What follows belongs to an exercise in optimizing a design on an open flow for small area; a production flow would make more cautious choices.
At most, simulation tests tie the RTL to the original design; equivalence was not proved.
Some runs may be left out. An edit can pass the tests and still lose a function that they never use.
Function not checked in runs 3 to 7 and 11: the RTL went through the layout flow alone.
No activity file was given, so power comes from the tool's default toggle rates.

File: flow/run.sh
#!/bin/bash
# synth_recipe.tcl (not shown) runs the flow's synth.tcl, then flattens the netlist and writes it again
# the make line also repeats each setting of config.mk as NAME=value (left out here)
make -C /OpenROAD-flow-scripts/flow DESIGN_CONFIG=/design/flow/config.mk WORK_HOME=/design/flow/orfs CLKGATE_MAP_FILE= SYNTH_SCRIPT=/design/flow/synth_recipe.tcl finish
File: flow/config.mk
export PLATFORM = sky130hd
export DESIGN_NAME = blockGame
export DESIGN_NICKNAME = blockGame
export VERILOG_FILES = /design/flow/design.v
export SDC_FILE = /design/flow/constraint.sdc
export NUM_CORES = 4
export LEC_CHECK = 0
export CAP_MARGIN = 20
export CORE_MARGIN = 2
export CORE_UTILIZATION = 40
export SLEW_MARGIN = 20
File: flow/constraint.sdc
create_clock -name core_clock -period 10.0 [get_ports {board_clk}]
set_input_delay 2.0000 -clock core_clock [delete_from_list [all_inputs] [get_ports {board_clk}]]
set_output_delay 2.0000 -clock core_clock [all_outputs]
set_load 0.01 [all_outputs]
File: flow/design.v
module clock_converter(board_clk, rst, update_en, clk_en, clk);
input board_clk, rst;
output update_en, clk_en;
output reg clk;
reg update;
reg [21:0]count;	
reg a;
always@(posedge board_clk)
	begin
		if (rst == 1'b1)
			begin
				count <= 22'd0;
				update <= 1'b0;
			end
		else
			begin
				count <= count + 22'd1;
				if(count == 22'd12500)
				begin
					update <= ~update;
					count <= 22'd0;
				end
			end
	end
assign update_en = (count == 22'd12500) && (update == 1'b0);
always@(posedge board_clk)
	begin
		if (rst == 1'b1)
			begin
				a <= 1'b0;
				clk <= 1'b0;
			end
		else
			begin
				a <= ~a; 
				clk <= a;
			end
	end
assign clk_en = a | rst;
endmodule
module VGA_Controller(clk, clk_en, rst, xCount, yCount, ScreenArea, hsync, vsync, blank_n);
input clk, clk_en, rst;
output reg [9:0]xCount, yCount; 
output reg ScreenArea;  
output hsync, vsync, blank_n;
reg p_hSync, p_vSync; 
localparam [9:0] porchHF = 10'd640;  
localparam [9:0] syncH = 10'd655; 
localparam [9:0] porchHB = 10'd747;  
localparam [9:0] maxH = 10'd793;  
localparam [9:0] porchVF = 10'd480;  
localparam [9:0] syncV = 10'd490;  
localparam [9:0] porchVB = 10'd492;  
localparam [9:0] maxV = 10'd525;  
always@(posedge clk)
	if (rst == 1'b1)
		xCount <= 10'd0;
	else if (clk_en)
	begin
		if(xCount == maxH)
			xCount <= 10'd0;
		else
			xCount <= xCount + 10'd1;
	end
always@(posedge clk)
	if (rst == 1'b1)
		yCount <= 10'd0;
	else if (clk_en)
	begin
		if(xCount == maxH)
			begin
				if(yCount == maxV)
					yCount <= 10'd0;
				else
					yCount <= yCount + 10'd1;
			end
	end
always@(posedge clk) if (clk_en)  
	begin
		ScreenArea <= ((xCount < porchHF) && (yCount < porchVF)); 
	end
always@(posedge clk) if (clk_en)  
	begin
		p_hSync <= ((xCount >= syncH) && (xCount < porchHB)); 
		p_vSync <= ((yCount >= syncV) && (yCount < porchVB)); 
	end
assign vsync = ~p_vSync; 
assign hsync = ~p_hSync;
assign blank_n = ScreenArea;
endmodule 
module player_movement(clk, clk_en, update_en, rst, up, down, left, right, xCount, yCount, player);
input clk, clk_en, update_en, rst, up, down, left, right;
input [9:0]xCount;
input [9:0]yCount;
output player;
reg player;
wire rst;
reg [9:0] playerX[0:31];
reg [8:0] playerY[0:31];
wire [9:0] xCount;
wire [9:0] yCount;
always @(posedge clk) if (clk_en) 
	begin	
		player <= (xCount > playerX[0] && xCount < (playerX[0] + 10'd20)) && (yCount > playerY[0] && yCount < (playerY[0] + 10'd20));
	end
reg [2:0]S; 
reg [2:0]NS;
localparam UP = 3'd0, 
	DOWN = 3'd1,
	LEFT = 3'd2, 
	RIGHT = 3'd3, 
	STAY = 3'd4;
always @(posedge clk) if (rst || update_en) 
	begin
		if (rst == 1'b1)
			S <= STAY;
		else
			S <= NS;
	end
always @(*) 
	case (S)
		UP:
			begin
				if(up == 1'b0)
					NS = UP;
				else
					NS = STAY;
			end
		DOWN:
			begin
				if(down == 1'b0)
					NS = DOWN;
				else
					NS = STAY;
			end
		LEFT:
			begin
				if(left == 1'b0)
					NS = LEFT;
				else
					NS = STAY;
			end
		RIGHT:
			begin
				if(right == 1'b0)
					NS = RIGHT;
				else
					NS = STAY;
			end
		STAY: 
			begin
				if(up == 1'b0)
					NS = UP;
				else if (down == 1'b0)
					NS = DOWN;
				else if (left == 1'b0)
					NS = LEFT;
				else if (right == 1'b0)
					NS = RIGHT;
				else
					NS = STAY;
			end
		default:
			NS = STAY;
	endcase
always @(posedge clk) if (rst || update_en) 
	begin
	if (rst == 1'b1)
		begin  
			playerX[0] <= 10'd75;
			playerY[0] <= 9'd385;
		end
	else
		case(S)
			UP:
				playerY[0] <= (playerY[0] - 9'd4);
			DOWN:
				playerY[0] <= (playerY[0] + 9'd4);
			LEFT:
				playerX[0] <= (playerX[0] - 10'd4);
			RIGHT:
				playerX[0] <= (playerX[0] + 10'd4);
			STAY:
				begin
					playerX[0] <= playerX[0];
					playerY[0] <= playerY[0];
				end
		endcase
	end
endmodule 
module collision(clk, clk_en, rst, player, blocks, border, end_zone, xCount, yCount, win, game_over); 
input clk, clk_en, rst, player, border, end_zone;
input [15:0]blocks;
input [9:0]xCount;
input [9:0]yCount;
output win, game_over;  
wire player;
wire end_zone;
wire border;
wire [15:0]blocks;
wire [9:0] xCount;
wire [9:0] yCount;
reg game_over; 
reg win; 
wire hitbox;  
wire goal;  
assign goal = player && end_zone;
assign hitbox = (player && border) || (player && (blocks[0] || blocks[1] || blocks[2] || blocks[3] || blocks[4] || blocks[5] || blocks[6] || blocks[7] || blocks[8] || blocks[9] || blocks[10] || blocks [11] || blocks[12] || blocks[13] || blocks[14] || blocks[15]));
localparam RUN = 2'd0, WIN = 2'd1, LOSE = 2'd2;
reg [1:0]S;
reg [1:0]NS;
always @(posedge clk) if (clk_en)
	begin
		if (rst == 1'b1)
			S <= RUN;
		else
			S <= NS;
	end
always @(*) 
	case (S)
		RUN: 
			begin
				if (goal == 1'b1)
					NS = WIN;
				else if (hitbox == 1'b1)
					NS = LOSE;
				else
					NS = RUN;
			end
		WIN:	 
			NS = WIN;
		LOSE:
			NS = LOSE;
		default:
			NS = S;
	endcase
always @(posedge clk) if (clk_en) 
	begin
		if (rst == 1'b1)
			begin
				win <= 1'b0;
				game_over <= 1'b0;
			end
		else
			begin
				case (S)
					RUN:
						begin
							win <= 1'b0;
							game_over <= 1'b0;
						end
					WIN:
						win <= 1'b1;
					LOSE:
						game_over <= 1'b1;
				endcase
			end
	end
endmodule 
module level0_generator(clk, clk_en, update_en, rst, xCount, yCount, blocks);	 
input clk, clk_en, update_en, rst;
input [9:0]xCount;
input [9:0]yCount;
wire [9:0] xCount;
wire [9:0] yCount;
output [15:0]blocks;  
assign blocks[0] = blockV;
assign blocks[1] = blockH;
assign blocks[2] = blockS;
assign blocks[15:3] = 13'd0;
reg blockV;
reg blockH;
reg blockS;
reg [9:0] blockVX [0:31];
reg [8:0] blockVY [0:31];
reg [9:0] blockHX [0:31];
reg [8:0] blockHY [0:31];
reg [9:0] blockSX [0:31];
reg [8:0] blockSY [0:31];
always @(posedge clk) if (clk_en) 
	begin	
		blockV <= (xCount > blockVX[0] && xCount < (blockVX[0] + 10'd50)) && (yCount > blockVY[0] && yCount < (blockVY[0] + 10'd50));
		blockH <= (xCount > blockHX[0] && xCount < (blockHX[0] + 10'd50)) && (yCount > blockHY[0] && yCount < (blockHY[0] + 10'd50));
		blockS <= (xCount > blockSX[0] && xCount < (blockSX[0] + 10'd50)) && (yCount > blockSY[0] && yCount < (blockSY[0] + 10'd50));
	end
always @(posedge clk) if (rst || update_en)
	begin
		if (rst == 1'b1)  
			begin 
				blockVX[0] <= 10'd300;
				blockVY[0] <= 9'd75;
			end
		else if (blockVY[0] >= 9'd406)
			blockVY[0] <= 9'd25;  
		else
			blockVY[0] <= blockVY[0] + 9'd5;
	end
always @(posedge clk) if (rst || update_en)
	begin
		if (rst == 1'b1)  
			begin
				blockHX[0] <= 10'd566;
				blockHY[0] <= 9'd249;
			end
		else if (blockHX[0] == 10'd0)
			blockHX[0] <= 10'd616;  
		else
			blockHX[0] <= blockHX[0] - 10'd7;
	end
always @(posedge clk) if (rst || update_en)
	begin
		if (rst == 1'b1)  
			begin 
				blockSX[0] <= 10'd515;
				blockSY[0] <= 9'd100;
			end
	end
endmodule 
module level1_generator(clk, clk_en, update_en, rst, xCount, yCount, blocks);	 
input clk, clk_en, update_en, rst;
input [9:0]xCount;
input [9:0]yCount;
wire [9:0] xCount;
wire [9:0] yCount;
output [15:0]blocks; 
assign blocks[0] = blockS1;
assign blocks[1] = blockS2;
assign blocks[2] = blockS3;
assign blocks[3] = blockS4;
assign blocks[4] = blockS5;
assign blocks[5] = blockH1;
assign blocks[6] = blockH2;
assign blocks[7] = blockH3;
assign blocks[8] = blockH4;
assign blocks[9] = blockH5;
assign blocks[10] = blockV1;
assign blocks[11] = blockV2;
assign blocks[12] = blockV3;
assign blocks[13] = blockV4;
assign blocks[14] = blockV5;
assign blocks[15] = blockV6;
reg blockS1;
reg blockS2;
reg blockS3;
reg blockS4;
reg blockS5;
reg blockH1;
reg blockH2;
reg blockH3;
reg blockH4;
reg blockH5;
reg blockV1;
reg blockV2;
reg blockV3;
reg blockV4;
reg blockV5;
reg blockV6;
reg [9:0] blockS1X [0:31];
reg [8:0] blockS1Y [0:31];
reg [9:0] blockS2X [0:31];
reg [8:0] blockS2Y [0:31];
reg [9:0] blockS3X [0:31];
reg [8:0] blockS3Y [0:31];
reg [9:0] blockS4X [0:31];
reg [8:0] blockS4Y [0:31];
reg [9:0] blockS5X [0:31];
reg [8:0] blockS5Y [0:31];
reg [9:0] blockH1X [0:31];
reg [8:0] blockH1Y [0:31];
reg [9:0] blockH2X [0:31];
reg [8:0] blockH2Y [0:31];
reg [9:0] blockH3X [0:31];
reg [8:0] blockH3Y [0:31];
reg [9:0] blockH4X [0:31];
reg [8:0] blockH4Y [0:31];
reg [9:0] blockH5X [0:31];
reg [8:0] blockH5Y [0:31];
reg [9:0] blockV1X [0:31];
reg [8:0] blockV1Y [0:31];
reg [9:0] blockV2X [0:31];
reg [8:0] blockV2Y [0:31];
reg [9:0] blockV3X [0:31];
reg [8:0] blockV3Y [0:31];
reg [9:0] blockV4X [0:31];
reg [8:0] blockV4Y [0:31];
reg [9:0] blockV5X [0:31];
reg [8:0] blockV5Y [0:31];
reg [9:0] blockV6X [0:31];
reg [8:0] blockV6Y [0:31];
always @(posedge clk) if (clk_en) 
	begin	
		blockS1 <= (xCount > blockS1X[0] && xCount < (blockS1X[0] + 10'd75)) && (yCount > blockS1Y[0] && yCount < (blockS1Y[0] + 10'd75));
		blockS2 <= (xCount > blockS2X[0] && xCount < (blockS2X[0] + 10'd75)) && (yCount > blockS2Y[0] && yCount < (blockS2Y[0] + 10'd75));
		blockS3 <= (xCount > blockS3X[0] && xCount < (blockS3X[0] + 10'd75)) && (yCount > blockS3Y[0] && yCount < (blockS3Y[0] + 10'd75));
		blockS4 <= (xCount > blockS4X[0] && xCount < (blockS4X[0] + 10'd75)) && (yCount > blockS4Y[0] && yCount < (blockS4Y[0] + 10'd75));
		blockS5 <= (xCount > blockS5X[0] && xCount < (blockS5X[0] + 10'd75)) && (yCount > blockS5Y[0] && yCount < (blockS5Y[0] + 10'd75));
		blockH1 <= (xCount > blockH1X[0] && xCount < (blockH1X[0] + 10'd20)) && (yCount > blockH1Y[0] && yCount < (blockH1Y[0] + 10'd20));
		blockH2 <= (xCount > blockH2X[0] && xCount < (blockH2X[0] + 10'd20)) && (yCount > blockH2Y[0] && yCount < (blockH2Y[0] + 10'd20));
		blockH3 <= (xCount > blockH3X[0] && xCount < (blockH3X[0] + 10'd20)) && (yCount > blockH3Y[0] && yCount < (blockH3Y[0] + 10'd20));
		blockH4 <= (xCount > blockH4X[0] && xCount < (blockH4X[0] + 10'd20)) && (yCount > blockH4Y[0] && yCount < (blockH4Y[0] + 10'd20));
		blockH5 <= (xCount > blockH5X[0] && xCount < (blockH5X[0] + 10'd20)) && (yCount > blockH5Y[0] && yCount < (blockH5Y[0] + 10'd20)); 
		blockV1 <= (xCount > blockV1X[0] && xCount < (blockV1X[0] + 10'd20)) && (yCount > blockV1Y[0] && yCount < (blockV1Y[0] + 10'd20));
		blockV2 <= (xCount > blockV2X[0] && xCount < (blockV2X[0] + 10'd20)) && (yCount > blockV2Y[0] && yCount < (blockV2Y[0] + 10'd20));
		blockV3 <= (xCount > blockV3X[0] && xCount < (blockV3X[0] + 10'd20)) && (yCount > blockV3Y[0] && yCount < (blockV3Y[0] + 10'd20));
		blockV4 <= (xCount > blockV4X[0] && xCount < (blockV4X[0] + 10'd20)) && (yCount > blockV4Y[0] && yCount < (blockV4Y[0] + 10'd20));
		blockV5 <= (xCount > blockV5X[0] && xCount < (blockV5X[0] + 10'd20)) && (yCount > blockV5Y[0] && yCount < (blockV5Y[0] + 10'd20));
		blockV6 <= (xCount > blockV6X[0] && xCount < (blockV6X[0] + 10'd20)) && (yCount > blockV6Y[0] && yCount < (blockV6Y[0] + 10'd20));
	end
always @(posedge clk) if (rst || update_en)
	begin
		if (rst == 1'b1)
			begin  
				blockS1X[0] <= 10'd70;
				blockS1Y[0] <= 9'd70;
				blockS2X[0] <= 10'd200;
				blockS2Y[0] <= 9'd155;
				blockS3X[0] <= 10'd200;
				blockS3Y[0] <= 9'd331;
				blockS4X[0] <= 10'd455;
				blockS4Y[0] <= 9'd290;
				blockS5X[0] <= 10'd455;
				blockS5Y[0] <= 9'd70;
			end
	end
always @(posedge clk) if (rst || update_en)
	begin
		if (rst == 1'b1)  
			begin
				blockH1X[0] <= 10'd215;
				blockH1Y[0] <= 9'd165;
				blockH2X[0] <= 10'd215;
				blockH2Y[0] <= 9'd210;
				blockH3X[0] <= 10'd510;
				blockH3Y[0] <= 9'd340;
				blockH4X[0] <= 10'd510;
				blockH4Y[0] <= 9'd300;
				blockH5X[0] <= 10'd510;
				blockH5Y[0] <= 9'd120;
			end 
		else if (blockH1X[0] <= 10'd50)
			blockH1X[0] <= 10'd215;
		else if (blockH2X[0] <= 10'd50)
			blockH2X[0] <= 10'd215;
		else if (blockH3X[0] >= 10'd588)
			blockH3X[0] <= 10'd510;
		else if (blockH4X[0] >= 10'd588)
			blockH4X[0] <= 10'd510;
		else if (blockH5X[0] >= 10'd588)
			blockH5X[0] <= 10'd510;
		else  
			begin 
				blockH1X[0] <= blockH1X[0] - 10'd3;
				blockH2X[0] <= blockH2X[0] - 10'd3;
				blockH3X[0] <= blockH3X[0] + 10'd3;
				blockH4X[0] <= blockH4X[0] + 10'd3;
				blockH5X[0] <= blockH5X[0] + 10'd3;	
			end
		end
always @(posedge clk) if (rst || update_en)
	begin
		if (rst == 1'b1)  
				begin
				blockV1X[0] <= 10'd205;
				blockV1Y[0] <= 9'd336;
				blockV2X[0] <= 10'd250;
				blockV2Y[0] <= 9'd336;
				blockV3X[0] <= 10'd460;
				blockV3Y[0] <= 9'd336;
				blockV4X[0] <= 10'd505;
				blockV4Y[0] <= 9'd336;
				blockV5X[0] <= 10'd460;
				blockV5Y[0] <= 9'd300;
				blockV6X[0] <= 10'd505;
				blockV6Y[0] <= 9'd300;
			end
		else if (blockV1Y[0] <= 10'd205)
			blockV1Y[0] <= 10'd336;
		else if (blockV2Y[0] <= 10'd205)
			blockV2Y[0] <= 10'd336;
		else if (blockV3Y[0] >= 10'd426)
			blockV3Y[0] <= 10'd336;
		else if (blockV4Y[0] >= 10'd426)
			blockV4Y[0] <= 10'd336;
		else if (blockV5Y[0] <= 10'd125)
			blockV5Y[0] <= 10'd300;
		else if (blockV6Y[0] <= 10'd125)
			blockV6Y[0] <= 10'd300;
		else  
			begin
				blockV1Y[0] <= blockV1Y[0] - 10'd3;
				blockV2Y[0] <= blockV2Y[0] - 10'd3;
				blockV3Y[0] <= blockV3Y[0] + 10'd3;
				blockV4Y[0] <= blockV4Y[0] + 10'd3;
				blockV5Y[0] <= blockV5Y[0] - 10'd3;
				blockV6Y[0] <= blockV6Y[0] - 10'd3;
			end
		end
endmodule 
module level2_generator(clk, clk_en, update_en, rst, xCount, yCount, blocks);	 
input clk, clk_en, update_en, rst;
input [9:0]xCount;
input [9:0]yCount;
wire [9:0] xCount;
wire [9:0] yCount;
output [15:0]blocks; 
assign blocks[0] = blockS;
assign blocks[1] = blockH1;
assign blocks[2] = blockH2;
assign blocks[3] = blockH3;
assign blocks[4] = blockH4;
assign blocks[5] = blockH5;
assign blocks[6] = blockH6;
assign blocks[7] = blockV1;
assign blocks[8] = blockV2;
assign blocks[9] = blockV3;
assign blocks[10] = blockV4;
assign blocks[11] = blockV5;
assign blocks[15:12] = 4'd0;
reg blockS;
reg blockH1;
reg blockH2;
reg blockH3;
reg blockH4;
reg blockH5;
reg blockH6;
reg blockV1;
reg blockV2;
reg blockV3;
reg blockV4;
reg blockV5;
reg [9:0] blockSX [0:31];
reg [8:0] blockSY [0:31];
reg [9:0] blockH1X [0:31];
reg [8:0] blockH1Y [0:31];
reg [9:0] blockH2X [0:31];
reg [8:0] blockH2Y [0:31];
reg [9:0] blockH3X [0:31];
reg [8:0] blockH3Y [0:31];
reg [9:0] blockH4X [0:31];
reg [8:0] blockH4Y [0:31];
reg [9:0] blockH5X [0:31];
reg [8:0] blockH5Y [0:31];
reg [9:0] blockH6X [0:31];
reg [8:0] blockH6Y [0:31];
reg [9:0] blockV1X [0:31];
reg [8:0] blockV1Y [0:31];
reg [9:0] blockV2X [0:31];
reg [8:0] blockV2Y [0:31];
reg [9:0] blockV3X [0:31];
reg [8:0] blockV3Y [0:31];
reg [9:0] blockV4X [0:31];
reg [8:0] blockV4Y [0:31];
reg [9:0] blockV5X [0:31];
reg [8:0] blockV5Y [0:31];
always @(posedge clk) if (clk_en) 
	begin	
		blockS <= (xCount > blockSX[0] && xCount < (blockSX[0]+10'd412)) && (yCount > blockSY[0] && yCount < (blockSY[0]+10'd281));
		blockH1 <= (xCount > blockH1X[0] && xCount < (blockH1X[0] + 10'd15)) && (yCount > blockH1Y[0] && yCount < (blockH1Y[0] + 10'd15));
		blockH2 <= (xCount > blockH2X[0] && xCount < (blockH2X[0] + 10'd15)) && (yCount > blockH2Y[0] && yCount < (blockH2Y[0] + 10'd15));
		blockH3 <= (xCount > blockH3X[0] && xCount < (blockH3X[0] + 10'd15)) && (yCount > blockH3Y[0] && yCount < (blockH3Y[0] + 10'd15));
		blockH4 <= (xCount > blockH4X[0] && xCount < (blockH4X[0] + 10'd15)) && (yCount > blockH4Y[0] && yCount < (blockH4Y[0] + 10'd15));
		blockH5 <= (xCount > blockH5X[0] && xCount < (blockH5X[0] + 10'd25)) && (yCount > blockH5Y[0] && yCount < (blockH5Y[0] + 10'd25));
		blockH6 <= (xCount > blockH6X[0] && xCount < (blockH6X[0] + 10'd25)) && (yCount > blockH6Y[0] && yCount < (blockH6Y[0] + 10'd25));
		blockV1 <= (xCount > blockV1X[0] && xCount < (blockV1X[0] + 10'd10)) && (yCount > blockV1Y[0] && yCount < (blockV1Y[0] + 10'd10));
		blockV2 <= (xCount > blockV2X[0] && xCount < (blockV2X[0] + 10'd10)) && (yCount > blockV2Y[0] && yCount < (blockV2Y[0] + 10'd10)); 
		blockV3 <= (xCount > blockV3X[0] && xCount < (blockV3X[0] + 10'd20)) && (yCount > blockV3Y[0] && yCount < (blockV3Y[0] + 10'd20));
		blockV4 <= (xCount > blockV4X[0] && xCount < (blockV4X[0] + 10'd20)) && (yCount > blockV4Y[0] && yCount < (blockV4Y[0] + 10'd20));
		blockV5 <= (xCount > blockV5X[0] && xCount < (blockV5X[0] + 10'd10)) && (yCount > blockV5Y[0] && yCount < (blockV5Y[0] + 10'd10));
	end
always @(posedge clk) if (rst || update_en)
	begin
		if (rst == 1'b1)  
			begin
				blockSX[0] <= 10'd165;
				blockSY[0] <= 9'd125;
			end
	end
always @(posedge clk) if (rst || update_en)
	begin
		if (rst == 1'b1)
			begin  
				blockH1X[0] <= 10'd165;
				blockH1Y[0] <= 9'd350;
				blockH2X[0] <= 10'd165;
				blockH2Y[0] <= 9'd315;
				blockH3X[0] <= 10'd165;
				blockH3Y[0] <= 9'd280;
				blockH4X[0] <= 10'd165;
				blockH4Y[0] <= 9'd245;
				blockH5X[0] <= 10'd165;
				blockH5Y[0] <= 9'd75;
				blockH6X[0] <= 10'd455;
				blockH6Y[0] <= 9'd100;
			end
		else if (blockH1X[0] <= 10'd75)
			blockH1X[0] <= 10'd165;
		else if (blockH2X[0] <= 10'd75)
			blockH2X[0] <= 10'd165;
		else if (blockH3X[0] <= 10'd75)
			blockH3X[0] <= 10'd165;
		else if (blockH4X[0] <= 10'd75)
			blockH4X[0] <= 10'd165;
		else if (blockH5X[0] >= 10'd435)
			blockH5X[0] <= 10'd165;
		else if (blockH6X[0] <= 10'd165)
			blockH6X[0] <= 10'd455;
		else
			begin  
				blockH1X[0] <= blockH1X[0] - 10'd1;
				blockH2X[0] <= blockH2X[0] - 10'd2;
				blockH3X[0] <= blockH3X[0] - 10'd2;
				blockH4X[0] <= blockH4X[0] - 10'd2;
				blockH5X[0] <= blockH5X[0] + 10'd5;
				blockH6X[0] <= blockH6X[0] - 10'd4;
			end
	end
always @(posedge clk) if (rst || update_en)
	begin
		if (rst == 1'b1)  
			begin
				blockV1X[0] <= 10'd515;
				blockV1Y[0] <= 9'd125;
				blockV2X[0] <= 10'd490;
				blockV2Y[0] <= 9'd125;
				blockV3X[0] <= 10'd75;
				blockV3Y[0] <= 9'd340;
				blockV4X[0] <= 10'd105;
				blockV4Y[0] <= 9'd340;
				blockV5X[0] <= 10'd540;
				blockV5Y[0] <= 9'd125;
			end
		else if (blockV1Y[0] <= 10'd75)
			blockV1Y[0] <= 10'd125;
		else if (blockV2Y[0] <= 10'd75)
			blockV2Y[0] <= 10'd125;
		else if (blockV3Y[0] <= 10'd125)
			blockV3Y[0] <= 10'd340;
		else if (blockV4Y[0] <= 10'd125)
			blockV4Y[0] <= 10'd340;
		else if (blockV5Y[0] <= 10'd75)
			blockV5Y[0] <= 10'd125;	
		else  
			begin
				blockV1Y[0] <= blockV1Y[0] - 10'd3;
				blockV2Y[0] <= blockV2Y[0] - 10'd3;	
				blockV3Y[0] <= blockV3Y[0] - 10'd9;
				blockV4Y[0] <= blockV4Y[0] - 10'd9;
				blockV5Y[0] <= blockV5Y[0] - 10'd3;
			end
		end
endmodule 
module text(clk, clk_en, rst, xCount, yCount, game_over_text, win_text, level_text, level_num0_text, level_num1_text, level_num2_text);
input clk, clk_en, rst;
input [9:0]xCount;
input [9:0] yCount;
wire [9:0] xCount;
wire [9:0] yCount;
output game_over_text;
output win_text;
output level_text;
output level_num0_text;
output level_num1_text;
output level_num2_text;
wire game_over_text;
assign game_over_text = (go1 || go2 || go3 || go4 || go5 || go6 || go7 || go8 || go9 || go10);
reg [9:0] game_overX[0:31];
reg [8:0] game_overY[0:31];
reg go1, go2, go3, go4, go5;
reg go6, go7, go8, go9, go10;
always @(posedge clk) if (clk_en) 
	begin	
			if (rst == 1'b1)
				begin
					game_overX[0] <= 10'd200;
					game_overY[0] <= 9'd200;
				end
			else
				begin
					go1 <= ((yCount >= (game_overY[0] + 9'd0))  && (yCount < (game_overY[0] + 9'd10)))  &&  ( ( (xCount >= (game_overX[0] + 10'd10)) && (xCount < (game_overX[0] + 10'd50)) ) || ( (xCount >= (game_overX[0] + 10'd90)) && (xCount < (game_overX[0] + 10'd100)) ) || ( (xCount >= (game_overX[0] + 10'd140)) && (xCount < (game_overX[0] + 10'd150)) ) || ( (xCount >= (game_overX[0] + 10'd180)) && (xCount < (game_overX[0] + 10'd190)) ) || ( (xCount >= (game_overX[0] + 10'd210)) && (xCount < (game_overX[0] + 10'd260)) )  );
					go2 <= ((yCount >= (game_overY[0] + 9'd10)) && (yCount < (game_overY[0] + 9'd20)))  &&  ( ( (xCount >= (game_overX[0] + 10'd0)) && (xCount < (game_overX[0] + 10'd10)) ) || ( (xCount >= (game_overX[0] + 10'd80)) && (xCount < (game_overX[0] + 10'd90)) ) || ( (xCount >= (game_overX[0] + 10'd100)) && (xCount < (game_overX[0] + 10'd110)) ) || ( (xCount >= (game_overX[0] + 10'd140)) && (xCount < (game_overX[0] + 10'd160)) ) || ( (xCount >= (game_overX[0] + 10'd170)) && (xCount < (game_overX[0] + 10'd190)) ) || ( (xCount >= (game_overX[0] + 10'd210)) && (xCount < (game_overX[0] + 10'd220)) ) );
					go3 <= ((yCount >= (game_overY[0] + 9'd20)) && (yCount < (game_overY[0] + 9'd30)))  &&  ( ( (xCount >= (game_overX[0] + 10'd0)) && (xCount < (game_overX[0] + 10'd10)) ) || ( (xCount >= (game_overX[0] + 10'd30)) && (xCount < (game_overX[0] + 10'd50)) ) || ( (xCount >= (game_overX[0] + 10'd70)) && (xCount < (game_overX[0] + 10'd80)) ) || ( (xCount >= (game_overX[0] + 10'd110)) && (xCount < (game_overX[0] + 10'd120)) ) || ( (xCount >= (game_overX[0] + 10'd140)) && (xCount < (game_overX[0] + 10'd150)) ) || ( (xCount >= (game_overX[0] + 10'd160)) && (xCount < (game_overX[0] + 10'd170)) ) || ( (xCount >= (game_overX[0] + 10'd180)) && (xCount < (game_overX[0] + 10'd190)) ) || ( (xCount >= (game_overX[0] + 10'd210)) && (xCount < (game_overX[0] + 10'd240)) ) );
					go4 <= ((yCount >= (game_overY[0] + 9'd30)) && (yCount < (game_overY[0] + 9'd40)))  &&  ( ( (xCount >= (game_overX[0] + 10'd0)) && (xCount < (game_overX[0] + 10'd10)) ) || ( (xCount >= (game_overX[0] + 10'd40)) && (xCount < (game_overX[0] + 10'd50)) ) || ( (xCount >= (game_overX[0] + 10'd70)) && (xCount < (game_overX[0] + 10'd120)) ) || ( (xCount >= (game_overX[0] + 10'd140)) && (xCount < (game_overX[0] + 10'd150)) ) || ( (xCount >= (game_overX[0] + 10'd180)) && (xCount < (game_overX[0] + 10'd190)) ) || ( (xCount >= (game_overX[0] + 10'd210)) && (xCount < (game_overX[0] + 10'd220)) ) );
					go5 <= ((yCount >= (game_overY[0] + 9'd40)) && (yCount < (game_overY[0] + 9'd50)))  &&  ( ( (xCount >= (game_overX[0] + 10'd10)) && (xCount < (game_overX[0] + 10'd50)) ) || ( (xCount >= (game_overX[0] + 10'd70)) && (xCount < (game_overX[0] + 10'd80)) ) || ( (xCount >= (game_overX[0] + 10'd110)) && (xCount < (game_overX[0] + 10'd120)) ) || ( (xCount >= (game_overX[0] + 10'd140)) && (xCount < (game_overX[0] + 10'd150)) ) || ( (xCount >= (game_overX[0] + 10'd180)) && (xCount < (game_overX[0] + 10'd190)) ) || ( (xCount >= (game_overX[0] + 10'd210)) && (xCount < (game_overX[0] + 10'd260)) ) );
					go6 <=  ((yCount >= (game_overY[0] + 9'd60))  && (yCount < (game_overY[0] + 9'd70)))  &&  ( ( (xCount >= (game_overX[0] + 10'd10)) && (xCount < (game_overX[0] + 10'd40)) ) || ( (xCount >= (game_overX[0] + 10'd70)) && (xCount < (game_overX[0] + 10'd80)) ) || ( (xCount >= (game_overX[0] + 10'd110)) && (xCount < (game_overX[0] + 10'd120)) ) || ( (xCount >= (game_overX[0] + 10'd140)) && (xCount < (game_overX[0] + 10'd190)) ) || ( (xCount >= (game_overX[0] + 10'd210)) && (xCount < (game_overX[0] + 10'd250)) ) );
					go7 <=  ((yCount >= (game_overY[0] + 9'd70))  && (yCount < (game_overY[0] + 9'd80)))  &&  ( ( (xCount >= (game_overX[0] + 10'd0)) && (xCount < (game_overX[0] + 10'd10)) ) || ( (xCount >= (game_overX[0] + 10'd40)) && (xCount < (game_overX[0] + 10'd50)) ) || ( (xCount >= (game_overX[0] + 10'd70)) && (xCount < (game_overX[0] + 10'd80)) ) || ( (xCount >= (game_overX[0] + 10'd110)) && (xCount < (game_overX[0] + 10'd120)) ) || ( (xCount >= (game_overX[0] + 10'd140)) && (xCount < (game_overX[0] + 10'd150)) ) || ( (xCount >= (game_overX[0] + 10'd210)) && (xCount < (game_overX[0] + 10'd220)) ) || ( (xCount >= (game_overX[0] + 10'd250)) && (xCount < (game_overX[0] + 10'd260)) ) );
					go8 <=  ((yCount >= (game_overY[0] + 9'd80))  && (yCount < (game_overY[0] + 9'd90)))  &&  ( ( (xCount >= (game_overX[0] + 10'd0)) && (xCount < (game_overX[0] + 10'd10)) ) || ( (xCount >= (game_overX[0] + 10'd40)) && (xCount < (game_overX[0] + 10'd50)) ) || ( (xCount >= (game_overX[0] + 10'd70)) && (xCount < (game_overX[0] + 10'd80)) ) || ( (xCount >= (game_overX[0] + 10'd110)) && (xCount < (game_overX[0] + 10'd120)) ) || ( (xCount >= (game_overX[0] + 10'd140)) && (xCount < (game_overX[0] + 10'd170)) ) || ( (xCount >= (game_overX[0] + 10'd210)) && (xCount < (game_overX[0] + 10'd250)) ) );
					go9 <=  ((yCount >= (game_overY[0] + 9'd90))  && (yCount < (game_overY[0] + 9'd100))) &&  ( ( (xCount >= (game_overX[0] + 10'd0)) && (xCount < (game_overX[0] + 10'd10)) ) || ( (xCount >= (game_overX[0] + 10'd40)) && (xCount < (game_overX[0] + 10'd50)) ) || ( (xCount >= (game_overX[0] + 10'd80)) && (xCount < (game_overX[0] + 10'd90)) ) || ( (xCount >= (game_overX[0] + 10'd100)) && (xCount < (game_overX[0] + 10'd110)) ) || ( (xCount >= (game_overX[0] + 10'd140)) && (xCount < (game_overX[0] + 10'd150)) ) || ( (xCount >= (game_overX[0] + 10'd210)) && (xCount < (game_overX[0] + 10'd220)) ) || ( (xCount >= (game_overX[0] + 10'd250)) && (xCount < (game_overX[0] + 10'd260)) ) );
					go10 <= ((yCount >= (game_overY[0] + 9'd100)) && (yCount < (game_overY[0] + 9'd110))) &&  ( ( (xCount >= (game_overX[0] + 10'd10)) && (xCount < (game_overX[0] + 10'd40)) ) || ( (xCount >= (game_overX[0] + 10'd90)) && (xCount < (game_overX[0] + 10'd100)) ) || ( (xCount >= (game_overX[0] + 10'd140)) && (xCount < (game_overX[0] + 10'd190)) ) || ( (xCount >= (game_overX[0] + 10'd210)) && (xCount < (game_overX[0] + 10'd220)) ) || ( (xCount >= (game_overX[0] + 10'd250)) && (xCount < (game_overX[0] + 10'd260)) ) );
				end
	end
wire win_text;
assign win_text = (win1 || win2 || win3 || win4 || win5);
reg [9:0] wt_X[0:31];
reg [8:0] wt_Y[0:31];
reg win1, win2, win3, win4, win5;
always @(posedge clk) if (clk_en)
	begin
		if (rst == 1'b1)
			begin
				wt_X[0] <= 10'd230;
				wt_Y[0] <= 9'd230;
			end
		else
			begin
			win1 <= ((yCount >= (wt_Y[0] + 9'd0))  && (yCount < (wt_Y[0] + 9'd10)))  && ( ( (xCount >= (wt_X[0] + 10'd0)) && (xCount < (wt_X[0] + 10'd10)) ) || ( (xCount >= (wt_X[0] + 10'd40)) && (xCount < (wt_X[0] + 10'd50)) ) || ( (xCount >= (wt_X[0] + 10'd70)) && (xCount < (wt_X[0] + 10'd120)) ) || ( (xCount >= (wt_X[0] + 10'd140)) && (xCount < (wt_X[0] + 10'd150)) ) || ((xCount >= (wt_X[0] + 10'd180)) && (xCount < (wt_X[0] + 10'd190)) ) || ( (xCount >= (wt_X[0] + 10'd200)) && (xCount < (wt_X[0] + 10'd210)) ) );
			win2 <= ((yCount >= (wt_Y[0] + 9'd10)) && (yCount < (wt_Y[0] + 9'd20)))  && ( ( (xCount >= (wt_X[0] + 10'd0)) && (xCount < (wt_X[0] + 10'd10)) ) || ( (xCount >= (wt_X[0] + 10'd40)) && (xCount < (wt_X[0] + 10'd50)) ) || ( (xCount >= (wt_X[0] + 10'd90)) && (xCount < (wt_X[0] + 10'd100)) ) || ( (xCount >= (wt_X[0] + 10'd140)) && (xCount < (wt_X[0] + 10'd160)) ) || ((xCount >= (wt_X[0] + 10'd180)) && (xCount < (wt_X[0] + 10'd190)) ) || ( (xCount >= (wt_X[0] + 10'd200)) && (xCount < (wt_X[0] + 10'd210)) ) );
			win3 <= ((yCount >= (wt_Y[0] + 9'd20)) && (yCount < (wt_Y[0] + 9'd30)))  && ( ( (xCount >= (wt_X[0] + 10'd0)) && (xCount < (wt_X[0] + 10'd10)) ) || ( (xCount >= (wt_X[0] + 10'd20)) && (xCount < (wt_X[0] + 10'd30)) ) || ( (xCount >= (wt_X[0] + 10'd40)) && (xCount < (wt_X[0] + 10'd50)) ) || ( (xCount >= (wt_X[0] + 10'd90)) && (xCount < (wt_X[0] + 10'd100)) ) || ( (xCount >= (wt_X[0] + 10'd140)) && (xCount < (wt_X[0] + 10'd150)) ) || ((xCount >= (wt_X[0] + 10'd160)) && (xCount < (wt_X[0] + 10'd170)) ) || ( (xCount >= (wt_X[0] + 10'd180)) && (xCount < (wt_X[0] + 10'd190)) ) || ( (xCount >= (wt_X[0] + 10'd200)) && (xCount < (wt_X[0] + 10'd210)) ) );
			win4 <= ((yCount >= (wt_Y[0] + 9'd30)) && (yCount < (wt_Y[0] + 9'd40)))  && ( ( (xCount >= (wt_X[0] + 10'd0)) && (xCount < (wt_X[0] + 10'd20)) ) || ( (xCount >= (wt_X[0] + 10'd30)) && (xCount < (wt_X[0] + 10'd50)) ) || ( (xCount >= (wt_X[0] + 10'd90)) && (xCount < (wt_X[0] + 10'd100)) ) || ( (xCount >= (wt_X[0] + 10'd140)) && (xCount < (wt_X[0] + 10'd150)) ) || ((xCount >= (wt_X[0] + 10'd170)) && (xCount < (wt_X[0] + 10'd190)) ) );
			win5 <= ((yCount >= (wt_Y[0] + 9'd40)) && (yCount < (wt_Y[0] + 9'd50)))  && ( ( (xCount >= (wt_X[0] + 10'd0)) && (xCount < (wt_X[0] + 10'd10)) ) || ( (xCount >= (wt_X[0] + 10'd40)) && (xCount < (wt_X[0] + 10'd50)) ) || ( (xCount >= (wt_X[0] + 10'd70)) && (xCount < (wt_X[0] + 10'd120)) ) || ( (xCount >= (wt_X[0] + 10'd140)) && (xCount < (wt_X[0] + 10'd150)) ) || ((xCount >= (wt_X[0] + 10'd180)) && (xCount < (wt_X[0] + 10'd190)) ) || ( (xCount >= (wt_X[0] + 10'd200)) && (xCount < (wt_X[0] + 10'd210)) ) );
			end
	end
wire level_text;
wire level_num0_text;
wire level_num1_text;
wire level_num2_text;
reg [9:0] level_X[0:31];
reg [8:0] level_Y[0:31];
assign level_text = (lvl1 || lvl2 || lvl3 || lvl4 || lvl5);
assign level_num0_text = (lvnon1 || lvnon2 || lvnon3 || lvnon4);
assign level_num1_text = (lvone1 || lvone2 || lvone3);
assign level_num2_text = (lvtwo1 || lvtwo2 || lvtwo3 || lvtwo4 || lvtwo5);
reg lvl1, lvl2, lvl3, lvl4, lvl5;
reg lvnon1, lvnon2, lvnon3, lvnon4;
reg lvone1, lvone2, lvone3;
reg lvtwo1, lvtwo2, lvtwo3, lvtwo4, lvtwo5;
always @(posedge clk) if (clk_en)
	begin
		level_X[0] = 10'd300;
		level_Y[0] = 9'd35;
		lvl1 <= ((yCount >= (level_Y[0] + 9'd0))  && (yCount < (level_Y[0] + 9'd2)))  && ( ( (xCount >= (level_X[0] + 10'd0)) && (xCount < (level_X[0] + 10'd2)) )  || ( (xCount >= (level_X[0] + 10'd12)) && (xCount < (level_X[0] + 10'd22)) ) || ( (xCount >= (level_X[0] + 10'd24)) && (xCount < (level_X[0] + 10'd26)) ) || ( (xCount >= (level_X[0] + 10'd32)) && (xCount < (level_X[0] + 10'd34)) ) || ( (xCount >= (level_X[0] + 10'd36)) && (xCount < (level_X[0] + 10'd46)) ) || ( (xCount >= (level_X[0] + 10'd48)) && (xCount < (level_X[0] + 10'd50)) ) );
		lvl2 <= ((yCount >= (level_Y[0] + 9'd2))  && (yCount < (level_Y[0] + 9'd4)))  && ( ( (xCount >= (level_X[0] + 10'd0)) && (xCount < (level_X[0] + 10'd2)) )  || ( (xCount >= (level_X[0] + 10'd12)) && (xCount < (level_X[0] + 10'd14)) ) || ( (xCount >= (level_X[0] + 10'd24)) && (xCount < (level_X[0] + 10'd26)) ) || ( (xCount >= (level_X[0] + 10'd32)) && (xCount < (level_X[0] + 10'd34)) ) || ( (xCount >= (level_X[0] + 10'd36)) && (xCount < (level_X[0] + 10'd38)) ) || ( (xCount >= (level_X[0] + 10'd48)) && (xCount < (level_X[0] + 10'd50)) ) );
		lvl3 <= ((yCount >= (level_Y[0] + 9'd4))  && (yCount < (level_Y[0] + 9'd6)))  && ( ( (xCount >= (level_X[0] + 10'd0)) && (xCount < (level_X[0] + 10'd2)) )  || ( (xCount >= (level_X[0] + 10'd12)) && (xCount < (level_X[0] + 10'd18)) ) || ( (xCount >= (level_X[0] + 10'd24)) && (xCount < (level_X[0] + 10'd26)) ) || ( (xCount >= (level_X[0] + 10'd32)) && (xCount < (level_X[0] + 10'd34)) ) || ( (xCount >= (level_X[0] + 10'd36)) && (xCount < (level_X[0] + 10'd42)) ) || ( (xCount >= (level_X[0] + 10'd48)) && (xCount < (level_X[0] + 10'd50)) ) );
		lvl4 <= ((yCount >= (level_Y[0] + 9'd6))  && (yCount < (level_Y[0] + 9'd8)))  && ( ( (xCount >= (level_X[0] + 10'd0)) && (xCount < (level_X[0] + 10'd2)) )  || ( (xCount >= (level_X[0] + 10'd12)) && (xCount < (level_X[0] + 10'd14)) ) || ( (xCount >= (level_X[0] + 10'd26)) && (xCount < (level_X[0] + 10'd28)) ) || ( (xCount >= (level_X[0] + 10'd30)) && (xCount < (level_X[0] + 10'd32)) ) || ( (xCount >= (level_X[0] + 10'd36)) && (xCount < (level_X[0] + 10'd38)) ) || ( (xCount >= (level_X[0] + 10'd48)) && (xCount < (level_X[0] + 10'd50)) ) );
		lvl5 <= ((yCount >= (level_Y[0] + 9'd8))  && (yCount < (level_Y[0] + 9'd10))) && ( ( (xCount >= (level_X[0] + 10'd0)) && (xCount < (level_X[0] + 10'd10)) ) || ( (xCount >= (level_X[0] + 10'd12)) && (xCount < (level_X[0] + 10'd22)) ) || ( (xCount >= (level_X[0] + 10'd28)) && (xCount < (level_X[0] + 10'd30)) ) || ( (xCount >= (level_X[0] + 10'd36)) && (xCount < (level_X[0] + 10'd46)) ) || ( (xCount >= (level_X[0] + 10'd48)) && (xCount < (level_X[0] + 10'd58)) )  );
		lvnon1 <= ((yCount >= (level_Y[0] + 9'd0)) && (yCount < (level_Y[0] + 9'd2))) && ((xCount >= (level_X[0] + 10'd62)) && (xCount < (level_X[0] + 10'd66)));
		lvnon2 <= ((yCount >= (level_Y[0] + 9'd2)) && (yCount < (level_Y[0] + 9'd8))) && ((xCount >= (level_X[0] + 10'd60)) && (xCount < (level_X[0] + 10'd62)));
		lvnon3 <= ((yCount >= (level_Y[0] + 9'd2)) && (yCount < (level_Y[0] + 9'd8))) && ((xCount >= (level_X[0] + 10'd66)) && (xCount < (level_X[0] + 10'd68)));
		lvnon4 <= ((yCount >= (level_Y[0] + 9'd8)) && (yCount < (level_Y[0] + 9'd10))) && ((xCount >= (level_X[0] + 10'd62)) && (xCount < (level_X[0] + 10'd66)));
		lvone1 <= ((yCount >= (level_Y[0] + 9'd0))  && (yCount < (level_Y[0] + 9'd2)))   && ( (xCount >= (level_X[0] + 10'd62)) && (xCount < (level_X[0] + 10'd66)) );
		lvone2 <= ((yCount >= (level_Y[0] + 9'd2))  && (yCount < (level_Y[0] + 9'd8)))   && ( (xCount >= (level_X[0] + 10'd64)) && (xCount < (level_X[0] + 10'd66)) );
		lvone3 <= ((yCount >= (level_Y[0] + 9'd8))  && (yCount < (level_Y[0] + 9'd10)))  && ( (xCount >= (level_X[0] + 10'd62)) && (xCount < (level_X[0] + 10'd68)) );
		lvtwo1 <= ((yCount >= (level_Y[0] + 9'd0))  && (yCount < (level_Y[0] + 9'd2)))   && ( (xCount >= (level_X[0] + 10'd60)) && (xCount < (level_X[0] + 10'd68)) );
		lvtwo2 <= ((yCount >= (level_Y[0] + 9'd2))  && (yCount < (level_Y[0] + 9'd4)))   && ( (xCount >= (level_X[0] + 10'd68)) && (xCount < (level_X[0] + 10'd70)) );
		lvtwo3 <= ((yCount >= (level_Y[0] + 9'd4))  && (yCount < (level_Y[0] + 9'd6)))   && ( (xCount >= (level_X[0] + 10'd62)) && (xCount < (level_X[0] + 10'd68)) );
		lvtwo4 <= ((yCount >= (level_Y[0] + 9'd6))  && (yCount < (level_Y[0] + 9'd8)))   && ( (xCount >= (level_X[0] + 10'd60)) && (xCount < (level_X[0] + 10'd62)) );
		lvtwo5 <= ((yCount >= (level_Y[0] + 9'd8))  && (yCount < (level_Y[0] + 9'd10)))  && ( (xCount >= (level_X[0] + 10'd60)) && (xCount < (level_X[0] + 10'd70)) );
	end
endmodule 
module blockGame(board_clk, rst, VGA_R, VGA_G, VGA_B, hsync, vsync, clk, blank_n, up, down, left, right, levelselect1, levelselect2);
input board_clk, rst; 
input up,down, left, right;   
input levelselect1, levelselect2;  
output hsync, vsync, clk, blank_n;  
clock_converter clocks(board_clk, rst, update_en, clk_en, clk);  
wire clk; 
wire update_en;
wire clk_en;
player_movement move(board_clk, clk_en, update_en, rst, up, down, left, right, xCount, yCount, player);
wire player;
level0_generator lv0(board_clk, clk_en, update_en, rst, xCount, yCount, blocks1);
level1_generator lv1(board_clk, clk_en, update_en, rst, xCount, yCount, blocks2);
level2_generator lv2(board_clk, clk_en, update_en, rst, xCount, yCount, blocks3);
wire [15:0]blocks1;
wire [15:0]blocks2;
wire [15:0]blocks3;
reg [15:0]blocks;
always @(posedge board_clk) if (clk_en)
	begin
		if (levelselect1 == 1'b0 && levelselect2 == 1'b0)
			blocks <= blocks1;
		else if (levelselect1 == 1'b1 && levelselect2 == 1'b0)
			blocks <= blocks2;
		else
			blocks <= blocks3;
	end
collision WL(board_clk, clk_en, rst, player, blocks, border, end_zone, xCount, yCount, win, game_over);
wire game_over;
wire win;
reg end_zone;
always @(posedge board_clk) if (clk_en)
	begin
		end_zone <= ((xCount >= 540) && (xCount <= 565)) && ((yCount >= 75) && (yCount <= 100)) ;
	end
reg  border;
always @(posedge board_clk) if (clk_en) 
	begin
		border <= (((xCount >= 0) && (xCount < 75) || (xCount >= 566) && (xCount < 641)) || ((yCount >= 0) && (yCount < 75) || (yCount >= 406) && (yCount < 481)));
	end
wire game_over_text;
wire win_text;
wire level_text;
wire level_num0_text;
wire level_num1_text;
wire level_num2_text;
text words(board_clk, clk_en, rst, xCount, yCount, game_over_text, win_text,level_text, level_num0_text, level_num1_text, level_num2_text);
wire [9:0] xCount; 
wire [9:0] yCount;
wire ScreenArea;
VGA_Controller VGA(board_clk, clk_en, rst, xCount, yCount, ScreenArea, hsync, vsync, blank_n);
output reg [7:0]VGA_R, VGA_G, VGA_B;
reg R;
reg G;
reg B;
always @(posedge board_clk) if (clk_en)
	begin
		if (game_over == 1'b0)
			begin
				if (win == 1'b0)
					begin
						if (levelselect1 == 1'b0 && levelselect2 == 1'b0)
							begin
								R <= ((border && !level_text && !level_num0_text) || player || blocks[2]);
								G <= ((border && !level_text && !level_num0_text) || end_zone || blocks[0]);
								B <= (!player &&((border && !level_text && !level_num0_text) || blocks[0] || blocks[1] || blocks[2]));
							end
						else if (levelselect1 == 1'b1 && levelselect2 == 1'b0)
							begin
								R <= (( (border && !level_text && !level_num1_text) || player || blocks[0] || blocks[1] || blocks[2] || blocks[3] || blocks[4]));
								G <= ((border && !level_text && !level_num1_text) || end_zone || blocks[10] || blocks[11] || blocks[12] || blocks[13] || blocks[14] || blocks[15]);
								B <= (!player &&((border && !level_text && !level_num1_text) || blocks[0] || blocks[1]|| blocks[2] || blocks[3] || blocks[4] || blocks[5] || blocks[6] || blocks[7] || blocks[8] || blocks[9] || blocks[10] || blocks[11] || blocks[12] || blocks[13] || blocks[14] || blocks[15]));
							end
						else
							begin
								R <= (( (border && !level_text && !level_num2_text) || player || blocks[0]));
								G <= ((border && !level_text && !level_num2_text) || end_zone || blocks[7] || blocks[8] || blocks[9] || blocks[10] || blocks[11]);
								B <= (!player &&((border && !level_text && !level_num2_text) || blocks[0] || blocks[1]|| blocks[2] || blocks[3] || blocks[4] || blocks[5] || blocks[6] || blocks[7] || blocks[8] || blocks[9] || blocks[10] || blocks[11]));					
							end
					end
				else
					begin
						R <= 1'b0;
						G <= ScreenArea & !win_text;
						B <= 1'b0;
					end
			end
		else
			begin
				R <= ScreenArea & !game_over_text;
				G <= 1'b0;
				B <= 1'b0;
			end
	end
always @(posedge board_clk) if (clk_en)
	begin
		VGA_R <= {8{R}};
		VGA_G <= {8{G}};
		VGA_B <= {8{B}};
	end 
endmodule 
==> impl_metrics.ini, run 1 <==
[clock_tree]
cts_root_buf = clkbuf_16
clkTransAtPathRegs_ns = 0.07
tritoncts = yes
hold_buffers = 0
worstSkewPairLatency_ns = 0.59
cts_max_level = 2
cts.sinks = 385
post_cts_resized = 0

[place]
place_hpwl_um = 71100
dp.cells = 4966

[logic_synthesis]
syn-num-nets = 4462
synthAdderAreaFrac = 0.207
yosysSeqAreaShare = 0.319
syn_inst = 3879
async_flop_share = 0
synthFlopType = edfxtp_1
synth_compound_area_frac = 0.146
netlist_area_um2 = 34900

[cells_and_area]
clk_share = 0.0392
multi_input_area_um2 = 22000
layout_common_cells = ha_1 (573), nor2_1 (374), edfxtp_1 (340), inv_1 (309), nand2_1 (302)
multi_input_gates = 3041
fin_cells = 5052
fin_nets = 4443
seq_share = 0.294
final-seq-area_um2 = 11100
buffer_area_frac = 0.0157
final_common_cell = ha_1
seq_cells = 385

[setup_path]
regToRegSetupSlack_ns = 6.36
cp-startpoint = rst
worstSetupPathType = input pin to flip-flop
worst_ep_required_time_ns = 10.47

[route]
postRouteAntennaNets = 0
route.met2.wl_um = 43000
via_per_inst = 5.64

[outcome]
status = finished clean

[min_path]
hp-class = flip-flop to flip-flop

[timing]
setup_viol = 0
setup-tns-final_ns = 0
fin_worst_skew_ns = 0.0195
maxClockFrequency_mhz = 248

[floorplanning]
placementRows = 108
tap_cells = 1155

[run]
max-cap-violations = 0

[grt]
met3_usage = 0.0307
met2_usage = 0.347
overflow = 0
## run 1: registers in the layout, summed over array words and instances (netlist names), 10 cells and up
signal,cells
VGA.xCount,10
VGA.yCount,10
blocks,16
clocks.count,22
lv0.blockHX,10
lv1.blockH1X,10
lv1.blockH2X,10
lv1.blockH3X,10
lv1.blockH4X,10
lv1.blockH5X,10
lv2.blockH1X,10
lv2.blockH2X,10
lv2.blockH3X,10
lv2.blockH4X,10
lv2.blockH5X,10
lv2.blockH6X,10
## run 1: per-stage QoR
stage                     power [W]   util  hold slack, ns  setup WS, ns
final                       0.00433  0.437           0.438          5.96
after global routing        0.00455  0.437           0.444          5.74
after CTS                   0.00437  0.437           0.443          5.98
after detailed placement    0.00270  0.419           0.430          5.36
after global placement      0.00269  0.419           0.411          5.34
after floorplan             0.00251      -           0.400          5.57
## run 1: worst max-delay path: stages
cell,delay [ns]
buf_4,0.16
buf_4,0.50
nor2_1,0.26
clkinv_2,0.08
buf_4,0.73
nand2_1,0.20
nor2_1,0.20
nand2_1,0.10
xor2_1,0.16
nor2_1,0.05
## run 1: where the power goes
part           total [W]  leakage (nW)  internal, W  switching [W]
clock network    0.00166         0.723     0.000945       0.000718
registers        0.00196          3.61      0.00186       0.000103
logic           0.000705          11.8     0.000299       0.000405
total            0.00433          16.1      0.00311        0.00123
## run 1: cells in the mapped netlist, types with 20 or more instances
master / n / share of area
a2111oi_0: 23 / 0.0058
a211oi_1: 46 / 0.0099
a21o_1: 69 / 0.015
a21oi_1: 207 / 0.030
a31oi_1: 31 / 0.0056
and2_1: 23 / 0.0041
and3_1: 31 / 0.0056
buf_2: 21 / 0.0030
buf_4: 22 / 0.0047
clkbuf_1: 83 / 0.0089
dfxtp_1: 45 / 0.026
edfxtp_1: 340 / 0.29
ha_1: 573 / 0.21
inv_1: 310 / 0.033
nand2_1: 302 / 0.033
nand2b_1: 36 / 0.0065
nand3_1: 109 / 0.016
nand4_1: 83 / 0.015
nor2_1: 376 / 0.040
nor2b_1: 73 / 0.013
nor3_1: 114 / 0.016
nor4_1: 38 / 0.0068
o211ai_1: 34 / 0.0073
o21a_1: 29 / 0.0062
o21ai_0: 167 / 0.024
o21bai_1: 24 / 0.0052
o31ai_1: 20 / 0.0043
or2_2: 20 / 0.0036
or3_1: 35 / 0.0063
xnor2_1: 289 / 0.073
xor2_1: 57 / 0.014
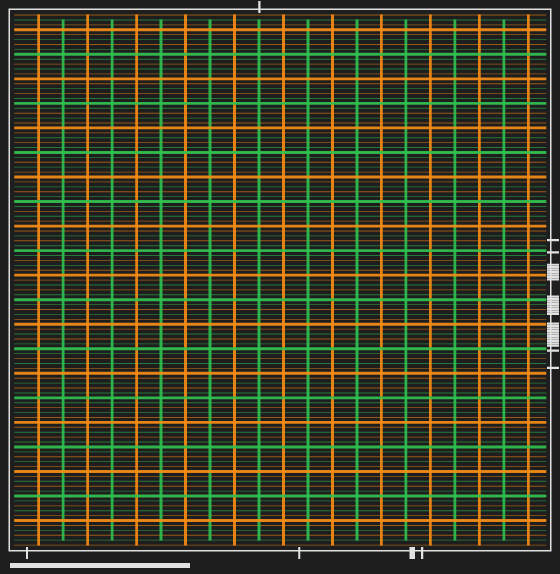
Fig. 1. Supply network (run 1).
The bar under the picture is 100 um long. Pins as bars on the die edge.
net	color
VDD	green
VSS	orange
met4 straps	21
signal pins	36
met1 rails	109
met5 straps	21
Die Wd: 299 um
core area: 86600 um^2
DIE HEIGHT: 299 um

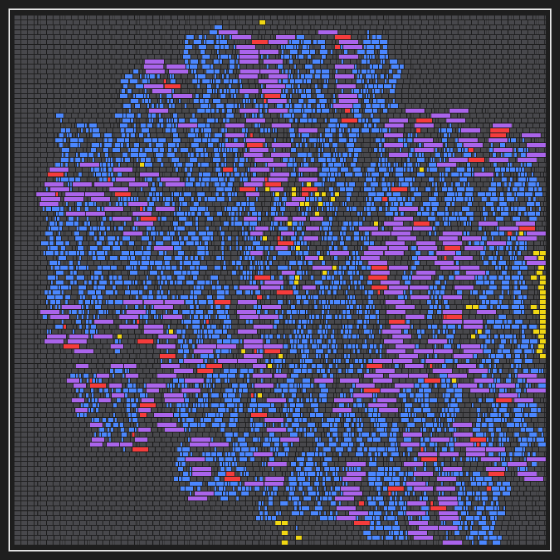
Fig. 2. Cell classes on the final placement (run 1).
Fill, decap, tap and diode cells in gray.
class	color	cells
flops	purple	385
other buffers and delay cells	yellow	68
combinational and other logic	blue	3358
clock drivers and dummy loads	red	86

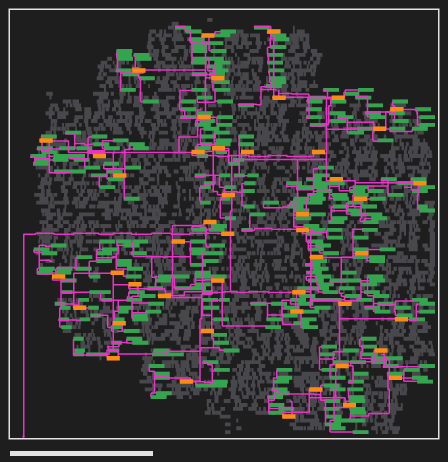
Fig. 3. Clock network drawn from the DEF (run 1).
The bar under the picture is 100 um long.
[flip-flops] green | count: 385
[clock drivers] orange | count: 47
[clock wires] magenta | length: 5840 um
flops lie	widely spread
routed clock nets	48

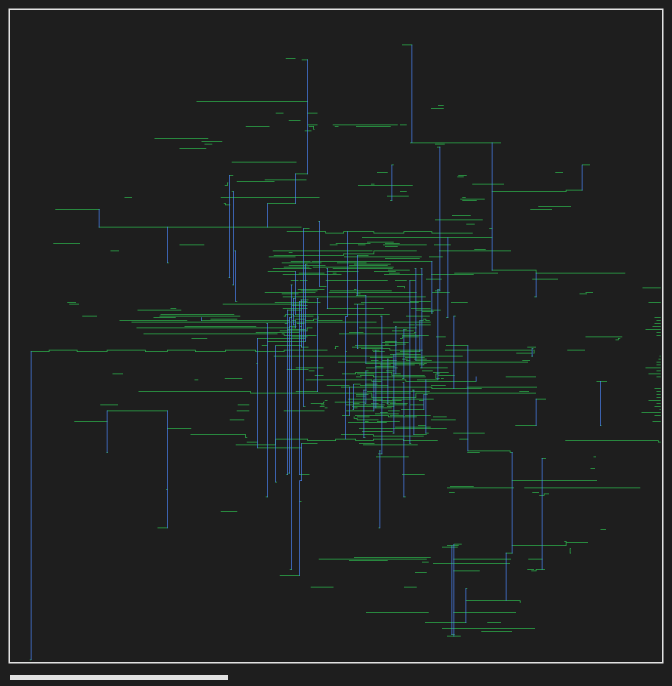
Fig. 4. Routed metal, one color a layer (run 1).
The bar under the picture is 100 um long. Only two layers are drawn.
layer	color	wire length
metal 4	blue	2700 um
metal 3	green	5800 um
global-route usage over all layers: 0.213
wirelength, routed: 96000 um
drt wl/cell: 19.0 um
Via Count: 28500

Fig. 5: run 1, worst path highlighted
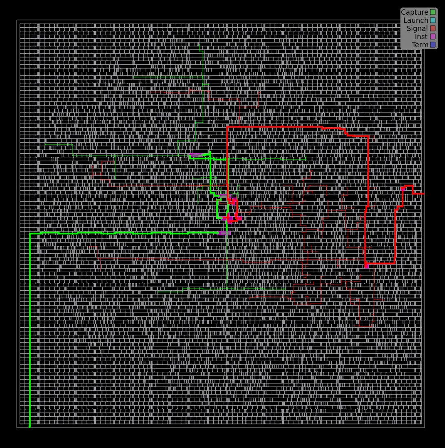

==> run 2: a larger rewrite; changed files in full <==
==> flow/design.v <==
module blockGame(board_clk, rst, VGA_R, VGA_G, VGA_B, hsync, vsync, clk, blank_n, up, down, left, right, levelselect1, levelselect2);
input board_clk, rst;
input up, down, left, right;
input levelselect1, levelselect2;
output hsync, vsync, clk, blank_n;
output [7:0] VGA_R, VGA_G, VGA_B;
function automatic inxc(input [9:0] xx, input [9:0] b, input [9:0] w);
	inxc = (xx > b) && (xx < b + w);
endfunction
function automatic inx(input [9:0] xx, input [9:0] b, input [9:0] w);
	reg [10:0] c; reg [9:0] d; integer i;
	begin
		c[0] = 1'b0;
		for (i = 0; i < 10; i = i + 1) begin
			d[i] = xx[i] ^ ~b[i] ^ c[i];
			c[i+1] = (xx[i] & ~b[i]) | (xx[i] & c[i]) | (~b[i] & c[i]);
		end
		inx = c[10] && (d < w - 10'd1);
	end
endfunction
function automatic [9:0] add10(input [9:0] p, input [9:0] q);
	reg c; integer i;
	begin
		c = 1'b0;
		for (i = 0; i < 10; i = i + 1) begin
			add10[i] = p[i] ^ q[i] ^ c;
			c = (p[i] & q[i]) | (p[i] & c) | (q[i] & c);
		end
	end
endfunction
function automatic [8:0] add9(input [8:0] p, input [8:0] q);
	reg c; integer i;
	begin
		c = 1'b0;
		for (i = 0; i < 9; i = i + 1) begin
			add9[i] = p[i] ^ q[i] ^ c;
			c = (p[i] & q[i]) | (p[i] & c) | (q[i] & c);
		end
	end
endfunction
function automatic [7:0] add8(input [7:0] p, input [7:0] q);
	reg c; integer i;
	begin
		c = 1'b0;
		for (i = 0; i < 8; i = i + 1) begin
			add8[i] = p[i] ^ q[i] ^ c;
			c = (p[i] & q[i]) | (p[i] & c) | (q[i] & c);
		end
	end
endfunction
function automatic [13:0] inc14(input [13:0] p);
	reg c; integer i;
	begin
		c = 1'b1;
		for (i = 0; i < 14; i = i + 1) begin
			inc14[i] = p[i] ^ c;
			c = p[i] & c;
		end
	end
endfunction
reg a, s;
always @(posedge board_clk) begin
	if (rst) begin a <= 1'b0; s <= 1'b0; end
	else begin a <= ~a; s <= s | a; end
end
wire clk_en = a | rst;
assign clk = s & ~a;
reg [13:0] h;
wire h_end = (h == 14'd12500);
always @(posedge board_clk) begin
	if (rst) h <= 14'd6250;
	else if (a) h <= h_end ? 14'd0 : inc14(h);
end
wire upd_s = h_end & ~a;	 
wire upd   = h_end & a;		 
reg [9:0] px, py;
wire px_end = (px == 10'd793);
always @(posedge board_clk) begin
	if (rst) begin px <= 10'd0; py <= 10'd0; end
	else if (a & s) begin
		px <= px_end ? 10'd0 : add10(px, 10'd1);
		if (px_end) py <= (py == 10'd525) ? 10'd0 : add10(py, 10'd1);
	end
end
wire [9:0] x = px;
wire [9:0] y = py;
assign blank_n = (x < 10'd640) && (y < 10'd480);
assign hsync = ~((x >= 10'd655) && (x < 10'd747));
assign vsync = ~((y >= 10'd490) && (y < 10'd492));
wire screen = blank_n;
wire border = (x < 10'd75) || ((x >= 10'd566) && (x < 10'd641)) || (y < 10'd75) || ((y >= 10'd406) && (y < 10'd481));
wire end_zone = (x >= 10'd540) && (x <= 10'd565) && (y >= 10'd75) && (y <= 10'd100);
wire go_text =
	(((y >= 10'd200) && (y < 10'd210)) && (((x >= 10'd210) && (x < 10'd250)) || ((x >= 10'd290) && (x < 10'd300)) || ((x >= 10'd340) && (x < 10'd350)) || ((x >= 10'd380) && (x < 10'd390)) || ((x >= 10'd410) && (x < 10'd460)))) ||
	(((y >= 10'd210) && (y < 10'd220)) && (((x >= 10'd200) && (x < 10'd210)) || ((x >= 10'd280) && (x < 10'd290)) || ((x >= 10'd300) && (x < 10'd310)) || ((x >= 10'd340) && (x < 10'd360)) || ((x >= 10'd370) && (x < 10'd390)) || ((x >= 10'd410) && (x < 10'd420)))) ||
	(((y >= 10'd220) && (y < 10'd230)) && (((x >= 10'd200) && (x < 10'd210)) || ((x >= 10'd230) && (x < 10'd250)) || ((x >= 10'd270) && (x < 10'd280)) || ((x >= 10'd310) && (x < 10'd320)) || ((x >= 10'd340) && (x < 10'd350)) || ((x >= 10'd360) && (x < 10'd370)) || ((x >= 10'd380) && (x < 10'd390)) || ((x >= 10'd410) && (x < 10'd440)))) ||
	(((y >= 10'd230) && (y < 10'd240)) && (((x >= 10'd200) && (x < 10'd210)) || ((x >= 10'd240) && (x < 10'd250)) || ((x >= 10'd270) && (x < 10'd320)) || ((x >= 10'd340) && (x < 10'd350)) || ((x >= 10'd380) && (x < 10'd390)) || ((x >= 10'd410) && (x < 10'd420)))) ||
	(((y >= 10'd240) && (y < 10'd250)) && (((x >= 10'd210) && (x < 10'd250)) || ((x >= 10'd270) && (x < 10'd280)) || ((x >= 10'd310) && (x < 10'd320)) || ((x >= 10'd340) && (x < 10'd350)) || ((x >= 10'd380) && (x < 10'd390)) || ((x >= 10'd410) && (x < 10'd460)))) ||
	(((y >= 10'd260) && (y < 10'd270)) && (((x >= 10'd210) && (x < 10'd240)) || ((x >= 10'd270) && (x < 10'd280)) || ((x >= 10'd310) && (x < 10'd320)) || ((x >= 10'd340) && (x < 10'd390)) || ((x >= 10'd410) && (x < 10'd450)))) ||
	(((y >= 10'd270) && (y < 10'd280)) && (((x >= 10'd200) && (x < 10'd210)) || ((x >= 10'd240) && (x < 10'd250)) || ((x >= 10'd270) && (x < 10'd280)) || ((x >= 10'd310) && (x < 10'd320)) || ((x >= 10'd340) && (x < 10'd350)) || ((x >= 10'd410) && (x < 10'd420)) || ((x >= 10'd450) && (x < 10'd460)))) ||
	(((y >= 10'd280) && (y < 10'd290)) && (((x >= 10'd200) && (x < 10'd210)) || ((x >= 10'd240) && (x < 10'd250)) || ((x >= 10'd270) && (x < 10'd280)) || ((x >= 10'd310) && (x < 10'd320)) || ((x >= 10'd340) && (x < 10'd370)) || ((x >= 10'd410) && (x < 10'd450)))) ||
	(((y >= 10'd290) && (y < 10'd300)) && (((x >= 10'd200) && (x < 10'd210)) || ((x >= 10'd240) && (x < 10'd250)) || ((x >= 10'd280) && (x < 10'd290)) || ((x >= 10'd300) && (x < 10'd310)) || ((x >= 10'd340) && (x < 10'd350)) || ((x >= 10'd410) && (x < 10'd420)) || ((x >= 10'd450) && (x < 10'd460)))) ||
	(((y >= 10'd300) && (y < 10'd310)) && (((x >= 10'd210) && (x < 10'd240)) || ((x >= 10'd290) && (x < 10'd300)) || ((x >= 10'd340) && (x < 10'd390)) || ((x >= 10'd410) && (x < 10'd420)) || ((x >= 10'd450) && (x < 10'd460))));
wire win_text =
	(((y >= 10'd230) && (y < 10'd240)) && (((x >= 10'd230) && (x < 10'd240)) || ((x >= 10'd270) && (x < 10'd280)) || ((x >= 10'd300) && (x < 10'd350)) || ((x >= 10'd370) && (x < 10'd380)) || ((x >= 10'd410) && (x < 10'd420)) || ((x >= 10'd430) && (x < 10'd440)))) ||
	(((y >= 10'd240) && (y < 10'd250)) && (((x >= 10'd230) && (x < 10'd240)) || ((x >= 10'd270) && (x < 10'd280)) || ((x >= 10'd320) && (x < 10'd330)) || ((x >= 10'd370) && (x < 10'd390)) || ((x >= 10'd410) && (x < 10'd420)) || ((x >= 10'd430) && (x < 10'd440)))) ||
	(((y >= 10'd250) && (y < 10'd260)) && (((x >= 10'd230) && (x < 10'd240)) || ((x >= 10'd250) && (x < 10'd260)) || ((x >= 10'd270) && (x < 10'd280)) || ((x >= 10'd320) && (x < 10'd330)) || ((x >= 10'd370) && (x < 10'd380)) || ((x >= 10'd390) && (x < 10'd400)) || ((x >= 10'd410) && (x < 10'd420)) || ((x >= 10'd430) && (x < 10'd440)))) ||
	(((y >= 10'd260) && (y < 10'd270)) && (((x >= 10'd230) && (x < 10'd250)) || ((x >= 10'd260) && (x < 10'd280)) || ((x >= 10'd320) && (x < 10'd330)) || ((x >= 10'd370) && (x < 10'd380)) || ((x >= 10'd400) && (x < 10'd420)))) ||
	(((y >= 10'd270) && (y < 10'd280)) && (((x >= 10'd230) && (x < 10'd240)) || ((x >= 10'd270) && (x < 10'd280)) || ((x >= 10'd300) && (x < 10'd350)) || ((x >= 10'd370) && (x < 10'd380)) || ((x >= 10'd410) && (x < 10'd420)) || ((x >= 10'd430) && (x < 10'd440))));
wire level_text =
	(((y >= 10'd35) && (y < 10'd37)) && (((x >= 10'd300) && (x < 10'd302)) || ((x >= 10'd312) && (x < 10'd322)) || ((x >= 10'd324) && (x < 10'd326)) || ((x >= 10'd332) && (x < 10'd334)) || ((x >= 10'd336) && (x < 10'd346)) || ((x >= 10'd348) && (x < 10'd350)))) ||
	(((y >= 10'd37) && (y < 10'd39)) && (((x >= 10'd300) && (x < 10'd302)) || ((x >= 10'd312) && (x < 10'd314)) || ((x >= 10'd324) && (x < 10'd326)) || ((x >= 10'd332) && (x < 10'd334)) || ((x >= 10'd336) && (x < 10'd338)) || ((x >= 10'd348) && (x < 10'd350)))) ||
	(((y >= 10'd39) && (y < 10'd41)) && (((x >= 10'd300) && (x < 10'd302)) || ((x >= 10'd312) && (x < 10'd318)) || ((x >= 10'd324) && (x < 10'd326)) || ((x >= 10'd332) && (x < 10'd334)) || ((x >= 10'd336) && (x < 10'd342)) || ((x >= 10'd348) && (x < 10'd350)))) ||
	(((y >= 10'd41) && (y < 10'd43)) && (((x >= 10'd300) && (x < 10'd302)) || ((x >= 10'd312) && (x < 10'd314)) || ((x >= 10'd326) && (x < 10'd328)) || ((x >= 10'd330) && (x < 10'd332)) || ((x >= 10'd336) && (x < 10'd338)) || ((x >= 10'd348) && (x < 10'd350)))) ||
	(((y >= 10'd43) && (y < 10'd45)) && (((x >= 10'd300) && (x < 10'd310)) || ((x >= 10'd312) && (x < 10'd322)) || ((x >= 10'd328) && (x < 10'd330)) || ((x >= 10'd336) && (x < 10'd346)) || ((x >= 10'd348) && (x < 10'd358))));
wire num0_text = (((y >= 10'd35) && (y < 10'd37)) && ((x >= 10'd362) && (x < 10'd366))) || (((y >= 10'd37) && (y < 10'd43)) && ((x >= 10'd360) && (x < 10'd362))) || (((y >= 10'd37) && (y < 10'd43)) && ((x >= 10'd366) && (x < 10'd368))) || (((y >= 10'd43) && (y < 10'd45)) && ((x >= 10'd362) && (x < 10'd366)));
wire num1_text = (((y >= 10'd35) && (y < 10'd37)) && ((x >= 10'd362) && (x < 10'd366))) || (((y >= 10'd37) && (y < 10'd43)) && ((x >= 10'd364) && (x < 10'd366))) || (((y >= 10'd43) && (y < 10'd45)) && ((x >= 10'd362) && (x < 10'd368)));
wire num2_text = (((y >= 10'd35) && (y < 10'd37)) && ((x >= 10'd360) && (x < 10'd368))) || (((y >= 10'd37) && (y < 10'd39)) && ((x >= 10'd368) && (x < 10'd370))) || (((y >= 10'd39) && (y < 10'd41)) && ((x >= 10'd362) && (x < 10'd368))) || (((y >= 10'd41) && (y < 10'd43)) && ((x >= 10'd360) && (x < 10'd362))) || (((y >= 10'd43) && (y < 10'd45)) && ((x >= 10'd360) && (x < 10'd370)));
reg pact, pact_d;
reg [1:0] pdir;
reg [9:0] plx;
reg [8:0] ply;
wire pu = ~up, pd = ~down, pl = ~left, pr = ~right;
always @(posedge board_clk) begin
	if (rst) begin
		pact <= 1'b0; pact_d <= 1'b0; pdir <= 2'd0;
	end else if (upd_s) begin
		pact_d <= pact;
		if (pact)
			pact <= (pdir == 2'd0) ? pu : (pdir == 2'd1) ? pd : (pdir == 2'd2) ? pl : pr;
		else begin
			pact <= pu | pd | pl | pr;
			pdir <= pu ? 2'd0 : pd ? 2'd1 : pl ? 2'd2 : 2'd3;
		end
	end
end
always @(posedge board_clk) begin
	if (rst) begin plx <= 10'd75; ply <= 9'd385; end
	else if (upd && pact_d) begin
		case (pdir)
			2'd0: ply <= add9(ply, -9'd4);
			2'd1: ply <= add9(ply, 9'd4);
			2'd2: plx <= add10(plx, -10'd4);
			2'd3: plx <= add10(plx, 10'd4);
		endcase
	end
end
wire player = inx(x, plx, 10'd20) && inx(y, {1'b0, ply}, 10'd20);
reg [8:0] l0vy;
reg [9:0] l0hx;
always @(posedge board_clk) begin
	if (rst) begin l0vy <= 9'd75; l0hx <= 10'd566; end
	else if (upd) begin
		l0vy <= (l0vy >= 9'd406) ? 9'd25 : add9(l0vy, 9'd5);
		l0hx <= (l0hx == 10'd0) ? 10'd616 : add10(l0hx, -10'd7);
	end
end
wire l0_v = inxc(x, 10'd300, 10'd50) && inx(y, {1'b0, l0vy}, 10'd50);
wire l0_h = inx(x, l0hx, 10'd50) && inxc(y, 10'd249, 10'd50);
wire l0_s = inxc(x, 10'd515, 10'd50) && inxc(y, 10'd100, 10'd50);
reg [7:0] l1h1x;
reg [9:0] l1h3x;
reg l1lag2, l1lag4, l1lag5;
always @(posedge board_clk) begin
	if (rst) begin l1h1x <= 8'd215; l1h3x <= 10'd510; l1lag2 <= 1'b0; l1lag4 <= 1'b0; l1lag5 <= 1'b0; end
	else if (upd) begin
		if (l1h1x <= 8'd50) begin l1h1x <= 8'd215; l1lag2 <= 1'b1; end
		else if (l1lag2) l1lag2 <= 1'b0;
		else if (l1h3x >= 10'd588) begin l1h3x <= 10'd510; l1lag4 <= 1'b1; l1lag5 <= 1'b1; end
		else if (l1lag4) l1lag4 <= 1'b0;
		else if (l1lag5) l1lag5 <= 1'b0;
		else begin l1h1x <= add8(l1h1x, -8'd3); l1h3x <= add10(l1h3x, 10'd3); end
	end
end
reg [8:0] l1v1y, l1v3y, l1v5y;
reg l1lagv2, l1lagv4, l1lagv6;
always @(posedge board_clk) begin
	if (rst) begin l1v1y <= 9'd336; l1v3y <= 9'd336; l1v5y <= 9'd300; l1lagv2 <= 1'b0; l1lagv4 <= 1'b0; l1lagv6 <= 1'b0; end
	else if (upd) begin
		if (l1v1y <= 9'd205) begin l1v1y <= 9'd336; l1lagv2 <= 1'b1; end
		else if (l1lagv2) l1lagv2 <= 1'b0;
		else if (l1v3y >= 9'd426) begin l1v3y <= 9'd336; l1lagv4 <= 1'b1; end
		else if (l1lagv4) l1lagv4 <= 1'b0;
		else if (l1v5y <= 9'd125) begin l1v5y <= 9'd300; l1lagv6 <= 1'b1; end
		else if (l1lagv6) l1lagv6 <= 1'b0;
		else begin l1v1y <= add9(l1v1y, -9'd3); l1v3y <= add9(l1v3y, 9'd3); l1v5y <= add9(l1v5y, -9'd3); end
	end
end
wire [9:0] l1h1 = {2'b0, l1h1x};
wire l1_s1 = inxc(x, 10'd70, 10'd75) && inxc(y, 10'd70, 10'd75);
wire l1_s2 = inxc(x, 10'd200, 10'd75) && inxc(y, 10'd155, 10'd75);
wire l1_s3 = inxc(x, 10'd200, 10'd75) && inxc(y, 10'd331, 10'd75);
wire l1_s4 = inxc(x, 10'd455, 10'd75) && inxc(y, 10'd290, 10'd75);
wire l1_s5 = inxc(x, 10'd455, 10'd75) && inxc(y, 10'd70, 10'd75);
wire l1_xh1 = inx(x, l1h1, 10'd20);
wire l1_xh3 = inx(x, l1h3x, 10'd20);
wire l1_h1 = l1_xh1 && inxc(y, 10'd165, 10'd20);
wire l1_h2 = (l1lag2 ? inxc(x, 10'd50, 10'd20) : l1_xh1) && inxc(y, 10'd210, 10'd20);
wire l1_h3 = l1_xh3 && inxc(y, 10'd340, 10'd20);
wire l1_h4 = (l1lag4 ? inxc(x, 10'd588, 10'd20) : l1_xh3) && inxc(y, 10'd300, 10'd20);
wire l1_h5 = (l1lag5 ? inxc(x, 10'd588, 10'd20) : l1_xh3) && inxc(y, 10'd120, 10'd20);
wire l1_yv1 = inx(y, {1'b0, l1v1y}, 10'd20);
wire l1_yv3 = inx(y, {1'b0, l1v3y}, 10'd20);
wire l1_yv5 = inx(y, {1'b0, l1v5y}, 10'd20);
wire l1_v1 = inxc(x, 10'd205, 10'd20) && l1_yv1;
wire l1_v2 = inxc(x, 10'd250, 10'd20) && (l1lagv2 ? inxc(y, 10'd204, 10'd20) : l1_yv1);
wire l1_v3 = inxc(x, 10'd460, 10'd20) && l1_yv3;
wire l1_v4 = inxc(x, 10'd505, 10'd20) && (l1lagv4 ? inxc(y, 10'd426, 10'd20) : l1_yv3);
wire l1_v5 = inxc(x, 10'd460, 10'd20) && l1_yv5;
wire l1_v6 = inxc(x, 10'd505, 10'd20) && (l1lagv6 ? inxc(y, 10'd123, 10'd20) : l1_yv5);
reg [7:0] l2h1x, l2h2x;
reg [8:0] l2h5x, l2h6x;
reg l2lag3, l2lag4;
always @(posedge board_clk) begin
	if (rst) begin l2h1x <= 8'd165; l2h2x <= 8'd165; l2h5x <= 9'd165; l2h6x <= 9'd455; l2lag3 <= 1'b0; l2lag4 <= 1'b0; end
	else if (upd) begin
		if (l2h1x <= 8'd75) l2h1x <= 8'd165;
		else if (l2h2x <= 8'd75) begin l2h2x <= 8'd165; l2lag3 <= 1'b1; l2lag4 <= 1'b1; end
		else if (l2lag3) l2lag3 <= 1'b0;
		else if (l2lag4) l2lag4 <= 1'b0;
		else if (l2h5x >= 9'd435) l2h5x <= 9'd165;
		else if (l2h6x <= 9'd165) l2h6x <= 9'd455;
		else begin l2h1x <= add8(l2h1x, -8'd1); l2h2x <= add8(l2h2x, -8'd2); l2h5x <= add9(l2h5x, 9'd5); l2h6x <= add9(l2h6x, -9'd4); end
	end
end
reg [8:0] l2v1y, l2v3y;
reg l2lagv2, l2lagv4, l2lagv5;
always @(posedge board_clk) begin
	if (rst) begin l2v1y <= 9'd125; l2v3y <= 9'd340; l2lagv2 <= 1'b0; l2lagv4 <= 1'b0; l2lagv5 <= 1'b0; end
	else if (upd) begin
		if (l2v1y <= 9'd75) begin l2v1y <= 9'd125; l2lagv2 <= 1'b1; l2lagv5 <= 1'b1; end
		else if (l2lagv2) l2lagv2 <= 1'b0;
		else if (l2v3y <= 9'd125) begin l2v3y <= 9'd340; l2lagv4 <= 1'b1; end
		else if (l2lagv4) l2lagv4 <= 1'b0;
		else if (l2lagv5) l2lagv5 <= 1'b0;
		else begin l2v1y <= add9(l2v1y, -9'd3); l2v3y <= add9(l2v3y, -9'd9); end
	end
end
wire [9:0] l2h1 = {2'b0, l2h1x};
wire [9:0] l2h2 = {2'b0, l2h2x};
wire l2_s  = inxc(x, 10'd165, 10'd412) && inxc(y, 10'd125, 10'd281);
wire l2_h1 = inx(x, l2h1, 10'd15) && inxc(y, 10'd350, 10'd15);
wire l2_xh2 = inx(x, l2h2, 10'd15);
wire l2_h2 = l2_xh2 && inxc(y, 10'd315, 10'd15);
wire l2_h3 = (l2lag3 ? inxc(x, 10'd75, 10'd15) : l2_xh2) && inxc(y, 10'd280, 10'd15);
wire l2_h4 = (l2lag4 ? inxc(x, 10'd75, 10'd15) : l2_xh2) && inxc(y, 10'd245, 10'd15);
wire l2_h5 = inx(x, {1'b0, l2h5x}, 10'd25) && inxc(y, 10'd75, 10'd25);
wire l2_h6 = inx(x, {1'b0, l2h6x}, 10'd25) && inxc(y, 10'd100, 10'd25);
wire l2_yv1 = inx(y, {1'b0, l2v1y}, 10'd10);
wire l2_yv3 = inx(y, {1'b0, l2v3y}, 10'd20);
wire l2_v1 = inxc(x, 10'd515, 10'd10) && l2_yv1;
wire l2_v2 = inxc(x, 10'd490, 10'd10) && (l2lagv2 ? inxc(y, 10'd74, 10'd10) : l2_yv1);
wire l2_v3 = inxc(x, 10'd75, 10'd20) && l2_yv3;
wire l2_v4 = inxc(x, 10'd105, 10'd20) && (l2lagv4 ? inxc(y, 10'd124, 10'd20) : l2_yv3);
wire l2_v5 = inxc(x, 10'd540, 10'd10) && (l2lagv5 ? inxc(y, 10'd74, 10'd10) : l2_yv1);
wire sel0 = ~levelselect1 & ~levelselect2;
wire sel1 = levelselect1 & ~levelselect2;
wire [15:0] v0 = {13'd0, l0_s, l0_h, l0_v};
wire [15:0] v1 = {l1_v6, l1_v5, l1_v4, l1_v3, l1_v2, l1_v1, l1_h5, l1_h4, l1_h3, l1_h2, l1_h1, l1_s5, l1_s4, l1_s3, l1_s2, l1_s1};
wire [15:0] v2 = {4'd0, l2_v5, l2_v4, l2_v3, l2_v2, l2_v1, l2_h6, l2_h5, l2_h4, l2_h3, l2_h2, l2_h1, l2_s};
wire [15:0] bv = sel0 ? v0 : sel1 ? v1 : v2;
reg fb0, fb1, fb2, fb34, fb56, fb79, fb1011, fb1215;
always @(posedge board_clk) if (clk_en) begin
	fb0 <= bv[0]; fb1 <= bv[1]; fb2 <= bv[2];
	fb34 <= bv[3] | bv[4];
	fb56 <= bv[5] | bv[6];
	fb79 <= bv[7] | bv[8] | bv[9];
	fb1011 <= bv[10] | bv[11];
	fb1215 <= |bv[15:12];
end
wire f012 = fb0 | fb1 | fb2;
wire f04 = f012 | fb34;
wire f011 = f04 | fb56 | fb79 | fb1011;
wire fall = f011 | fb1215;
wire f1015 = fb1011 | fb1215;
wire f711 = fb79 | fb1011;
reg [1:0] cs;	 
reg win, game_over;
wire goal = player & end_zone;
wire hitbox = player & (border | fall);
always @(posedge board_clk) if (clk_en) begin
	if (rst) begin
		cs <= 2'd0; win <= 1'b0; game_over <= 1'b0;
	end else begin
		if (cs == 2'd0) cs <= goal ? 2'd1 : hitbox ? 2'd2 : 2'd0;
		case (cs)
			2'd0: begin win <= 1'b0; game_over <= 1'b0; end
			2'd1: win <= 1'b1;
			2'd2: game_over <= 1'b1;
			default: ;
		endcase
	end
end
reg R, G, B;
always @(posedge board_clk) if (clk_en) begin
	if (game_over) begin
		R <= screen & ~go_text; G <= 1'b0; B <= 1'b0;
	end else if (win) begin
		R <= 1'b0; G <= screen & ~win_text; B <= 1'b0;
	end else if (sel0) begin
		R <= (border & ~level_text & ~num0_text) | player | fb2;
		G <= (border & ~level_text & ~num0_text) | end_zone | fb0;
		B <= ~player & ((border & ~level_text & ~num0_text) | f012);
	end else if (sel1) begin
		R <= (border & ~level_text & ~num1_text) | player | f04;
		G <= (border & ~level_text & ~num1_text) | end_zone | f1015;
		B <= ~player & ((border & ~level_text & ~num1_text) | fall);
	end else begin
		R <= (border & ~level_text & ~num2_text) | player | fb0;
		G <= (border & ~level_text & ~num2_text) | end_zone | f711;
		B <= ~player & ((border & ~level_text & ~num2_text) | f011);
	end
end
reg oR, oG, oB;
always @(posedge board_clk) if (clk_en) begin
	oR <= R; oG <= G; oB <= B;
end
assign VGA_R = {8{oR}};
assign VGA_G = {8{oG}};
assign VGA_B = {8{oB}};
endmodule
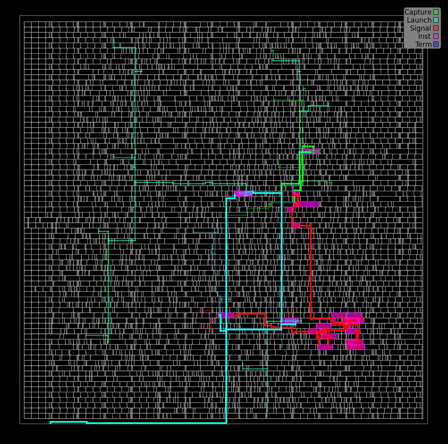
Fig. 6. Worst path highlighted (run 2).
setup ws final: 4.66 ns
setup_tns: 0 ns
min cycle time layout: 5.34 ns
Non-Filler Instances: 2562
Final Util: 0.437

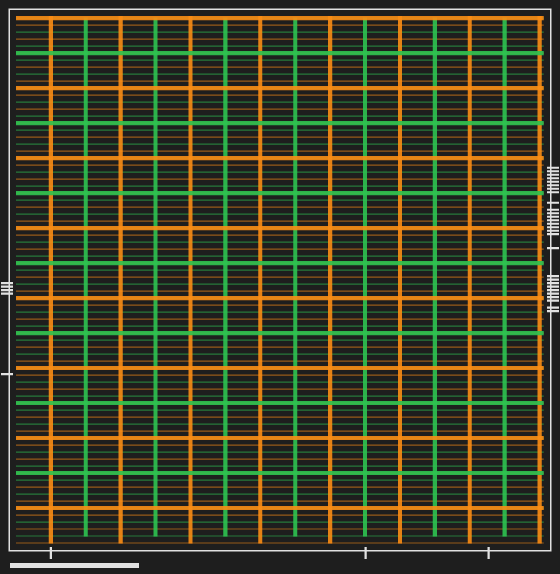
Fig. 7. Supply network (run 2).
The bar under the picture is 50 um long. Pins as bars on the die edge.
net	color
VDD	green
VSS	orange
rows	75
signal pins	36
met4 straps	15
met1 rails	76

==> impl_metrics.ini, run 2 <==
[clock_tree]
cts_root_buf = clkbuf_16
tritoncts = yes
cts.sinks = 198
worstSkewPairLatency_ns = 0.48

[timing]
fin_hold_ws_ns = 0.424
maxClockFrequency_mhz = 187

[logic_synthesis]
syn_inst = 2039
netlist_area_um2 = 17000
synth.most_common_cell = inv_1
synthTopCellsByArea = dfxtp_1 (21%), fa_1 (13%), ha_1 (13%)
synthFlopType = dfxtp_1
synth_common_cells = inv_1 (227), nand2_1 (208), nor2_1 (196), dfxtp_1 (180), ha_1 (170)
yosysTopAreaCell = dfxtp_1
async_flop_share = 0

[power]
pg_comb_w = 0.0000745
power_switching_w = 0.000394
p_seq_w = 0.000817
p_int_w = 0.00118

[cells_and_area]
final_common_cell = inv_1
regMostFlops = h
layout_common_cells = inv_1 (226), nand2_1 (208), nor2_1 (196), dfxtp_1 (178), ha_1 (170)
largest_reg_flops = 14

[route]
postRouteAntennaNets = 0
route.met2.wl_um = 23600

[outcome]
status = finished clean

[floorplanning]
die_w_um = 210

[setup_path]
cp-startpoint = px[0]$_SDFFE_PP0P_
worst_ep_required_time_ns = 10.33

[grt]
met3_usage = 0.0431
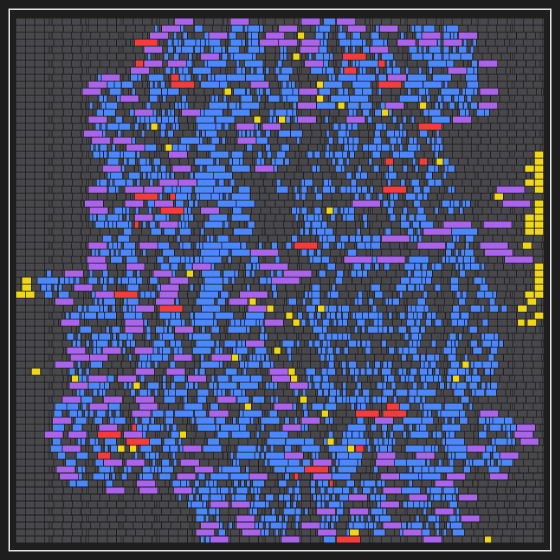
Fig. 8. Cell classes on the final placement (run 2).
Fill, decap, tap and diode cells in gray.
class	color	cells
other buffers and delay cells	yellow	72
combinational and other logic	blue	1722
clock drivers and dummy loads	red	31
flops	purple	198
core area: 41900 um^2
Seq area share: 0.227
post-route cell area: 18300 um^2
num rows: 75

-- run 2: cell types whose count changed after synthesis, sizes merged, moves of 70 or more --
cell / delta
a21oi: -78
dfxtp: +135
edfxtp: -322
fa: +111
ha: -403
inv: -81
nand2: -93
nor2: -181
nor3: -70
o21ai: -89
xnor2: -275
-- run 2: worst min path at each step --
stage	start	endpoint	slack [ns]	depth (start not counted)
floorplan	B$_SDFFCE_PP0P_	oB$_DFFE_PP_	0.40	0
global placement	R$_DFFE_PP_	oR$_DFFE_PP_	0.41	0
detailed placement	R$_DFFE_PP_	oR$_DFFE_PP_	0.41	0
CTS	R$_DFFE_PP_	oR$_DFFE_PP_	0.43	0
global route	R$_DFFE_PP_	oR$_DFFE_PP_	0.43	0
finish	R$_DFFE_PP_	oR$_DFFE_PP_	0.42	0
-- run 2: final cells by class --
cell class / count / area [um^2] / share of cell area
well taps: 539 / 674 / 0.0369
flip-flops and latches: 198 / 4150 / 0.227
clock buffers: 21 / 470 / 0.0257
repair buffers: 72 / 626 / 0.0342
clock inverters: 10 / 72.6 / 0.00397
multi-input cells: 1492 / 11400 / 0.625
inverters: 230 / 863 / 0.0472
-- run 2: logic make-up (layout without fill, tap and decap cells) --
kind of cell / Yosys count / count (layout) / synth area share
XOR/XNOR: 20 / 20 / 0.0103
multiplexers: 17 / 17 / 0.0111
flip-flops: 198 / 198 / 0.244
buffers and inverters: 349 / 333 / 0.0840
AND/OR/NAND/NOR: 710 / 710 / 0.207
adder cells (fa/ha/maj): 283 / 283 / 0.259
AO/OA/AOI/OAI: 462 / 462 / 0.185
-- run 2: through the flow --
stage          setup slack [ns]  std cells  utilization  cell area, um^2
6_report                   4.66       2562        0.437            18300
4_1_cts                    4.68       2562        0.436            18300
2_1_floorplan              5.37       2039            -            17000
3_5_place_dp               4.72       2531        0.423            17700
5_1_grt                    4.38       2562        0.437            18300
3_3_place_gp               4.85       2531        0.423            17700
-- run 2: critical path, stage by stage, from the launching register on --
cell and delay [ns]:
dfxtp_1 0.46, ha_1 0.29, fa_1 0.36, inv_1 0.07, fa_1 0.15, inv_1 0.05, fa_1 0.39, fa_1 0.42
fa_1 0.37, inv_1 0.08, fa_1 0.15, inv_1 0.05, fa_1 0.35, inv_1 0.07, fa_1 0.15, inv_1 0.05
fa_1 0.41, or3_1 0.37, a21oi_1 0.32, mux2i_1 0.13, o31ai_1 0.20, o21ai_0 0.11, mux2i_1 0.17
Fig. 9: run 2, clock network drawn from the DEF
The bar under the picture is 50 um long.
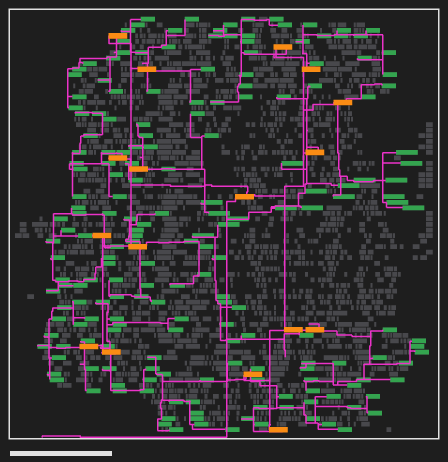

## Run 3: files that changed since run 2, shown whole
==> flow/design.v <==
module blockGame(board_clk, rst, VGA_R, VGA_G, VGA_B, hsync, vsync, clk, blank_n, up, down, left, right, levelselect1, levelselect2);
input board_clk, rst;
input up, down, left, right;
input levelselect1, levelselect2;
output hsync, vsync, clk, blank_n;
output [7:0] VGA_R, VGA_G, VGA_B;
function automatic inxc(input [9:0] xx, input [9:0] b, input [9:0] w);
	inxc = (xx > b) && (xx < b + w);
endfunction
function automatic inx(input [9:0] xx, input [9:0] b, input [9:0] w);
	reg [10:0] c; reg [9:0] d; integer i;
	begin
		c[0] = 1'b0;
		for (i = 0; i < 10; i = i + 1) begin
			d[i] = xx[i] ^ ~b[i] ^ c[i];
			c[i+1] = (xx[i] & ~b[i]) | (xx[i] & c[i]) | (~b[i] & c[i]);
		end
		inx = c[10] && (d < w - 10'd1);
	end
endfunction
function automatic [9:0] add10(input [9:0] p, input [9:0] q);
	reg c; integer i;
	begin
		c = 1'b0;
		for (i = 0; i < 10; i = i + 1) begin
			add10[i] = p[i] ^ q[i] ^ c;
			c = (p[i] & q[i]) | (p[i] & c) | (q[i] & c);
		end
	end
endfunction
function automatic [8:0] add9(input [8:0] p, input [8:0] q);
	reg c; integer i;
	begin
		c = 1'b0;
		for (i = 0; i < 9; i = i + 1) begin
			add9[i] = p[i] ^ q[i] ^ c;
			c = (p[i] & q[i]) | (p[i] & c) | (q[i] & c);
		end
	end
endfunction
function automatic [6:0] add7(input [6:0] p, input [6:0] q);
	reg c; integer i;
	begin
		c = 1'b0;
		for (i = 0; i < 7; i = i + 1) begin
			add7[i] = p[i] ^ q[i] ^ c;
			c = (p[i] & q[i]) | (p[i] & c) | (q[i] & c);
		end
	end
endfunction
function automatic [7:0] add8(input [7:0] p, input [7:0] q);
	reg c; integer i;
	begin
		c = 1'b0;
		for (i = 0; i < 8; i = i + 1) begin
			add8[i] = p[i] ^ q[i] ^ c;
			c = (p[i] & q[i]) | (p[i] & c) | (q[i] & c);
		end
	end
endfunction
function automatic [13:0] inc14c(input [13:0] p, input ci);
	reg c; integer i;
	begin
		c = ci;
		for (i = 0; i < 14; i = i + 1) begin
			inc14c[i] = p[i] ^ c;
			c = p[i] & c;
		end
	end
endfunction
function automatic [9:0] inc10c(input [9:0] p, input ci);
	reg c; integer i;
	begin
		c = ci;
		for (i = 0; i < 10; i = i + 1) begin
			inc10c[i] = p[i] ^ c;
			c = p[i] & c;
		end
	end
endfunction
reg a, s;
always @(posedge board_clk) begin
	if (rst) begin a <= 1'b0; s <= 1'b0; end
	else begin a <= ~a; s <= s | a; end
end
wire clk_en = a | rst;
assign clk = s & ~a;
reg [13:0] h;
wire h_end = h[13] & h[12] & h[7] & h[6] & h[4] & h[2];	 
always @(posedge board_clk) begin
	if (rst) h <= 14'd6250;
	else h <= (h_end & a) ? 14'd0 : inc14c(h, a);
end
wire upd_s = h_end & ~a;	 
wire upd   = h_end & a;		 
reg [9:0] px, py;
wire pinc = a & s;
wire px_end = px[9] & px[8] & px[4] & px[3] & px[0];	 
wire py_end = py[9] & py[3] & py[2] & py[0];		 
wire pyinc = pinc & px_end;
always @(posedge board_clk) begin
	if (rst) begin px <= 10'd0; py <= 10'd0; end
	else begin
		px <= pyinc ? 10'd0 : inc10c(px, pinc);
		py <= (pyinc & py_end) ? 10'd0 : inc10c(py, pyinc);
	end
end
wire [9:0] x = px;
wire [9:0] y = py;
assign blank_n = (x < 10'd640) && (y < 10'd480);
assign hsync = ~((x >= 10'd655) && (x < 10'd747));
assign vsync = ~((y >= 10'd490) && (y < 10'd492));
wire screen = blank_n;
wire border = (x < 10'd75) || ((x >= 10'd566) && (x < 10'd641)) || (y < 10'd75) || ((y >= 10'd406) && (y < 10'd481));
wire end_zone = (x >= 10'd540) && (x <= 10'd565) && (y >= 10'd75) && (y <= 10'd100);
wire go_text =
	(((y >= 10'd200) && (y < 10'd210)) && (((x >= 10'd210) && (x < 10'd250)) || ((x >= 10'd290) && (x < 10'd300)) || ((x >= 10'd340) && (x < 10'd350)) || ((x >= 10'd380) && (x < 10'd390)) || ((x >= 10'd410) && (x < 10'd460)))) ||
	(((y >= 10'd210) && (y < 10'd220)) && (((x >= 10'd200) && (x < 10'd210)) || ((x >= 10'd280) && (x < 10'd290)) || ((x >= 10'd300) && (x < 10'd310)) || ((x >= 10'd340) && (x < 10'd360)) || ((x >= 10'd370) && (x < 10'd390)) || ((x >= 10'd410) && (x < 10'd420)))) ||
	(((y >= 10'd220) && (y < 10'd230)) && (((x >= 10'd200) && (x < 10'd210)) || ((x >= 10'd230) && (x < 10'd250)) || ((x >= 10'd270) && (x < 10'd280)) || ((x >= 10'd310) && (x < 10'd320)) || ((x >= 10'd340) && (x < 10'd350)) || ((x >= 10'd360) && (x < 10'd370)) || ((x >= 10'd380) && (x < 10'd390)) || ((x >= 10'd410) && (x < 10'd440)))) ||
	(((y >= 10'd230) && (y < 10'd240)) && (((x >= 10'd200) && (x < 10'd210)) || ((x >= 10'd240) && (x < 10'd250)) || ((x >= 10'd270) && (x < 10'd320)) || ((x >= 10'd340) && (x < 10'd350)) || ((x >= 10'd380) && (x < 10'd390)) || ((x >= 10'd410) && (x < 10'd420)))) ||
	(((y >= 10'd240) && (y < 10'd250)) && (((x >= 10'd210) && (x < 10'd250)) || ((x >= 10'd270) && (x < 10'd280)) || ((x >= 10'd310) && (x < 10'd320)) || ((x >= 10'd340) && (x < 10'd350)) || ((x >= 10'd380) && (x < 10'd390)) || ((x >= 10'd410) && (x < 10'd460)))) ||
	(((y >= 10'd260) && (y < 10'd270)) && (((x >= 10'd210) && (x < 10'd240)) || ((x >= 10'd270) && (x < 10'd280)) || ((x >= 10'd310) && (x < 10'd320)) || ((x >= 10'd340) && (x < 10'd390)) || ((x >= 10'd410) && (x < 10'd450)))) ||
	(((y >= 10'd270) && (y < 10'd280)) && (((x >= 10'd200) && (x < 10'd210)) || ((x >= 10'd240) && (x < 10'd250)) || ((x >= 10'd270) && (x < 10'd280)) || ((x >= 10'd310) && (x < 10'd320)) || ((x >= 10'd340) && (x < 10'd350)) || ((x >= 10'd410) && (x < 10'd420)) || ((x >= 10'd450) && (x < 10'd460)))) ||
	(((y >= 10'd280) && (y < 10'd290)) && (((x >= 10'd200) && (x < 10'd210)) || ((x >= 10'd240) && (x < 10'd250)) || ((x >= 10'd270) && (x < 10'd280)) || ((x >= 10'd310) && (x < 10'd320)) || ((x >= 10'd340) && (x < 10'd370)) || ((x >= 10'd410) && (x < 10'd450)))) ||
	(((y >= 10'd290) && (y < 10'd300)) && (((x >= 10'd200) && (x < 10'd210)) || ((x >= 10'd240) && (x < 10'd250)) || ((x >= 10'd280) && (x < 10'd290)) || ((x >= 10'd300) && (x < 10'd310)) || ((x >= 10'd340) && (x < 10'd350)) || ((x >= 10'd410) && (x < 10'd420)) || ((x >= 10'd450) && (x < 10'd460)))) ||
	(((y >= 10'd300) && (y < 10'd310)) && (((x >= 10'd210) && (x < 10'd240)) || ((x >= 10'd290) && (x < 10'd300)) || ((x >= 10'd340) && (x < 10'd390)) || ((x >= 10'd410) && (x < 10'd420)) || ((x >= 10'd450) && (x < 10'd460))));
wire win_text =
	(((y >= 10'd230) && (y < 10'd240)) && (((x >= 10'd230) && (x < 10'd240)) || ((x >= 10'd270) && (x < 10'd280)) || ((x >= 10'd300) && (x < 10'd350)) || ((x >= 10'd370) && (x < 10'd380)) || ((x >= 10'd410) && (x < 10'd420)) || ((x >= 10'd430) && (x < 10'd440)))) ||
	(((y >= 10'd240) && (y < 10'd250)) && (((x >= 10'd230) && (x < 10'd240)) || ((x >= 10'd270) && (x < 10'd280)) || ((x >= 10'd320) && (x < 10'd330)) || ((x >= 10'd370) && (x < 10'd390)) || ((x >= 10'd410) && (x < 10'd420)) || ((x >= 10'd430) && (x < 10'd440)))) ||
	(((y >= 10'd250) && (y < 10'd260)) && (((x >= 10'd230) && (x < 10'd240)) || ((x >= 10'd250) && (x < 10'd260)) || ((x >= 10'd270) && (x < 10'd280)) || ((x >= 10'd320) && (x < 10'd330)) || ((x >= 10'd370) && (x < 10'd380)) || ((x >= 10'd390) && (x < 10'd400)) || ((x >= 10'd410) && (x < 10'd420)) || ((x >= 10'd430) && (x < 10'd440)))) ||
	(((y >= 10'd260) && (y < 10'd270)) && (((x >= 10'd230) && (x < 10'd250)) || ((x >= 10'd260) && (x < 10'd280)) || ((x >= 10'd320) && (x < 10'd330)) || ((x >= 10'd370) && (x < 10'd380)) || ((x >= 10'd400) && (x < 10'd420)))) ||
	(((y >= 10'd270) && (y < 10'd280)) && (((x >= 10'd230) && (x < 10'd240)) || ((x >= 10'd270) && (x < 10'd280)) || ((x >= 10'd300) && (x < 10'd350)) || ((x >= 10'd370) && (x < 10'd380)) || ((x >= 10'd410) && (x < 10'd420)) || ((x >= 10'd430) && (x < 10'd440))));
wire level_text =
	(((y >= 10'd35) && (y < 10'd37)) && (((x >= 10'd300) && (x < 10'd302)) || ((x >= 10'd312) && (x < 10'd322)) || ((x >= 10'd324) && (x < 10'd326)) || ((x >= 10'd332) && (x < 10'd334)) || ((x >= 10'd336) && (x < 10'd346)) || ((x >= 10'd348) && (x < 10'd350)))) ||
	(((y >= 10'd37) && (y < 10'd39)) && (((x >= 10'd300) && (x < 10'd302)) || ((x >= 10'd312) && (x < 10'd314)) || ((x >= 10'd324) && (x < 10'd326)) || ((x >= 10'd332) && (x < 10'd334)) || ((x >= 10'd336) && (x < 10'd338)) || ((x >= 10'd348) && (x < 10'd350)))) ||
	(((y >= 10'd39) && (y < 10'd41)) && (((x >= 10'd300) && (x < 10'd302)) || ((x >= 10'd312) && (x < 10'd318)) || ((x >= 10'd324) && (x < 10'd326)) || ((x >= 10'd332) && (x < 10'd334)) || ((x >= 10'd336) && (x < 10'd342)) || ((x >= 10'd348) && (x < 10'd350)))) ||
	(((y >= 10'd41) && (y < 10'd43)) && (((x >= 10'd300) && (x < 10'd302)) || ((x >= 10'd312) && (x < 10'd314)) || ((x >= 10'd326) && (x < 10'd328)) || ((x >= 10'd330) && (x < 10'd332)) || ((x >= 10'd336) && (x < 10'd338)) || ((x >= 10'd348) && (x < 10'd350)))) ||
	(((y >= 10'd43) && (y < 10'd45)) && (((x >= 10'd300) && (x < 10'd310)) || ((x >= 10'd312) && (x < 10'd322)) || ((x >= 10'd328) && (x < 10'd330)) || ((x >= 10'd336) && (x < 10'd346)) || ((x >= 10'd348) && (x < 10'd358))));
wire num0_text = (((y >= 10'd35) && (y < 10'd37)) && ((x >= 10'd362) && (x < 10'd366))) || (((y >= 10'd37) && (y < 10'd43)) && ((x >= 10'd360) && (x < 10'd362))) || (((y >= 10'd37) && (y < 10'd43)) && ((x >= 10'd366) && (x < 10'd368))) || (((y >= 10'd43) && (y < 10'd45)) && ((x >= 10'd362) && (x < 10'd366)));
wire num1_text = (((y >= 10'd35) && (y < 10'd37)) && ((x >= 10'd362) && (x < 10'd366))) || (((y >= 10'd37) && (y < 10'd43)) && ((x >= 10'd364) && (x < 10'd366))) || (((y >= 10'd43) && (y < 10'd45)) && ((x >= 10'd362) && (x < 10'd368)));
wire num2_text = (((y >= 10'd35) && (y < 10'd37)) && ((x >= 10'd360) && (x < 10'd368))) || (((y >= 10'd37) && (y < 10'd39)) && ((x >= 10'd368) && (x < 10'd370))) || (((y >= 10'd39) && (y < 10'd41)) && ((x >= 10'd362) && (x < 10'd368))) || (((y >= 10'd41) && (y < 10'd43)) && ((x >= 10'd360) && (x < 10'd362))) || (((y >= 10'd43) && (y < 10'd45)) && ((x >= 10'd360) && (x < 10'd370)));
reg pact, pact_d;
reg [1:0] pdir;
wire pu = ~up, pd = ~down, pl = ~left, pr = ~right;
always @(posedge board_clk) begin
	if (rst) begin
		pact <= 1'b0; pact_d <= 1'b0; pdir <= 2'd0;
	end else if (upd_s) begin
		pact_d <= pact;
		if (pact)
			pact <= (pdir == 2'd0) ? pu : (pdir == 2'd1) ? pd : (pdir == 2'd2) ? pl : pr;
		else begin
			pact <= pu | pd | pl | pr;
			pdir <= pu ? 2'd0 : pd ? 2'd1 : pl ? 2'd2 : 2'd3;
		end
	end
end
reg u2;
always @(posedge board_clk) u2 <= upd;
wire u1 = upd;
reg [9:0] x1a, x1b;	 
reg [7:0] x2a, x2b;	 
reg [8:0] x3a, x3b;	 
reg [7:0] x4a, x4b;	 
reg [8:0] y1a, y1b;	 
reg [8:0] y2a, y2b;	 
reg [8:0] y3a, y3b;	 
reg [6:0] l2v1y;
wire [9:0] l1h3x = x1b;
wire [7:0] l1h1x_1 = x2a;
wire [7:0] l2h2x = x2b;
wire [8:0] l2h5x = x3b;
wire [8:0] l2h1x_1 = x3a;
wire [8:0] l2h6x = {x4b[6:0], 2'b11};
wire [8:0] l1v3y = y1b;
wire [8:0] l1v1y_1 = y1a;
wire [8:0] l1v5y = y2b;
wire [8:0] l2v3y = y3b;
wire [9:0] l0hx = x1b;
wire [7:0] l1h1x = x2b;
wire [8:0] l2h1x = x3b;
wire [7:0] plx_h = x4b;
wire [8:0] l1v1y = y1b;
wire [8:0] l0vy = y2b;
wire [8:0] ply = y3b;
reg l1lag2, l1lag4, l1lag5, l1lagv2, l1lagv4, l1lagv6, l2lag3, l2lag4, l2lagv2, l2lagv4, l2lagv5;
wire c1 = (~l1h1x_1[0] & ~l1h1x_1[3] & ~l1h1x_1[6] & ~l1h1x_1[7]), c3 = (~l1h3x[1] & l1h3x[2] & l1h3x[6]);
wire l1h_rs3 = ~c1 & ~l1lag2 & c3;
wire l1h_mv = ~c1 & ~l1lag2 & ~c3 & ~l1lag4 & ~l1lag5;
wire f1 = (~l1v1y_1[0] & ~l1v1y_1[4] & ~l1v1y_1[5] & l1v1y_1[7]), f3 = (l1v3y[3] & l1v3y[5] & ~l1v3y[6]), f5 = (l1v5y[0] & l1v5y[6] & ~l1v5y[7]);
wire l1v_rs3 = ~f1 & ~l1lagv2 & f3;
wire l1v_rs5 = ~f1 & ~l1lagv2 & ~f3 & ~l1lagv4 & f5;
wire l1v_mv = ~f1 & ~l1lagv2 & ~f3 & ~l1lagv4 & ~f5 & ~l1lagv6;
wire e1 = (~l2h1x_1[2] & ~l2h1x_1[4] & ~l2h1x_1[5] & l2h1x_1[6]), e2 = (~l2h2x[2] & ~l2h2x[4] & ~l2h2x[5] & l2h2x[6]), e5 = (l2h5x[4] & l2h5x[5] & l2h5x[7] & l2h5x[8]), e6 = (~x4b[0] & ~x4b[1] & ~x4b[2] & ~x4b[4] & ~x4b[6]);
wire l2h_rs2 = ~e1 & e2;
wire l2h_n = ~e1 & ~e2 & ~l2lag3 & ~l2lag4;
wire l2h_rs5 = l2h_n & e5;
wire l2h_rs6 = l2h_n & ~e5 & e6;
wire l2h_mv = l2h_n & ~e5 & ~e6;
wire g1 = (~l2v1y[0] & ~l2v1y[4] & ~l2v1y[5]), g3 = (~l2v3y[7] & ~l2v3y[8]);
wire l2v_rs3 = ~g1 & ~l2lagv2 & g3;
wire l2v_mv = ~g1 & ~l2lagv2 & ~g3 & ~l2lagv4 & ~l2lagv5;
reg l1h_mv2, l2h_mv2, l1v_mv2;	 
always @(posedge board_clk) begin
	l1h_mv2 <= u1 & l1h_mv;
	l2h_mv2 <= u1 & l2h_mv;
	l1v_mv2 <= u1 & l1v_mv;
end
always @(posedge board_clk) begin
	if (rst) begin
		l1lag2 <= 1'b0; l1lag4 <= 1'b0; l1lag5 <= 1'b0; l1lagv2 <= 1'b0; l1lagv4 <= 1'b0; l1lagv6 <= 1'b0;
		l2lag3 <= 1'b0; l2lag4 <= 1'b0; l2lagv2 <= 1'b0; l2lagv4 <= 1'b0; l2lagv5 <= 1'b0;
		l2v1y <= 7'd125;
	end else if (u1) begin
		if (c1) l1lag2 <= 1'b1; else if (l1lag2) l1lag2 <= 1'b0;
		if (l1h_rs3) begin l1lag4 <= 1'b1; l1lag5 <= 1'b1; end
		else if (~c1 & ~l1lag2 & ~c3) begin
			if (l1lag4) l1lag4 <= 1'b0; else if (l1lag5) l1lag5 <= 1'b0;
		end
		if (f1) l1lagv2 <= 1'b1; else if (l1lagv2) l1lagv2 <= 1'b0;
		if (l1v_rs3) l1lagv4 <= 1'b1; else if (~f1 & ~l1lagv2 & ~f3 & l1lagv4) l1lagv4 <= 1'b0;
		if (l1v_rs5) l1lagv6 <= 1'b1; else if (~f1 & ~l1lagv2 & ~f3 & ~l1lagv4 & ~f5 & l1lagv6) l1lagv6 <= 1'b0;
		if (l2h_rs2) begin l2lag3 <= 1'b1; l2lag4 <= 1'b1; end
		else if (~e1 & ~e2) begin
			if (l2lag3) l2lag3 <= 1'b0; else if (l2lag4) l2lag4 <= 1'b0;
		end
		if (g1) begin l2v1y <= 7'd125; l2lagv2 <= 1'b1; l2lagv5 <= 1'b1; end
		else if (l2lagv2) l2lagv2 <= 1'b0;
		else if (~g3) begin
			if (l2lagv4) l2lagv4 <= 1'b0;
			else if (l2lagv5) l2lagv5 <= 1'b0;
			else l2v1y <= add7(l2v1y, -7'd3);
		end
		if (l2v_rs3) l2lagv4 <= 1'b1;
	end
end
wire px_l = pact_d & (pdir == 2'd2), px_r = pact_d & (pdir == 2'd3);
wire py_u = pact_d & (pdir == 2'd0), py_d = pact_d & (pdir == 2'd1);
wire [9:0] nx1 = (a ? l1h_rs3 : (~x1b[0] & ~x1b[1] & ~x1b[2] & ~x1b[3] & ~x1b[5] & ~x1b[6] & ~x1b[8] & ~x1b[9])) ? (a ? 10'd510 : 10'd616) :
	(a ? l1h_mv : 1'b1) ? add10(x1b, a ? 10'd3 : -10'd7) : x1b;
wire [7:0] nx2 = (a ? l2h_rs2 : (~x2b[0] & ~x2b[3] & ~x2b[6] & ~x2b[7])) ? (a ? 8'd165 : 8'd215) :
	(a ? l2h_mv : l1h_mv2) ? add8(x2b, a ? -8'd2 : -8'd3) : x2b;
wire [8:0] nx3 = (a ? l2h_rs5 : (~x3b[2] & ~x3b[4] & ~x3b[5] & x3b[6])) ? 9'd165 :
	(a ? l2h_mv : l2h_mv2) ? add9(x3b, a ? 9'd5 : -9'd1) : x3b;
wire [7:0] nx4 = (a & l2h_rs6) ? 8'd113 :
	(a ? l2h_mv : (px_l | px_r)) ? add8(x4b, (a | px_l) ? -8'd1 : 8'd1) : x4b;
wire [8:0] ny1 = (a ? l1v_rs3 : (~y1b[0] & ~y1b[4] & ~y1b[5] & y1b[7])) ? 9'd336 :
	(a ? l1v_mv : l1v_mv2) ? add9(y1b, a ? 9'd3 : -9'd3) : y1b;
wire [8:0] ny2 = (a ? l1v_rs5 : (~y2b[0] & y2b[3] & y2b[7] & y2b[8])) ? (a ? 9'd300 : 9'd25) :
	(a ? l1v_mv : 1'b1) ? add9(y2b, a ? -9'd3 : 9'd5) : y2b;
wire [8:0] ny3 = (a & l2v_rs3) ? 9'd340 :
	(a ? l2v_mv : (py_u | py_d)) ? add9(y3b, a ? -9'd9 : py_u ? -9'd4 : 9'd4) : y3b;
wire uu = u1 | u2;
wire first = ~a & ~s;
always @(posedge board_clk) begin
	x1b <= x1a; x2b <= x2a; x3b <= x3a; x4b <= x4a; y1b <= y1a; y2b <= y2a; y3b <= y3a;
	if (rst) begin
		x1a <= 10'd510; x2a <= 8'd165; x3a <= 9'd165; x4a <= 8'd113;
		y1a <= 9'd336;  y2a <= 9'd300; y3a <= 9'd340;
	end else if (first) begin
		x1a <= 10'd566; x2a <= 8'd215; x3a <= 9'd165; x4a <= 8'd18;
		y1a <= 9'd336;  y2a <= 9'd75;  y3a <= 9'd385;
	end else if (uu) begin
		x1a <= nx1; x2a <= nx2; x3a <= nx3; x4a <= nx4; y1a <= ny1; y2a <= ny2; y3a <= ny3;
	end else begin
		x1a <= x1b; x2a <= x2b; x3a <= x3b; x4a <= x4b; y1a <= y1b; y2a <= y2b; y3a <= y3b;
	end
end
function automatic inxw(input [9:0] xx, input [9:0] b, input [9:0] wa, input [9:0] wb, input ph);
	reg [10:0] c; reg [9:0] d; integer i;
	begin
		c[0] = 1'b0;
		for (i = 0; i < 10; i = i + 1) begin
			d[i] = xx[i] ^ ~b[i] ^ c[i];
			c[i+1] = (xx[i] & ~b[i]) | (xx[i] & c[i]) | (~b[i] & c[i]);
		end
		inxw = c[10] && (ph ? (d < wb - 10'd1) : (d < wa - 10'd1));
	end
endfunction
wire cx1 = inxw(x, x1a, 10'd20, 10'd50, a);
wire cx2 = inxw(x, {2'b0, x2a}, 10'd15, 10'd20, a);
wire cx3 = inxw(x, {1'b0, x3a}, 10'd25, 10'd15, a);
wire cx4 = inxw(x, {x4a, 2'b11}, 10'd25, 10'd20, a);
wire cy1 = inxw(y, {1'b0, y1a}, 10'd20, 10'd20, a);
wire cy2 = inxw(y, {1'b0, y2a}, 10'd20, 10'd50, a);
wire cy3 = inxw(y, {1'b0, y3a}, 10'd20, 10'd20, a);
reg kx1, kx2, kx3, kx4, ky1, ky2, ky3;	 
always @(posedge board_clk) begin
	kx1 <= cx1; kx2 <= cx2; kx3 <= cx3; kx4 <= cx4; ky1 <= cy1; ky2 <= cy2; ky3 <= cy3;
end
wire xl1h3 = kx1, xl0h = cx1;
wire xl2h2 = kx2, xl1h1 = cx2;
wire xl2h5 = kx3, xl2h1 = cx3;
wire xl2h6 = kx4, xpl = cx4;
wire yl1v3 = ky1, yl1v1 = cy1;
wire yl1v5 = ky2, yl0v = cy2;
wire yl2v3 = ky3, ypl = cy3;
wire yl2v1 = inx(y, {3'b0, l2v1y}, 10'd10);
wire player = xpl && ypl;
wire l0_v = inxc(x, 10'd300, 10'd50) && yl0v;
wire l0_h = xl0h && inxc(y, 10'd249, 10'd50);
wire l0_s = inxc(x, 10'd515, 10'd50) && inxc(y, 10'd100, 10'd50);
wire l1_s1 = inxc(x, 10'd70, 10'd75) && inxc(y, 10'd70, 10'd75);
wire l1_s2 = inxc(x, 10'd200, 10'd75) && inxc(y, 10'd155, 10'd75);
wire l1_s3 = inxc(x, 10'd200, 10'd75) && inxc(y, 10'd331, 10'd75);
wire l1_s4 = inxc(x, 10'd455, 10'd75) && inxc(y, 10'd290, 10'd75);
wire l1_s5 = inxc(x, 10'd455, 10'd75) && inxc(y, 10'd70, 10'd75);
wire l1_h1 = xl1h1 && inxc(y, 10'd165, 10'd20);
wire l1_h2 = (l1lag2 ? inxc(x, 10'd50, 10'd20) : xl1h1) && inxc(y, 10'd210, 10'd20);
wire l1_h3 = xl1h3 && inxc(y, 10'd340, 10'd20);
wire l1_h4 = (l1lag4 ? inxc(x, 10'd588, 10'd20) : xl1h3) && inxc(y, 10'd300, 10'd20);
wire l1_h5 = (l1lag5 ? inxc(x, 10'd588, 10'd20) : xl1h3) && inxc(y, 10'd120, 10'd20);
wire l1_v1 = inxc(x, 10'd205, 10'd20) && yl1v1;
wire l1_v2 = inxc(x, 10'd250, 10'd20) && (l1lagv2 ? inxc(y, 10'd204, 10'd20) : yl1v1);
wire l1_v3 = inxc(x, 10'd460, 10'd20) && yl1v3;
wire l1_v4 = inxc(x, 10'd505, 10'd20) && (l1lagv4 ? inxc(y, 10'd426, 10'd20) : yl1v3);
wire l1_v5 = inxc(x, 10'd460, 10'd20) && yl1v5;
wire l1_v6 = inxc(x, 10'd505, 10'd20) && (l1lagv6 ? inxc(y, 10'd123, 10'd20) : yl1v5);
wire l2_s  = inxc(x, 10'd165, 10'd412) && inxc(y, 10'd125, 10'd281);
wire l2_h1 = xl2h1 && inxc(y, 10'd350, 10'd15);
wire l2_h2 = xl2h2 && inxc(y, 10'd315, 10'd15);
wire l2_h3 = (l2lag3 ? inxc(x, 10'd75, 10'd15) : xl2h2) && inxc(y, 10'd280, 10'd15);
wire l2_h4 = (l2lag4 ? inxc(x, 10'd75, 10'd15) : xl2h2) && inxc(y, 10'd245, 10'd15);
wire l2_h5 = xl2h5 && inxc(y, 10'd75, 10'd25);
wire l2_h6 = xl2h6 && inxc(y, 10'd100, 10'd25);
wire l2_v1 = inxc(x, 10'd515, 10'd10) && yl2v1;
wire l2_v2 = inxc(x, 10'd490, 10'd10) && (l2lagv2 ? inxc(y, 10'd74, 10'd10) : yl2v1);
wire l2_v3 = inxc(x, 10'd75, 10'd20) && yl2v3;
wire l2_v4 = inxc(x, 10'd105, 10'd20) && (l2lagv4 ? inxc(y, 10'd124, 10'd20) : yl2v3);
wire l2_v5 = inxc(x, 10'd540, 10'd10) && (l2lagv5 ? inxc(y, 10'd74, 10'd10) : yl2v1);
wire sel0 = ~levelselect1 & ~levelselect2;
wire sel1 = levelselect1 & ~levelselect2;
wire [15:0] v0 = {13'd0, l0_s, l0_h, l0_v};
wire [15:0] v1 = {l1_v6, l1_v5, l1_v4, l1_v3, l1_v2, l1_v1, l1_h5, l1_h4, l1_h3, l1_h2, l1_h1, l1_s5, l1_s4, l1_s3, l1_s2, l1_s1};
wire [15:0] v2 = {4'd0, l2_v5, l2_v4, l2_v3, l2_v2, l2_v1, l2_h6, l2_h5, l2_h4, l2_h3, l2_h2, l2_h1, l2_s};
wire [15:0] bv = sel0 ? v0 : sel1 ? v1 : v2;
reg fb0, fb1, fb2, fb34, fb56, fb79, fb1011, fb1215;
always @(posedge board_clk) if (clk_en) begin
	fb0 <= bv[0]; fb1 <= bv[1]; fb2 <= bv[2];
	fb34 <= bv[3] | bv[4];
	fb56 <= bv[5] | bv[6];
	fb79 <= bv[7] | bv[8] | bv[9];
	fb1011 <= bv[10] | bv[11];
	fb1215 <= |bv[15:12];
end
wire f012 = fb0 | fb1 | fb2;
wire f04 = f012 | fb34;
wire f011 = f04 | fb56 | fb79 | fb1011;
wire fall = f011 | fb1215;
wire f1015 = fb1011 | fb1215;
wire f711 = fb79 | fb1011;
reg [1:0] cs;	 
reg win, game_over;
wire goal = player & end_zone;
wire hitbox = player & (border | fall);
always @(posedge board_clk) if (clk_en) begin
	if (rst) begin
		cs <= 2'd0; win <= 1'b0; game_over <= 1'b0;
	end else begin
		if (cs == 2'd0) cs <= goal ? 2'd1 : hitbox ? 2'd2 : 2'd0;
		case (cs)
			2'd0: begin win <= 1'b0; game_over <= 1'b0; end
			2'd1: win <= 1'b1;
			2'd2: game_over <= 1'b1;
			default: ;
		endcase
	end
end
reg R, G, B;
always @(posedge board_clk) if (clk_en) begin
	if (game_over) begin
		R <= screen & ~go_text; G <= 1'b0; B <= 1'b0;
	end else if (win) begin
		R <= 1'b0; G <= screen & ~win_text; B <= 1'b0;
	end else if (sel0) begin
		R <= (border & ~level_text & ~num0_text) | player | fb2;
		G <= (border & ~level_text & ~num0_text) | end_zone | fb0;
		B <= ~player & ((border & ~level_text & ~num0_text) | f012);
	end else if (sel1) begin
		R <= (border & ~level_text & ~num1_text) | player | f04;
		G <= (border & ~level_text & ~num1_text) | end_zone | f1015;
		B <= ~player & ((border & ~level_text & ~num1_text) | fall);
	end else begin
		R <= (border & ~level_text & ~num2_text) | player | fb0;
		G <= (border & ~level_text & ~num2_text) | end_zone | f711;
		B <= ~player & ((border & ~level_text & ~num2_text) | f011);
	end
end
reg oR, oG, oB;
always @(posedge board_clk) if (clk_en) begin
	oR <= R; oG <= G; oB <= B;
end
assign VGA_R = {8{oR}};
assign VGA_G = {8{oG}};
assign VGA_B = {8{oB}};
endmodule
==> flow/config.mk <==
export PLATFORM = sky130hd
export DESIGN_NAME = blockGame
export DESIGN_NICKNAME = blockGame
export VERILOG_FILES = /design/flow/design.v
export SDC_FILE = /design/flow/constraint.sdc
export NUM_CORES = 4
export LEC_CHECK = 0
export CAP_MARGIN = 20
export CORE_MARGIN = 2
export CORE_UTILIZATION = 40
export CTS_BUF_LIST = sky130_fd_sc_hd__clkbuf_4
export CTS_CLUSTER_SIZE = 20
export SLEW_MARGIN = 20
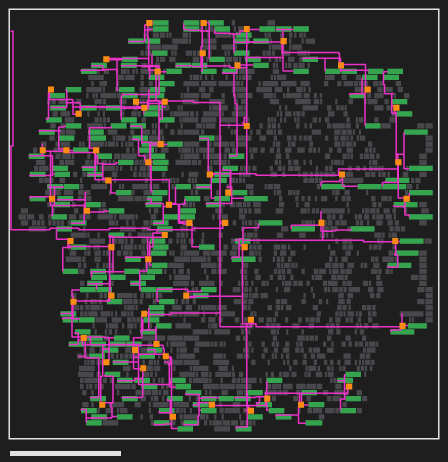
Fig. 10. Clock network drawn from the DEF (run 3).
The bar under the picture is 50 um long.
Final Skew: 0.0635 ns
Clock group: 0.000884 W

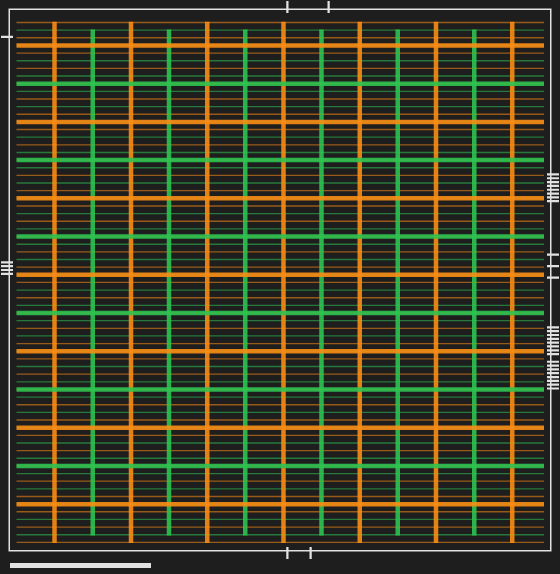
Fig. 11. Supply network (run 3).
The bar under the picture is 50 um long. Pins as bars on the die edge.
net	color
VSS	orange
VDD	green
signal pins	36
met1 rails	69
met5 straps	13
met4 straps	13

==> impl_metrics.ini, run 3 <==
[setup_path]
worstSetupPathType = flip-flop to primary output
worst_ep_required_time_ns = 8.00

[power]
clkPwrFrac = 0.456
p_seq_frac = 0.466

[logic_synthesis]
synthAdderAreaFrac = 0.198
synthXorXnorAreaFrac = 0.0118
synth.most_common_cell = dfxtp_1
netlist_area_um2 = 14200
synth_common_cells = dfxtp_1 (193), inv_1 (161), nor2_1 (134), nand2_1 (131)
synth_compound_area_frac = 0.166
synth.mux.area_fraction = 0.0186

[route]
route.met2.wl_um = 20000
postRouteAntennaNets = 0
routed_wirelength_um = 44000

[timing]
setup_viol = 0
setup-tns-final_ns = 0

[min_path]
hp-class = flip-flop to flip-flop

[cells_and_area]
layout_common_cells = dfxtp_1 (191), inv_1 (161), nor2_1 (134), nand2_1 (131)
fin_nets = 1822

[grt]
grt_use_total = 0.244

[floorplanning]
placementRows = 68
die_h_um = 192
core_um2 = 34700

[place]
place_hpwl_um = 32000
pre_cts_slack_ns = 4.86

[run]
max-cap-violations = 0

[outcome]
status = finished clean

[clock_tree]
post_cts_resized = 0
cts.sinks = 211
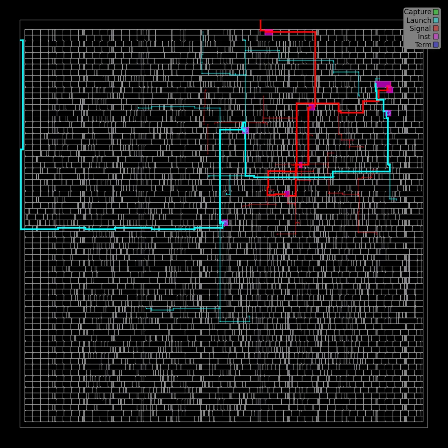
Fig. 12. Worst path highlighted (run 3).
setup ws final: 4.96 ns
Final Util: 0.449

## run 3: cell count changes after synthesis, moves of 12 or more
cell,change
a22o_1,-12
o211ai_1,-18
nand2_1,-77
dfxtp_1,+13
inv_1,-66
nor2_1,-62
a22oi_1,-14
ha_1,-105
a21oi_1,-31
fa_1,-15
clkbuf_1,-23
and2_1,+29
## run 3: critical path, cell delays in order (launching register included)
cell and delay (ns):
dfxtp_1 0.31, buf_4 0.41, and2_1 0.32, nand2_1 0.17
or4_1 0.55, clkdlybuf4s50_1 0.51
## run 3: power groups by stage
stage               sequential, W  clock, W  combinational (W)
finish                   0.000905  0.000884           0.000151
global route             0.000908  0.000953           0.000173
CTS                      0.000905  0.000911           0.000152
detailed placement       0.000923         0           0.000151
global placement         0.000922         0           0.000147
floorplan                0.000915         0           0.000108
## run 3: routing by layer
metal  global-route usage  up-vias
met1                0.315     5970
met3               0.0519      145
met2                0.388      608
li1                     -     5756
met4                0.120        0
met5                    0        -
## run 3: final timing paths
kind	slack, ns	cells past startpoint	to	startpoint
max	4.96	5	vsync	py[5]$_SDFF_PP0_
min	0.32	0	x3b[5]$_DFF_P_	x3a[5]$_SDFF_PP1_
max reg2reg	4.99	20	R$_DFFE_PP_	py[2]$_SDFF_PP0_
min reg2reg	0.32	0	x3b[5]$_DFF_P_	x3a[5]$_SDFF_PP1_
## run 3: metrics by stage
stage               instances  instance area [um^2]  hold WS (ns)  power, W
floorplan                1636                 14200         0.331   0.00102
global placement         2045                 14700         0.336   0.00107
detailed placement       2045                 14700         0.337   0.00107
CTS                      2152                 15600         0.350   0.00197
global route             2153                 15600         0.354   0.00203
finish                   2153                 15600         0.318   0.00194
## run 3: kinds of logic after synthesis
kind of cell | Yosys count
multiplexers | 25
flip-flops | 211
AO/OA/AOI/OAI | 363
XOR/XNOR | 19
AND/OR/NAND/NOR | 578
buffers and inverters | 274
adder cells (fa/ha/maj) | 166
## run 3: area by class of cell
type,instances,area [um^2]
Inverter,167,627
Timing Repair Buffer,61,541
Tap cell,455,569
Multi-Input combinational cell,1151,8600
Antenna cell,1,2.50
Sequential cell,211,4410
Clock buffer,81,608
Fill cell,3490,19100
Clock inverter,26,221
Fig. 13: run 3, routed metal, one color a layer
The bar under the picture is 50 um long. Only two layers are drawn.
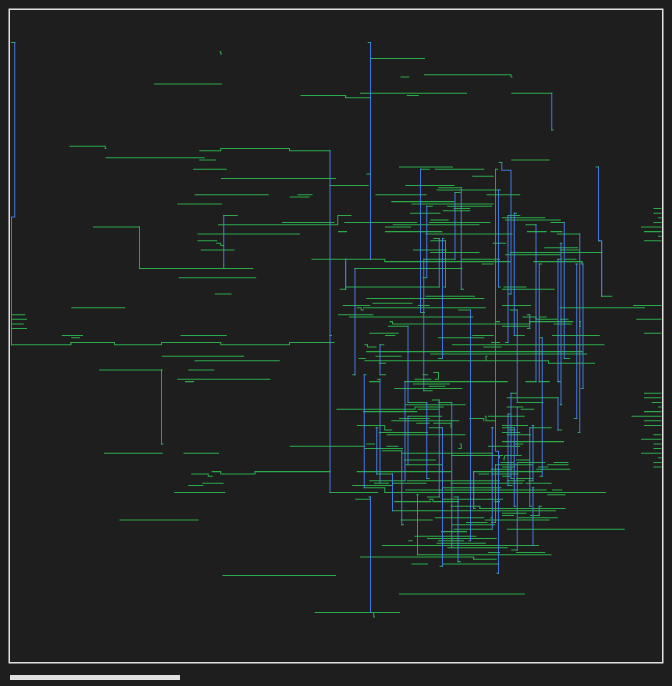

==> run 3 -> run 4 <==
--- a/flow/config.mk
+++ b/flow/config.mk
@@ -10,4 +10,4 @@
 export CORE_UTILIZATION = 40
-export CTS_BUF_LIST = sky130_fd_sc_hd__clkbuf_4
-export CTS_CLUSTER_SIZE = 20
+export CTS_CLUSTER_DIAMETER = 100
+export CTS_CLUSTER_SIZE = 30
 export SLEW_MARGIN = 20
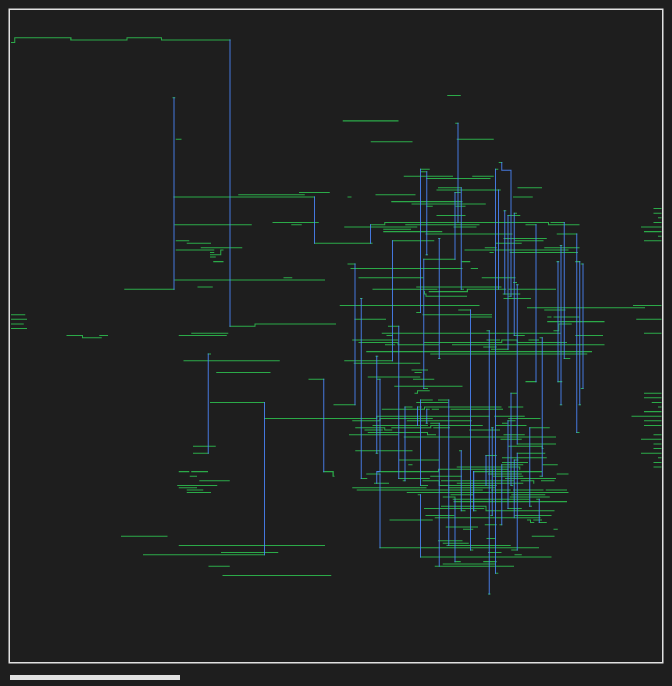
Fig. 14. Routed metal, one color a layer (run 4).
The bar under the picture is 50 um long. Only two layers are drawn.
layer	color	wire length
metal 4	blue	1960 um
metal 3	green	3260 um

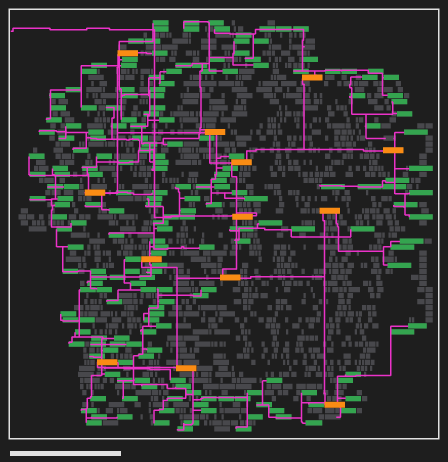
Fig. 15. Clock network drawn from the DEF (run 4).
The bar under the picture is 50 um long.
[flip-flops] green | count: 211
[clock drivers] orange | count: 13
[clock wires] magenta | length: 2820 um
flops lie	widely spread
routed clock nets	14
part of the power in the clock network: 0.367
clock latency (worst-skew pair): 0.51 ns
Final Skew: 0.0255 ns
Clock group: 0.000611 W

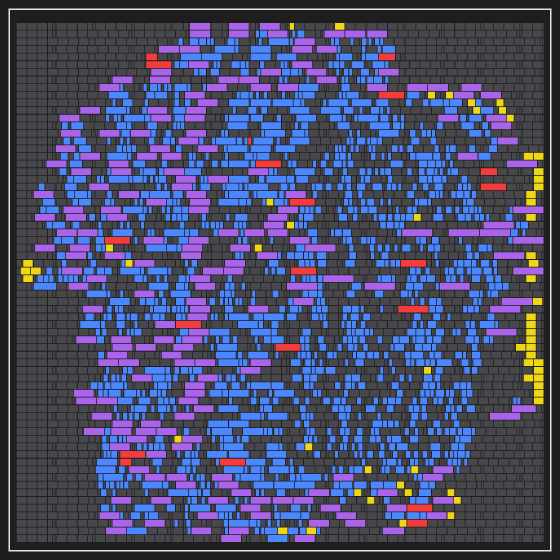
Fig. 16. Cell classes on the final placement (run 4).
Fill, decap, tap and diode cells in gray.
class	color	cells
combinational and other logic	blue	1318
flops	purple	211
other buffers and delay cells	yellow	61
clock drivers and dummy loads	red	20
post-route cell area: 15200 um^2
Seq area share: 0.290
Final Util: 0.437
num rows: 68

==> impl_metrics.ini, run 4 <==
[setup_path]
worstSetupPathType = flip-flop to flip-flop
slowest_delay_ns = 0.95
worstPathCellList = inv_1 -> fa_1 -> inv_1 -> fa_1 -> fa_1 -> fa_1 -> inv_1 -> fa_1 -> inv_1 -> fa_1 -> inv_1 -> fa_1 -> ha_1 -> nand4b_1 -> or3_1 -> a21oi_1 -> nand2_1 -> nand3_1 -> a211o_1 -> a32o_1
worst_ep_required_time_ns = 10.36
cp.arrival_ns = 5.41
path_common_cell = fa_1

[cells_and_area]
largest_reg_flops = 14
regMostFlops = h
layout_common_cells = dfxtp_1 (191), inv_1 (161), nor2_1 (134), nand2_1 (131)
n_antenna_cell = 0
fin_nets = 1776
final_common_cell = dfxtp_1
syn_to_final_growth_pct = 7.24

[logic_synthesis]
synth_common_cells = dfxtp_1 (193), inv_1 (161), nor2_1 (134), nand2_1 (131)
yosysSeqAreaShare = 0.311
synthTopCellsByArea = dfxtp_1 (27%), fa_1 (14%), ha_1 (5.7%)
synth.avg_cell_area_um2 = 8.65
netlist_area_um2 = 14200
synth.top_cell.area_share = 0.273
syn_inst = 1636
yosysTopAreaCell = dfxtp_1
syn-num-nets = 1807
async_flop_share = 0
ys_ff_latch = 211
synth.most_common_cell = dfxtp_1

[clock_tree]
tritoncts = yes
post_cts_resized = 0
cts_root_buf = clkbuf_16
cts_max_level = 1
hold_buffers = 0
clkTransAtPathRegs_ns = 0.12

[outcome]
status = finished clean

[power]
p_int_w = 0.00121
p_seq_frac = 0.543
switching_share = 0.275
power_frac_comb = 0.090
power_switching_w = 0.000458

[min_path]
hp-class = flip-flop to flip-flop

[grt]
overflow = 0
grt_use_total = 0.239

[timing]
maxClockFrequency_mhz = 198
period_minus_slack_ns = 5.04
setup-tns-final_ns = 0
fin_hold_ws_ns = 0.352

[route]
postRouteAntennaNets = 0
num_vias = 12100
drc = 0
wl_per_cell_um = 20.9

[run]
max-cap-violations = 0

[floorplanning]
core_um2 = 34700
die_w_um = 192
die_h_um = 192

[place]
place_hpwl_um = 32000
pre_cts_slack_ns = 4.86
[run 4: cell counts after synthesis]
No cell type changed its count.
[run 4: worst max-delay path, delay by kind of cell, from the launching register on]
kind                     cells  cell delay, ns
AND/OR/NAND/NOR              4            0.74
adder cells (fa/ha/maj)      8            2.17
flip-flops                   1            0.95
buffers and inverters        5            0.60
AO/OA/AOI/OAI                3            0.43
[run 4: cells by family after synthesis]
logic type,share of synthesized area
AND/OR/NAND/NOR,0.213
AO/OA/AOI/OAI,0.166
buffers and inverters,0.0815
flip-flops,0.311
adder cells (fa/ha/maj),0.198
multiplexers,0.0186
XOR/XNOR,0.0118
[run 4: power groups by stage]
stage / sequential [W] / combinational, W / clock [W]
floorplan: 0.000915 / 0.000108 / 0
global placement: 0.000922 / 0.000147 / 0
detailed placement: 0.000923 / 0.000151 / 0
CTS: 0.000904 / 0.000152 / 0.000631
global route: 0.000908 / 0.000173 / 0.000650
finish: 0.000904 / 0.000151 / 0.000611
[run 4: layout make-up]
class | instances | area, um^2 | area share
Multi-Input combinational cell | 1151 | 8600 | 0.567
Sequential cell | 211 | 4410 | 0.290
Clock buffer | 14 | 329 | 0.0217
Clock inverter | 6 | 105 | 0.00692
Inverter | 167 | 627 | 0.0413
Tap cell | 455 | 569 | 0.0375
Timing Repair Buffer | 61 | 541 | 0.0356
[run 4: worst paths after layout]
kind	from	to	slack, ns	cells after the start
max	py[2]$_SDFF_PP0_	R$_DFFE_PP_	4.96	20
min	y3a[0]$_SDFF_PP0_	y3b[0]$_DFF_P_	0.35	0
max reg2reg	py[2]$_SDFF_PP0_	R$_DFFE_PP_	4.96	20
min reg2reg	y3a[0]$_SDFF_PP0_	y3b[0]$_DFF_P_	0.35	0
[run 4: layer usage]
layer  wire, um  GRT usage  share of wire  vias up
met4       1960      0.105          0.045        0
met5          0          0              0        -
met2      19500      0.384           0.45      545
met3       3260     0.0347          0.075      124
met1      18500      0.319           0.43     5844
li1           -          -              -     5614
[run 4: metrics by stage]
stage	instances	total power, W	area [um^2]
finish	2065	0.00167	15200
global route	2065	0.00173	15200
CTS	2065	0.00169	15200
detailed placement	2045	0.00107	14700
global placement	2045	0.00107	14700
floorplan	1636	0.00102	14200
Fig. 17: run 4, worst path highlighted
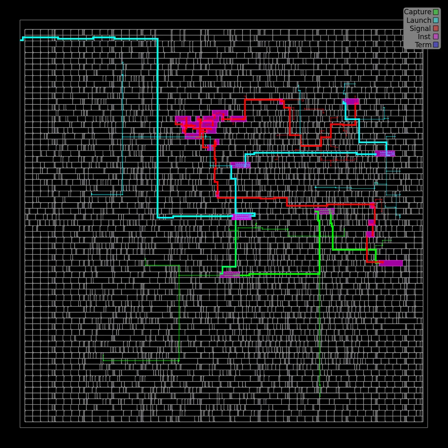

==> run 4 -> run 5 <==
--- a/flow/config.mk
+++ b/flow/config.mk
@@ -7,7 +7,7 @@
 export LEC_CHECK = 0
-export CAP_MARGIN = 20
+export CAP_MARGIN = 0
 export CORE_MARGIN = 2
-export CORE_UTILIZATION = 40
-export CTS_CLUSTER_DIAMETER = 100
+export CORE_UTILIZATION = 60
+export CTS_BUF_LIST = sky130_fd_sc_hd__clkbuf_8
 export CTS_CLUSTER_SIZE = 30
-export SLEW_MARGIN = 20
+export SLEW_MARGIN = 0
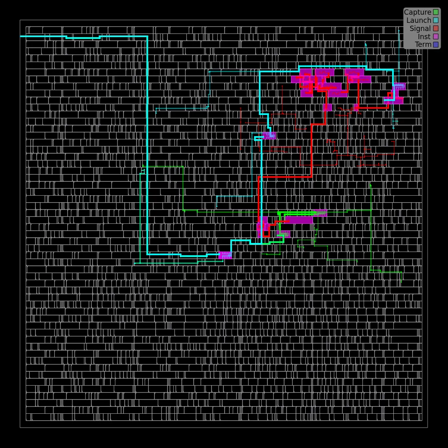
Fig. 18. Worst path highlighted (run 5).
min cycle time layout: 5.32 ns
Non-Filler Instances: 1976
setup ws final: 4.68 ns
Final Util: 0.663

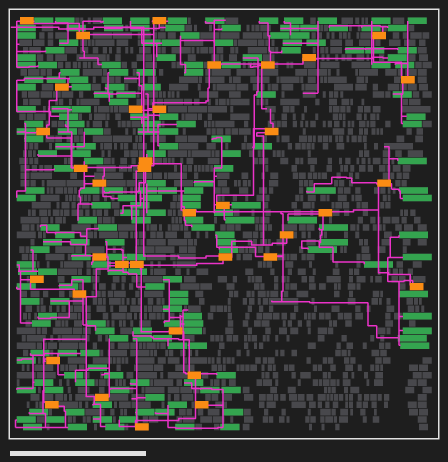
Fig. 19. Clock network drawn from the DEF (run 5).
The bar under the picture is 50 um long.
part of the power in the clock network: 0.475
clock latency (worst-skew pair): 0.57 ns

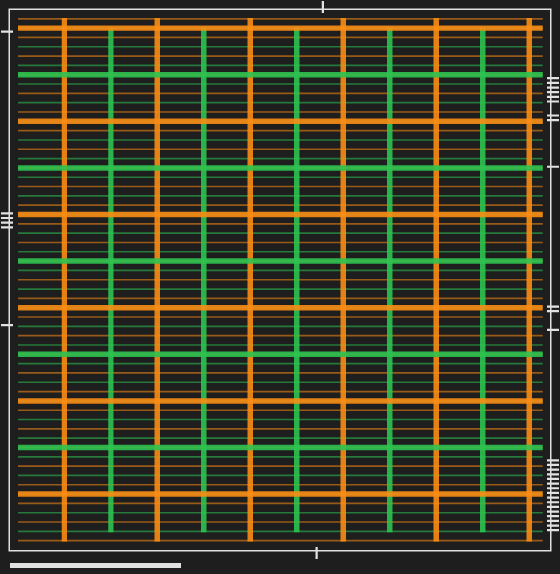
Fig. 20. Supply network (run 5).
The bar under the picture is 50 um long. Pins as bars on the die edge.
net	color
VSS	orange
VDD	green
met4 straps	11
signal pins	36
Die Wd: 158 um
VDD IR max: 0.141 mV
core area: 23300 um^2
DIE HEIGHT: 158 um

==> impl_metrics.ini, run 5 <==
[outcome]
status = finished clean

[timing]
fin_worst_skew_ns = 0.0255

[logic_synthesis]
ys_ff_latch = 211
netlist_area_um2 = 14200
synth_common_cells = dfxtp_1 (193), inv_1 (161), nor2_1 (134), nand2_1 (131)
synthTopCellsByArea = dfxtp_1 (27%), fa_1 (14%), ha_1 (5.7%)
yosysTopAreaCell = dfxtp_1
syn-num-nets = 1807

[route]
highest_layer = met4
postRouteAntennaNets = 0
drc = 0
num_vias = 12500
m1WireLength_um = 17800
route.met2.wl_um = 19400
wl_met3_um = 3590

[setup_path]
worstPathCellList = buf_4 -> inv_1 -> fa_1 -> inv_1 -> fa_1 -> fa_1 -> inv_1 -> fa_1 -> inv_1 -> fa_1 -> inv_1 -> fa_1 -> ha_1 -> ha_1 -> ha_1 -> nand4b_1 -> a2111oi_0 -> mux2i_1 -> nor4b_1 -> o21ai_0 -> o21ai_0
worstSetupPathType = flip-flop to flip-flop
reg2regPathDepth = 21
cp_slowest_cell = a2111oi_0

[grt]
grt_use_total = 0.349
overflow = 0

[power]
p_int_w = 0.00151
switching_share = 0.248
p_seq_frac = 0.450
power_switching_w = 0.000497
power_frac_comb = 0.075

[place]
place_hpwl_um = 30800
dp.cells = 1908
placed_area_um2 = 14600
pre_cts_slack_ns = 4.81

[run]
max-cap-violations = 0

[cells_and_area]
largest_reg_flops = 14
n_antenna_cell = 0
final_common_cell = dfxtp_1
design_area_um2 = 15500
regMostFlops = h

[clock_tree]
clkTransAtPathRegs_ns = 0.06
cts_max_level = 2
cts.sinks = 211
hold_buffers = 0
cts_root_buf = clkbuf_8

[floorplanning]
placementRows = 56
[run 5: power by group through the flow]
stage | clock network [W] | registers, W | logic, W
after floorplan | 0 | 0.000915 | 0.000108
after global routing | 0.00100 | 0.000907 | 0.000169
final | 0.000954 | 0.000904 | 0.000150
after detailed placement | 0 | 0.000922 | 0.000150
after global placement | 0 | 0.000921 | 0.000144
after CTS | 0.000963 | 0.000904 | 0.000151
[run 5: final cells by class]
type                            instances  area (um^2)
Tap cell                              319          399
Fill cell                            1966         7870
Timing Repair Buffer                   60          533
Multi-Input combinational cell       1151         8600
Inverter                              167          627
Sequential cell                       211         4410
Clock buffer                           48          661
Clock inverter                         20          235
[run 5: routing by layer]
layer | vias to the layer above | GRT usage
li1 | 5673 | -
met1 | 5986 | 0.468
met2 | 675 | 0.548
met3 | 157 | 0.0605
met4 | 0 | 0.172
met5 | - | 0
[run 5: worst paths after layout]
check | from | end | slack [ns]
setup reg to reg | py[1]$_SDFF_PP0_ | fb1011$_DFFE_PP_ | 4.68
setup / recovery | py[1]$_SDFF_PP0_ | fb1011$_DFFE_PP_ | 4.68
hold reg to reg | y2a[1]$_SDFF_PP0_ | y2b[1]$_DFF_P_ | 0.35
hold / removal | y2a[1]$_SDFF_PP0_ | y2b[1]$_DFF_P_ | 0.35
[run 5: kinds of logic after synthesis]
family / count (synthesis) / share of synthesized area
flip-flops: 211 / 0.311
AO/OA/AOI/OAI: 363 / 0.166
buffers and inverters: 274 / 0.0815
multiplexers: 25 / 0.0186
XOR/XNOR: 19 / 0.0118
AND/OR/NAND/NOR: 578 / 0.213
adder cells (fa/ha/maj): 166 / 0.198
[run 5: stage by stage]
stage          hold slack (ns)  total power (W)   util
6_report                 0.349          0.00201  0.663
5_1_grt                  0.348          0.00208  0.663
4_1_cts                  0.349          0.00202  0.663
3_5_place_dp             0.337          0.00107  0.624
3_3_place_gp             0.334          0.00107  0.624
2_1_floorplan            0.331          0.00102      -
[run 5: critical path: cells and delay by family (launching register included)]
family / cells / cell delay (ns)
AOI/OAI and AO/OA: 3 / 1.30
adders and majority gates: 9 / 2.28
buffers and inverters: 6 / 0.69
DFF: 1 / 0.31
muxes: 1 / 0.17
and+or+nand+nor: 2 / 0.40
Fig. 21: run 5, routed metal, one color a layer
The bar under the picture is 50 um long. Only two layers are drawn.
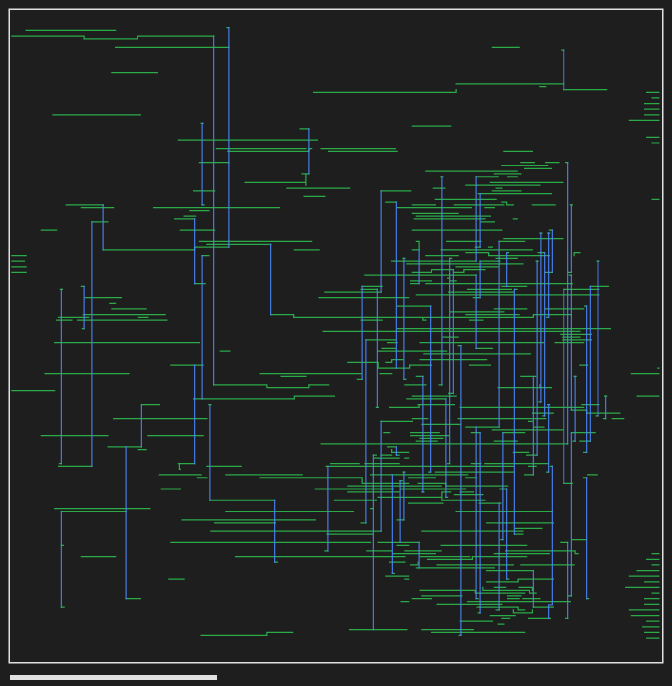

==> run 5 -> run 6 <==
--- a/flow/design.v
+++ b/flow/design.v
@@ -351,4 +351,3 @@
 wire f711 = fb79 | fb1011;
-reg [1:0] cs;	 
-reg win, game_over;
+reg cw, cl, cd;
 wire goal = player & end_zone;
@@ -357,13 +356,10 @@
 	if (rst) begin
-		cs <= 2'd0; win <= 1'b0; game_over <= 1'b0;
+		cw <= 1'b0; cl <= 1'b0; cd <= 1'b0;
 	end else begin
-		if (cs == 2'd0) cs <= goal ? 2'd1 : hitbox ? 2'd2 : 2'd0;
-		case (cs)
-			2'd0: begin win <= 1'b0; game_over <= 1'b0; end
-			2'd1: win <= 1'b1;
-			2'd2: game_over <= 1'b1;
-			default: ;
-		endcase
+		cw <= cw | (~cl & goal);
+		cl <= cl | (~cw & ~goal & hitbox);
+		cd <= cw | cl;
 	end
 end
+wire win = cw & cd, game_over = cl & cd;
 reg R, G, B;
==> flow/config.mk (replaced) <==
export PLATFORM = sky130hd
export DESIGN_NAME = blockGame
export DESIGN_NICKNAME = blockGame
export VERILOG_FILES = /design/flow/design.v
export SDC_FILE = /design/flow/constraint.sdc
export NUM_CORES = 4
export LEC_CHECK = 0
export CAP_MARGIN = 20
export CORE_MARGIN = 2
export CORE_UTILIZATION = 40
export CTS_CLUSTER_DIAMETER = 90
export CTS_CLUSTER_SIZE = 25
export SLEW_MARGIN = 20
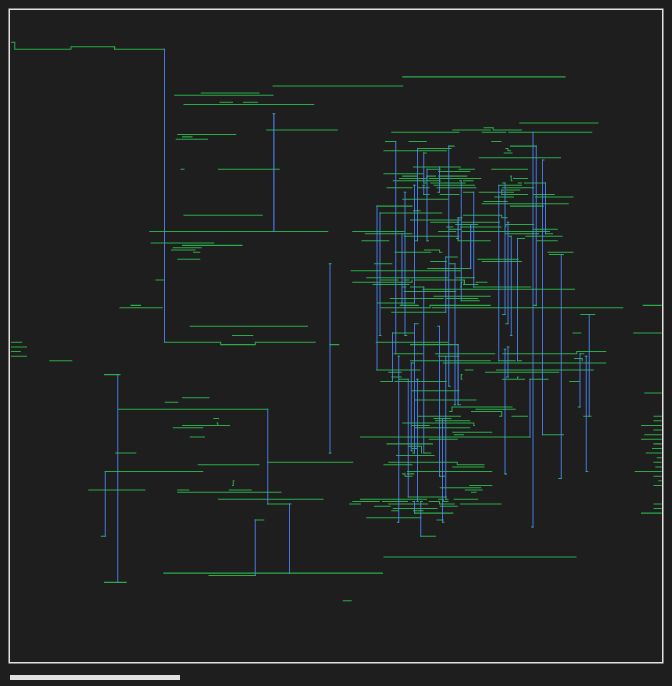
Fig. 22. Routed metal, one color a layer (run 6).
The bar under the picture is 50 um long. Only two layers are drawn.
layer	color	wire length
metal 3	green	3040 um
metal 4	blue	1890 um

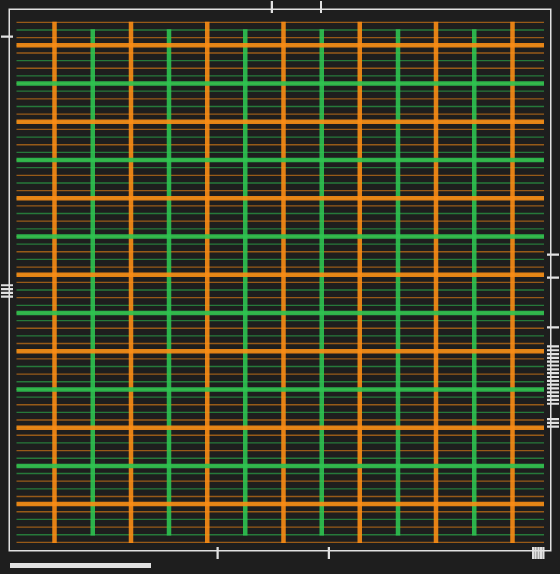
Fig. 23. Supply network (run 6).
The bar under the picture is 50 um long. Pins as bars on the die edge.
net	color
VDD	green
VSS	orange
met5 straps	13
met1 rails	69
signal pins	36
rows	68
DIE HEIGHT: 192 um
VDD IR max: 0.0847 mV
core area: 34700 um^2
Die Wd: 192 um

==> impl_metrics.ini, run 6 <==
[timing]
maxClockFrequency_mhz = 204
setup_viol = 0

[route]
routed_wirelength_um = 43000
wl_per_cell_um = 20.8
num_vias = 12100

[logic_synthesis]
synthTopCellsByArea = dfxtp_1 (27%), fa_1 (14%), ha_1 (5.7%)
synth_compound_area_frac = 0.182
yosysSeqAreaShare = 0.309
async_flop_share = 0
syn-num-nets = 1795
synth_common_cells = dfxtp_1 (193), inv_1 (166), nor2_1 (145), nand2_1 (132), a21oi_1 (101)
synthXorXnorAreaFrac = 0.0118

[min_path]
min-delay-start = x1a[7]$_SDFF_PP1_

[outcome]
status = finished clean

[clock_tree]
hold_buffers = 0
cts_max_level = 1
cts_root_buf = clkbuf_16
tritoncts = yes
cts.sinks = 210

[grt]
overflow = 0
grt_use_total = 0.238

[setup_path]
worstSetupPathType = flip-flop to flip-flop
cp.arrival_ns = 5.27
reg2regPathDepth = 21
worst_ep_required_time_ns = 10.38

[power]
power_switching_w = 0.000465
switching_share = 0.274
clkPwrFrac = 0.387
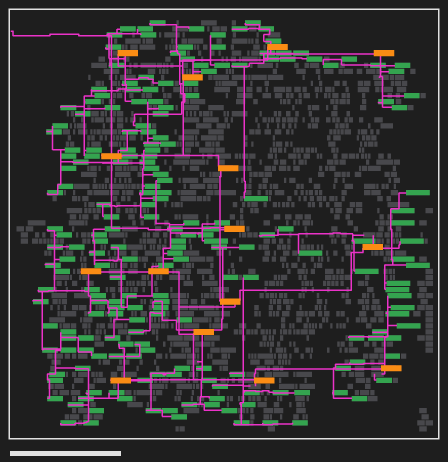
Fig. 24. Clock network drawn from the DEF (run 6).
The bar under the picture is 50 um long.
[clock wires] magenta | length: 2880 um
[flip-flops] green | count: 210
[clock drivers] orange | count: 15
routed clock nets	16
flops lie	widely spread

run 6: final cells by class:
class                   instances  area [um^2]
fillers                      3408        19500
multi-input cells            1142         8580
flip-flops and latches        210         4380
inverters                     169          634
repair buffers                 65          571
well taps                     455          569
clock buffers                  16          379
clock inverters                 9          126
run 6: metrics by stage:
step            util  setup slack (ns)  cell area, um^2  total power (W)  cells
3_3_place_gp   0.424              5.23            14700          0.00106   2041
4_1_cts        0.439              5.06            15200          0.00172   2066
3_5_place_dp   0.424              5.10            14700          0.00106   2041
5_1_grt        0.439              4.69            15200          0.00177   2066
6_report       0.439              5.10            15200          0.00170   2066
2_1_floorplan      -              4.53            14100          0.00101   1624
run 6: worst paths after layout:
check | to | slack (ns)
min | x1b[7]$_DFF_P_ | 0.35
min reg2reg | x1b[7]$_DFF_P_ | 0.35
max reg2reg | cl$_SDFFCE_PP0P_ | 5.10
max | cl$_SDFFCE_PP0P_ | 5.10
run 6: worst max-delay path: stages, from the launching register on:
cell and delay (ns):
dfxtp_1 0.31, buf_4 0.40, inv_1 0.22, fa_1 0.45, inv_1 0.07, fa_1 0.18
fa_1 0.17, inv_1 0.05, fa_1 0.36, inv_1 0.08, fa_1 0.16, inv_1 0.05
fa_1 0.35, inv_1 0.07, fa_1 0.41, nor4b_1 0.28, nand3_1 0.12, a21oi_1 0.31
nand2_1 0.27, nor4_1 0.31, nor2_1 0.06, nor2_1 0.08
run 6: power groups by stage:
stage	combinational, W	sequential, W	clock [W]
5_1_grt	0.000164	0.000903	0.000705
3_5_place_dp	0.000144	0.000918	0
4_1_cts	0.000145	0.000899	0.000677
2_1_floorplan	0.000104	0.000908	0
3_3_place_gp	0.000140	0.000917	0
6_report	0.000143	0.000899	0.000658
run 6: layer usage:
layer  global-route usage  part of all wire  vias to the layer above
met5                    0                 0                        -
met4               0.0966             0.044                        0
met3               0.0322             0.071                      116
met2                0.378              0.45                      554
met1                0.328              0.43                     5822
li1                     -                 -                     5618
run 6: cell families (layout without fill, tap and decap cells):
logic type,count (synthesis),count (layout)
buf+inv,272,259
flops,210,210
compound gates,387,387
fa+ha+maj,165,165
mux,22,22
simple gates,549,549
xor+xnor,19,19
Fig. 25: run 6, worst path highlighted
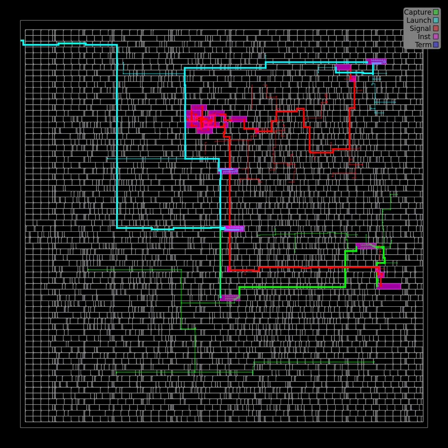

==> run 6 -> run 7 <==
==> flow/flow/run.sh (new file) <==
#!/bin/bash
# The standard layout (standard.sh), with two changes to how it is made:
#  - the port buffers use the smallest buffer cell (buf_1) instead of ORFS's default choice;
#  - clock tree synthesis clusters up to 25 flip-flops per leaf buffer and inserts no
#    dummy loads (the same arguments ORFS passes otherwise).
# The make output goes to standard.log in this folder; ORFS keeps each step's own log
# under orfs/logs.
set -euo pipefail
export BUFFER_PORTS_ARGS="-buffer_cell sky130_fd_sc_hd__buf_1"
export CTS_ARGS="-sink_clustering_enable -repair_clock_nets -sink_clustering_size 25 -sink_clustering_max_diameter 90 -dont_use_dummy_load"
bash standard.sh > standard.log 2>&1
==> flow/standard.sh (new file) <==
#!/bin/bash
# synth_recipe.tcl (not shown) runs the flow's synth.tcl, then flattens the netlist and writes it again
# the make line also repeats each setting of config.mk as NAME=value (left out here)
make -C /OpenROAD-flow-scripts/flow DESIGN_CONFIG=/design/flow/config.mk WORK_HOME=/design/flow/orfs CLKGATE_MAP_FILE= SYNTH_SCRIPT=/design/flow/synth_recipe.tcl "${@:-finish}"
--- a/flow/config.mk
+++ b/flow/config.mk
@@ -10,4 +10,2 @@
 export CORE_UTILIZATION = 40
-export CTS_CLUSTER_DIAMETER = 90
-export CTS_CLUSTER_SIZE = 25
 export SLEW_MARGIN = 20
removed: flow/run.sh
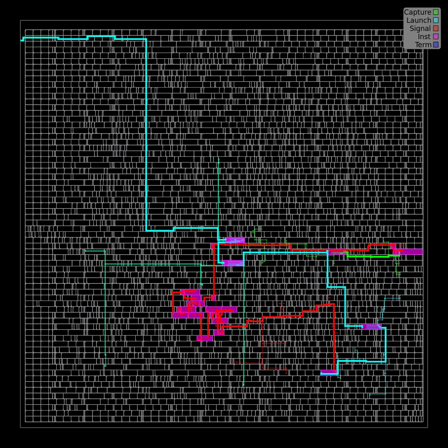
Fig. 26. Worst path highlighted (run 7).
Non-Filler Instances: 2054
setup ws final: 4.85 ns

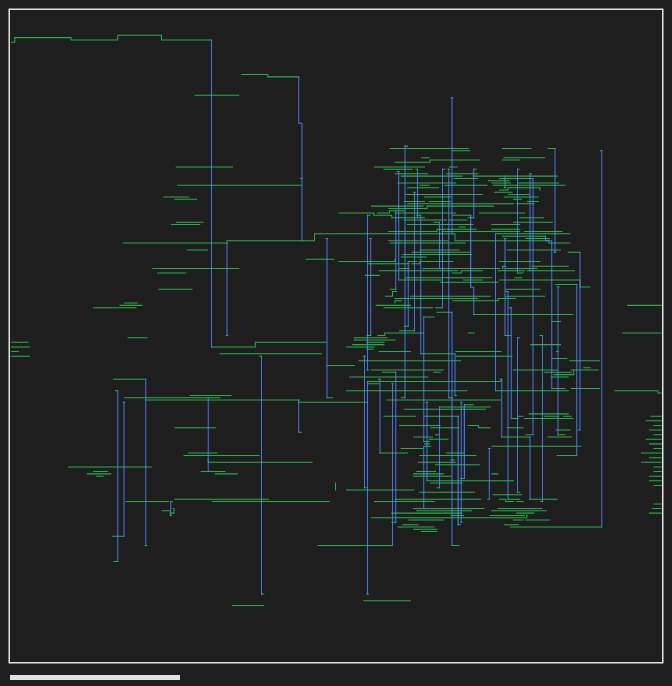
Fig. 27. Routed metal, one color a layer (run 7).
The bar under the picture is 50 um long. Only two layers are drawn.
layer	color	wire length
metal 4	blue	2260 um
metal 3	green	3280 um

==> impl_metrics.ini, run 7 <==
[outcome]
status = finished clean

[setup_path]
worst_ep_required_time_ns = 10.34
cpLargestDelayFamily = adder cells
reg2regPathDepth = 22
r2r-start = py[0]$_SDFF_PP0_
cp.arrival_ns = 5.49
path_buf_inv = 5
slowest_delay_ns = 0.57
cp.depth = 22
worstPathCellList = ha_1 -> fa_1 -> inv_1 -> fa_1 -> inv_1 -> fa_1 -> fa_1 -> fa_1 -> inv_1 -> fa_1 -> inv_1 -> fa_1 -> inv_1 -> fa_1 -> ha_1 -> nand4b_1 -> or3_1 -> a21oi_1 -> nand2_1 -> nor4_1 -> nor2_1 -> nor2_1
regToRegSetupSlack_ns = 4.85

[clock_tree]
clkTransAtPathRegs_ns = 0.10
hold_buffers = 0
cts_root_buf = clkbuf_16
cts_max_level = 1

[min_path]
min-delay-start = x2a[2]$_SDFF_PP1_
hp-class = flip-flop to flip-flop

[cells_and_area]
final_common_cell = dfxtp_1
fin_nets = 1772
syn_to_final_growth_pct = 5.14
largest_reg_flops = 14
n_antenna_cell = 0
layout_common_cells = dfxtp_1 (192), inv_1 (166), nor2_1 (145), nand2_1 (132), a21oi_1 (101)

[logic_synthesis]
synth_common_cells = dfxtp_1 (193), inv_1 (166), nor2_1 (145), nand2_1 (132), a21oi_1 (101)
synth.top_cell.area_share = 0.273
synthAdderAreaFrac = 0.198
synth-simple-area-share = 0.198
ys_ff_latch = 210
syn_inst = 1624
synth.mux.area_fraction = 0.0167
synth.avg_cell_area_um2 = 8.71
yosysTopAreaCell = dfxtp_1
synth_compound_area_frac = 0.182

[floorplanning]
placementRows = 68

[place]
place_hpwl_um = 31700
placed_area_um2 = 14500

[power]
p_seq_w = 0.000898
irDropWorstVdd_mv = 0.0824
p_seq_frac = 0.562
p_int_w = 0.00119

[timing]
fin_worst_skew_ns = 0.0351

[grt]
grt_use_total = 0.238

[run]
max-cap-violations = 0
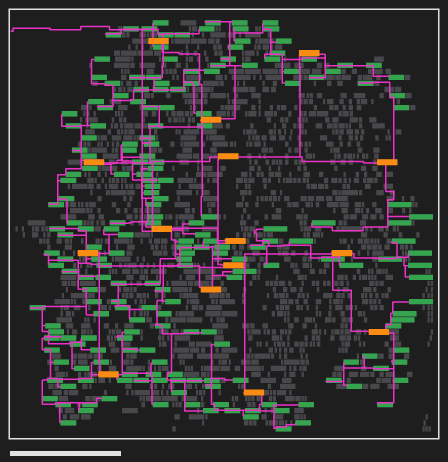
Fig. 28. Clock network drawn from the DEF (run 7).
The bar under the picture is 50 um long.
[clock wires] magenta | length: 2920 um
[flip-flops] green | count: 210
[clock drivers] orange | count: 15
flops lie	widely spread
routed clock nets	16

[run 7: cell types whose count changed in the layout (fill, tap and decap cells not counted), sizes merged]
cell | previous run | this run
clkdlybuf4s50 | 34 | 0
buf | 31 | 62
clkinv | 7 | 3
inv | 170 | 166
clkinvlp | 1 | 0
[run 7: worst register-to-register path, cell delays in order, from the launching register on]
cell	delay, ns
dfxtp_1	0.57
ha_1	0.38
fa_1	0.36
inv_1	0.07
fa_1	0.15
inv_1	0.05
fa_1	0.38
fa_1	0.40
fa_1	0.37
inv_1	0.07
fa_1	0.15
inv_1	0.05
fa_1	0.36
inv_1	0.08
fa_1	0.16
ha_1	0.12
nand4b_1	0.08
or3_1	0.31
a21oi_1	0.20
nand2_1	0.24
nor4_1	0.32
nor2_1	0.06
nor2_1	0.08
[run 7: kinds of logic (layout without fill, tap and decap cells)]
| group | after synthesis | after routing |
|---|---|---|
| buf+inv | 272 | 247 |
| flops | 210 | 210 |
| xor+xnor | 19 | 19 |
| simple gates | 549 | 549 |
| compound gates | 387 | 387 |
| fa+ha+maj | 165 | 165 |
| mux | 22 | 22 |
[run 7: layout make-up]
type / count / share of cell area
Timing Repair Buffer: 63 / 0.0230
Inverter: 169 / 0.0426
Tap cell: 455 / 0.0383
Clock buffer: 15 / 0.0252
Sequential cell: 210 / 0.294
Multi-Input combinational cell: 1142 / 0.577
[run 7: per-stage QoR]
step	hold WS [ns]	util	total power (W)	instances
3_5_place_dp	0.341	0.418	0.00105	2039
2_1_floorplan	0.331	-	0.00101	1624
3_3_place_gp	0.335	0.418	0.00105	2039
4_1_cts	0.331	0.428	0.00162	2054
5_1_grt	0.345	0.429	0.00167	2054
6_report	0.332	0.429	0.00160	2054
[run 7: worst min-delay path by stage]
stage / to / depth (start not counted)
after global routing: x2b[2]$_DFF_P_ / 0
after global placement: y3b[0]$_DFF_P_ / 0
final: x2b[2]$_DFF_P_ / 0
after CTS: x2b[2]$_DFF_P_ / 0
after detailed placement: y3b[1]$_DFF_P_ / 0
after floorplan: x1b[0]$_DFF_P_ / 0
[run 7: routing by layer]
metal  up-vias  part of all wire  global-route usage
li1       5607                 -                   -
met1      5897              0.43               0.329
met2       584              0.44               0.368
met3       124             0.076              0.0312
met4         0             0.052               0.116
met5         -                 0                   0
Fig. 29: run 7, cell classes on the final placement
Fill, decap, tap and diode cells in gray.
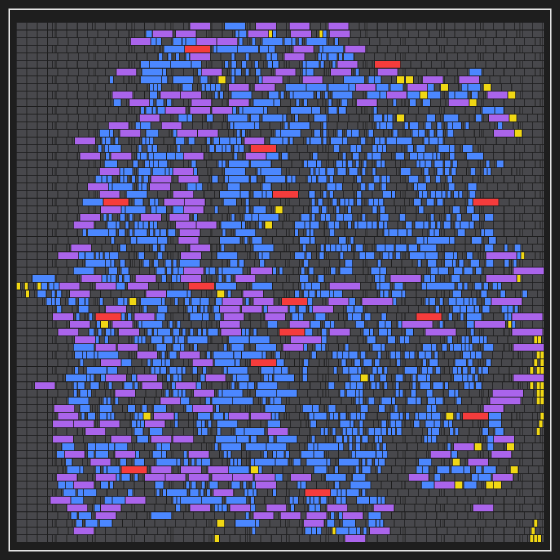

==> run 7 -> run 8 <==
--- a/flow/design.v
+++ b/flow/design.v
@@ -174,5 +174,5 @@
 wire [8:0] l2h6x = {x4b[6:0], 2'b11};
-wire [8:0] l1v3y = y1b;
+wire [8:0] l1v5y = y1b;
 wire [8:0] l1v1y_1 = y1a;
-wire [8:0] l1v5y = y2b;
+wire [8:0] l1v3y = y2b;
 wire [8:0] l2v3y = y3b;
@@ -246,6 +246,6 @@
 	(a ? l2h_mv : (px_l | px_r)) ? add8(x4b, (a | px_l) ? -8'd1 : 8'd1) : x4b;
-wire [8:0] ny1 = (a ? l1v_rs3 : (~y1b[0] & ~y1b[4] & ~y1b[5] & y1b[7])) ? 9'd336 :
-	(a ? l1v_mv : l1v_mv2) ? add9(y1b, a ? 9'd3 : -9'd3) : y1b;
-wire [8:0] ny2 = (a ? l1v_rs5 : (~y2b[0] & y2b[3] & y2b[7] & y2b[8])) ? (a ? 9'd300 : 9'd25) :
-	(a ? l1v_mv : 1'b1) ? add9(y2b, a ? -9'd3 : 9'd5) : y2b;
+wire [8:0] ny1 = (a ? l1v_rs5 : (~y1b[0] & ~y1b[4] & ~y1b[5] & y1b[7])) ? (a ? 9'd300 : 9'd336) :
+	(a ? l1v_mv : l1v_mv2) ? add9(y1b, -9'd3) : y1b;
+wire [8:0] ny2 = (a ? l1v_rs3 : (~y2b[0] & y2b[3] & y2b[7] & y2b[8])) ? (a ? 9'd336 : 9'd25) :
+	(a ? l1v_mv : 1'b1) ? add9(y2b, a ? 9'd3 : 9'd5) : y2b;
 wire [8:0] ny3 = (a & l2v_rs3) ? 9'd340 :
@@ -258,3 +258,3 @@
 		x1a <= 10'd510; x2a <= 8'd165; x3a <= 9'd165; x4a <= 8'd113;
-		y1a <= 9'd336;  y2a <= 9'd300; y3a <= 9'd340;
+		y1a <= 9'd300;  y2a <= 9'd336; y3a <= 9'd340;
 	end else if (first) begin
@@ -294,4 +294,4 @@
 wire xl2h6 = kx4, xpl = cx4;
-wire yl1v3 = ky1, yl1v1 = cy1;
-wire yl1v5 = ky2, yl0v = cy2;
+wire yl1v5 = ky1, yl1v1 = cy1;
+wire yl1v3 = ky2, yl0v = cy2;
 wire yl2v3 = ky3, ypl = cy3;
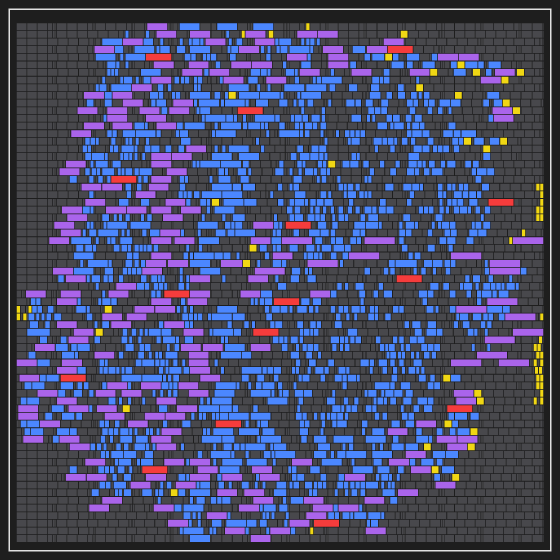
Fig. 30. Cell classes on the final placement (run 8).
Fill, decap, tap and diode cells in gray.
class	color	cells
other buffers and delay cells	yellow	67
clock drivers	red	15
combinational and other logic	blue	1325
flops	purple	210

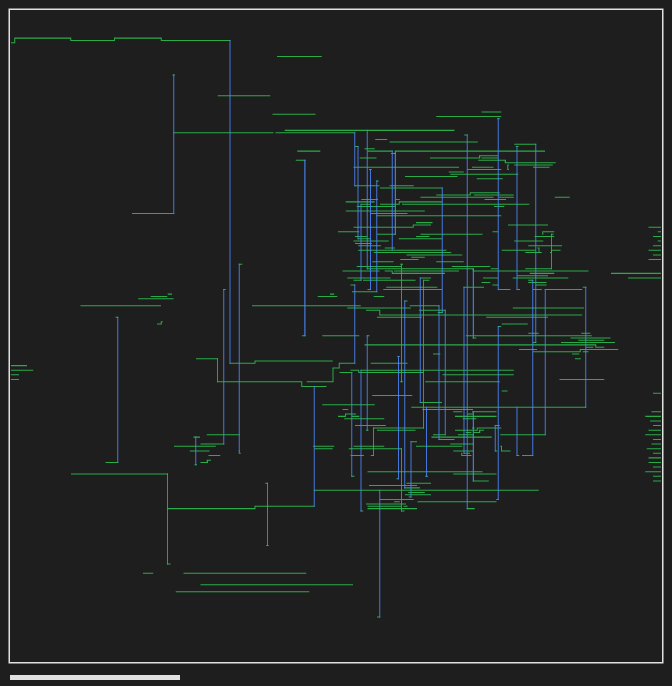
Fig. 31. Routed metal, one color a layer (run 8).
The bar under the picture is 50 um long. Only two layers are drawn.
layer	color	wire length
metal 3	green	2880 um
metal 4	blue	1760 um
global-route usage over all layers: 0.240
Via Count: 12300
drt wl/cell: 21.1 um

==> impl_metrics.ini, run 8 <==
[outcome]
status = finished clean

[logic_synthesis]
synth_compound_area_frac = 0.181
synth.most_common_cell = dfxtp_1
yosysTopAreaCell = dfxtp_1
ys_ff_latch = 210
synth.avg_cell_area_um2 = 8.64
synth-simple-area-share = 0.215

[route]
m1WireLength_um = 19600
route.met2.wl_um = 19500
routed_wirelength_um = 43700

[floorplanning]
placementRows = 68
core_um2 = 34700
die_w_um = 192

[setup_path]
cpLargestDelayFamily = adder cells
slowest_delay_ns = 0.58
worstSetupPathType = flip-flop to flip-flop
worst_ep_required_time_ns = 10.24

[cells_and_area]
n_antenna_cell = 0
largest_reg_flops = 14

[place]
place_hpwl_um = 32200

[clock_tree]
cts.sinks = 210
cts_root_buf = clkbuf_16

[grt]
overflow = 0
top_usage_layer = met2
met2_usage = 0.382

[timing]
period_minus_slack_ns = 5.12
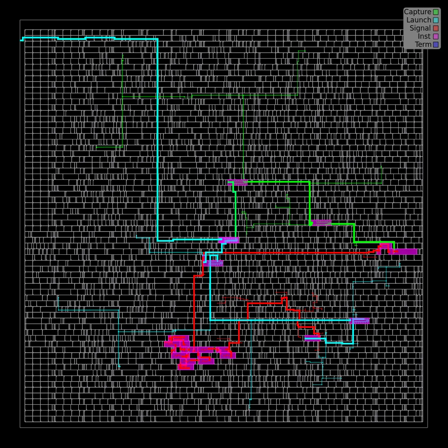
Fig. 32. Worst path highlighted (run 8).
Final Util: 0.432
Non-Filler Instances: 2072

-- run 8: changes by cell type in the layout (fill, tap and decap cells not counted), sizes merged, moves of 7 or more --
cell / delta
nand3: +18
o21bai: +8
ha: +10
o31ai: +8
nand2b: +7
nand2: -29
a2111oi: -9
fa: -10
a21oi: -11
-- run 8: worst register-to-register path, cell delays in order, from the launching register on --
cell and delay [ns]:
dfxtp_1 0.58, ha_1 0.37, fa_1 0.35, inv_1 0.07, fa_1 0.15, inv_1 0.05, fa_1 0.37, fa_1 0.39
fa_1 0.37, inv_1 0.07, fa_1 0.15, inv_1 0.05, fa_1 0.35, inv_1 0.08, fa_1 0.16, ha_1 0.12
nand4b_1 0.08, or3_1 0.30, a21oi_1 0.22, nand2_1 0.23, nand3_1 0.17, a221oi_2 0.04, and2_1 0.15
-- run 8: cell type report --
type	instances	area (um^2)	area share
Tap cell	455	569	0.0380
Inverter	161	604	0.0403
Clock buffer	15	375	0.0251
Sequential cell	210	4380	0.292
Timing Repair Buffer	67	373	0.0249
Multi-Input combinational cell	1164	8680	0.580
-- run 8: path summary, 6_finish.rpt --
path                                        start               to  slack, ns  cells after the start
worst min-delay path            y3a[7]$_SDFF_PP0_   y3b[7]$_DFF_P_       0.33                      0
worst max register to register   py[0]$_SDFF_PP0_  B$_SDFFCE_PP0P_       4.88                     22
worst max-delay path             py[0]$_SDFF_PP0_  B$_SDFFCE_PP0P_       4.88                     22
worst min register to register  y3a[7]$_SDFF_PP0_   y3b[7]$_DFF_P_       0.33                      0
-- run 8: cells by family after synthesis --
group	count (synthesis)
xor+xnor	15
mux	19
buf+inv	267
simple gates	575
flops	210
compound gates	389
fa+ha+maj	166
-- run 8: power by group --
part | switching (W) | total [W] | internal, W
clock network | 0.000299 | 0.000567 | 0.000268
registers | 0.0000235 | 0.000900 | 0.000877
logic | 0.0000836 | 0.000133 | 0.0000497
-- run 8: through the flow --
| stage | std cells | util | instance area, um^2 | hold slack, ns |
|---|---|---|---|---|
| after floorplan | 1641 | - | 14200 | 0.331 |
| after CTS | 2072 | 0.431 | 15000 | 0.329 |
| after global placement | 2057 | 0.421 | 14600 | 0.335 |
| final | 2072 | 0.432 | 15000 | 0.330 |
| after detailed placement | 2057 | 0.421 | 14600 | 0.336 |
| after global routing | 2072 | 0.432 | 15000 | 0.336 |
Fig. 33: run 8, clock network drawn from the DEF
The bar under the picture is 50 um long.
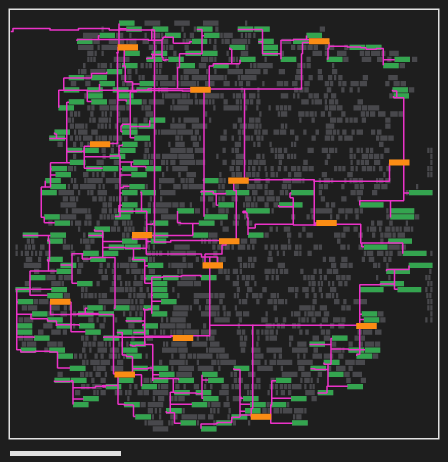

==> run 8 -> run 9 <==
==> flow/run.sh (new file) <==
#!/bin/bash
# synth_recipe.tcl (not shown) runs the flow's synth.tcl, then flattens the netlist and writes it again
# the make line also repeats each setting of config.mk as NAME=value (left out here)
make -C /OpenROAD-flow-scripts/flow DESIGN_CONFIG=/design/flow/config.mk WORK_HOME=/design/flow/orfs CLKGATE_MAP_FILE= SYNTH_SCRIPT=/design/flow/synth_recipe.tcl finish
--- a/flow/config.mk
+++ b/flow/config.mk
@@ -10,2 +10,4 @@
 export CORE_UTILIZATION = 40
+export CTS_CLUSTER_DIAMETER = 90
+export CTS_CLUSTER_SIZE = 25
 export SLEW_MARGIN = 20
removed: flow/flow/run.sh
removed: flow/standard.sh
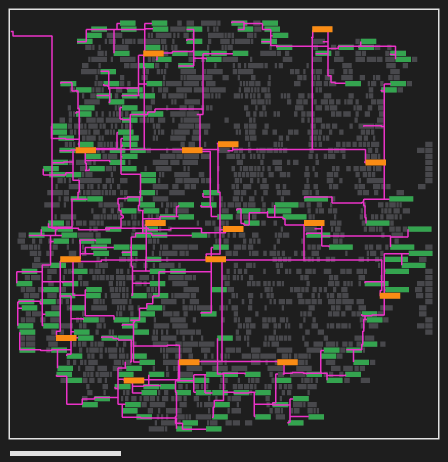
Fig. 34. Clock network drawn from the DEF (run 9).
The bar under the picture is 50 um long.
clock latency (worst-skew pair): 0.53 ns
Final Skew: 0.0353 ns
part of the power in the clock network: 0.411

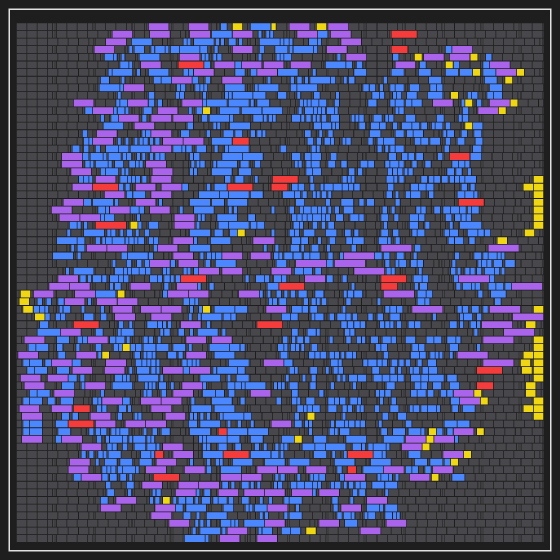
Fig. 35. Cell classes on the final placement (run 9).
Fill, decap, tap and diode cells in gray.
Seq area share: 0.285
post-route cell area: 15400 um^2
Final Util: 0.443

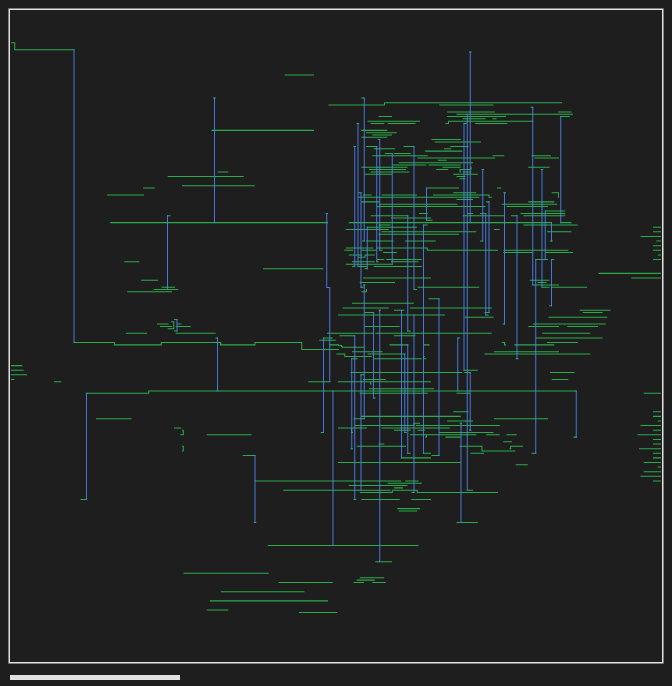
Fig. 36. Routed metal, one color a layer (run 9).
The bar under the picture is 50 um long. Only two layers are drawn.
layer	color	wire length
metal 3	green	3030 um
metal 4	blue	1880 um
drt wl/cell: 21.1 um
global-route usage over all layers: 0.242
wirelength, routed: 44000 um

==> impl_metrics.ini, run 9 <==
[cells_and_area]
regMostFlops = h
fill_cells = 3475
layout_common_cells = dfxtp_1 (192), inv_1 (157), nor2_1 (143), nand2_1 (103), a21oi_1 (92)
largest_reg_flops = 14
fin_nets = 1789
final_common_cell = dfxtp_1
syn_to_final_growth_pct = 8.51
multi_input_area_um2 = 8680
n_antenna_cell = 0
final-seq-area_um2 = 4380

[setup_path]
cp-startpoint = py[1]$_SDFF_PP0_
path_common_cell = fa_1
worstSetupPathType = flip-flop to flip-flop
cp_slowest_cell = fa_1
worstPathCellList = buf_4 -> fa_1 -> inv_1 -> fa_1 -> inv_1 -> fa_1 -> fa_1 -> fa_1 -> inv_1 -> fa_1 -> inv_1 -> fa_1 -> inv_1 -> fa_1 -> ha_1 -> nand4b_1 -> or3_1 -> a21oi_1 -> nand2_1 -> nand3_1 -> a221oi_2 -> and2_1
cpLargestDelayFamily = adder cells
path_buf_inv = 6
worst_ep_required_time_ns = 10.29
cp.arrival_ns = 5.18

[clock_tree]
cts_root_buf = clkbuf_16
post_cts_resized = 0
cts_max_level = 1
tritoncts = yes
cts.sinks = 210
clkTransAtPathRegs_ns = 0.10

[logic_synthesis]
synth-simple-area-share = 0.215
yosysTopAreaCell = dfxtp_1
async_flop_share = 0
synth_common_cells = dfxtp_1 (193), inv_1 (157), nor2_1 (143), nand2_1 (103), a21oi_1 (92)
syn_inst = 1641
synthFlopType = dfxtp_1
synthXorXnorAreaFrac = 0.00927
synth.mux.area_fraction = 0.0146
synthAdderAreaFrac = 0.193
synthTopCellsByArea = dfxtp_1 (27%), fa_1 (12%), ha_1 (6.6%)
ys_ff_latch = 210
synth.top_cell.area_share = 0.273
synth.most_common_cell = dfxtp_1
synth.avg_cell_area_um2 = 8.64
netlist_area_um2 = 14200

[min_path]
hp-class = flip-flop to flip-flop
min-delay-start = x1a[0]$_SDFF_PP0_

[floorplanning]
die_w_um = 192
placementRows = 68
core_um2 = 34700
die_h_um = 192

[timing]
setup_viol = 0
period_minus_slack_ns = 4.90
maxClockFrequency_mhz = 204
setup-tns-final_ns = 0

[route]
drc = 0
via_per_inst = 5.97
postRouteAntennaNets = 0
num_vias = 12400

[place]
place_hpwl_um = 31900

[grt]
overflow = 0

[power]
irDropWorstVdd_mv = 0.0981
power_w = 0.00178

[outcome]
status = finished clean

[run]
max-cap-violations = 0
-- run 9: through the flow --
step / worst slack, ns / instances / utilization / area [um^2] / hold slack, ns
floorplan: 5.16 / 1641 / - / 14200 / 0.331
global placement: 5.21 / 2055 / 0.426 / 14800 / 0.336
detailed placement: 5.13 / 2055 / 0.426 / 14800 / 0.338
global route: 4.87 / 2082 / 0.443 / 15400 / 0.333
finish: 5.10 / 2082 / 0.443 / 15400 / 0.335
CTS: 5.08 / 2082 / 0.443 / 15400 / 0.327
-- run 9: metal layers --
metal  vias to the layer above  part of all wire  wire [um]  GRT usage
li1                       5749                 -          -          -
met1                      5992              0.44      19300      0.334
met2                       588              0.45      19800      0.384
met3                       109             0.069       3030     0.0265
met4                         0             0.043       1880      0.100
met5                         -                 0          0          0
-- run 9: path summary, 6_finish.rpt --
check | slack [ns] | end | cells after the start
worst max register to register | 5.10 | B$_SDFFCE_PP0P_ | 22
worst min-delay path | 0.33 | x1b[0]$_DFF_P_ | 0
worst max-delay path | 5.10 | B$_SDFFCE_PP0P_ | 22
worst min register to register | 0.33 | x1b[0]$_DFF_P_ | 0
-- run 9: cells by family after synthesis --
logic type,count (synthesis)
AND/OR/NAND/NOR,575
AO/OA/AOI/OAI,389
buffers and inverters,267
flip-flops,210
adder cells (fa/ha/maj),166
multiplexers,19
XOR/XNOR,15
-- run 9: where the power goes --
group          switching (W)  internal [W]
registers          0.0000267      0.000876
clock network       0.000380      0.000350
logic              0.0000812     0.0000609
-- run 9: area by class of cell --
class                      count  area share
tap                          455      0.0370
timing repair buffer          65      0.0371
clock inverter                11      0.0113
clock buffer                  16      0.0260
sequential                   210       0.285
multi-input combinational   1164       0.565
inverter                     161      0.0393
Fig. 37: run 9, worst path highlighted
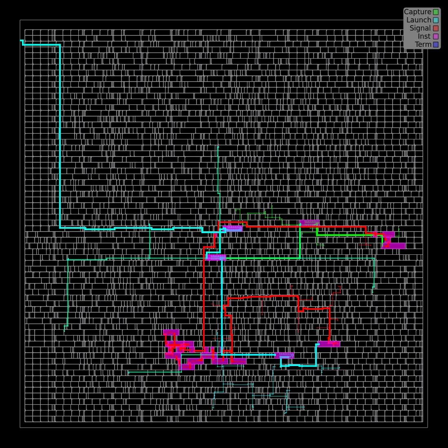

==> run 9 -> run 10 <==
--- a/flow/design.v
+++ b/flow/design.v
@@ -174,5 +174,5 @@
 wire [8:0] l2h6x = {x4b[6:0], 2'b11};
-wire [8:0] l1v5y = y1b;
+wire [8:0] l1v3y = y1b;
 wire [8:0] l1v1y_1 = y1a;
-wire [8:0] l1v3y = y2b;
+wire [8:0] l1v5y = y2b;
 wire [8:0] l2v3y = y3b;
@@ -246,6 +246,6 @@
 	(a ? l2h_mv : (px_l | px_r)) ? add8(x4b, (a | px_l) ? -8'd1 : 8'd1) : x4b;
-wire [8:0] ny1 = (a ? l1v_rs5 : (~y1b[0] & ~y1b[4] & ~y1b[5] & y1b[7])) ? (a ? 9'd300 : 9'd336) :
-	(a ? l1v_mv : l1v_mv2) ? add9(y1b, -9'd3) : y1b;
-wire [8:0] ny2 = (a ? l1v_rs3 : (~y2b[0] & y2b[3] & y2b[7] & y2b[8])) ? (a ? 9'd336 : 9'd25) :
-	(a ? l1v_mv : 1'b1) ? add9(y2b, a ? 9'd3 : 9'd5) : y2b;
+wire [8:0] ny1 = (a ? l1v_rs3 : (~y1b[0] & ~y1b[4] & ~y1b[5] & y1b[7])) ? 9'd336 :
+	(a ? l1v_mv : l1v_mv2) ? add9(y1b, a ? 9'd3 : -9'd3) : y1b;
+wire [8:0] ny2 = (a ? l1v_rs5 : (~y2b[0] & y2b[3] & y2b[7] & y2b[8])) ? (a ? 9'd300 : 9'd25) :
+	(a ? l1v_mv : 1'b1) ? add9(y2b, a ? -9'd3 : 9'd5) : y2b;
 wire [8:0] ny3 = (a & l2v_rs3) ? 9'd340 :
@@ -253,15 +253,18 @@
 wire uu = u1 | u2;
-wire first = ~a & ~s;
 always @(posedge board_clk) begin
-	x1b <= x1a; x2b <= x2a; x3b <= x3a; x4b <= x4a; y1b <= y1a; y2b <= y2a; y3b <= y3a;
 	if (rst) begin
-		x1a <= 10'd510; x2a <= 8'd165; x3a <= 9'd165; x4a <= 8'd113;
-		y1a <= 9'd300;  y2a <= 9'd336; y3a <= 9'd340;
-	end else if (first) begin
-		x1a <= 10'd566; x2a <= 8'd215; x3a <= 9'd165; x4a <= 8'd18;
-		y1a <= 9'd336;  y2a <= 9'd75;  y3a <= 9'd385;
-	end else if (uu) begin
-		x1a <= nx1; x2a <= nx2; x3a <= nx3; x4a <= nx4; y1a <= ny1; y2a <= ny2; y3a <= ny3;
+		x1a <= 10'd510; x1b <= 10'd566;
+		x2a <= 8'd165;  x2b <= 8'd215;
+		x3a <= 9'd165;  x3b <= 9'd165;
+		x4a <= 8'd113;  x4b <= 8'd18;
+		y1a <= 9'd336;  y1b <= 9'd336;
+		y2a <= 9'd300;  y2b <= 9'd75;
+		y3a <= 9'd340;  y3b <= 9'd385;
 	end else begin
-		x1a <= x1b; x2a <= x2b; x3a <= x3b; x4a <= x4b; y1a <= y1b; y2a <= y2b; y3a <= y3b;
+		x1b <= x1a; x2b <= x2a; x3b <= x3a; x4b <= x4a; y1b <= y1a; y2b <= y2a; y3b <= y3a;
+		if (uu) begin
+			x1a <= nx1; x2a <= nx2; x3a <= nx3; x4a <= nx4; y1a <= ny1; y2a <= ny2; y3a <= ny3;
+		end else begin
+			x1a <= x1b; x2a <= x2b; x3a <= x3b; x4a <= x4b; y1a <= y1b; y2a <= y2b; y3a <= y3b;
+		end
 	end
@@ -294,4 +297,4 @@
 wire xl2h6 = kx4, xpl = cx4;
-wire yl1v5 = ky1, yl1v1 = cy1;
-wire yl1v3 = ky2, yl0v = cy2;
+wire yl1v3 = ky1, yl1v1 = cy1;
+wire yl1v5 = ky2, yl0v = cy2;
 wire yl2v3 = ky3, ypl = cy3;
@@ -351,3 +354,4 @@
 wire f711 = fb79 | fb1011;
-reg cw, cl, cd;
+reg [1:0] cs;	 
+reg win, game_over;
 wire goal = player & end_zone;
@@ -356,10 +360,13 @@
 	if (rst) begin
-		cw <= 1'b0; cl <= 1'b0; cd <= 1'b0;
+		cs <= 2'd0; win <= 1'b0; game_over <= 1'b0;
 	end else begin
-		cw <= cw | (~cl & goal);
-		cl <= cl | (~cw & ~goal & hitbox);
-		cd <= cw | cl;
+		if (cs == 2'd0) cs <= goal ? 2'd1 : hitbox ? 2'd2 : 2'd0;
+		case (cs)
+			2'd0: begin win <= 1'b0; game_over <= 1'b0; end
+			2'd1: win <= 1'b1;
+			2'd2: game_over <= 1'b1;
+			default: ;
+		endcase
 	end
 end
-wire win = cw & cd, game_over = cl & cd;
 reg R, G, B;
--- a/flow/config.mk
+++ b/flow/config.mk
@@ -10,4 +10,2 @@
 export CORE_UTILIZATION = 40
-export CTS_CLUSTER_DIAMETER = 90
-export CTS_CLUSTER_SIZE = 25
 export SLEW_MARGIN = 20
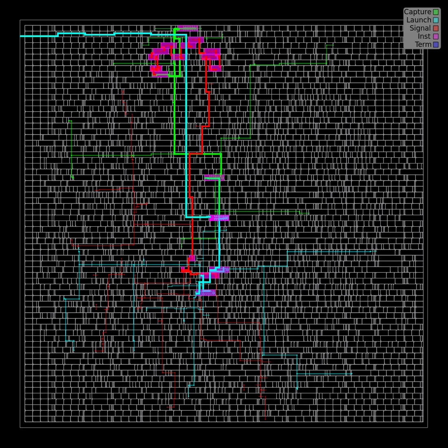
Fig. 38. Worst path highlighted (run 10).
setup ws final: 4.99 ns
Final Util: 0.444

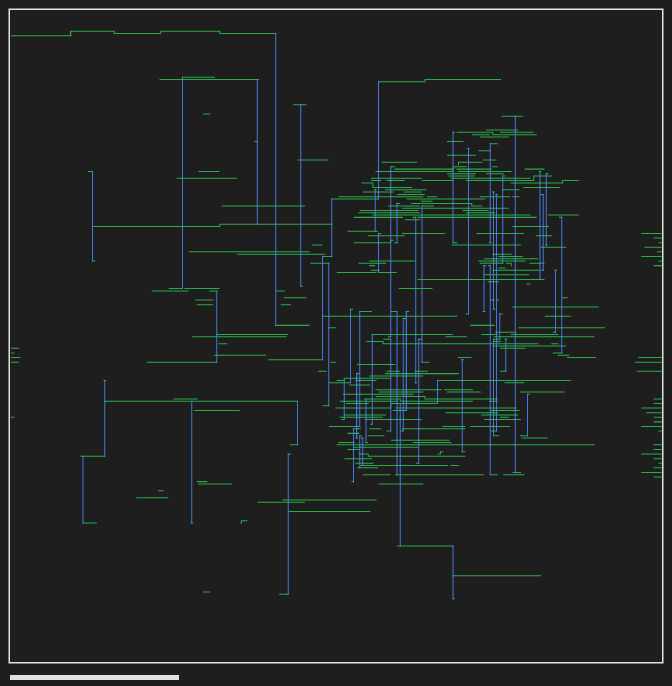
Fig. 39. Routed metal, one color a layer (run 10).
The bar under the picture is 50 um long. Only two layers are drawn.
layer	color	wire length
metal 4	blue	1770 um
metal 3	green	2950 um

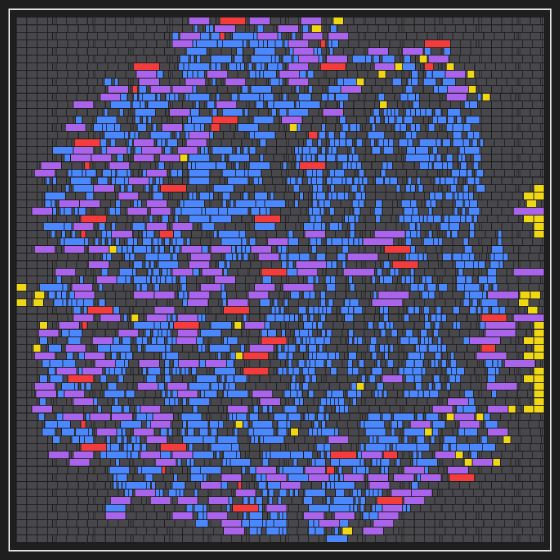
Fig. 40. Cell classes on the final placement (run 10).
Fill, decap, tap and diode cells in gray.
num rows: 69
post-route cell area: 15700 um^2
Seq area share: 0.281

==> impl_metrics.ini, run 10 <==
[outcome]
status = finished clean

[logic_synthesis]
synthFlopType = dfxtp_1
synthXorXnorAreaFrac = 0.00920
yosysTopAreaCell = dfxtp_1
synth_common_cells = dfxtp_1 (193), nor2_1 (166), inv_1 (157), nand2_1 (124), fa_1 (98)
synth-simple-area-share = 0.226
synth_compound_area_frac = 0.169
syn-num-nets = 1838
synth.most_common_cell = dfxtp_1
async_flop_share = 0
syn_inst = 1667
synthAdderAreaFrac = 0.196
synth.top_cell.area_share = 0.271

[power]
p_int_w = 0.00145
p_seq_w = 0.000895
switching_share = 0.248
clkPwrFrac = 0.463
power_top_consumer = sequential cells
irDropWorstVdd_mv = 0.105
pg_comb_w = 0.000138

[clock_tree]
cts.sinks = 211
cts_max_level = 1
cts_root_buf = clkbuf_16
tritoncts = yes

[timing]
fin_worst_skew_ns = 0.0180
setup-tns-final_ns = 0
maxClockFrequency_mhz = 200
setup_viol = 0
period_minus_slack_ns = 5.01

[cells_and_area]
fill_cells = 3398
fin_nets = 1824
regMostFlops = h
largest_reg_flops = 14
syn_to_final_growth_pct = 10.0

[min_path]
hp-class = flip-flop to flip-flop

[setup_path]
worst_ep_required_time_ns = 10.46
worstSetupPathType = flip-flop to flip-flop

[grt]
grt_use_total = 0.233

[floorplanning]
die_w_um = 193
core_um2 = 35400
die_h_um = 193

[route]
via_per_inst = 5.79
drc = 0
num_vias = 12300

[run]
max-cap-violations = 0
-- run 10: changes by cell type in the layout (fill, tap and decap cells not counted), sizes merged, moves of 16 or more --
| cell | change |
|---|---|
| nor2 | +24 |
| clkbuf | +16 |
| or2 | +24 |
| nand2 | +21 |
-- run 10: final timing paths --
kind	from	to	depth (start not counted)
worst min register to register	B$_SDFFCE_PP0P_	oB$_DFFE_PP_	0
worst max register to register	a$_SDFF_PP0_	x1a[9]$_SDFF_PP0_	17
worst min-delay path	B$_SDFFCE_PP0P_	oB$_DFFE_PP_	0
worst max-delay path	a$_SDFF_PP0_	x1a[9]$_SDFF_PP0_	17
-- run 10: logic make-up after synthesis --
logic type,count (synthesis)
flip-flops,211
XOR/XNOR,15
adder cells (fa/ha/maj),166
AND/OR/NAND/NOR,628
buffers and inverters,264
AO/OA/AOI/OAI,364
multiplexers,19
-- run 10: per-layer routing --
metal,part of all wire,vias up,track usage
met4,0.042,0,0.0915
met2,0.44,531,0.364
met1,0.45,5897,0.326
met3,0.069,129,0.0317
met5,0,-,0
li1,-,5772,-
-- run 10: layout make-up --
| type | instances | share of cell area |
|---|---|---|
| well taps | 461 | 0.0367 |
| multi-input cells | 1192 | 0.559 |
| flip-flops and latches | 211 | 0.281 |
| inverters | 161 | 0.0385 |
| repair buffers | 62 | 0.0350 |
| clock inverters | 11 | 0.00438 |
| clock buffers | 32 | 0.0461 |
-- run 10: critical path, stage by stage (launching register included) --
cell and delay (ns):
dfxtp_4 0.66, inv_1 0.30, buf_4 0.30, fa_1 0.44, inv_1 0.06, ha_1 0.13
inv_1 0.05, fa_1 0.37, fa_1 0.39, fa_1 0.39, fa_1 0.39, fa_1 0.39
fa_1 0.38, xor2_1 0.18, nand2_1 0.08, nor3_1 0.18, o21ai_0 0.09, a21oi_1 0.14
-- run 10: metrics by stage --
stage / total power [W] / hold WS, ns / instances / utilization / instance area, um^2
after floorplan: 0.00101 / 0.400 / 1667 / - / 14300
final: 0.00192 / 0.427 / 2130 / 0.444 / 15700
after detailed placement: 0.00105 / 0.412 / 2087 / 0.421 / 14900
after CTS: 0.00195 / 0.431 / 2130 / 0.444 / 15700
after global routing: 0.00200 / 0.444 / 2130 / 0.444 / 15700
after global placement: 0.00105 / 0.406 / 2087 / 0.421 / 14900
Fig. 41: run 10, supply network
The bar under the picture is 50 um long. Pins as bars on the die edge.
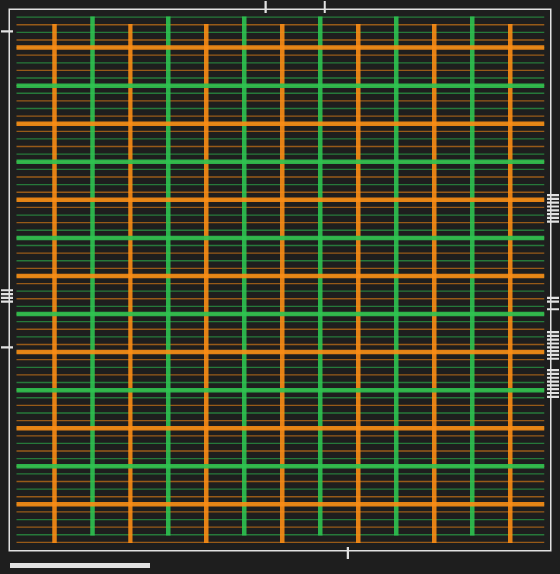

==> run 10 -> run 11 <==
--- a/flow/design.v
+++ b/flow/design.v
@@ -174,5 +174,5 @@
 wire [8:0] l2h6x = {x4b[6:0], 2'b11};
-wire [8:0] l1v3y = y1b;
+wire [8:0] l1v5y = y1b;
 wire [8:0] l1v1y_1 = y1a;
-wire [8:0] l1v5y = y2b;
+wire [8:0] l1v3y = y2b;
 wire [8:0] l2v3y = y3b;
@@ -238,34 +238,28 @@
 wire py_u = pact_d & (pdir == 2'd0), py_d = pact_d & (pdir == 2'd1);
-wire [9:0] nx1 = (a ? l1h_rs3 : (~x1b[0] & ~x1b[1] & ~x1b[2] & ~x1b[3] & ~x1b[5] & ~x1b[6] & ~x1b[8] & ~x1b[9])) ? (a ? 10'd510 : 10'd616) :
-	(a ? l1h_mv : 1'b1) ? add10(x1b, a ? 10'd3 : -10'd7) : x1b;
-wire [7:0] nx2 = (a ? l2h_rs2 : (~x2b[0] & ~x2b[3] & ~x2b[6] & ~x2b[7])) ? (a ? 8'd165 : 8'd215) :
-	(a ? l2h_mv : l1h_mv2) ? add8(x2b, a ? -8'd2 : -8'd3) : x2b;
-wire [8:0] nx3 = (a ? l2h_rs5 : (~x3b[2] & ~x3b[4] & ~x3b[5] & x3b[6])) ? 9'd165 :
-	(a ? l2h_mv : l2h_mv2) ? add9(x3b, a ? 9'd5 : -9'd1) : x3b;
-wire [7:0] nx4 = (a & l2h_rs6) ? 8'd113 :
-	(a ? l2h_mv : (px_l | px_r)) ? add8(x4b, (a | px_l) ? -8'd1 : 8'd1) : x4b;
-wire [8:0] ny1 = (a ? l1v_rs3 : (~y1b[0] & ~y1b[4] & ~y1b[5] & y1b[7])) ? 9'd336 :
-	(a ? l1v_mv : l1v_mv2) ? add9(y1b, a ? 9'd3 : -9'd3) : y1b;
-wire [8:0] ny2 = (a ? l1v_rs5 : (~y2b[0] & y2b[3] & y2b[7] & y2b[8])) ? (a ? 9'd300 : 9'd25) :
-	(a ? l1v_mv : 1'b1) ? add9(y2b, a ? -9'd3 : 9'd5) : y2b;
-wire [8:0] ny3 = (a & l2v_rs3) ? 9'd340 :
-	(a ? l2v_mv : (py_u | py_d)) ? add9(y3b, a ? -9'd9 : py_u ? -9'd4 : 9'd4) : y3b;
-wire uu = u1 | u2;
+wire first = ~a & ~s;
+wire ra = rst | a;
+wire fx1 = rst | first | (u1 & l1h_rs3) | (u2 & ~x1b[0] & ~x1b[1] & ~x1b[2] & ~x1b[3] & ~x1b[5] & ~x1b[6] & ~x1b[8] & ~x1b[9]);
+wire fx2 = rst | first | (u1 & l2h_rs2) | (u2 & ~x2b[0] & ~x2b[3] & ~x2b[6] & ~x2b[7]);
+wire fx3 = rst | first | (u1 & l2h_rs5) | (u2 & ~x3b[2] & ~x3b[4] & ~x3b[5] & x3b[6]);
+wire fx4 = rst | first | (u1 & l2h_rs6);
+wire fy1 = rst | first | (u1 & l1v_rs5) | (u2 & ~y1b[0] & ~y1b[4] & ~y1b[5] & y1b[7]);
+wire fy2 = rst | first | (u1 & l1v_rs3) | (u2 & ~y2b[0] & y2b[3] & y2b[7] & y2b[8]);
+wire fy3 = rst | first | (u1 & l2v_rs3);
+wire mvx1 = (u1 & l1h_mv) | u2;
+wire mvx2 = (u1 & l2h_mv) | (u2 & l1h_mv2);
+wire mvx3 = (u1 & l2h_mv) | (u2 & l2h_mv2);
+wire mvx4 = (u1 & l2h_mv) | (u2 & (px_l | px_r));
+wire mvy1 = (u1 & l1v_mv) | (u2 & l1v_mv2);
+wire mvy2 = (u1 & l1v_mv) | u2;
+wire mvy3 = (u1 & l2v_mv) | (u2 & (py_u | py_d));
+wire [9:0] nx1 = fx1 ? (ra ? 10'd510 : first ? 10'd566 : 10'd616) : mvx1 ? add10(x1b, a ? 10'd3 : -10'd7) : x1b;
+wire [7:0] nx2 = fx2 ? (ra ? 8'd165 : 8'd215) : mvx2 ? add8(x2b, a ? -8'd2 : -8'd3) : x2b;
+wire [8:0] nx3 = fx3 ? 9'd165 : mvx3 ? add9(x3b, a ? 9'd5 : -9'd1) : x3b;
+wire [7:0] nx4 = fx4 ? (ra ? 8'd113 : 8'd18) : mvx4 ? add8(x4b, (a | px_l) ? -8'd1 : 8'd1) : x4b;
+wire [8:0] ny1 = fy1 ? (ra ? 9'd300 : 9'd336) : mvy1 ? add9(y1b, -9'd3) : y1b;
+wire [8:0] ny2 = fy2 ? (ra ? 9'd336 : first ? 9'd75 : 9'd25) : mvy2 ? add9(y2b, a ? 9'd3 : 9'd5) : y2b;
+wire [8:0] ny3 = fy3 ? (ra ? 9'd340 : 9'd385) : mvy3 ? add9(y3b, a ? -9'd9 : py_u ? -9'd4 : 9'd4) : y3b;
 always @(posedge board_clk) begin
-	if (rst) begin
-		x1a <= 10'd510; x1b <= 10'd566;
-		x2a <= 8'd165;  x2b <= 8'd215;
-		x3a <= 9'd165;  x3b <= 9'd165;
-		x4a <= 8'd113;  x4b <= 8'd18;
-		y1a <= 9'd336;  y1b <= 9'd336;
-		y2a <= 9'd300;  y2b <= 9'd75;
-		y3a <= 9'd340;  y3b <= 9'd385;
-	end else begin
-		x1b <= x1a; x2b <= x2a; x3b <= x3a; x4b <= x4a; y1b <= y1a; y2b <= y2a; y3b <= y3a;
-		if (uu) begin
-			x1a <= nx1; x2a <= nx2; x3a <= nx3; x4a <= nx4; y1a <= ny1; y2a <= ny2; y3a <= ny3;
-		end else begin
-			x1a <= x1b; x2a <= x2b; x3a <= x3b; x4a <= x4b; y1a <= y1b; y2a <= y2b; y3a <= y3b;
-		end
-	end
+	x1b <= x1a; x2b <= x2a; x3b <= x3a; x4b <= x4a; y1b <= y1a; y2b <= y2a; y3b <= y3a;
+	x1a <= nx1; x2a <= nx2; x3a <= nx3; x4a <= nx4; y1a <= ny1; y2a <= ny2; y3a <= ny3;
 end
@@ -297,4 +291,4 @@
 wire xl2h6 = kx4, xpl = cx4;
-wire yl1v3 = ky1, yl1v1 = cy1;
-wire yl1v5 = ky2, yl0v = cy2;
+wire yl1v5 = ky1, yl1v1 = cy1;
+wire yl1v3 = ky2, yl0v = cy2;
 wire yl2v3 = ky3, ypl = cy3;
@@ -354,4 +348,3 @@
 wire f711 = fb79 | fb1011;
-reg [1:0] cs;	 
-reg win, game_over;
+reg cw, cl, cd;
 wire goal = player & end_zone;
@@ -360,13 +353,10 @@
 	if (rst) begin
-		cs <= 2'd0; win <= 1'b0; game_over <= 1'b0;
+		cw <= 1'b0; cl <= 1'b0; cd <= 1'b0;
 	end else begin
-		if (cs == 2'd0) cs <= goal ? 2'd1 : hitbox ? 2'd2 : 2'd0;
-		case (cs)
-			2'd0: begin win <= 1'b0; game_over <= 1'b0; end
-			2'd1: win <= 1'b1;
-			2'd2: game_over <= 1'b1;
-			default: ;
-		endcase
+		cw <= cw | (~cl & goal);
+		cl <= cl | (~cw & ~goal & hitbox);
+		cd <= cw | cl;
 	end
 end
+wire win = cw & cd, game_over = cl & cd;
 reg R, G, B;
==> flow/flow/run.sh (new file) <==
#!/bin/bash
# The standard layout (standard.sh), with three changes to how it is made:
#  - the port buffers use the smallest buffer cell (buf_1) instead of ORFS's default choice;
#  - clock tree synthesis clusters up to 25 flip-flops per leaf buffer and inserts no
#    dummy loads (otherwise the arguments ORFS passes);
#  - after global routing, ORFS's power recovery downsizes gates that have slack to spare.
# The make output goes to standard.log in this folder; ORFS keeps each step's own log
# under orfs/logs.
set -euo pipefail
export BUFFER_PORTS_ARGS="-buffer_cell sky130_fd_sc_hd__buf_1"
export CTS_ARGS="-sink_clustering_enable -repair_clock_nets -sink_clustering_size 25 -sink_clustering_max_diameter 90 -dont_use_dummy_load"
export RECOVER_POWER=100
bash standard.sh > standard.log 2>&1
==> flow/standard.sh (new file) <==
#!/bin/bash
# synth_recipe.tcl (not shown) runs the flow's synth.tcl, then flattens the netlist and writes it again
# the make line also repeats each setting of config.mk as NAME=value (left out here)
make -C /OpenROAD-flow-scripts/flow DESIGN_CONFIG=/design/flow/config.mk WORK_HOME=/design/flow/orfs CLKGATE_MAP_FILE= SYNTH_SCRIPT=/design/flow/synth_recipe.tcl "${@:-finish}"
--- a/flow/config.mk
+++ b/flow/config.mk
@@ -9,3 +9,3 @@
 export CORE_MARGIN = 2
-export CORE_UTILIZATION = 40
+export CORE_UTILIZATION = 65
 export SLEW_MARGIN = 20
removed: flow/run.sh
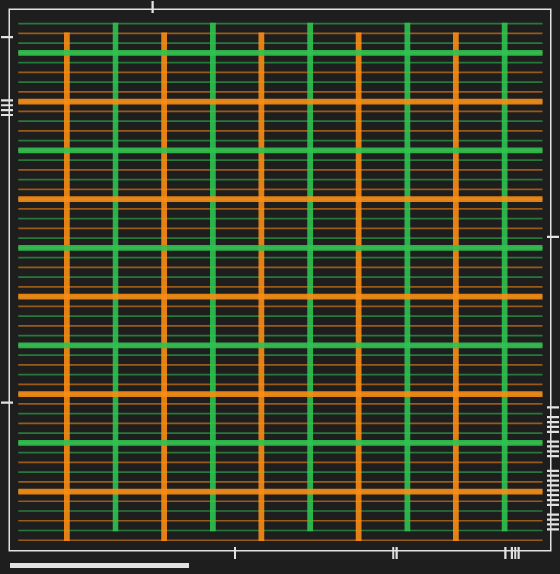
Fig. 42. Supply network (run 11).
The bar under the picture is 50 um long. Pins as bars on the die edge.
net	color
VSS	orange
VDD	green
met1 rails	54
signal pins	36
met5 straps	10
rows	53
core area: 21100 um^2
DIE HEIGHT: 151 um

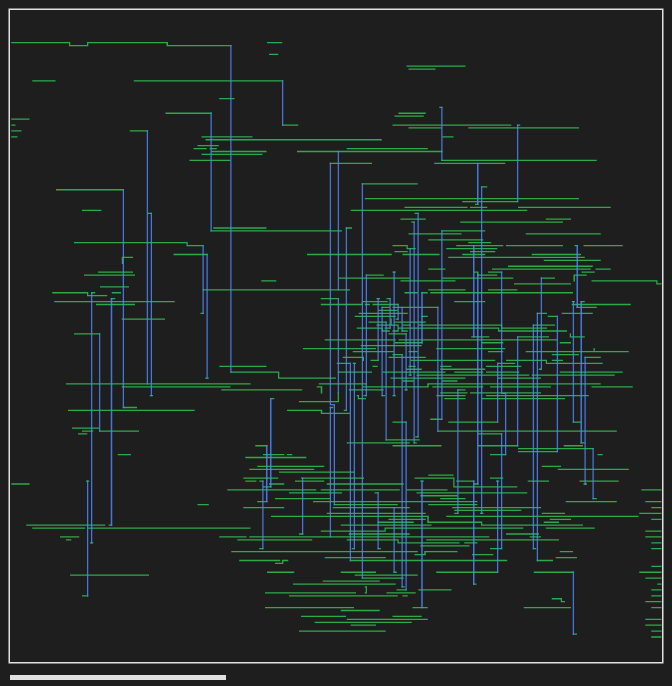
Fig. 43. Routed metal, one color a layer (run 11).
The bar under the picture is 50 um long. Only two layers are drawn.
layer	color	wire length
metal 3	green	3850 um
metal 4	blue	2080 um

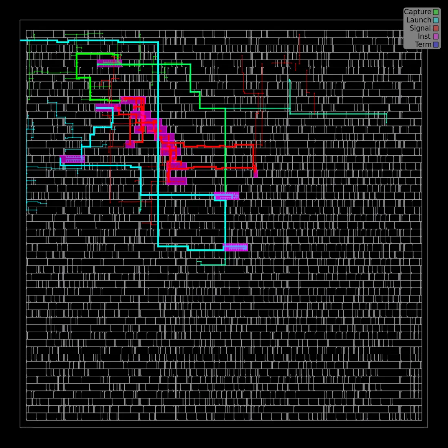
Fig. 44. Worst path highlighted (run 11).
Final Util: 0.684
Non-Filler Instances: 1844
min cycle time layout: 6.91 ns
setup ws final: 3.09 ns

==> impl_metrics.ini, run 11 <==
[cells_and_area]
layout_common_cells = dfxtp_1 (191), inv_1 (160), nand2_1 (120), nor2_1 (111), a21oi_1 (102)
inverters = 164
multi_input_gates = 1120
seq_cells = 210
multi_input_area_um2 = 8460
design_area_um2 = 14400
final-seq-area_um2 = 4380
fin_nets = 1743
regMostFlops = h

[setup_path]
worst_ep_required_time_ns = 10.37
cp.arrival_ns = 7.28
cp.depth = 16

[timing]
fin_worst_skew_ns = 0.0635
setup_viol = 0
slew_viol_final = 123

[outcome]
status = failed layout checks
failed_checks = max-capacitance violations, max-slew violations

[logic_synthesis]
netlist_area_um2 = 14000
yosysSeqAreaShare = 0.313
synthFlopType = dfxtp_1

[power]
switching_share = 0.250
clkPwrFrac = 0.325

[grt]
grt_use_total = 0.365
overflow = 0

[place]
dp.cells = 1831
place_hpwl_um = 30500
placed_area_um2 = 14100

[run]
max-cap-violations = 4

[route]
drc = 0
wl_per_cell_um = 22.3

[clock_tree]
tritoncts = yes
clkTransAtPathRegs_ns = 0.10
## run 11: cell count changes after synthesis, moves of 7 or more
| cell | delta |
|---|---|
| and4b_1 | +7 |
| fa_1 | -10 |
| nor3_1 | -10 |
| a211oi_1 | +11 |
| o211ai_1 | -11 |
| o21ai_0 | +7 |
| a21oi_1 | +9 |
| nand3_1 | -15 |
| o21ai_1 | -7 |
| nor2_1 | -55 |
| buf_2 | +12 |
| ha_1 | +11 |
| or2_2 | -30 |
## run 11: how the worst max path moves through the flow
stage / endpoint / start
after CTS: x1a[9]$_DFF_P_ / a$_SDFF_PP0_
after floorplan: x1a[9]$_DFF_P_ / a$_SDFF_PP0_
final: x1a[9]$_DFF_P_ / a$_SDFF_PP0_
after detailed placement: x1a[9]$_DFF_P_ / a$_SDFF_PP0_
after global placement: x1a[9]$_DFF_P_ / a$_SDFF_PP0_
after global routing: x1a[9]$_DFF_P_ / a$_SDFF_PP0_
## run 11: per-layer routing
metal | part of all wire | wire length (um) | vias up | global-route usage
met5 | 0 | 0 | - | 0
met4 | 0.051 | 2080 | 0 | 0.166
met3 | 0.094 | 3850 | 142 | 0.0655
met2 | 0.44 | 18300 | 681 | 0.566
met1 | 0.41 | 17000 | 5878 | 0.499
li1 | - | - | 5549 | -
## run 11: worst reg2reg max path, cell delays in order (launching register included)
cell and delay, ns:
dfxtp_2 0.32, clkbuf_1 1.41, clkinv_1 1.14, fa_1 0.69
inv_1 0.07, ha_1 0.14, inv_1 0.05, fa_1 0.38
fa_1 0.39, fa_1 0.39, fa_1 0.39, fa_1 0.39
fa_1 0.39, xnor2_1 0.15, nor2_1 0.23, xnor2_1 0.16
a21oi_1 0.09
## run 11: power groups by stage
stage	combinational [W]	clock [W]	sequential [W]
after detailed placement	0.000138	0	0.000931
final	0.000140	0.000507	0.000913
after floorplan	0.000105	0	0.000922
after global routing	0.000158	0.000533	0.000917
after CTS	0.000140	0.000514	0.000912
after global placement	0.000131	0	0.000930
## run 11: kinds of logic after synthesis
kind of cell               Yosys count  share of synthesized area
muxes                               18                     0.0140
and+or+nand+nor                    537                      0.205
adders and majority gates          166                      0.195
xor gates and xnor gates            22                     0.0138
AOI/OAI and AO/OA                  377                      0.177
DFF                                210                      0.313
buffers and inverters              275                     0.0824
Fig. 45: run 11, cell classes on the final placement
Fill, decap, tap and diode cells in gray.
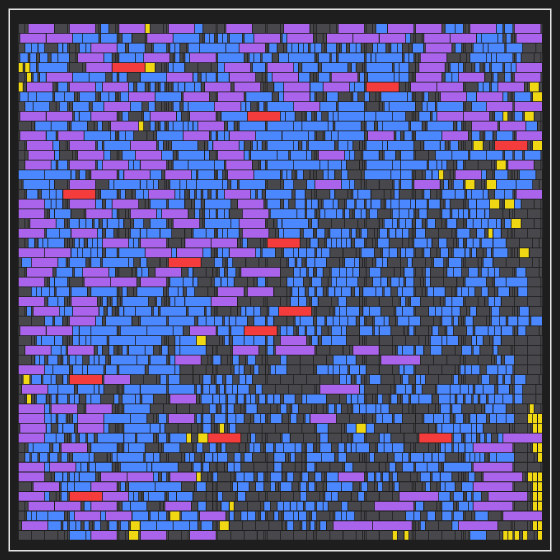

==> run 11 -> run 12 <==
--- a/flow/design.v
+++ b/flow/design.v
@@ -169,4 +169,4 @@
 wire [9:0] l1h3x = x1b;
-wire [7:0] l1h1x_1 = x2a;
-wire [7:0] l2h2x = x2b;
+wire [7:0] l1h1x_1 = ~x2a;
+wire [7:0] l2h2x = ~x2b;
 wire [8:0] l2h5x = x3b;
@@ -174,4 +174,4 @@
 wire [8:0] l2h6x = {x4b[6:0], 2'b11};
-wire [8:0] l1v5y = y1b;
-wire [8:0] l1v1y_1 = y1a;
+wire [8:0] l1v5y = ~y1b;
+wire [8:0] l1v1y_1 = ~y1a;
 wire [8:0] l1v3y = y2b;
@@ -179,6 +179,6 @@
 wire [9:0] l0hx = x1b;
-wire [7:0] l1h1x = x2b;
+wire [7:0] l1h1x = ~x2b;
 wire [8:0] l2h1x = x3b;
 wire [7:0] plx_h = x4b;
-wire [8:0] l1v1y = y1b;
+wire [8:0] l1v1y = ~y1b;
 wire [8:0] l0vy = y2b;
@@ -241,6 +241,6 @@
 wire fx1 = rst | first | (u1 & l1h_rs3) | (u2 & ~x1b[0] & ~x1b[1] & ~x1b[2] & ~x1b[3] & ~x1b[5] & ~x1b[6] & ~x1b[8] & ~x1b[9]);
-wire fx2 = rst | first | (u1 & l2h_rs2) | (u2 & ~x2b[0] & ~x2b[3] & ~x2b[6] & ~x2b[7]);
+wire fx2 = rst | first | (u1 & l2h_rs2) | (u2 & ~l1h1x[0] & ~l1h1x[3] & ~l1h1x[6] & ~l1h1x[7]);
 wire fx3 = rst | first | (u1 & l2h_rs5) | (u2 & ~x3b[2] & ~x3b[4] & ~x3b[5] & x3b[6]);
 wire fx4 = rst | first | (u1 & l2h_rs6);
-wire fy1 = rst | first | (u1 & l1v_rs5) | (u2 & ~y1b[0] & ~y1b[4] & ~y1b[5] & y1b[7]);
+wire fy1 = rst | first | (u1 & l1v_rs5) | (u2 & ~l1v1y[0] & ~l1v1y[4] & ~l1v1y[5] & l1v1y[7]);
 wire fy2 = rst | first | (u1 & l1v_rs3) | (u2 & ~y2b[0] & y2b[3] & y2b[7] & y2b[8]);
@@ -255,7 +255,7 @@
 wire [9:0] nx1 = fx1 ? (ra ? 10'd510 : first ? 10'd566 : 10'd616) : mvx1 ? add10(x1b, a ? 10'd3 : -10'd7) : x1b;
-wire [7:0] nx2 = fx2 ? (ra ? 8'd165 : 8'd215) : mvx2 ? add8(x2b, a ? -8'd2 : -8'd3) : x2b;
+wire [7:0] nx2 = fx2 ? ~(ra ? 8'd165 : 8'd215) : add8(x2b, mvx2 ? (a ? 8'd2 : 8'd3) : 8'd0);
 wire [8:0] nx3 = fx3 ? 9'd165 : mvx3 ? add9(x3b, a ? 9'd5 : -9'd1) : x3b;
 wire [7:0] nx4 = fx4 ? (ra ? 8'd113 : 8'd18) : mvx4 ? add8(x4b, (a | px_l) ? -8'd1 : 8'd1) : x4b;
-wire [8:0] ny1 = fy1 ? (ra ? 9'd300 : 9'd336) : mvy1 ? add9(y1b, -9'd3) : y1b;
-wire [8:0] ny2 = fy2 ? (ra ? 9'd336 : first ? 9'd75 : 9'd25) : mvy2 ? add9(y2b, a ? 9'd3 : 9'd5) : y2b;
+wire [8:0] ny1 = fy1 ? ~(ra ? 9'd300 : 9'd336) : add9(y1b, mvy1 ? 9'd3 : 9'd0);
+wire [8:0] ny2 = fy2 ? (ra ? 9'd336 : first ? 9'd75 : 9'd25) : add9(y2b, mvy2 ? (a ? 9'd3 : 9'd5) : 9'd0);
 wire [8:0] ny3 = fy3 ? (ra ? 9'd340 : 9'd385) : mvy3 ? add9(y3b, a ? -9'd9 : py_u ? -9'd4 : 9'd4) : y3b;
@@ -277,6 +277,6 @@
 wire cx1 = inxw(x, x1a, 10'd20, 10'd50, a);
-wire cx2 = inxw(x, {2'b0, x2a}, 10'd15, 10'd20, a);
+wire cx2 = inxw(x, {2'b0, ~x2a}, 10'd15, 10'd20, a);
 wire cx3 = inxw(x, {1'b0, x3a}, 10'd25, 10'd15, a);
 wire cx4 = inxw(x, {x4a, 2'b11}, 10'd25, 10'd20, a);
-wire cy1 = inxw(y, {1'b0, y1a}, 10'd20, 10'd20, a);
+wire cy1 = inxw(y, {1'b0, ~y1a}, 10'd20, 10'd20, a);
 wire cy2 = inxw(y, {1'b0, y2a}, 10'd20, 10'd50, a);
==> flow/flow/run.sh (replaced) <==
#!/bin/bash
# The standard layout (standard.sh), with two changes to how it is made:
#  - the port buffers use the smallest buffer cell (buf_1) instead of ORFS's default choice;
#  - clock tree synthesis clusters up to 25 flip-flops per leaf buffer and inserts no
#    dummy loads (the same arguments ORFS passes otherwise).
# The make output goes to standard.log in this folder; ORFS keeps each step's own log
# under orfs/logs.
set -euo pipefail
export BUFFER_PORTS_ARGS="-buffer_cell sky130_fd_sc_hd__buf_1"
export CTS_ARGS="-sink_clustering_enable -repair_clock_nets -sink_clustering_size 25 -sink_clustering_max_diameter 90 -dont_use_dummy_load"
bash standard.sh > standard.log 2>&1
--- a/flow/config.mk
+++ b/flow/config.mk
@@ -9,3 +9,3 @@
 export CORE_MARGIN = 2
-export CORE_UTILIZATION = 65
+export CORE_UTILIZATION = 60
 export SLEW_MARGIN = 20
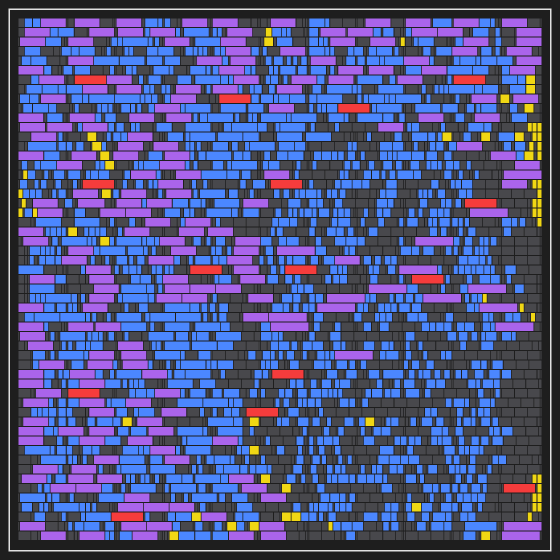
Fig. 46. Cell classes on the final placement (run 12).
Fill, decap, tap and diode cells in gray.
post-route cell area: 14200 um^2
num rows: 55
core area: 22400 um^2
Seq area share: 0.308

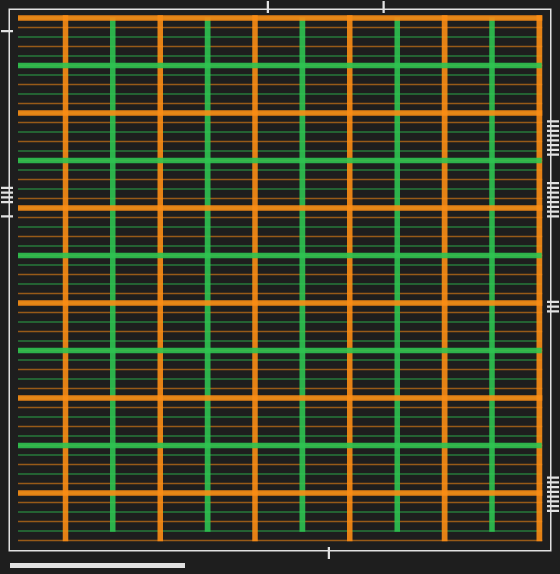
Fig. 47. Supply network (run 12).
The bar under the picture is 50 um long. Pins as bars on the die edge.
VDD IR max: 0.135 mV
DIE HEIGHT: 155 um
Die Wd: 155 um

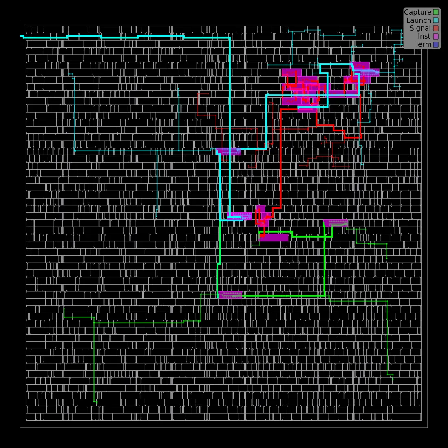
Fig. 48. Worst path highlighted (run 12).
Final Util: 0.633
setup ws final: 4.49 ns
Non-Filler Instances: 1815

==> impl_metrics.ini, run 12 <==
[route]
wl_per_cell_um = 22.7
routed_wirelength_um = 41200
postRouteAntennaNets = 0
drc = 0

[power]
power_w = 0.00160
p_seq_frac = 0.571

[outcome]
status = finished clean

[logic_synthesis]
synth.most_common_cell = dfxtp_1
synth_common_cells = dfxtp_1 (193), inv_1 (150), nor2_1 (128), nand2_1 (114)
async_flop_share = 0
yosysSeqAreaShare = 0.321
synthTopCellsByArea = dfxtp_1 (28%), fa_1 (13%), ha_1 (7.3%)

[cells_and_area]
regMostFlops = h
syn_to_final_growth_pct = 4.34
multi_input_area_um2 = 8150
layout_common_cells = dfxtp_1 (192), inv_1 (150), nor2_1 (128), nand2_1 (114)
final_common_cell = dfxtp_1

[grt]
met2_usage = 0.543
top_usage_layer = met2
met3_usage = 0.0642
use_met1 = 0.464

[run]
max-cap-violations = 0

[setup_path]
cp.arrival_ns = 5.80
cp.depth = 25
path_common_cell = fa_1
slowest_delay_ns = 0.92

[clock_tree]
tritoncts = yes
clkTransAtPathRegs_ns = 0.10
cts_root_buf = clkbuf_16

[timing]
maxClockFrequency_mhz = 182
-- run 12: cell types whose count changed after synthesis, moves of 6 or more --
cell      before  now
a211oi_1      22   13
a21oi_1      102   88
a31oi_1       16   26
and4b_1        7    0
buf_2         18   25
clkbuf_1      60   41
inv_1        160  150
nand2_1      120  114
nand3_1       49   43
nor2_1       111  128
nor3_1        35   43
nor4_1        18   12
o21ai_0       83   73
-- run 12: area by class of cell --
cell class | count | share of cell area
inverters | 155 | 0.0410
well taps | 285 | 0.0251
flip-flops and latches | 210 | 0.308
clock buffers | 15 | 0.0264
repair buffers | 65 | 0.0252
multi-input cells | 1085 | 0.574
-- run 12: routing by layer --
layer	vias up	part of all wire
met5	-	0
met2	689	0.44
met4	0	0.055
met3	159	0.095
li1	5369	-
met1	5602	0.41
-- run 12: cells by family (layout without fill, tap and decap cells) --
family                   after synthesis  count (layout)  synth area share
buffers and inverters                257             235            0.0806
flip-flops                           210             210             0.321
adder cells (fa/ha/maj)              169             169             0.204
XOR/XNOR                              21              21            0.0135
AO/OA/AOI/OAI                        347             347             0.166
AND/OR/NAND/NOR                      532             532             0.201
multiplexers                          16              16            0.0137
-- run 12: worst paths after layout --
check	start	to	slack [ns]
hold / removal	y1a[8]$_SDFF_PP0_	y1b[8]$_DFF_P_	0.34
setup / recovery	py[0]$_SDFF_PP0_	fb1011$_DFFE_PN_	4.49
setup reg to reg	py[0]$_SDFF_PP0_	fb1011$_DFFE_PN_	4.49
hold reg to reg	y1a[8]$_SDFF_PP0_	y1b[8]$_DFF_P_	0.34
-- run 12: metrics by stage --
step	worst slack (ns)	cell area, um^2	utilization	hold WS [ns]
after CTS	4.55	14200	0.633	0.336
after detailed placement	4.65	13800	0.616	0.341
after floorplan	5.23	13600	-	0.331
final	4.49	14200	0.633	0.339
after global routing	4.22	14200	0.633	0.343
after global placement	4.86	13800	0.616	0.336
-- run 12: power groups by stage --
stage | Combinational, W | Sequential, W | Clock, W
after floorplan | 0.000102 | 0.000922 | 0
after detailed placement | 0.000129 | 0.000930 | 0
after global placement | 0.000125 | 0.000929 | 0
final | 0.000129 | 0.000911 | 0.000555
after global routing | 0.000148 | 0.000916 | 0.000588
after CTS | 0.000130 | 0.000911 | 0.000564
Fig. 49: run 12, routed metal, one color a layer
The bar under the picture is 50 um long. Only two layers are drawn.
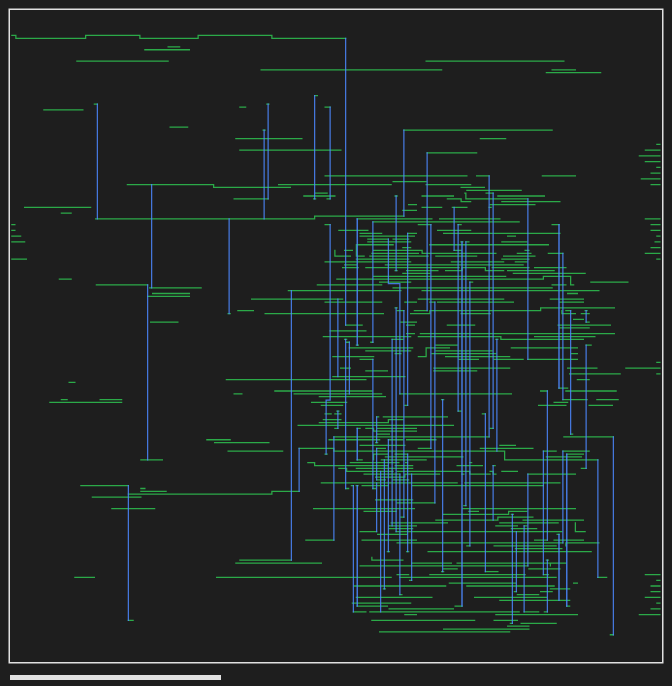

==> run 12 -> run 13 <==
--- a/flow/config.mk
+++ b/flow/config.mk
@@ -9,3 +9,3 @@
 export CORE_MARGIN = 2
-export CORE_UTILIZATION = 60
+export CORE_UTILIZATION = 40
 export SLEW_MARGIN = 20
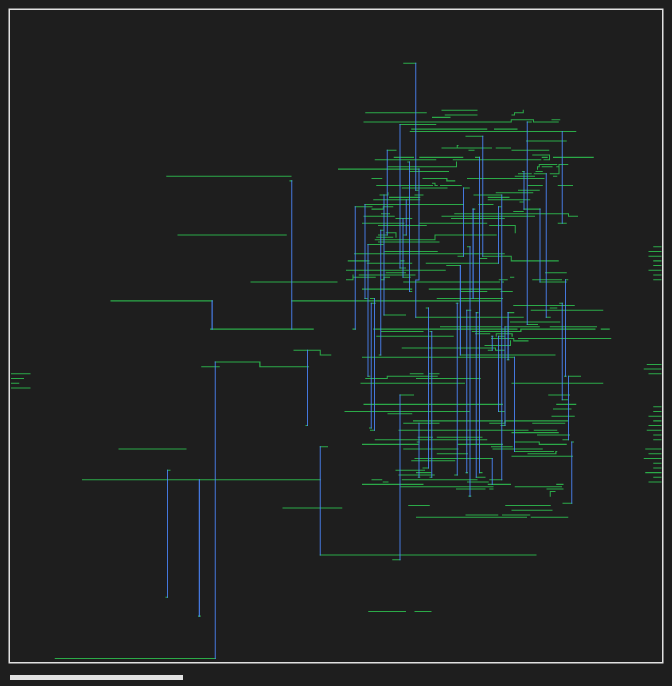
Fig. 50. Routed metal, one color a layer (run 13).
The bar under the picture is 50 um long. Only two layers are drawn.
global-route usage over all layers: 0.237
wirelength, routed: 41800 um
Via Count: 11500

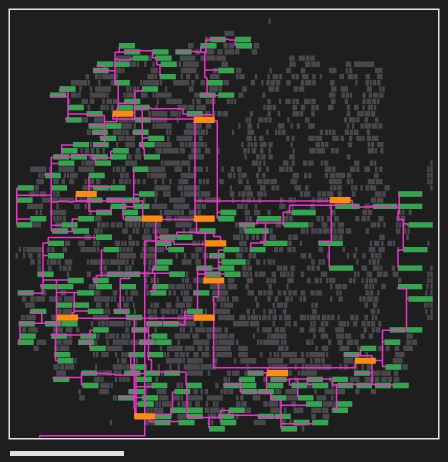
Fig. 51. Clock network drawn from the DEF (run 13).
The bar under the picture is 50 um long.
[flip-flops] green | count: 210
[clock drivers] orange | count: 13
[clock wires] magenta | length: 2490 um
flops lie	widely spread
clock latency (worst-skew pair): 0.47 ns
part of the power in the clock network: 0.327
Final Skew: 0.0221 ns
Clock group: 0.000505 W

==> impl_metrics.ini, run 13 <==
[outcome]
status = finished clean

[setup_path]
slowest_delay_ns = 0.82
r2r-start = py[1]$_SDFF_PP0_
worst_ep_required_time_ns = 10.31
worstPathCellList = inv_1 -> fa_1 -> inv_1 -> fa_1 -> inv_1 -> fa_1 -> fa_1 -> fa_1 -> inv_1 -> fa_1 -> inv_1 -> fa_1 -> inv_1 -> fa_1 -> inv_1 -> ha_1 -> nand4b_1 -> nor3_1 -> o21ai_0 -> nor2_1 -> a31oi_1 -> nor3_1 -> a32oi_1 -> o21ai_0
reg2reg_to = fb1011$_DFFE_PN_
cp_slowest_cell = dfxtp_1
cp.arrival_ns = 5.62
cp-startpoint = py[1]$_SDFF_PP0_
worstSetupPathType = flip-flop to flip-flop
reg2regPathDepth = 24
regToRegSetupSlack_ns = 4.69

[clock_tree]
hold_buffers = 0
clkTransAtPathRegs_ns = 0.09
tritoncts = yes
post_cts_resized = 0
cts_root_buf = clkbuf_16
cts.sinks = 210

[logic_synthesis]
syn-num-nets = 1727
netlist_area_um2 = 13600
synthTopCellsByArea = dfxtp_1 (28%), fa_1 (13%), ha_1 (7.3%)
async_flop_share = 0
synth.avg_cell_area_um2 = 8.77

[cells_and_area]
fill_cells = 3393
final-seq-area_um2 = 4380
final_common_cell = dfxtp_1
syn_to_final_growth_pct = 5.41

[power]
power_switching_w = 0.000379

[timing]
slew_viol_final = 0
fin_hold_ws_ns = 0.343
finalWorstSetupSlack_ns = 4.69

[place]
pre_cts_slack_ns = 4.68

[route]
postRouteAntennaNets = 0
highest_layer = met4
m1WireLength_um = 18600
via_per_inst = 5.83
wl_per_cell_um = 21.2
route.met2.wl_um = 18500
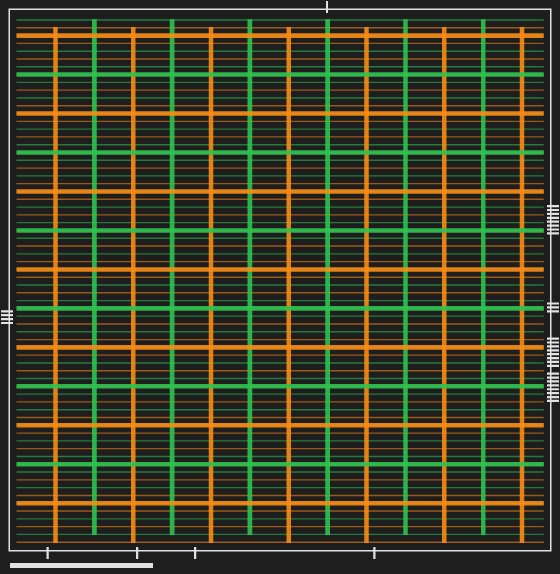
Fig. 52. Supply network (run 13).
The bar under the picture is 50 um long. Pins as bars on the die edge.
net	color
VSS	orange
VDD	green
met1 rails	68
met4 straps	13
DIE HEIGHT: 188 um
core area: 33500 um^2
Die Wd: 188 um
VDD IR max: 0.0777 mV

-- run 13: cell counts after synthesis --
Identical to the previous run, type by type.
-- run 13: cells by family (layout without fill, tap and decap cells) --
family,Yosys count,count (layout),share of synthesized area
adders and majority gates,169,169,0.204
and+or+nand+nor,532,532,0.201
DFF,210,210,0.321
muxes,16,16,0.0137
buffers and inverters,257,231,0.0806
xor gates and xnor gates,21,21,0.0135
AOI/OAI and AO/OA,347,347,0.166
-- run 13: cell type report --
class / instances / area share
flip-flops and latches: 210 / 0.305
repair buffers: 63 / 0.0239
well taps: 448 / 0.0391
clock buffers: 13 / 0.0227
inverters: 155 / 0.0406
multi-input cells: 1085 / 0.569
-- run 13: worst min-delay path by stage --
stage	startpoint	to	slack, ns	cells past startpoint
final	y3a[4]$_DFF_P_	y3b[4]$_DFF_P_	0.34	0
after detailed placement	y3a[5]$_SDFF_PP0_	y3b[5]$_DFF_P_	0.34	0
after global routing	y3a[4]$_DFF_P_	y3b[4]$_DFF_P_	0.35	0
after floorplan	x1a[0]$_SDFF_PP0_	x1b[0]$_DFF_P_	0.33	0
after CTS	y3a[4]$_DFF_P_	y3b[4]$_DFF_P_	0.34	0
after global placement	y2a[0]$_DFF_P_	y2b[0]$_DFF_P_	0.33	0
-- run 13: per-stage QoR --
stage / std cells / power [W] / utilization / instance area [um^2]
3_5_place_dp: 1961 / 0.00106 / 0.418 / 14000
3_3_place_gp: 1961 / 0.00106 / 0.418 / 14000
2_1_floorplan: 1552 / 0.00102 / - / 13600
5_1_grt: 1974 / 0.00162 / 0.428 / 14300
6_report: 1974 / 0.00155 / 0.428 / 14300
4_1_cts: 1974 / 0.00156 / 0.427 / 14300
-- run 13: worst max-delay path: cells and delay by family, from the launching register on --
family | cells | cell delay (ns)
fa+ha+maj | 9 | 2.66
flops | 1 | 0.82
buf+inv | 7 | 0.65
simple gates | 4 | 0.52
compound gates | 4 | 0.52
-- run 13: layer usage --
metal / global-route usage / up-vias
met3: 0.0326 / 109
li1: - / 5359
met4: 0.0913 / 0
met5: 0 / -
met1: 0.328 / 5532
met2: 0.377 / 505
-- run 13: power by group through the flow --
stage          Sequential [W]  Combinational, W  Clock (W)
2_1_floorplan        0.000922          0.000102          0
3_3_place_gp         0.000934          0.000123          0
3_5_place_dp         0.000934          0.000125          0
4_1_cts              0.000916          0.000125   0.000522
5_1_grt              0.000921          0.000145   0.000556
6_report             0.000915          0.000125   0.000505
Fig. 53: run 13, worst path highlighted
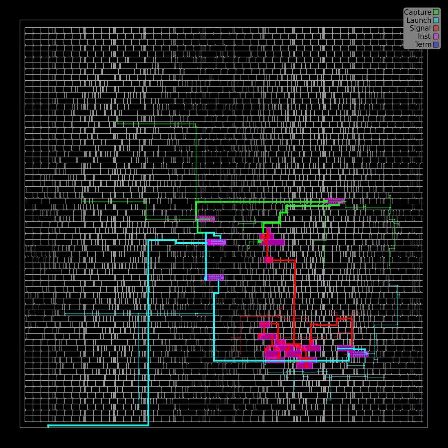

==> run 13 -> run 14 <==
==> flow/flow/run.sh (replaced) <==
#!/bin/bash
# The standard layout (standard.sh), with two changes to how it is made:
#  - the port buffers use the smallest buffer cell (buf_1) instead of ORFS's default choice;
#  - clock tree synthesis clusters up to 10 flip-flops within 40 um per clkbuf_4 buffer and inserts no
#    dummy loads (the same arguments ORFS passes otherwise).
# The make output goes to standard.log in this folder; ORFS keeps each step's own log
# under orfs/logs.
set -euo pipefail
export BUFFER_PORTS_ARGS="-buffer_cell sky130_fd_sc_hd__buf_1"
export CTS_ARGS="-sink_clustering_enable -repair_clock_nets -sink_clustering_size 10 -sink_clustering_max_diameter 40 -dont_use_dummy_load -buf_list sky130_fd_sc_hd__clkbuf_4"
bash standard.sh > standard.log 2>&1
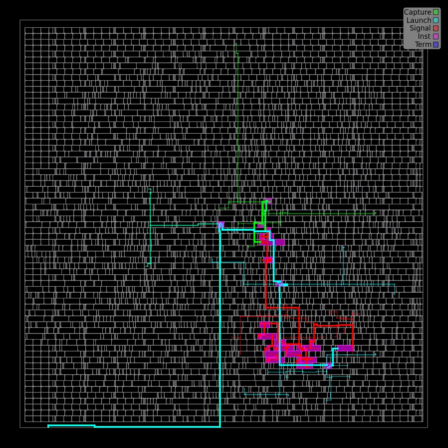
Fig. 54. Worst path highlighted (run 14).
setup ws final: 4.57 ns
Non-Filler Instances: 1996
min cycle time layout: 5.43 ns
Final Util: 0.426

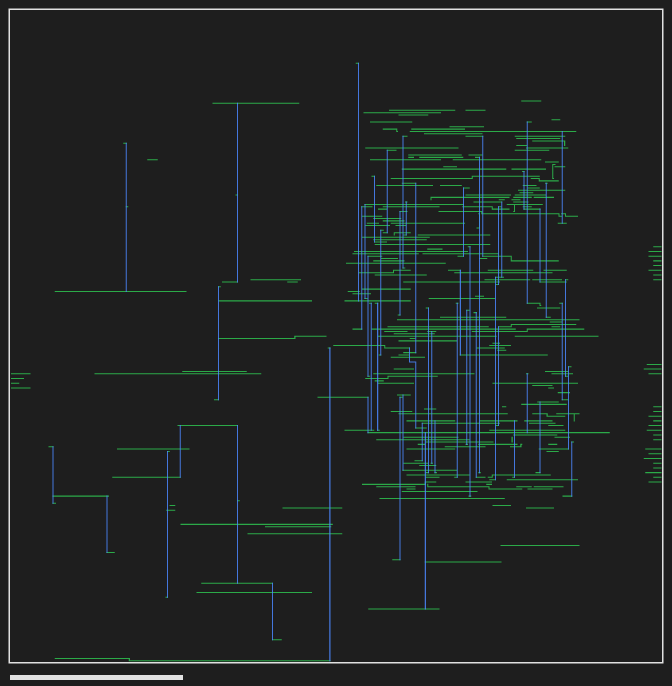
Fig. 55. Routed metal, one color a layer (run 14).
The bar under the picture is 50 um long. Only two layers are drawn.
global-route usage over all layers: 0.240
wirelength, routed: 42200 um
Via Count: 11700
drt wl/cell: 21.1 um

==> impl_metrics.ini, run 14 <==
[grt]
use_met1 = 0.330
met3_usage = 0.0361
met2_usage = 0.375

[cells_and_area]
largest_reg_flops = 14
layout_common_cells = dfxtp_1 (192), inv_1 (150), nor2_1 (128), nand2_1 (114)
fin_nets = 1724
design_area_um2 = 14300
final_common_cell = dfxtp_1

[place]
place_hpwl_um = 31100
pre_cts_slack_ns = 4.68

[logic_synthesis]
synth_common_cells = dfxtp_1 (193), inv_1 (150), nor2_1 (128), nand2_1 (114)
netlist_area_um2 = 13600
synth.most_common_cell = dfxtp_1
synthTopCellsByArea = dfxtp_1 (28%), fa_1 (13%), ha_1 (7.3%)
synthFlopType = dfxtp_1
syn_inst = 1552
synth.avg_cell_area_um2 = 8.77
ys_ff_latch = 210
syn-num-nets = 1727

[setup_path]
worstSetupPathType = flip-flop to flip-flop
regToRegSetupSlack_ns = 4.57
reg2regPathDepth = 24
worst_ep_required_time_ns = 10.42
r2r-start = py[1]$_SDFF_PP0_
cp.arrival_ns = 5.85

[route]
highest_layer = met4
postRouteAntennaNets = 0
m1WireLength_um = 18500
wl_met3_um = 3100
drc = 0
route.met2.wl_um = 18700
via_per_inst = 5.85

[run]
max-cap-violations = 0

[min_path]
whs_path_depth = 0
min-delay-start = x1a[1]$_DFF_P_
hp-class = flip-flop to flip-flop

[clock_tree]
post_cts_resized = 0
cts_root_buf = clkbuf_4
cts.sinks = 210
clkTransAtPathRegs_ns = 0.11
tritoncts = yes
hold_buffers = 0
cts_max_level = 2

[timing]
setup_viol = 0
maxClockFrequency_mhz = 184
slew_viol_final = 0

[floorplanning]
die_w_um = 188
core_um2 = 33500
placementRows = 67
die_h_um = 188

[power]
irDropWorstVdd_mv = 0.0829

[outcome]
status = finished clean
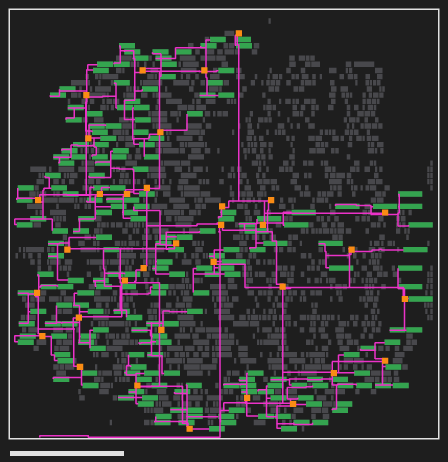
Fig. 56. Clock network drawn from the DEF (run 14).
The bar under the picture is 50 um long.
clock latency (worst-skew pair): 0.68 ns
part of the power in the clock network: 0.300
Final Skew: 0.152 ns

-- run 14: cell types whose count changed in the layout (fill, tap and decap cells not counted), sizes merged --
cell    delta
diode      +1
clkbuf    +21
-- run 14: cell type report --
cell class / count / area [um^2]
diodes: 1 / 2.50
multi-input cells: 1085 / 8160
clock buffers: 34 / 255
flip-flops and latches: 210 / 4380
well taps: 448 / 561
inverters: 155 / 582
repair buffers: 63 / 343
fillers: 3415 / 19300
-- run 14: critical path, cell delays in order, from the launching register on --
cell      delay, ns
dfxtp_1        0.84
inv_1          0.29
fa_1           0.47
inv_1          0.08
fa_1           0.15
inv_1          0.05
fa_1           0.37
fa_1           0.38
fa_1           0.36
inv_1          0.07
fa_1           0.15
inv_1          0.05
fa_1           0.35
inv_1          0.07
fa_1           0.15
inv_1          0.04
ha_1           0.28
nand4b_1       0.09
nor3_1         0.14
o21ai_0        0.23
nor2_1         0.14
a31oi_1        0.06
nor3_1         0.15
a32oi_1        0.07
o21ai_0        0.17
-- run 14: cell families after synthesis --
| group | after synthesis | synth area share |
|---|---|---|
| and+or+nand+nor | 532 | 0.201 |
| AOI/OAI and AO/OA | 347 | 0.166 |
| buffers and inverters | 257 | 0.0806 |
| DFF | 210 | 0.321 |
| adders and majority gates | 169 | 0.204 |
| xor gates and xnor gates | 21 | 0.0135 |
| muxes | 16 | 0.0137 |
-- run 14: where the power goes --
part,total [W],leakage [nW],internal (W),switching [W]
registers,0.000915,1.75,0.000884,0.0000313
logic,0.000124,3.86,0.0000493,0.0000751
clock network,0.000446,0.156,0.000156,0.000290
total,0.00149,5.77,0.00109,0.000397
-- run 14: worst max path at each step --
stage                           from          endpoint  slack, ns
floorplan           py[1]$_SDFF_PP0_  fb1011$_DFFE_PN_       5.23
global placement    py[1]$_SDFF_PP0_  fb1011$_DFFE_PN_       4.87
detailed placement  py[1]$_SDFF_PP0_  fb1011$_DFFE_PN_       4.68
CTS                 py[1]$_SDFF_PP0_  fb1011$_DFFE_PN_       4.57
global route        py[1]$_SDFF_PP0_  fb1011$_DFFE_PN_       4.16
finish              py[1]$_SDFF_PP0_  fb1011$_DFFE_PN_       4.57
-- run 14: metrics by stage --
stage,hold slack [ns],util
final,0.308,0.426
after global routing,0.306,0.426
after CTS,0.297,0.425
after detailed placement,0.335,0.418
after global placement,0.334,0.418
after floorplan,0.331,-
Fig. 57: run 14, cell classes on the final placement
Fill, decap, tap and diode cells in gray.
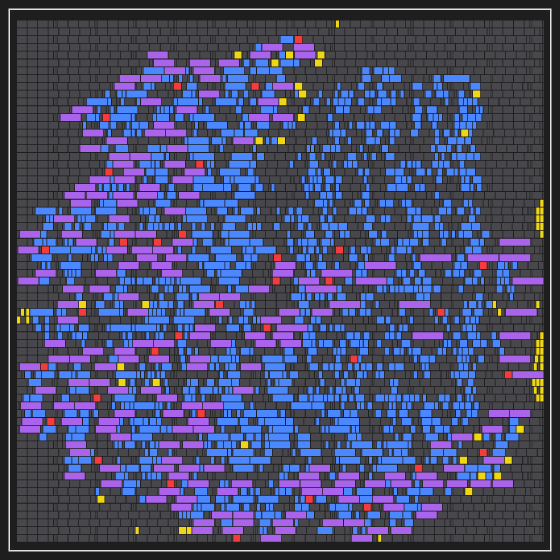

==> run 14 -> run 15 <==
==> flow/flow/run.sh (replaced) <==
#!/bin/bash
# The standard layout (standard.sh), with two changes to how it is made:
#  - the port buffers use the smallest buffer cell (buf_1) instead of ORFS's default choice;
#  - clock tree synthesis clusters up to 16 flip-flops within 60 um per clkbuf_8 buffer and inserts no
#    dummy loads (the same arguments ORFS passes otherwise).
# The make output goes to standard.log in this folder; ORFS keeps each step's own log
# under orfs/logs.
set -euo pipefail
export BUFFER_PORTS_ARGS="-buffer_cell sky130_fd_sc_hd__buf_1"
export CTS_ARGS="-sink_clustering_enable -repair_clock_nets -sink_clustering_size 16 -sink_clustering_max_diameter 60 -dont_use_dummy_load -buf_list sky130_fd_sc_hd__clkbuf_8"
bash standard.sh > standard.log 2>&1
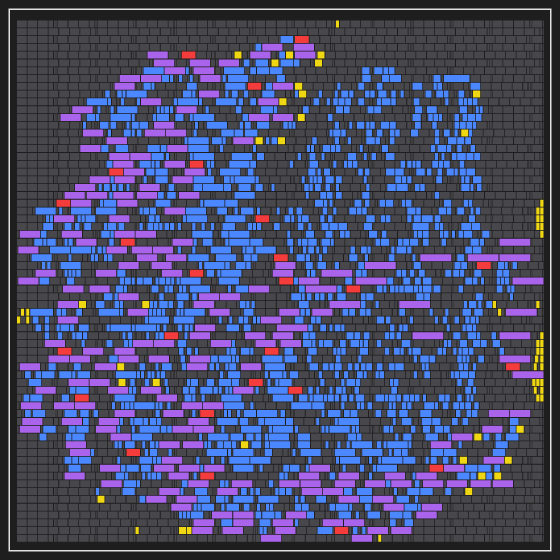
Fig. 58. Cell classes on the final placement (run 15).
Fill, decap, tap and diode cells in gray.
post-route cell area: 14400 um^2
Final Util: 0.428

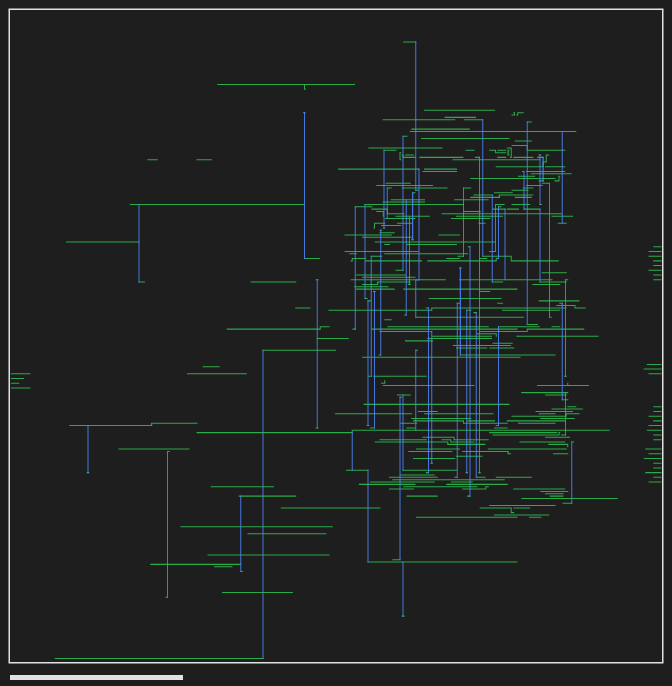
Fig. 59. Routed metal, one color a layer (run 15).
The bar under the picture is 50 um long. Only two layers are drawn.
layer	color	wire length
metal 4	blue	1690 um
metal 3	green	3280 um

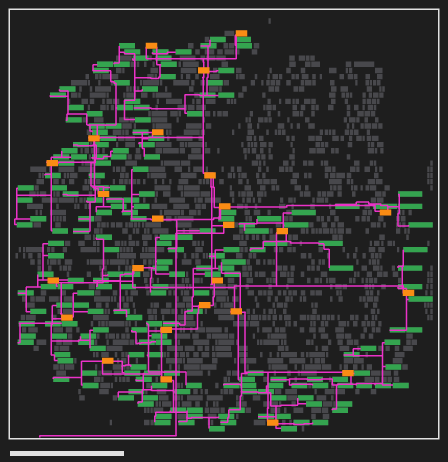
Fig. 60. Clock network drawn from the DEF (run 15).
The bar under the picture is 50 um long.
Clock group: 0.000509 W
Final Skew: 0.0930 ns
clock latency (worst-skew pair): 0.59 ns
part of the power in the clock network: 0.329

==> impl_metrics.ini, run 15 <==
[outcome]
status = finished clean

[clock_tree]
clkTransAtPathRegs_ns = 0.10
tritoncts = yes
cts_max_level = 1

[cells_and_area]
regMostFlops = h
final-seq-area_um2 = 4380
fin_nets = 1715
fill_cells = 3389
multi_input_area_um2 = 8160
syn_to_final_growth_pct = 5.54

[floorplanning]
die_w_um = 188
placementRows = 67
core_um2 = 33500

[route]
drc = 0
wl_per_cell_um = 21.2
postRouteAntennaNets = 0
num_vias = 11600

[setup_path]
r2r-start = py[1]$_SDFF_PP0_
cp.arrival_ns = 5.80
slowest_delay_ns = 0.83
cp_slowest_cell = dfxtp_1
worstSetupPathType = flip-flop to flip-flop

[logic_synthesis]
synth.most_common_cell = dfxtp_1
syn_inst = 1552
ys_ff_latch = 210
yosysSeqAreaShare = 0.321
yosysTopAreaCell = dfxtp_1

[place]
place_hpwl_um = 31100
placed_area_um2 = 14000

[timing]
setup-tns-final_ns = 0
maxClockFrequency_mhz = 186
period_minus_slack_ns = 5.38

[grt]
overflow = 0
use_met1 = 0.327
top_usage_layer = met2
met3_usage = 0.0376
met2_usage = 0.378

[min_path]
min-delay-start = y3a[0]$_DFF_P_

[run]
max-cap-violations = 0
-- run 15: cell counts after synthesis --
Identical to the previous run, type by type.
-- run 15: area by class of cell --
type,count,share of cell area
multi-input combinational,1085,0.568
sequential,210,0.305
inverter,155,0.0405
tap,448,0.0390
clock buffer,25,0.0240
timing repair buffer,63,0.0239
-- run 15: kinds of logic (layout without fill, tap and decap cells) --
family / Yosys count / after routing / synth area share
adder cells (fa/ha/maj): 169 / 169 / 0.204
buffers and inverters: 257 / 243 / 0.0806
multiplexers: 16 / 16 / 0.0137
AND/OR/NAND/NOR: 532 / 532 / 0.201
AO/OA/AOI/OAI: 347 / 347 / 0.166
flip-flops: 210 / 210 / 0.321
XOR/XNOR: 21 / 21 / 0.0135
-- run 15: power by group --
group	internal, W	switching, W	leakage (nW)
Clock	0.000220	0.000289	0.180
Sequential	0.000884	0.0000313	1.75
Combinational	0.0000493	0.0000752	3.86
Total	0.00115	0.000396	5.79
-- run 15: per-layer routing --
| layer | routed length [um] | vias up |
|---|---|---|
| li1 | - | 5384 |
| met1 | 18300 | 5574 |
| met2 | 18800 | 551 |
| met3 | 3280 | 113 |
| met4 | 1690 | 0 |
| met5 | 0 | - |
-- run 15: through the flow --
stage | hold WS [ns] | std cells | setup slack [ns]
final | 0.315 | 1986 | 4.62
after global routing | 0.314 | 1986 | 4.24
after CTS | 0.317 | 1986 | 4.63
after detailed placement | 0.335 | 1961 | 4.68
after global placement | 0.334 | 1961 | 4.87
after floorplan | 0.331 | 1552 | 5.23
-- run 15: how the worst max path moves through the flow --
stage / start / to / depth (start not counted)
3_5_place_dp: py[1]$_SDFF_PP0_ / fb1011$_DFFE_PN_ / 24
6_report: py[1]$_SDFF_PP0_ / fb1011$_DFFE_PN_ / 24
4_1_cts: py[1]$_SDFF_PP0_ / fb1011$_DFFE_PN_ / 24
3_3_place_gp: py[1]$_SDFF_PP0_ / fb1011$_DFFE_PN_ / 24
2_1_floorplan: py[1]$_SDFF_PP0_ / fb1011$_DFFE_PN_ / 25
5_1_grt: py[1]$_SDFF_PP0_ / fb1011$_DFFE_PN_ / 24
-- run 15: worst max-delay path: cells and delay by family (launching register included) --
kind / cells / cell delay [ns]
flip-flops: 1 / 0.83
buffers and inverters: 7 / 0.66
adder cells (fa/ha/maj): 9 / 2.67
AND/OR/NAND/NOR: 4 / 0.52
AO/OA/AOI/OAI: 4 / 0.53
Fig. 61: run 15, worst path highlighted
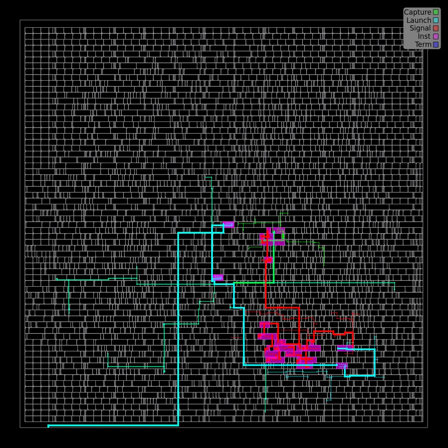

==> run 15 -> run 16 <==
--- a/flow/design.v
+++ b/flow/design.v
@@ -162,3 +162,3 @@
 reg [7:0] x2a, x2b;	 
-reg [8:0] x3a, x3b;	 
+reg [9:0] x3a, x3b;	 
 reg [7:0] x4a, x4b;	 
@@ -168,7 +168,7 @@
 reg [6:0] l2v1y;
-wire [9:0] l1h3x = x1b;
+wire [9:0] l1h3x = x1a;
 wire [7:0] l1h1x_1 = ~x2a;
 wire [7:0] l2h2x = ~x2b;
-wire [8:0] l2h5x = x3b;
-wire [8:0] l2h1x_1 = x3a;
+wire [8:0] l2h5x = x1b[8:0];
+wire [7:0] l2h1x = ~x3b[7:0];
 wire [8:0] l2h6x = {x4b[6:0], 2'b11};
@@ -178,5 +178,4 @@
 wire [8:0] l2v3y = y3b;
-wire [9:0] l0hx = x1b;
+wire [9:0] l0hx = ~x3b;
 wire [7:0] l1h1x = ~x2b;
-wire [8:0] l2h1x = x3b;
 wire [7:0] plx_h = x4b;
@@ -193,3 +192,3 @@
 wire l1v_mv = ~f1 & ~l1lagv2 & ~f3 & ~l1lagv4 & ~f5 & ~l1lagv6;
-wire e1 = (~l2h1x_1[2] & ~l2h1x_1[4] & ~l2h1x_1[5] & l2h1x_1[6]), e2 = (~l2h2x[2] & ~l2h2x[4] & ~l2h2x[5] & l2h2x[6]), e5 = (l2h5x[4] & l2h5x[5] & l2h5x[7] & l2h5x[8]), e6 = (~x4b[0] & ~x4b[1] & ~x4b[2] & ~x4b[4] & ~x4b[6]);
+wire e1 = (~l2h1x[2] & ~l2h1x[4] & ~l2h1x[5] & l2h1x[6]), e2 = (~l2h2x[2] & ~l2h2x[4] & ~l2h2x[5] & l2h2x[6]), e5 = (l2h5x[4] & l2h5x[5] & l2h5x[7] & l2h5x[8]), e6 = (~x4b[0] & ~x4b[1] & ~x4b[2] & ~x4b[4] & ~x4b[6]);
 wire l2h_rs2 = ~e1 & e2;
@@ -202,6 +201,6 @@
 wire l2v_mv = ~g1 & ~l2lagv2 & ~g3 & ~l2lagv4 & ~l2lagv5;
-reg l1h_mv2, l2h_mv2, l1v_mv2;	 
+reg l1h_mv2, l1h_rs32, l1v_mv2;	 
 always @(posedge board_clk) begin
 	l1h_mv2 <= u1 & l1h_mv;
-	l2h_mv2 <= u1 & l2h_mv;
+	l1h_rs32 <= u1 & l1h_rs3;
 	l1v_mv2 <= u1 & l1v_mv;
@@ -240,5 +239,5 @@
 wire ra = rst | a;
-wire fx1 = rst | first | (u1 & l1h_rs3) | (u2 & ~x1b[0] & ~x1b[1] & ~x1b[2] & ~x1b[3] & ~x1b[5] & ~x1b[6] & ~x1b[8] & ~x1b[9]);
+wire fx1 = rst | first | (u1 & l2h_rs5) | (u2 & l1h_rs32);
 wire fx2 = rst | first | (u1 & l2h_rs2) | (u2 & ~l1h1x[0] & ~l1h1x[3] & ~l1h1x[6] & ~l1h1x[7]);
-wire fx3 = rst | first | (u1 & l2h_rs5) | (u2 & ~x3b[2] & ~x3b[4] & ~x3b[5] & x3b[6]);
+wire fx3 = rst | first | (u1 & e1) | (u2 & ~l0hx[0] & ~l0hx[1] & ~l0hx[2] & ~l0hx[3] & ~l0hx[5] & ~l0hx[6] & ~l0hx[8] & ~l0hx[9]);
 wire fx4 = rst | first | (u1 & l2h_rs6);
@@ -247,5 +246,5 @@
 wire fy3 = rst | first | (u1 & l2v_rs3);
-wire mvx1 = (u1 & l1h_mv) | u2;
+wire mvx1 = (u1 & l2h_mv) | (u2 & l1h_mv2);
 wire mvx2 = (u1 & l2h_mv) | (u2 & l1h_mv2);
-wire mvx3 = (u1 & l2h_mv) | (u2 & l2h_mv2);
+wire mvx3 = (u1 & l2h_mv) | u2;
 wire mvx4 = (u1 & l2h_mv) | (u2 & (px_l | px_r));
@@ -254,5 +253,5 @@
 wire mvy3 = (u1 & l2v_mv) | (u2 & (py_u | py_d));
-wire [9:0] nx1 = fx1 ? (ra ? 10'd510 : first ? 10'd566 : 10'd616) : mvx1 ? add10(x1b, a ? 10'd3 : -10'd7) : x1b;
+wire [9:0] nx1 = fx1 ? (ra ? 10'd165 : 10'd510) : add10(x1b, mvx1 ? (a ? 10'd5 : 10'd3) : 10'd0);
 wire [7:0] nx2 = fx2 ? ~(ra ? 8'd165 : 8'd215) : add8(x2b, mvx2 ? (a ? 8'd2 : 8'd3) : 8'd0);
-wire [8:0] nx3 = fx3 ? 9'd165 : mvx3 ? add9(x3b, a ? 9'd5 : -9'd1) : x3b;
+wire [9:0] nx3 = fx3 ? ~(ra ? 10'd165 : first ? 10'd566 : 10'd616) : add10(x3b, mvx3 ? (a ? 10'd1 : 10'd7) : 10'd0);
 wire [7:0] nx4 = fx4 ? (ra ? 8'd113 : 8'd18) : mvx4 ? add8(x4b, (a | px_l) ? -8'd1 : 8'd1) : x4b;
@@ -276,5 +275,5 @@
 endfunction
-wire cx1 = inxw(x, x1a, 10'd20, 10'd50, a);
+wire cx1 = inxw(x, x1a, 10'd25, 10'd20, a);
 wire cx2 = inxw(x, {2'b0, ~x2a}, 10'd15, 10'd20, a);
-wire cx3 = inxw(x, {1'b0, x3a}, 10'd25, 10'd15, a);
+wire cx3 = inxw(x, ~x3a, 10'd15, 10'd50, a);
 wire cx4 = inxw(x, {x4a, 2'b11}, 10'd25, 10'd20, a);
@@ -287,5 +286,5 @@
 end
-wire xl1h3 = kx1, xl0h = cx1;
+wire xl2h5 = kx1, xl1h3 = cx1;
 wire xl2h2 = kx2, xl1h1 = cx2;
-wire xl2h5 = kx3, xl2h1 = cx3;
+wire xl2h1 = kx3, xl0h = cx3;
 wire xl2h6 = kx4, xpl = cx4;
==> flow/flow/run.sh (replaced) <==
#!/bin/bash
# The standard layout (standard.sh), with two changes to how it is made:
#  - the port buffers use the smallest buffer cell (buf_1) instead of ORFS's default choice;
#  - clock tree synthesis clusters up to 25 flip-flops per leaf buffer and inserts no
#    dummy loads (the same arguments ORFS passes otherwise).
# The make output goes to standard.log in this folder; ORFS keeps each step's own log
# under orfs/logs.
set -euo pipefail
export BUFFER_PORTS_ARGS="-buffer_cell sky130_fd_sc_hd__buf_1"
export CTS_ARGS="-sink_clustering_enable -repair_clock_nets -sink_clustering_size 25 -sink_clustering_max_diameter 90 -dont_use_dummy_load"
bash standard.sh > standard.log 2>&1
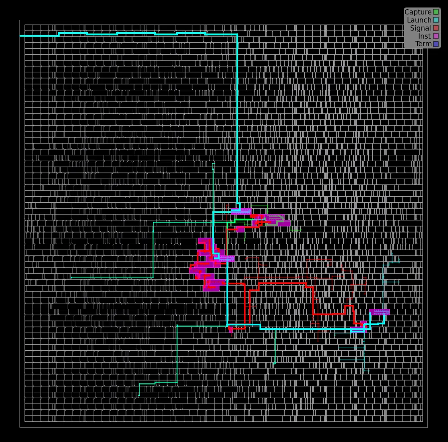
Fig. 62. Worst path highlighted (run 16).
Non-Filler Instances: 1923
min cycle time layout: 5.44 ns
setup ws final: 4.56 ns

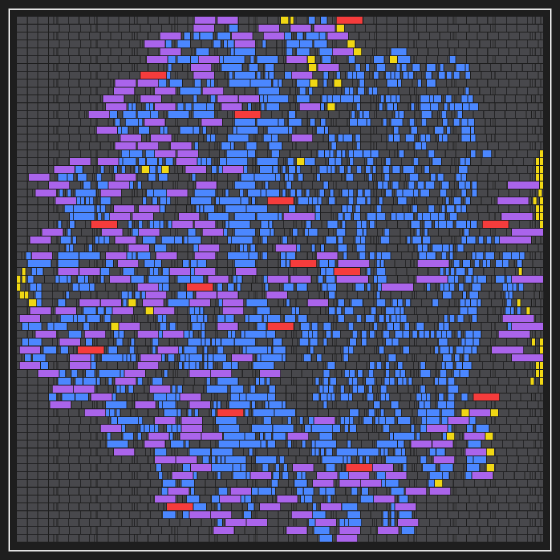
Fig. 63. Cell classes on the final placement (run 16).
Fill, decap, tap and diode cells in gray.
class	color	cells
combinational and other logic	blue	1189
clock drivers	red	15
flops	purple	212
other buffers and delay cells	yellow	59

==> impl_metrics.ini, run 16 <==
[setup_path]
worst_ep_required_time_ns = 10.32
worstSetupPathType = flip-flop to flip-flop
worstSetupEndpoint = fb1011$_DFFE_PN_
regToRegSetupSlack_ns = 4.56
reg2reg_to = fb1011$_DFFE_PN_
cp.arrival_ns = 5.76
cp-startpoint = py[1]$_SDFF_PP0_

[cells_and_area]
fill_cells = 3330
multi_input_area_um2 = 7980
multi_input_area_share = 0.563
design_area_um2 = 14200
seq_cells = 212
seq_share = 0.312
dominant_cells = multi-input combinational cells
largest_reg_flops = 14
multi_input_gates = 1051
inverters = 138

[clock_tree]
tritoncts = yes
clkTransAtPathRegs_ns = 0.10
hold_buffers = 0
worstSkewPairLatency_ns = 0.52

[power]
power_switching_w = 0.000394
p_int_w = 0.00121
power_frac_comb = 0.075
switching_share = 0.246
clkPwrFrac = 0.348
p_seq_frac = 0.577

[logic_synthesis]
syn_inst = 1506
synth.avg_cell_area_um2 = 8.91
synthAdderAreaFrac = 0.206
synth_top_family_by_area = adder cells
async_flop_share = 0
synthXorXnorAreaFrac = 0.0124
synth.most_common_cell = dfxtp_1
synthTopCellsByArea = dfxtp_1 (29%), fa_1 (12%), ha_1 (8.5%)
synth_common_cells = dfxtp_1 (195), inv_1 (130), nor2_1 (106), nand2_1 (100)
synth-simple-area-share = 0.197
synth.mux.area_fraction = 0.0125
yosysSeqAreaShare = 0.329
synth.top_cell.area_share = 0.291
synth_compound_area_frac = 0.167
yosysTopAreaCell = dfxtp_1

[floorplanning]
placementRows = 67
die_w_um = 187

[grt]
grt_use_total = 0.233

[timing]
setup_viol = 0
setup-tns-final_ns = 0

[place]
dp.cells = 1908
place_hpwl_um = 30000
placed_area_um2 = 13800

[route]
wl_per_cell_um = 21.2
postRouteAntennaNets = 0
routed_wirelength_um = 40700
via_per_inst = 5.86

[outcome]
status = finished clean
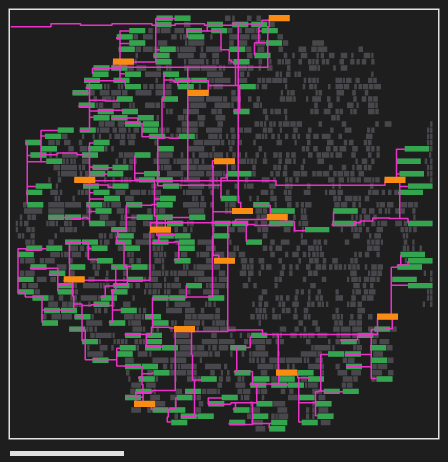
Fig. 64. Clock network drawn from the DEF (run 16).
The bar under the picture is 50 um long.
[clock wires] magenta | length: 2760 um
[flip-flops] green | count: 212
[clock drivers] orange | count: 15
flops lie	widely spread

## run 16: how the worst min path moves through the flow
stage                       from             end  slack (ns)  cells past startpoint
5_1_grt           y2a[0]$_DFF_P_  y2b[0]$_DFF_P_        0.34                      0
3_3_place_gp      x1a[0]$_DFF_P_  x1b[0]$_DFF_P_        0.33                      0
2_1_floorplan     x1a[0]$_DFF_P_  x1b[0]$_DFF_P_        0.33                      0
4_1_cts           y2a[0]$_DFF_P_  y2b[0]$_DFF_P_        0.34                      0
3_5_place_dp   y2a[7]$_SDFF_PN0_  y2b[7]$_DFF_P_        0.34                      0
6_report          y2a[0]$_DFF_P_  y2b[0]$_DFF_P_        0.34                      0
## run 16: cell families after synthesis
group,after synthesis
simple gates,502
compound gates,343
buf+inv,243
flops,212
fa+ha+maj,173
xor+xnor,19
mux,14
## run 16: stage by stage
stage	hold WS, ns	power, W	worst slack [ns]	util
2_1_floorplan	0.331	0.00103	4.93	-
5_1_grt	0.342	0.00168	4.07	0.425
6_report	0.335	0.00160	4.56	0.425
3_3_place_gp	0.335	0.00106	4.86	0.414
3_5_place_dp	0.338	0.00107	4.63	0.414
4_1_cts	0.339	0.00163	4.60	0.425
## run 16: power groups by stage
stage	sequential (W)	clock, W	combinational [W]
final	0.000927	0.000558	0.000120
after global routing	0.000932	0.000610	0.000138
after CTS	0.000927	0.000580	0.000121
after detailed placement	0.000945	0	0.000120
after global placement	0.000944	0	0.000119
after floorplan	0.000935	0	0.0000947
## run 16: per-layer routing
metal | up-vias | share of wire | GRT usage
li1 | 5205 | - | -
met1 | 5457 | 0.44 | 0.321
met2 | 488 | 0.44 | 0.362
met3 | 112 | 0.071 | 0.0396
met4 | 0 | 0.046 | 0.100
met5 | - | 0 | 0
## run 16: worst max-delay path, cell delays in order (launching register included)
cell and delay, ns:
dfxtp_1 0.31, buf_4 0.29, clkinv_1 0.44, fa_1 0.54
inv_1 0.07, fa_1 0.18, fa_1 0.16, inv_1 0.05
fa_1 0.35, inv_1 0.07, fa_1 0.15, inv_1 0.05
fa_1 0.36, ha_1 0.19, ha_1 0.17, ha_1 0.27
nand4b_1 0.09, a2111oi_0 0.82, mux2i_1 0.20, a211oi_1 0.28
o21ai_0 0.11, o21ai_0 0.11

==> gallery <==
Clock network drawn from the DEF.
The bar under the picture is 50 um long.
picture 1
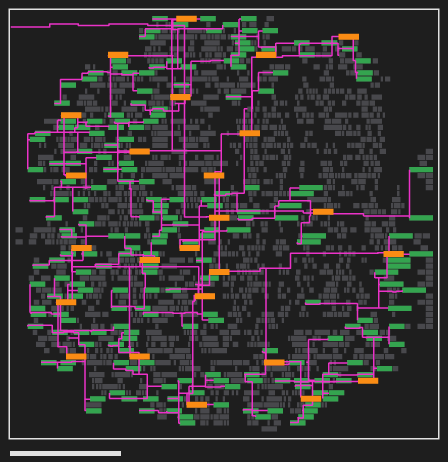
picture 2
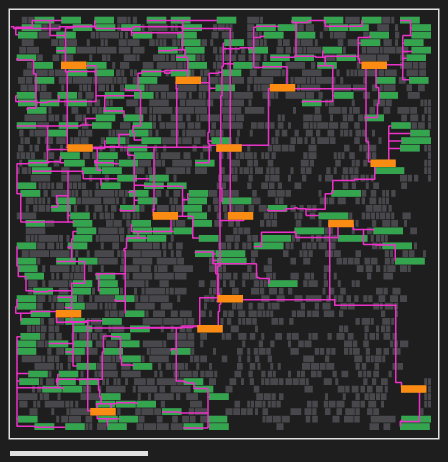
picture 3
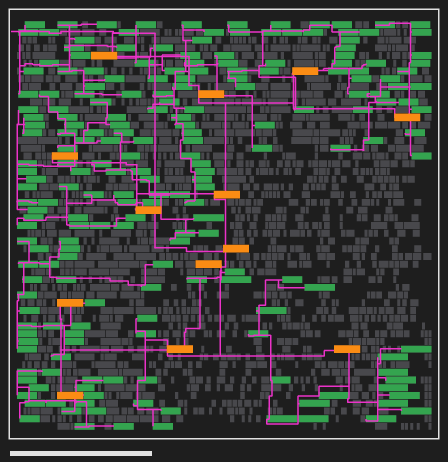
run 11: picture 3
run 12: picture 2
run 10: picture 1
- largest die: picture 1


==> gallery <==
Cell classes on the final placement.
Fill, decap, tap and diode cells in gray.
Plate I
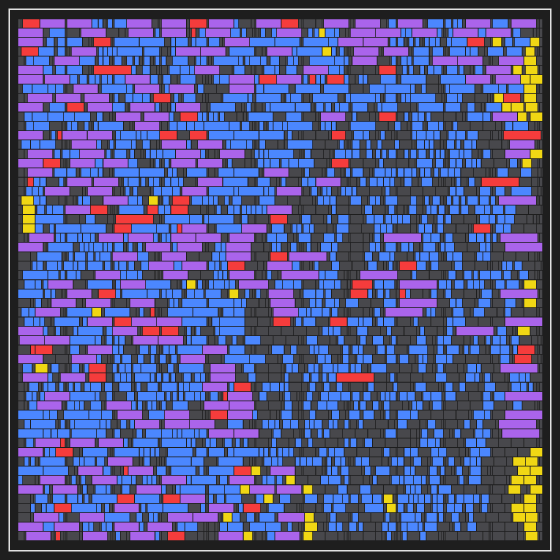
Plate II
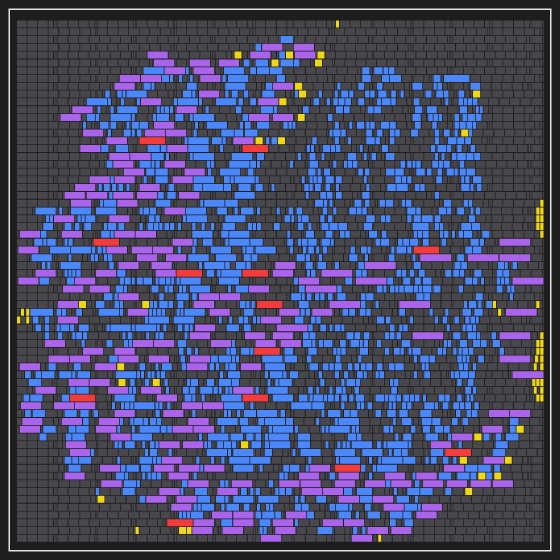
Plate III
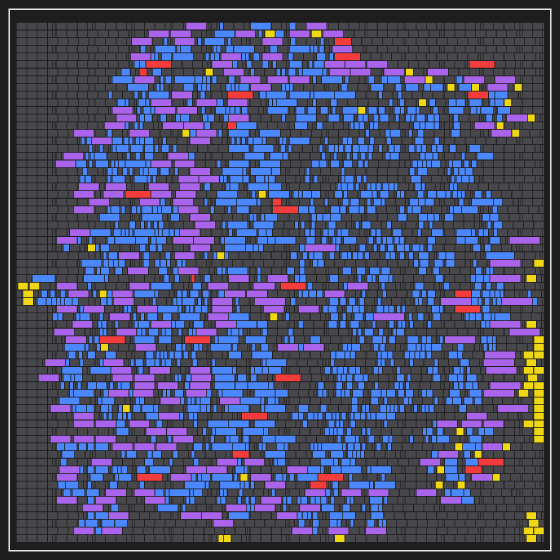
Plate IV
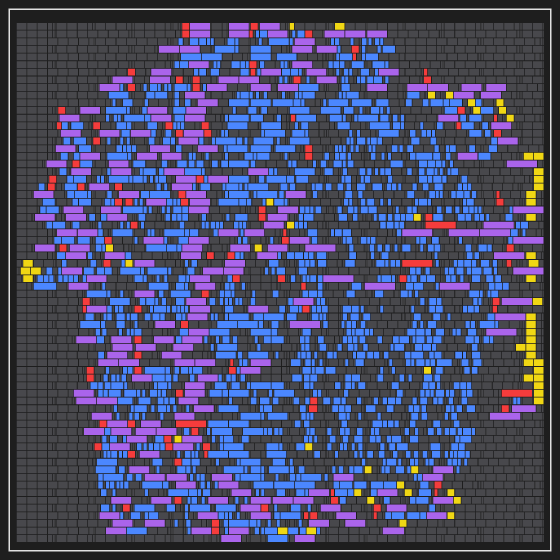
The one with the highest utilization is Plate I.
Plate III comes from run 6.
Plate I comes from run 5.
Plate II comes from run 13.
Plate IV comes from run 3.

[separate check: timing with driven ports]
Ports are ideal in the flow. The routed layouts listed here were re-timed in OpenROAD. Step 1, drivers: a clkbuf_16 drives board_clk and a buf_2 each remaining input, both assumed. Step 2 times the ports against the registers' clock, not the clock port: input delays grow and output delays shrink by t, the midpoint of the rising clock arrivals with the driver on. Three values: no drivers, after step 1, after step 2; two values: the first two.
run | t (ns) | setup slack, ns | worst setup path after step 2 | worst slew at a driven data input, ns
run 1 | 0.648 | 5.961 / 5.985 / 5.337 | input to register | 0.09
run 2 | 0.524 | 4.660 / 4.660 / 4.660 | register to register | 0.03
run 3 | 0.780 | 4.962 / 4.919 / 4.986 | register to register | 0.03
run 4 | 0.552 | 4.958 / 4.958 / 4.958 | register to register | 0.03
run 5 | 0.599 | 4.682 / 4.682 / 4.682 | register to register | 0.03
run 6 | 0.555 | 5.102 / 5.102 / 5.102 | register to register | 0.03
run 7 | 0.540 | 4.854 / 4.854 / 4.854 | register to register | 0.03
run 8 | 0.544 | 4.879 / 4.879 / 4.879 | register to register | 0.04
run 9 | 0.566 | 5.104 / 5.104 / 5.104 | register to register | 0.04
run 10 | 0.578 | 4.994 / 4.994 / 4.994 | register to register | 0.03
run 11 | 0.514 | 3.093 / 3.093 / 3.093 | register to register | 0.03
run 12 | 0.520 | 4.491 / 4.491 / 4.491 | register to register | 0.03
run 13 | 0.509 | 4.685 / 4.685 / 4.685 | register to register | 0.04
run 14 | 0.640 | 4.575 / 4.575 / 4.575 | register to register | 0.04
run 15 | 0.592 | 4.621 / 4.621 / 4.621 | register to register | 0.04
run 16 | 0.534 | 4.559 / 4.559 / 4.559 | register to register | 0.03
For run 1, which loses most, drivers alone change the setup slack by +0.024 ns; drivers and shift together by -0.624 ns.
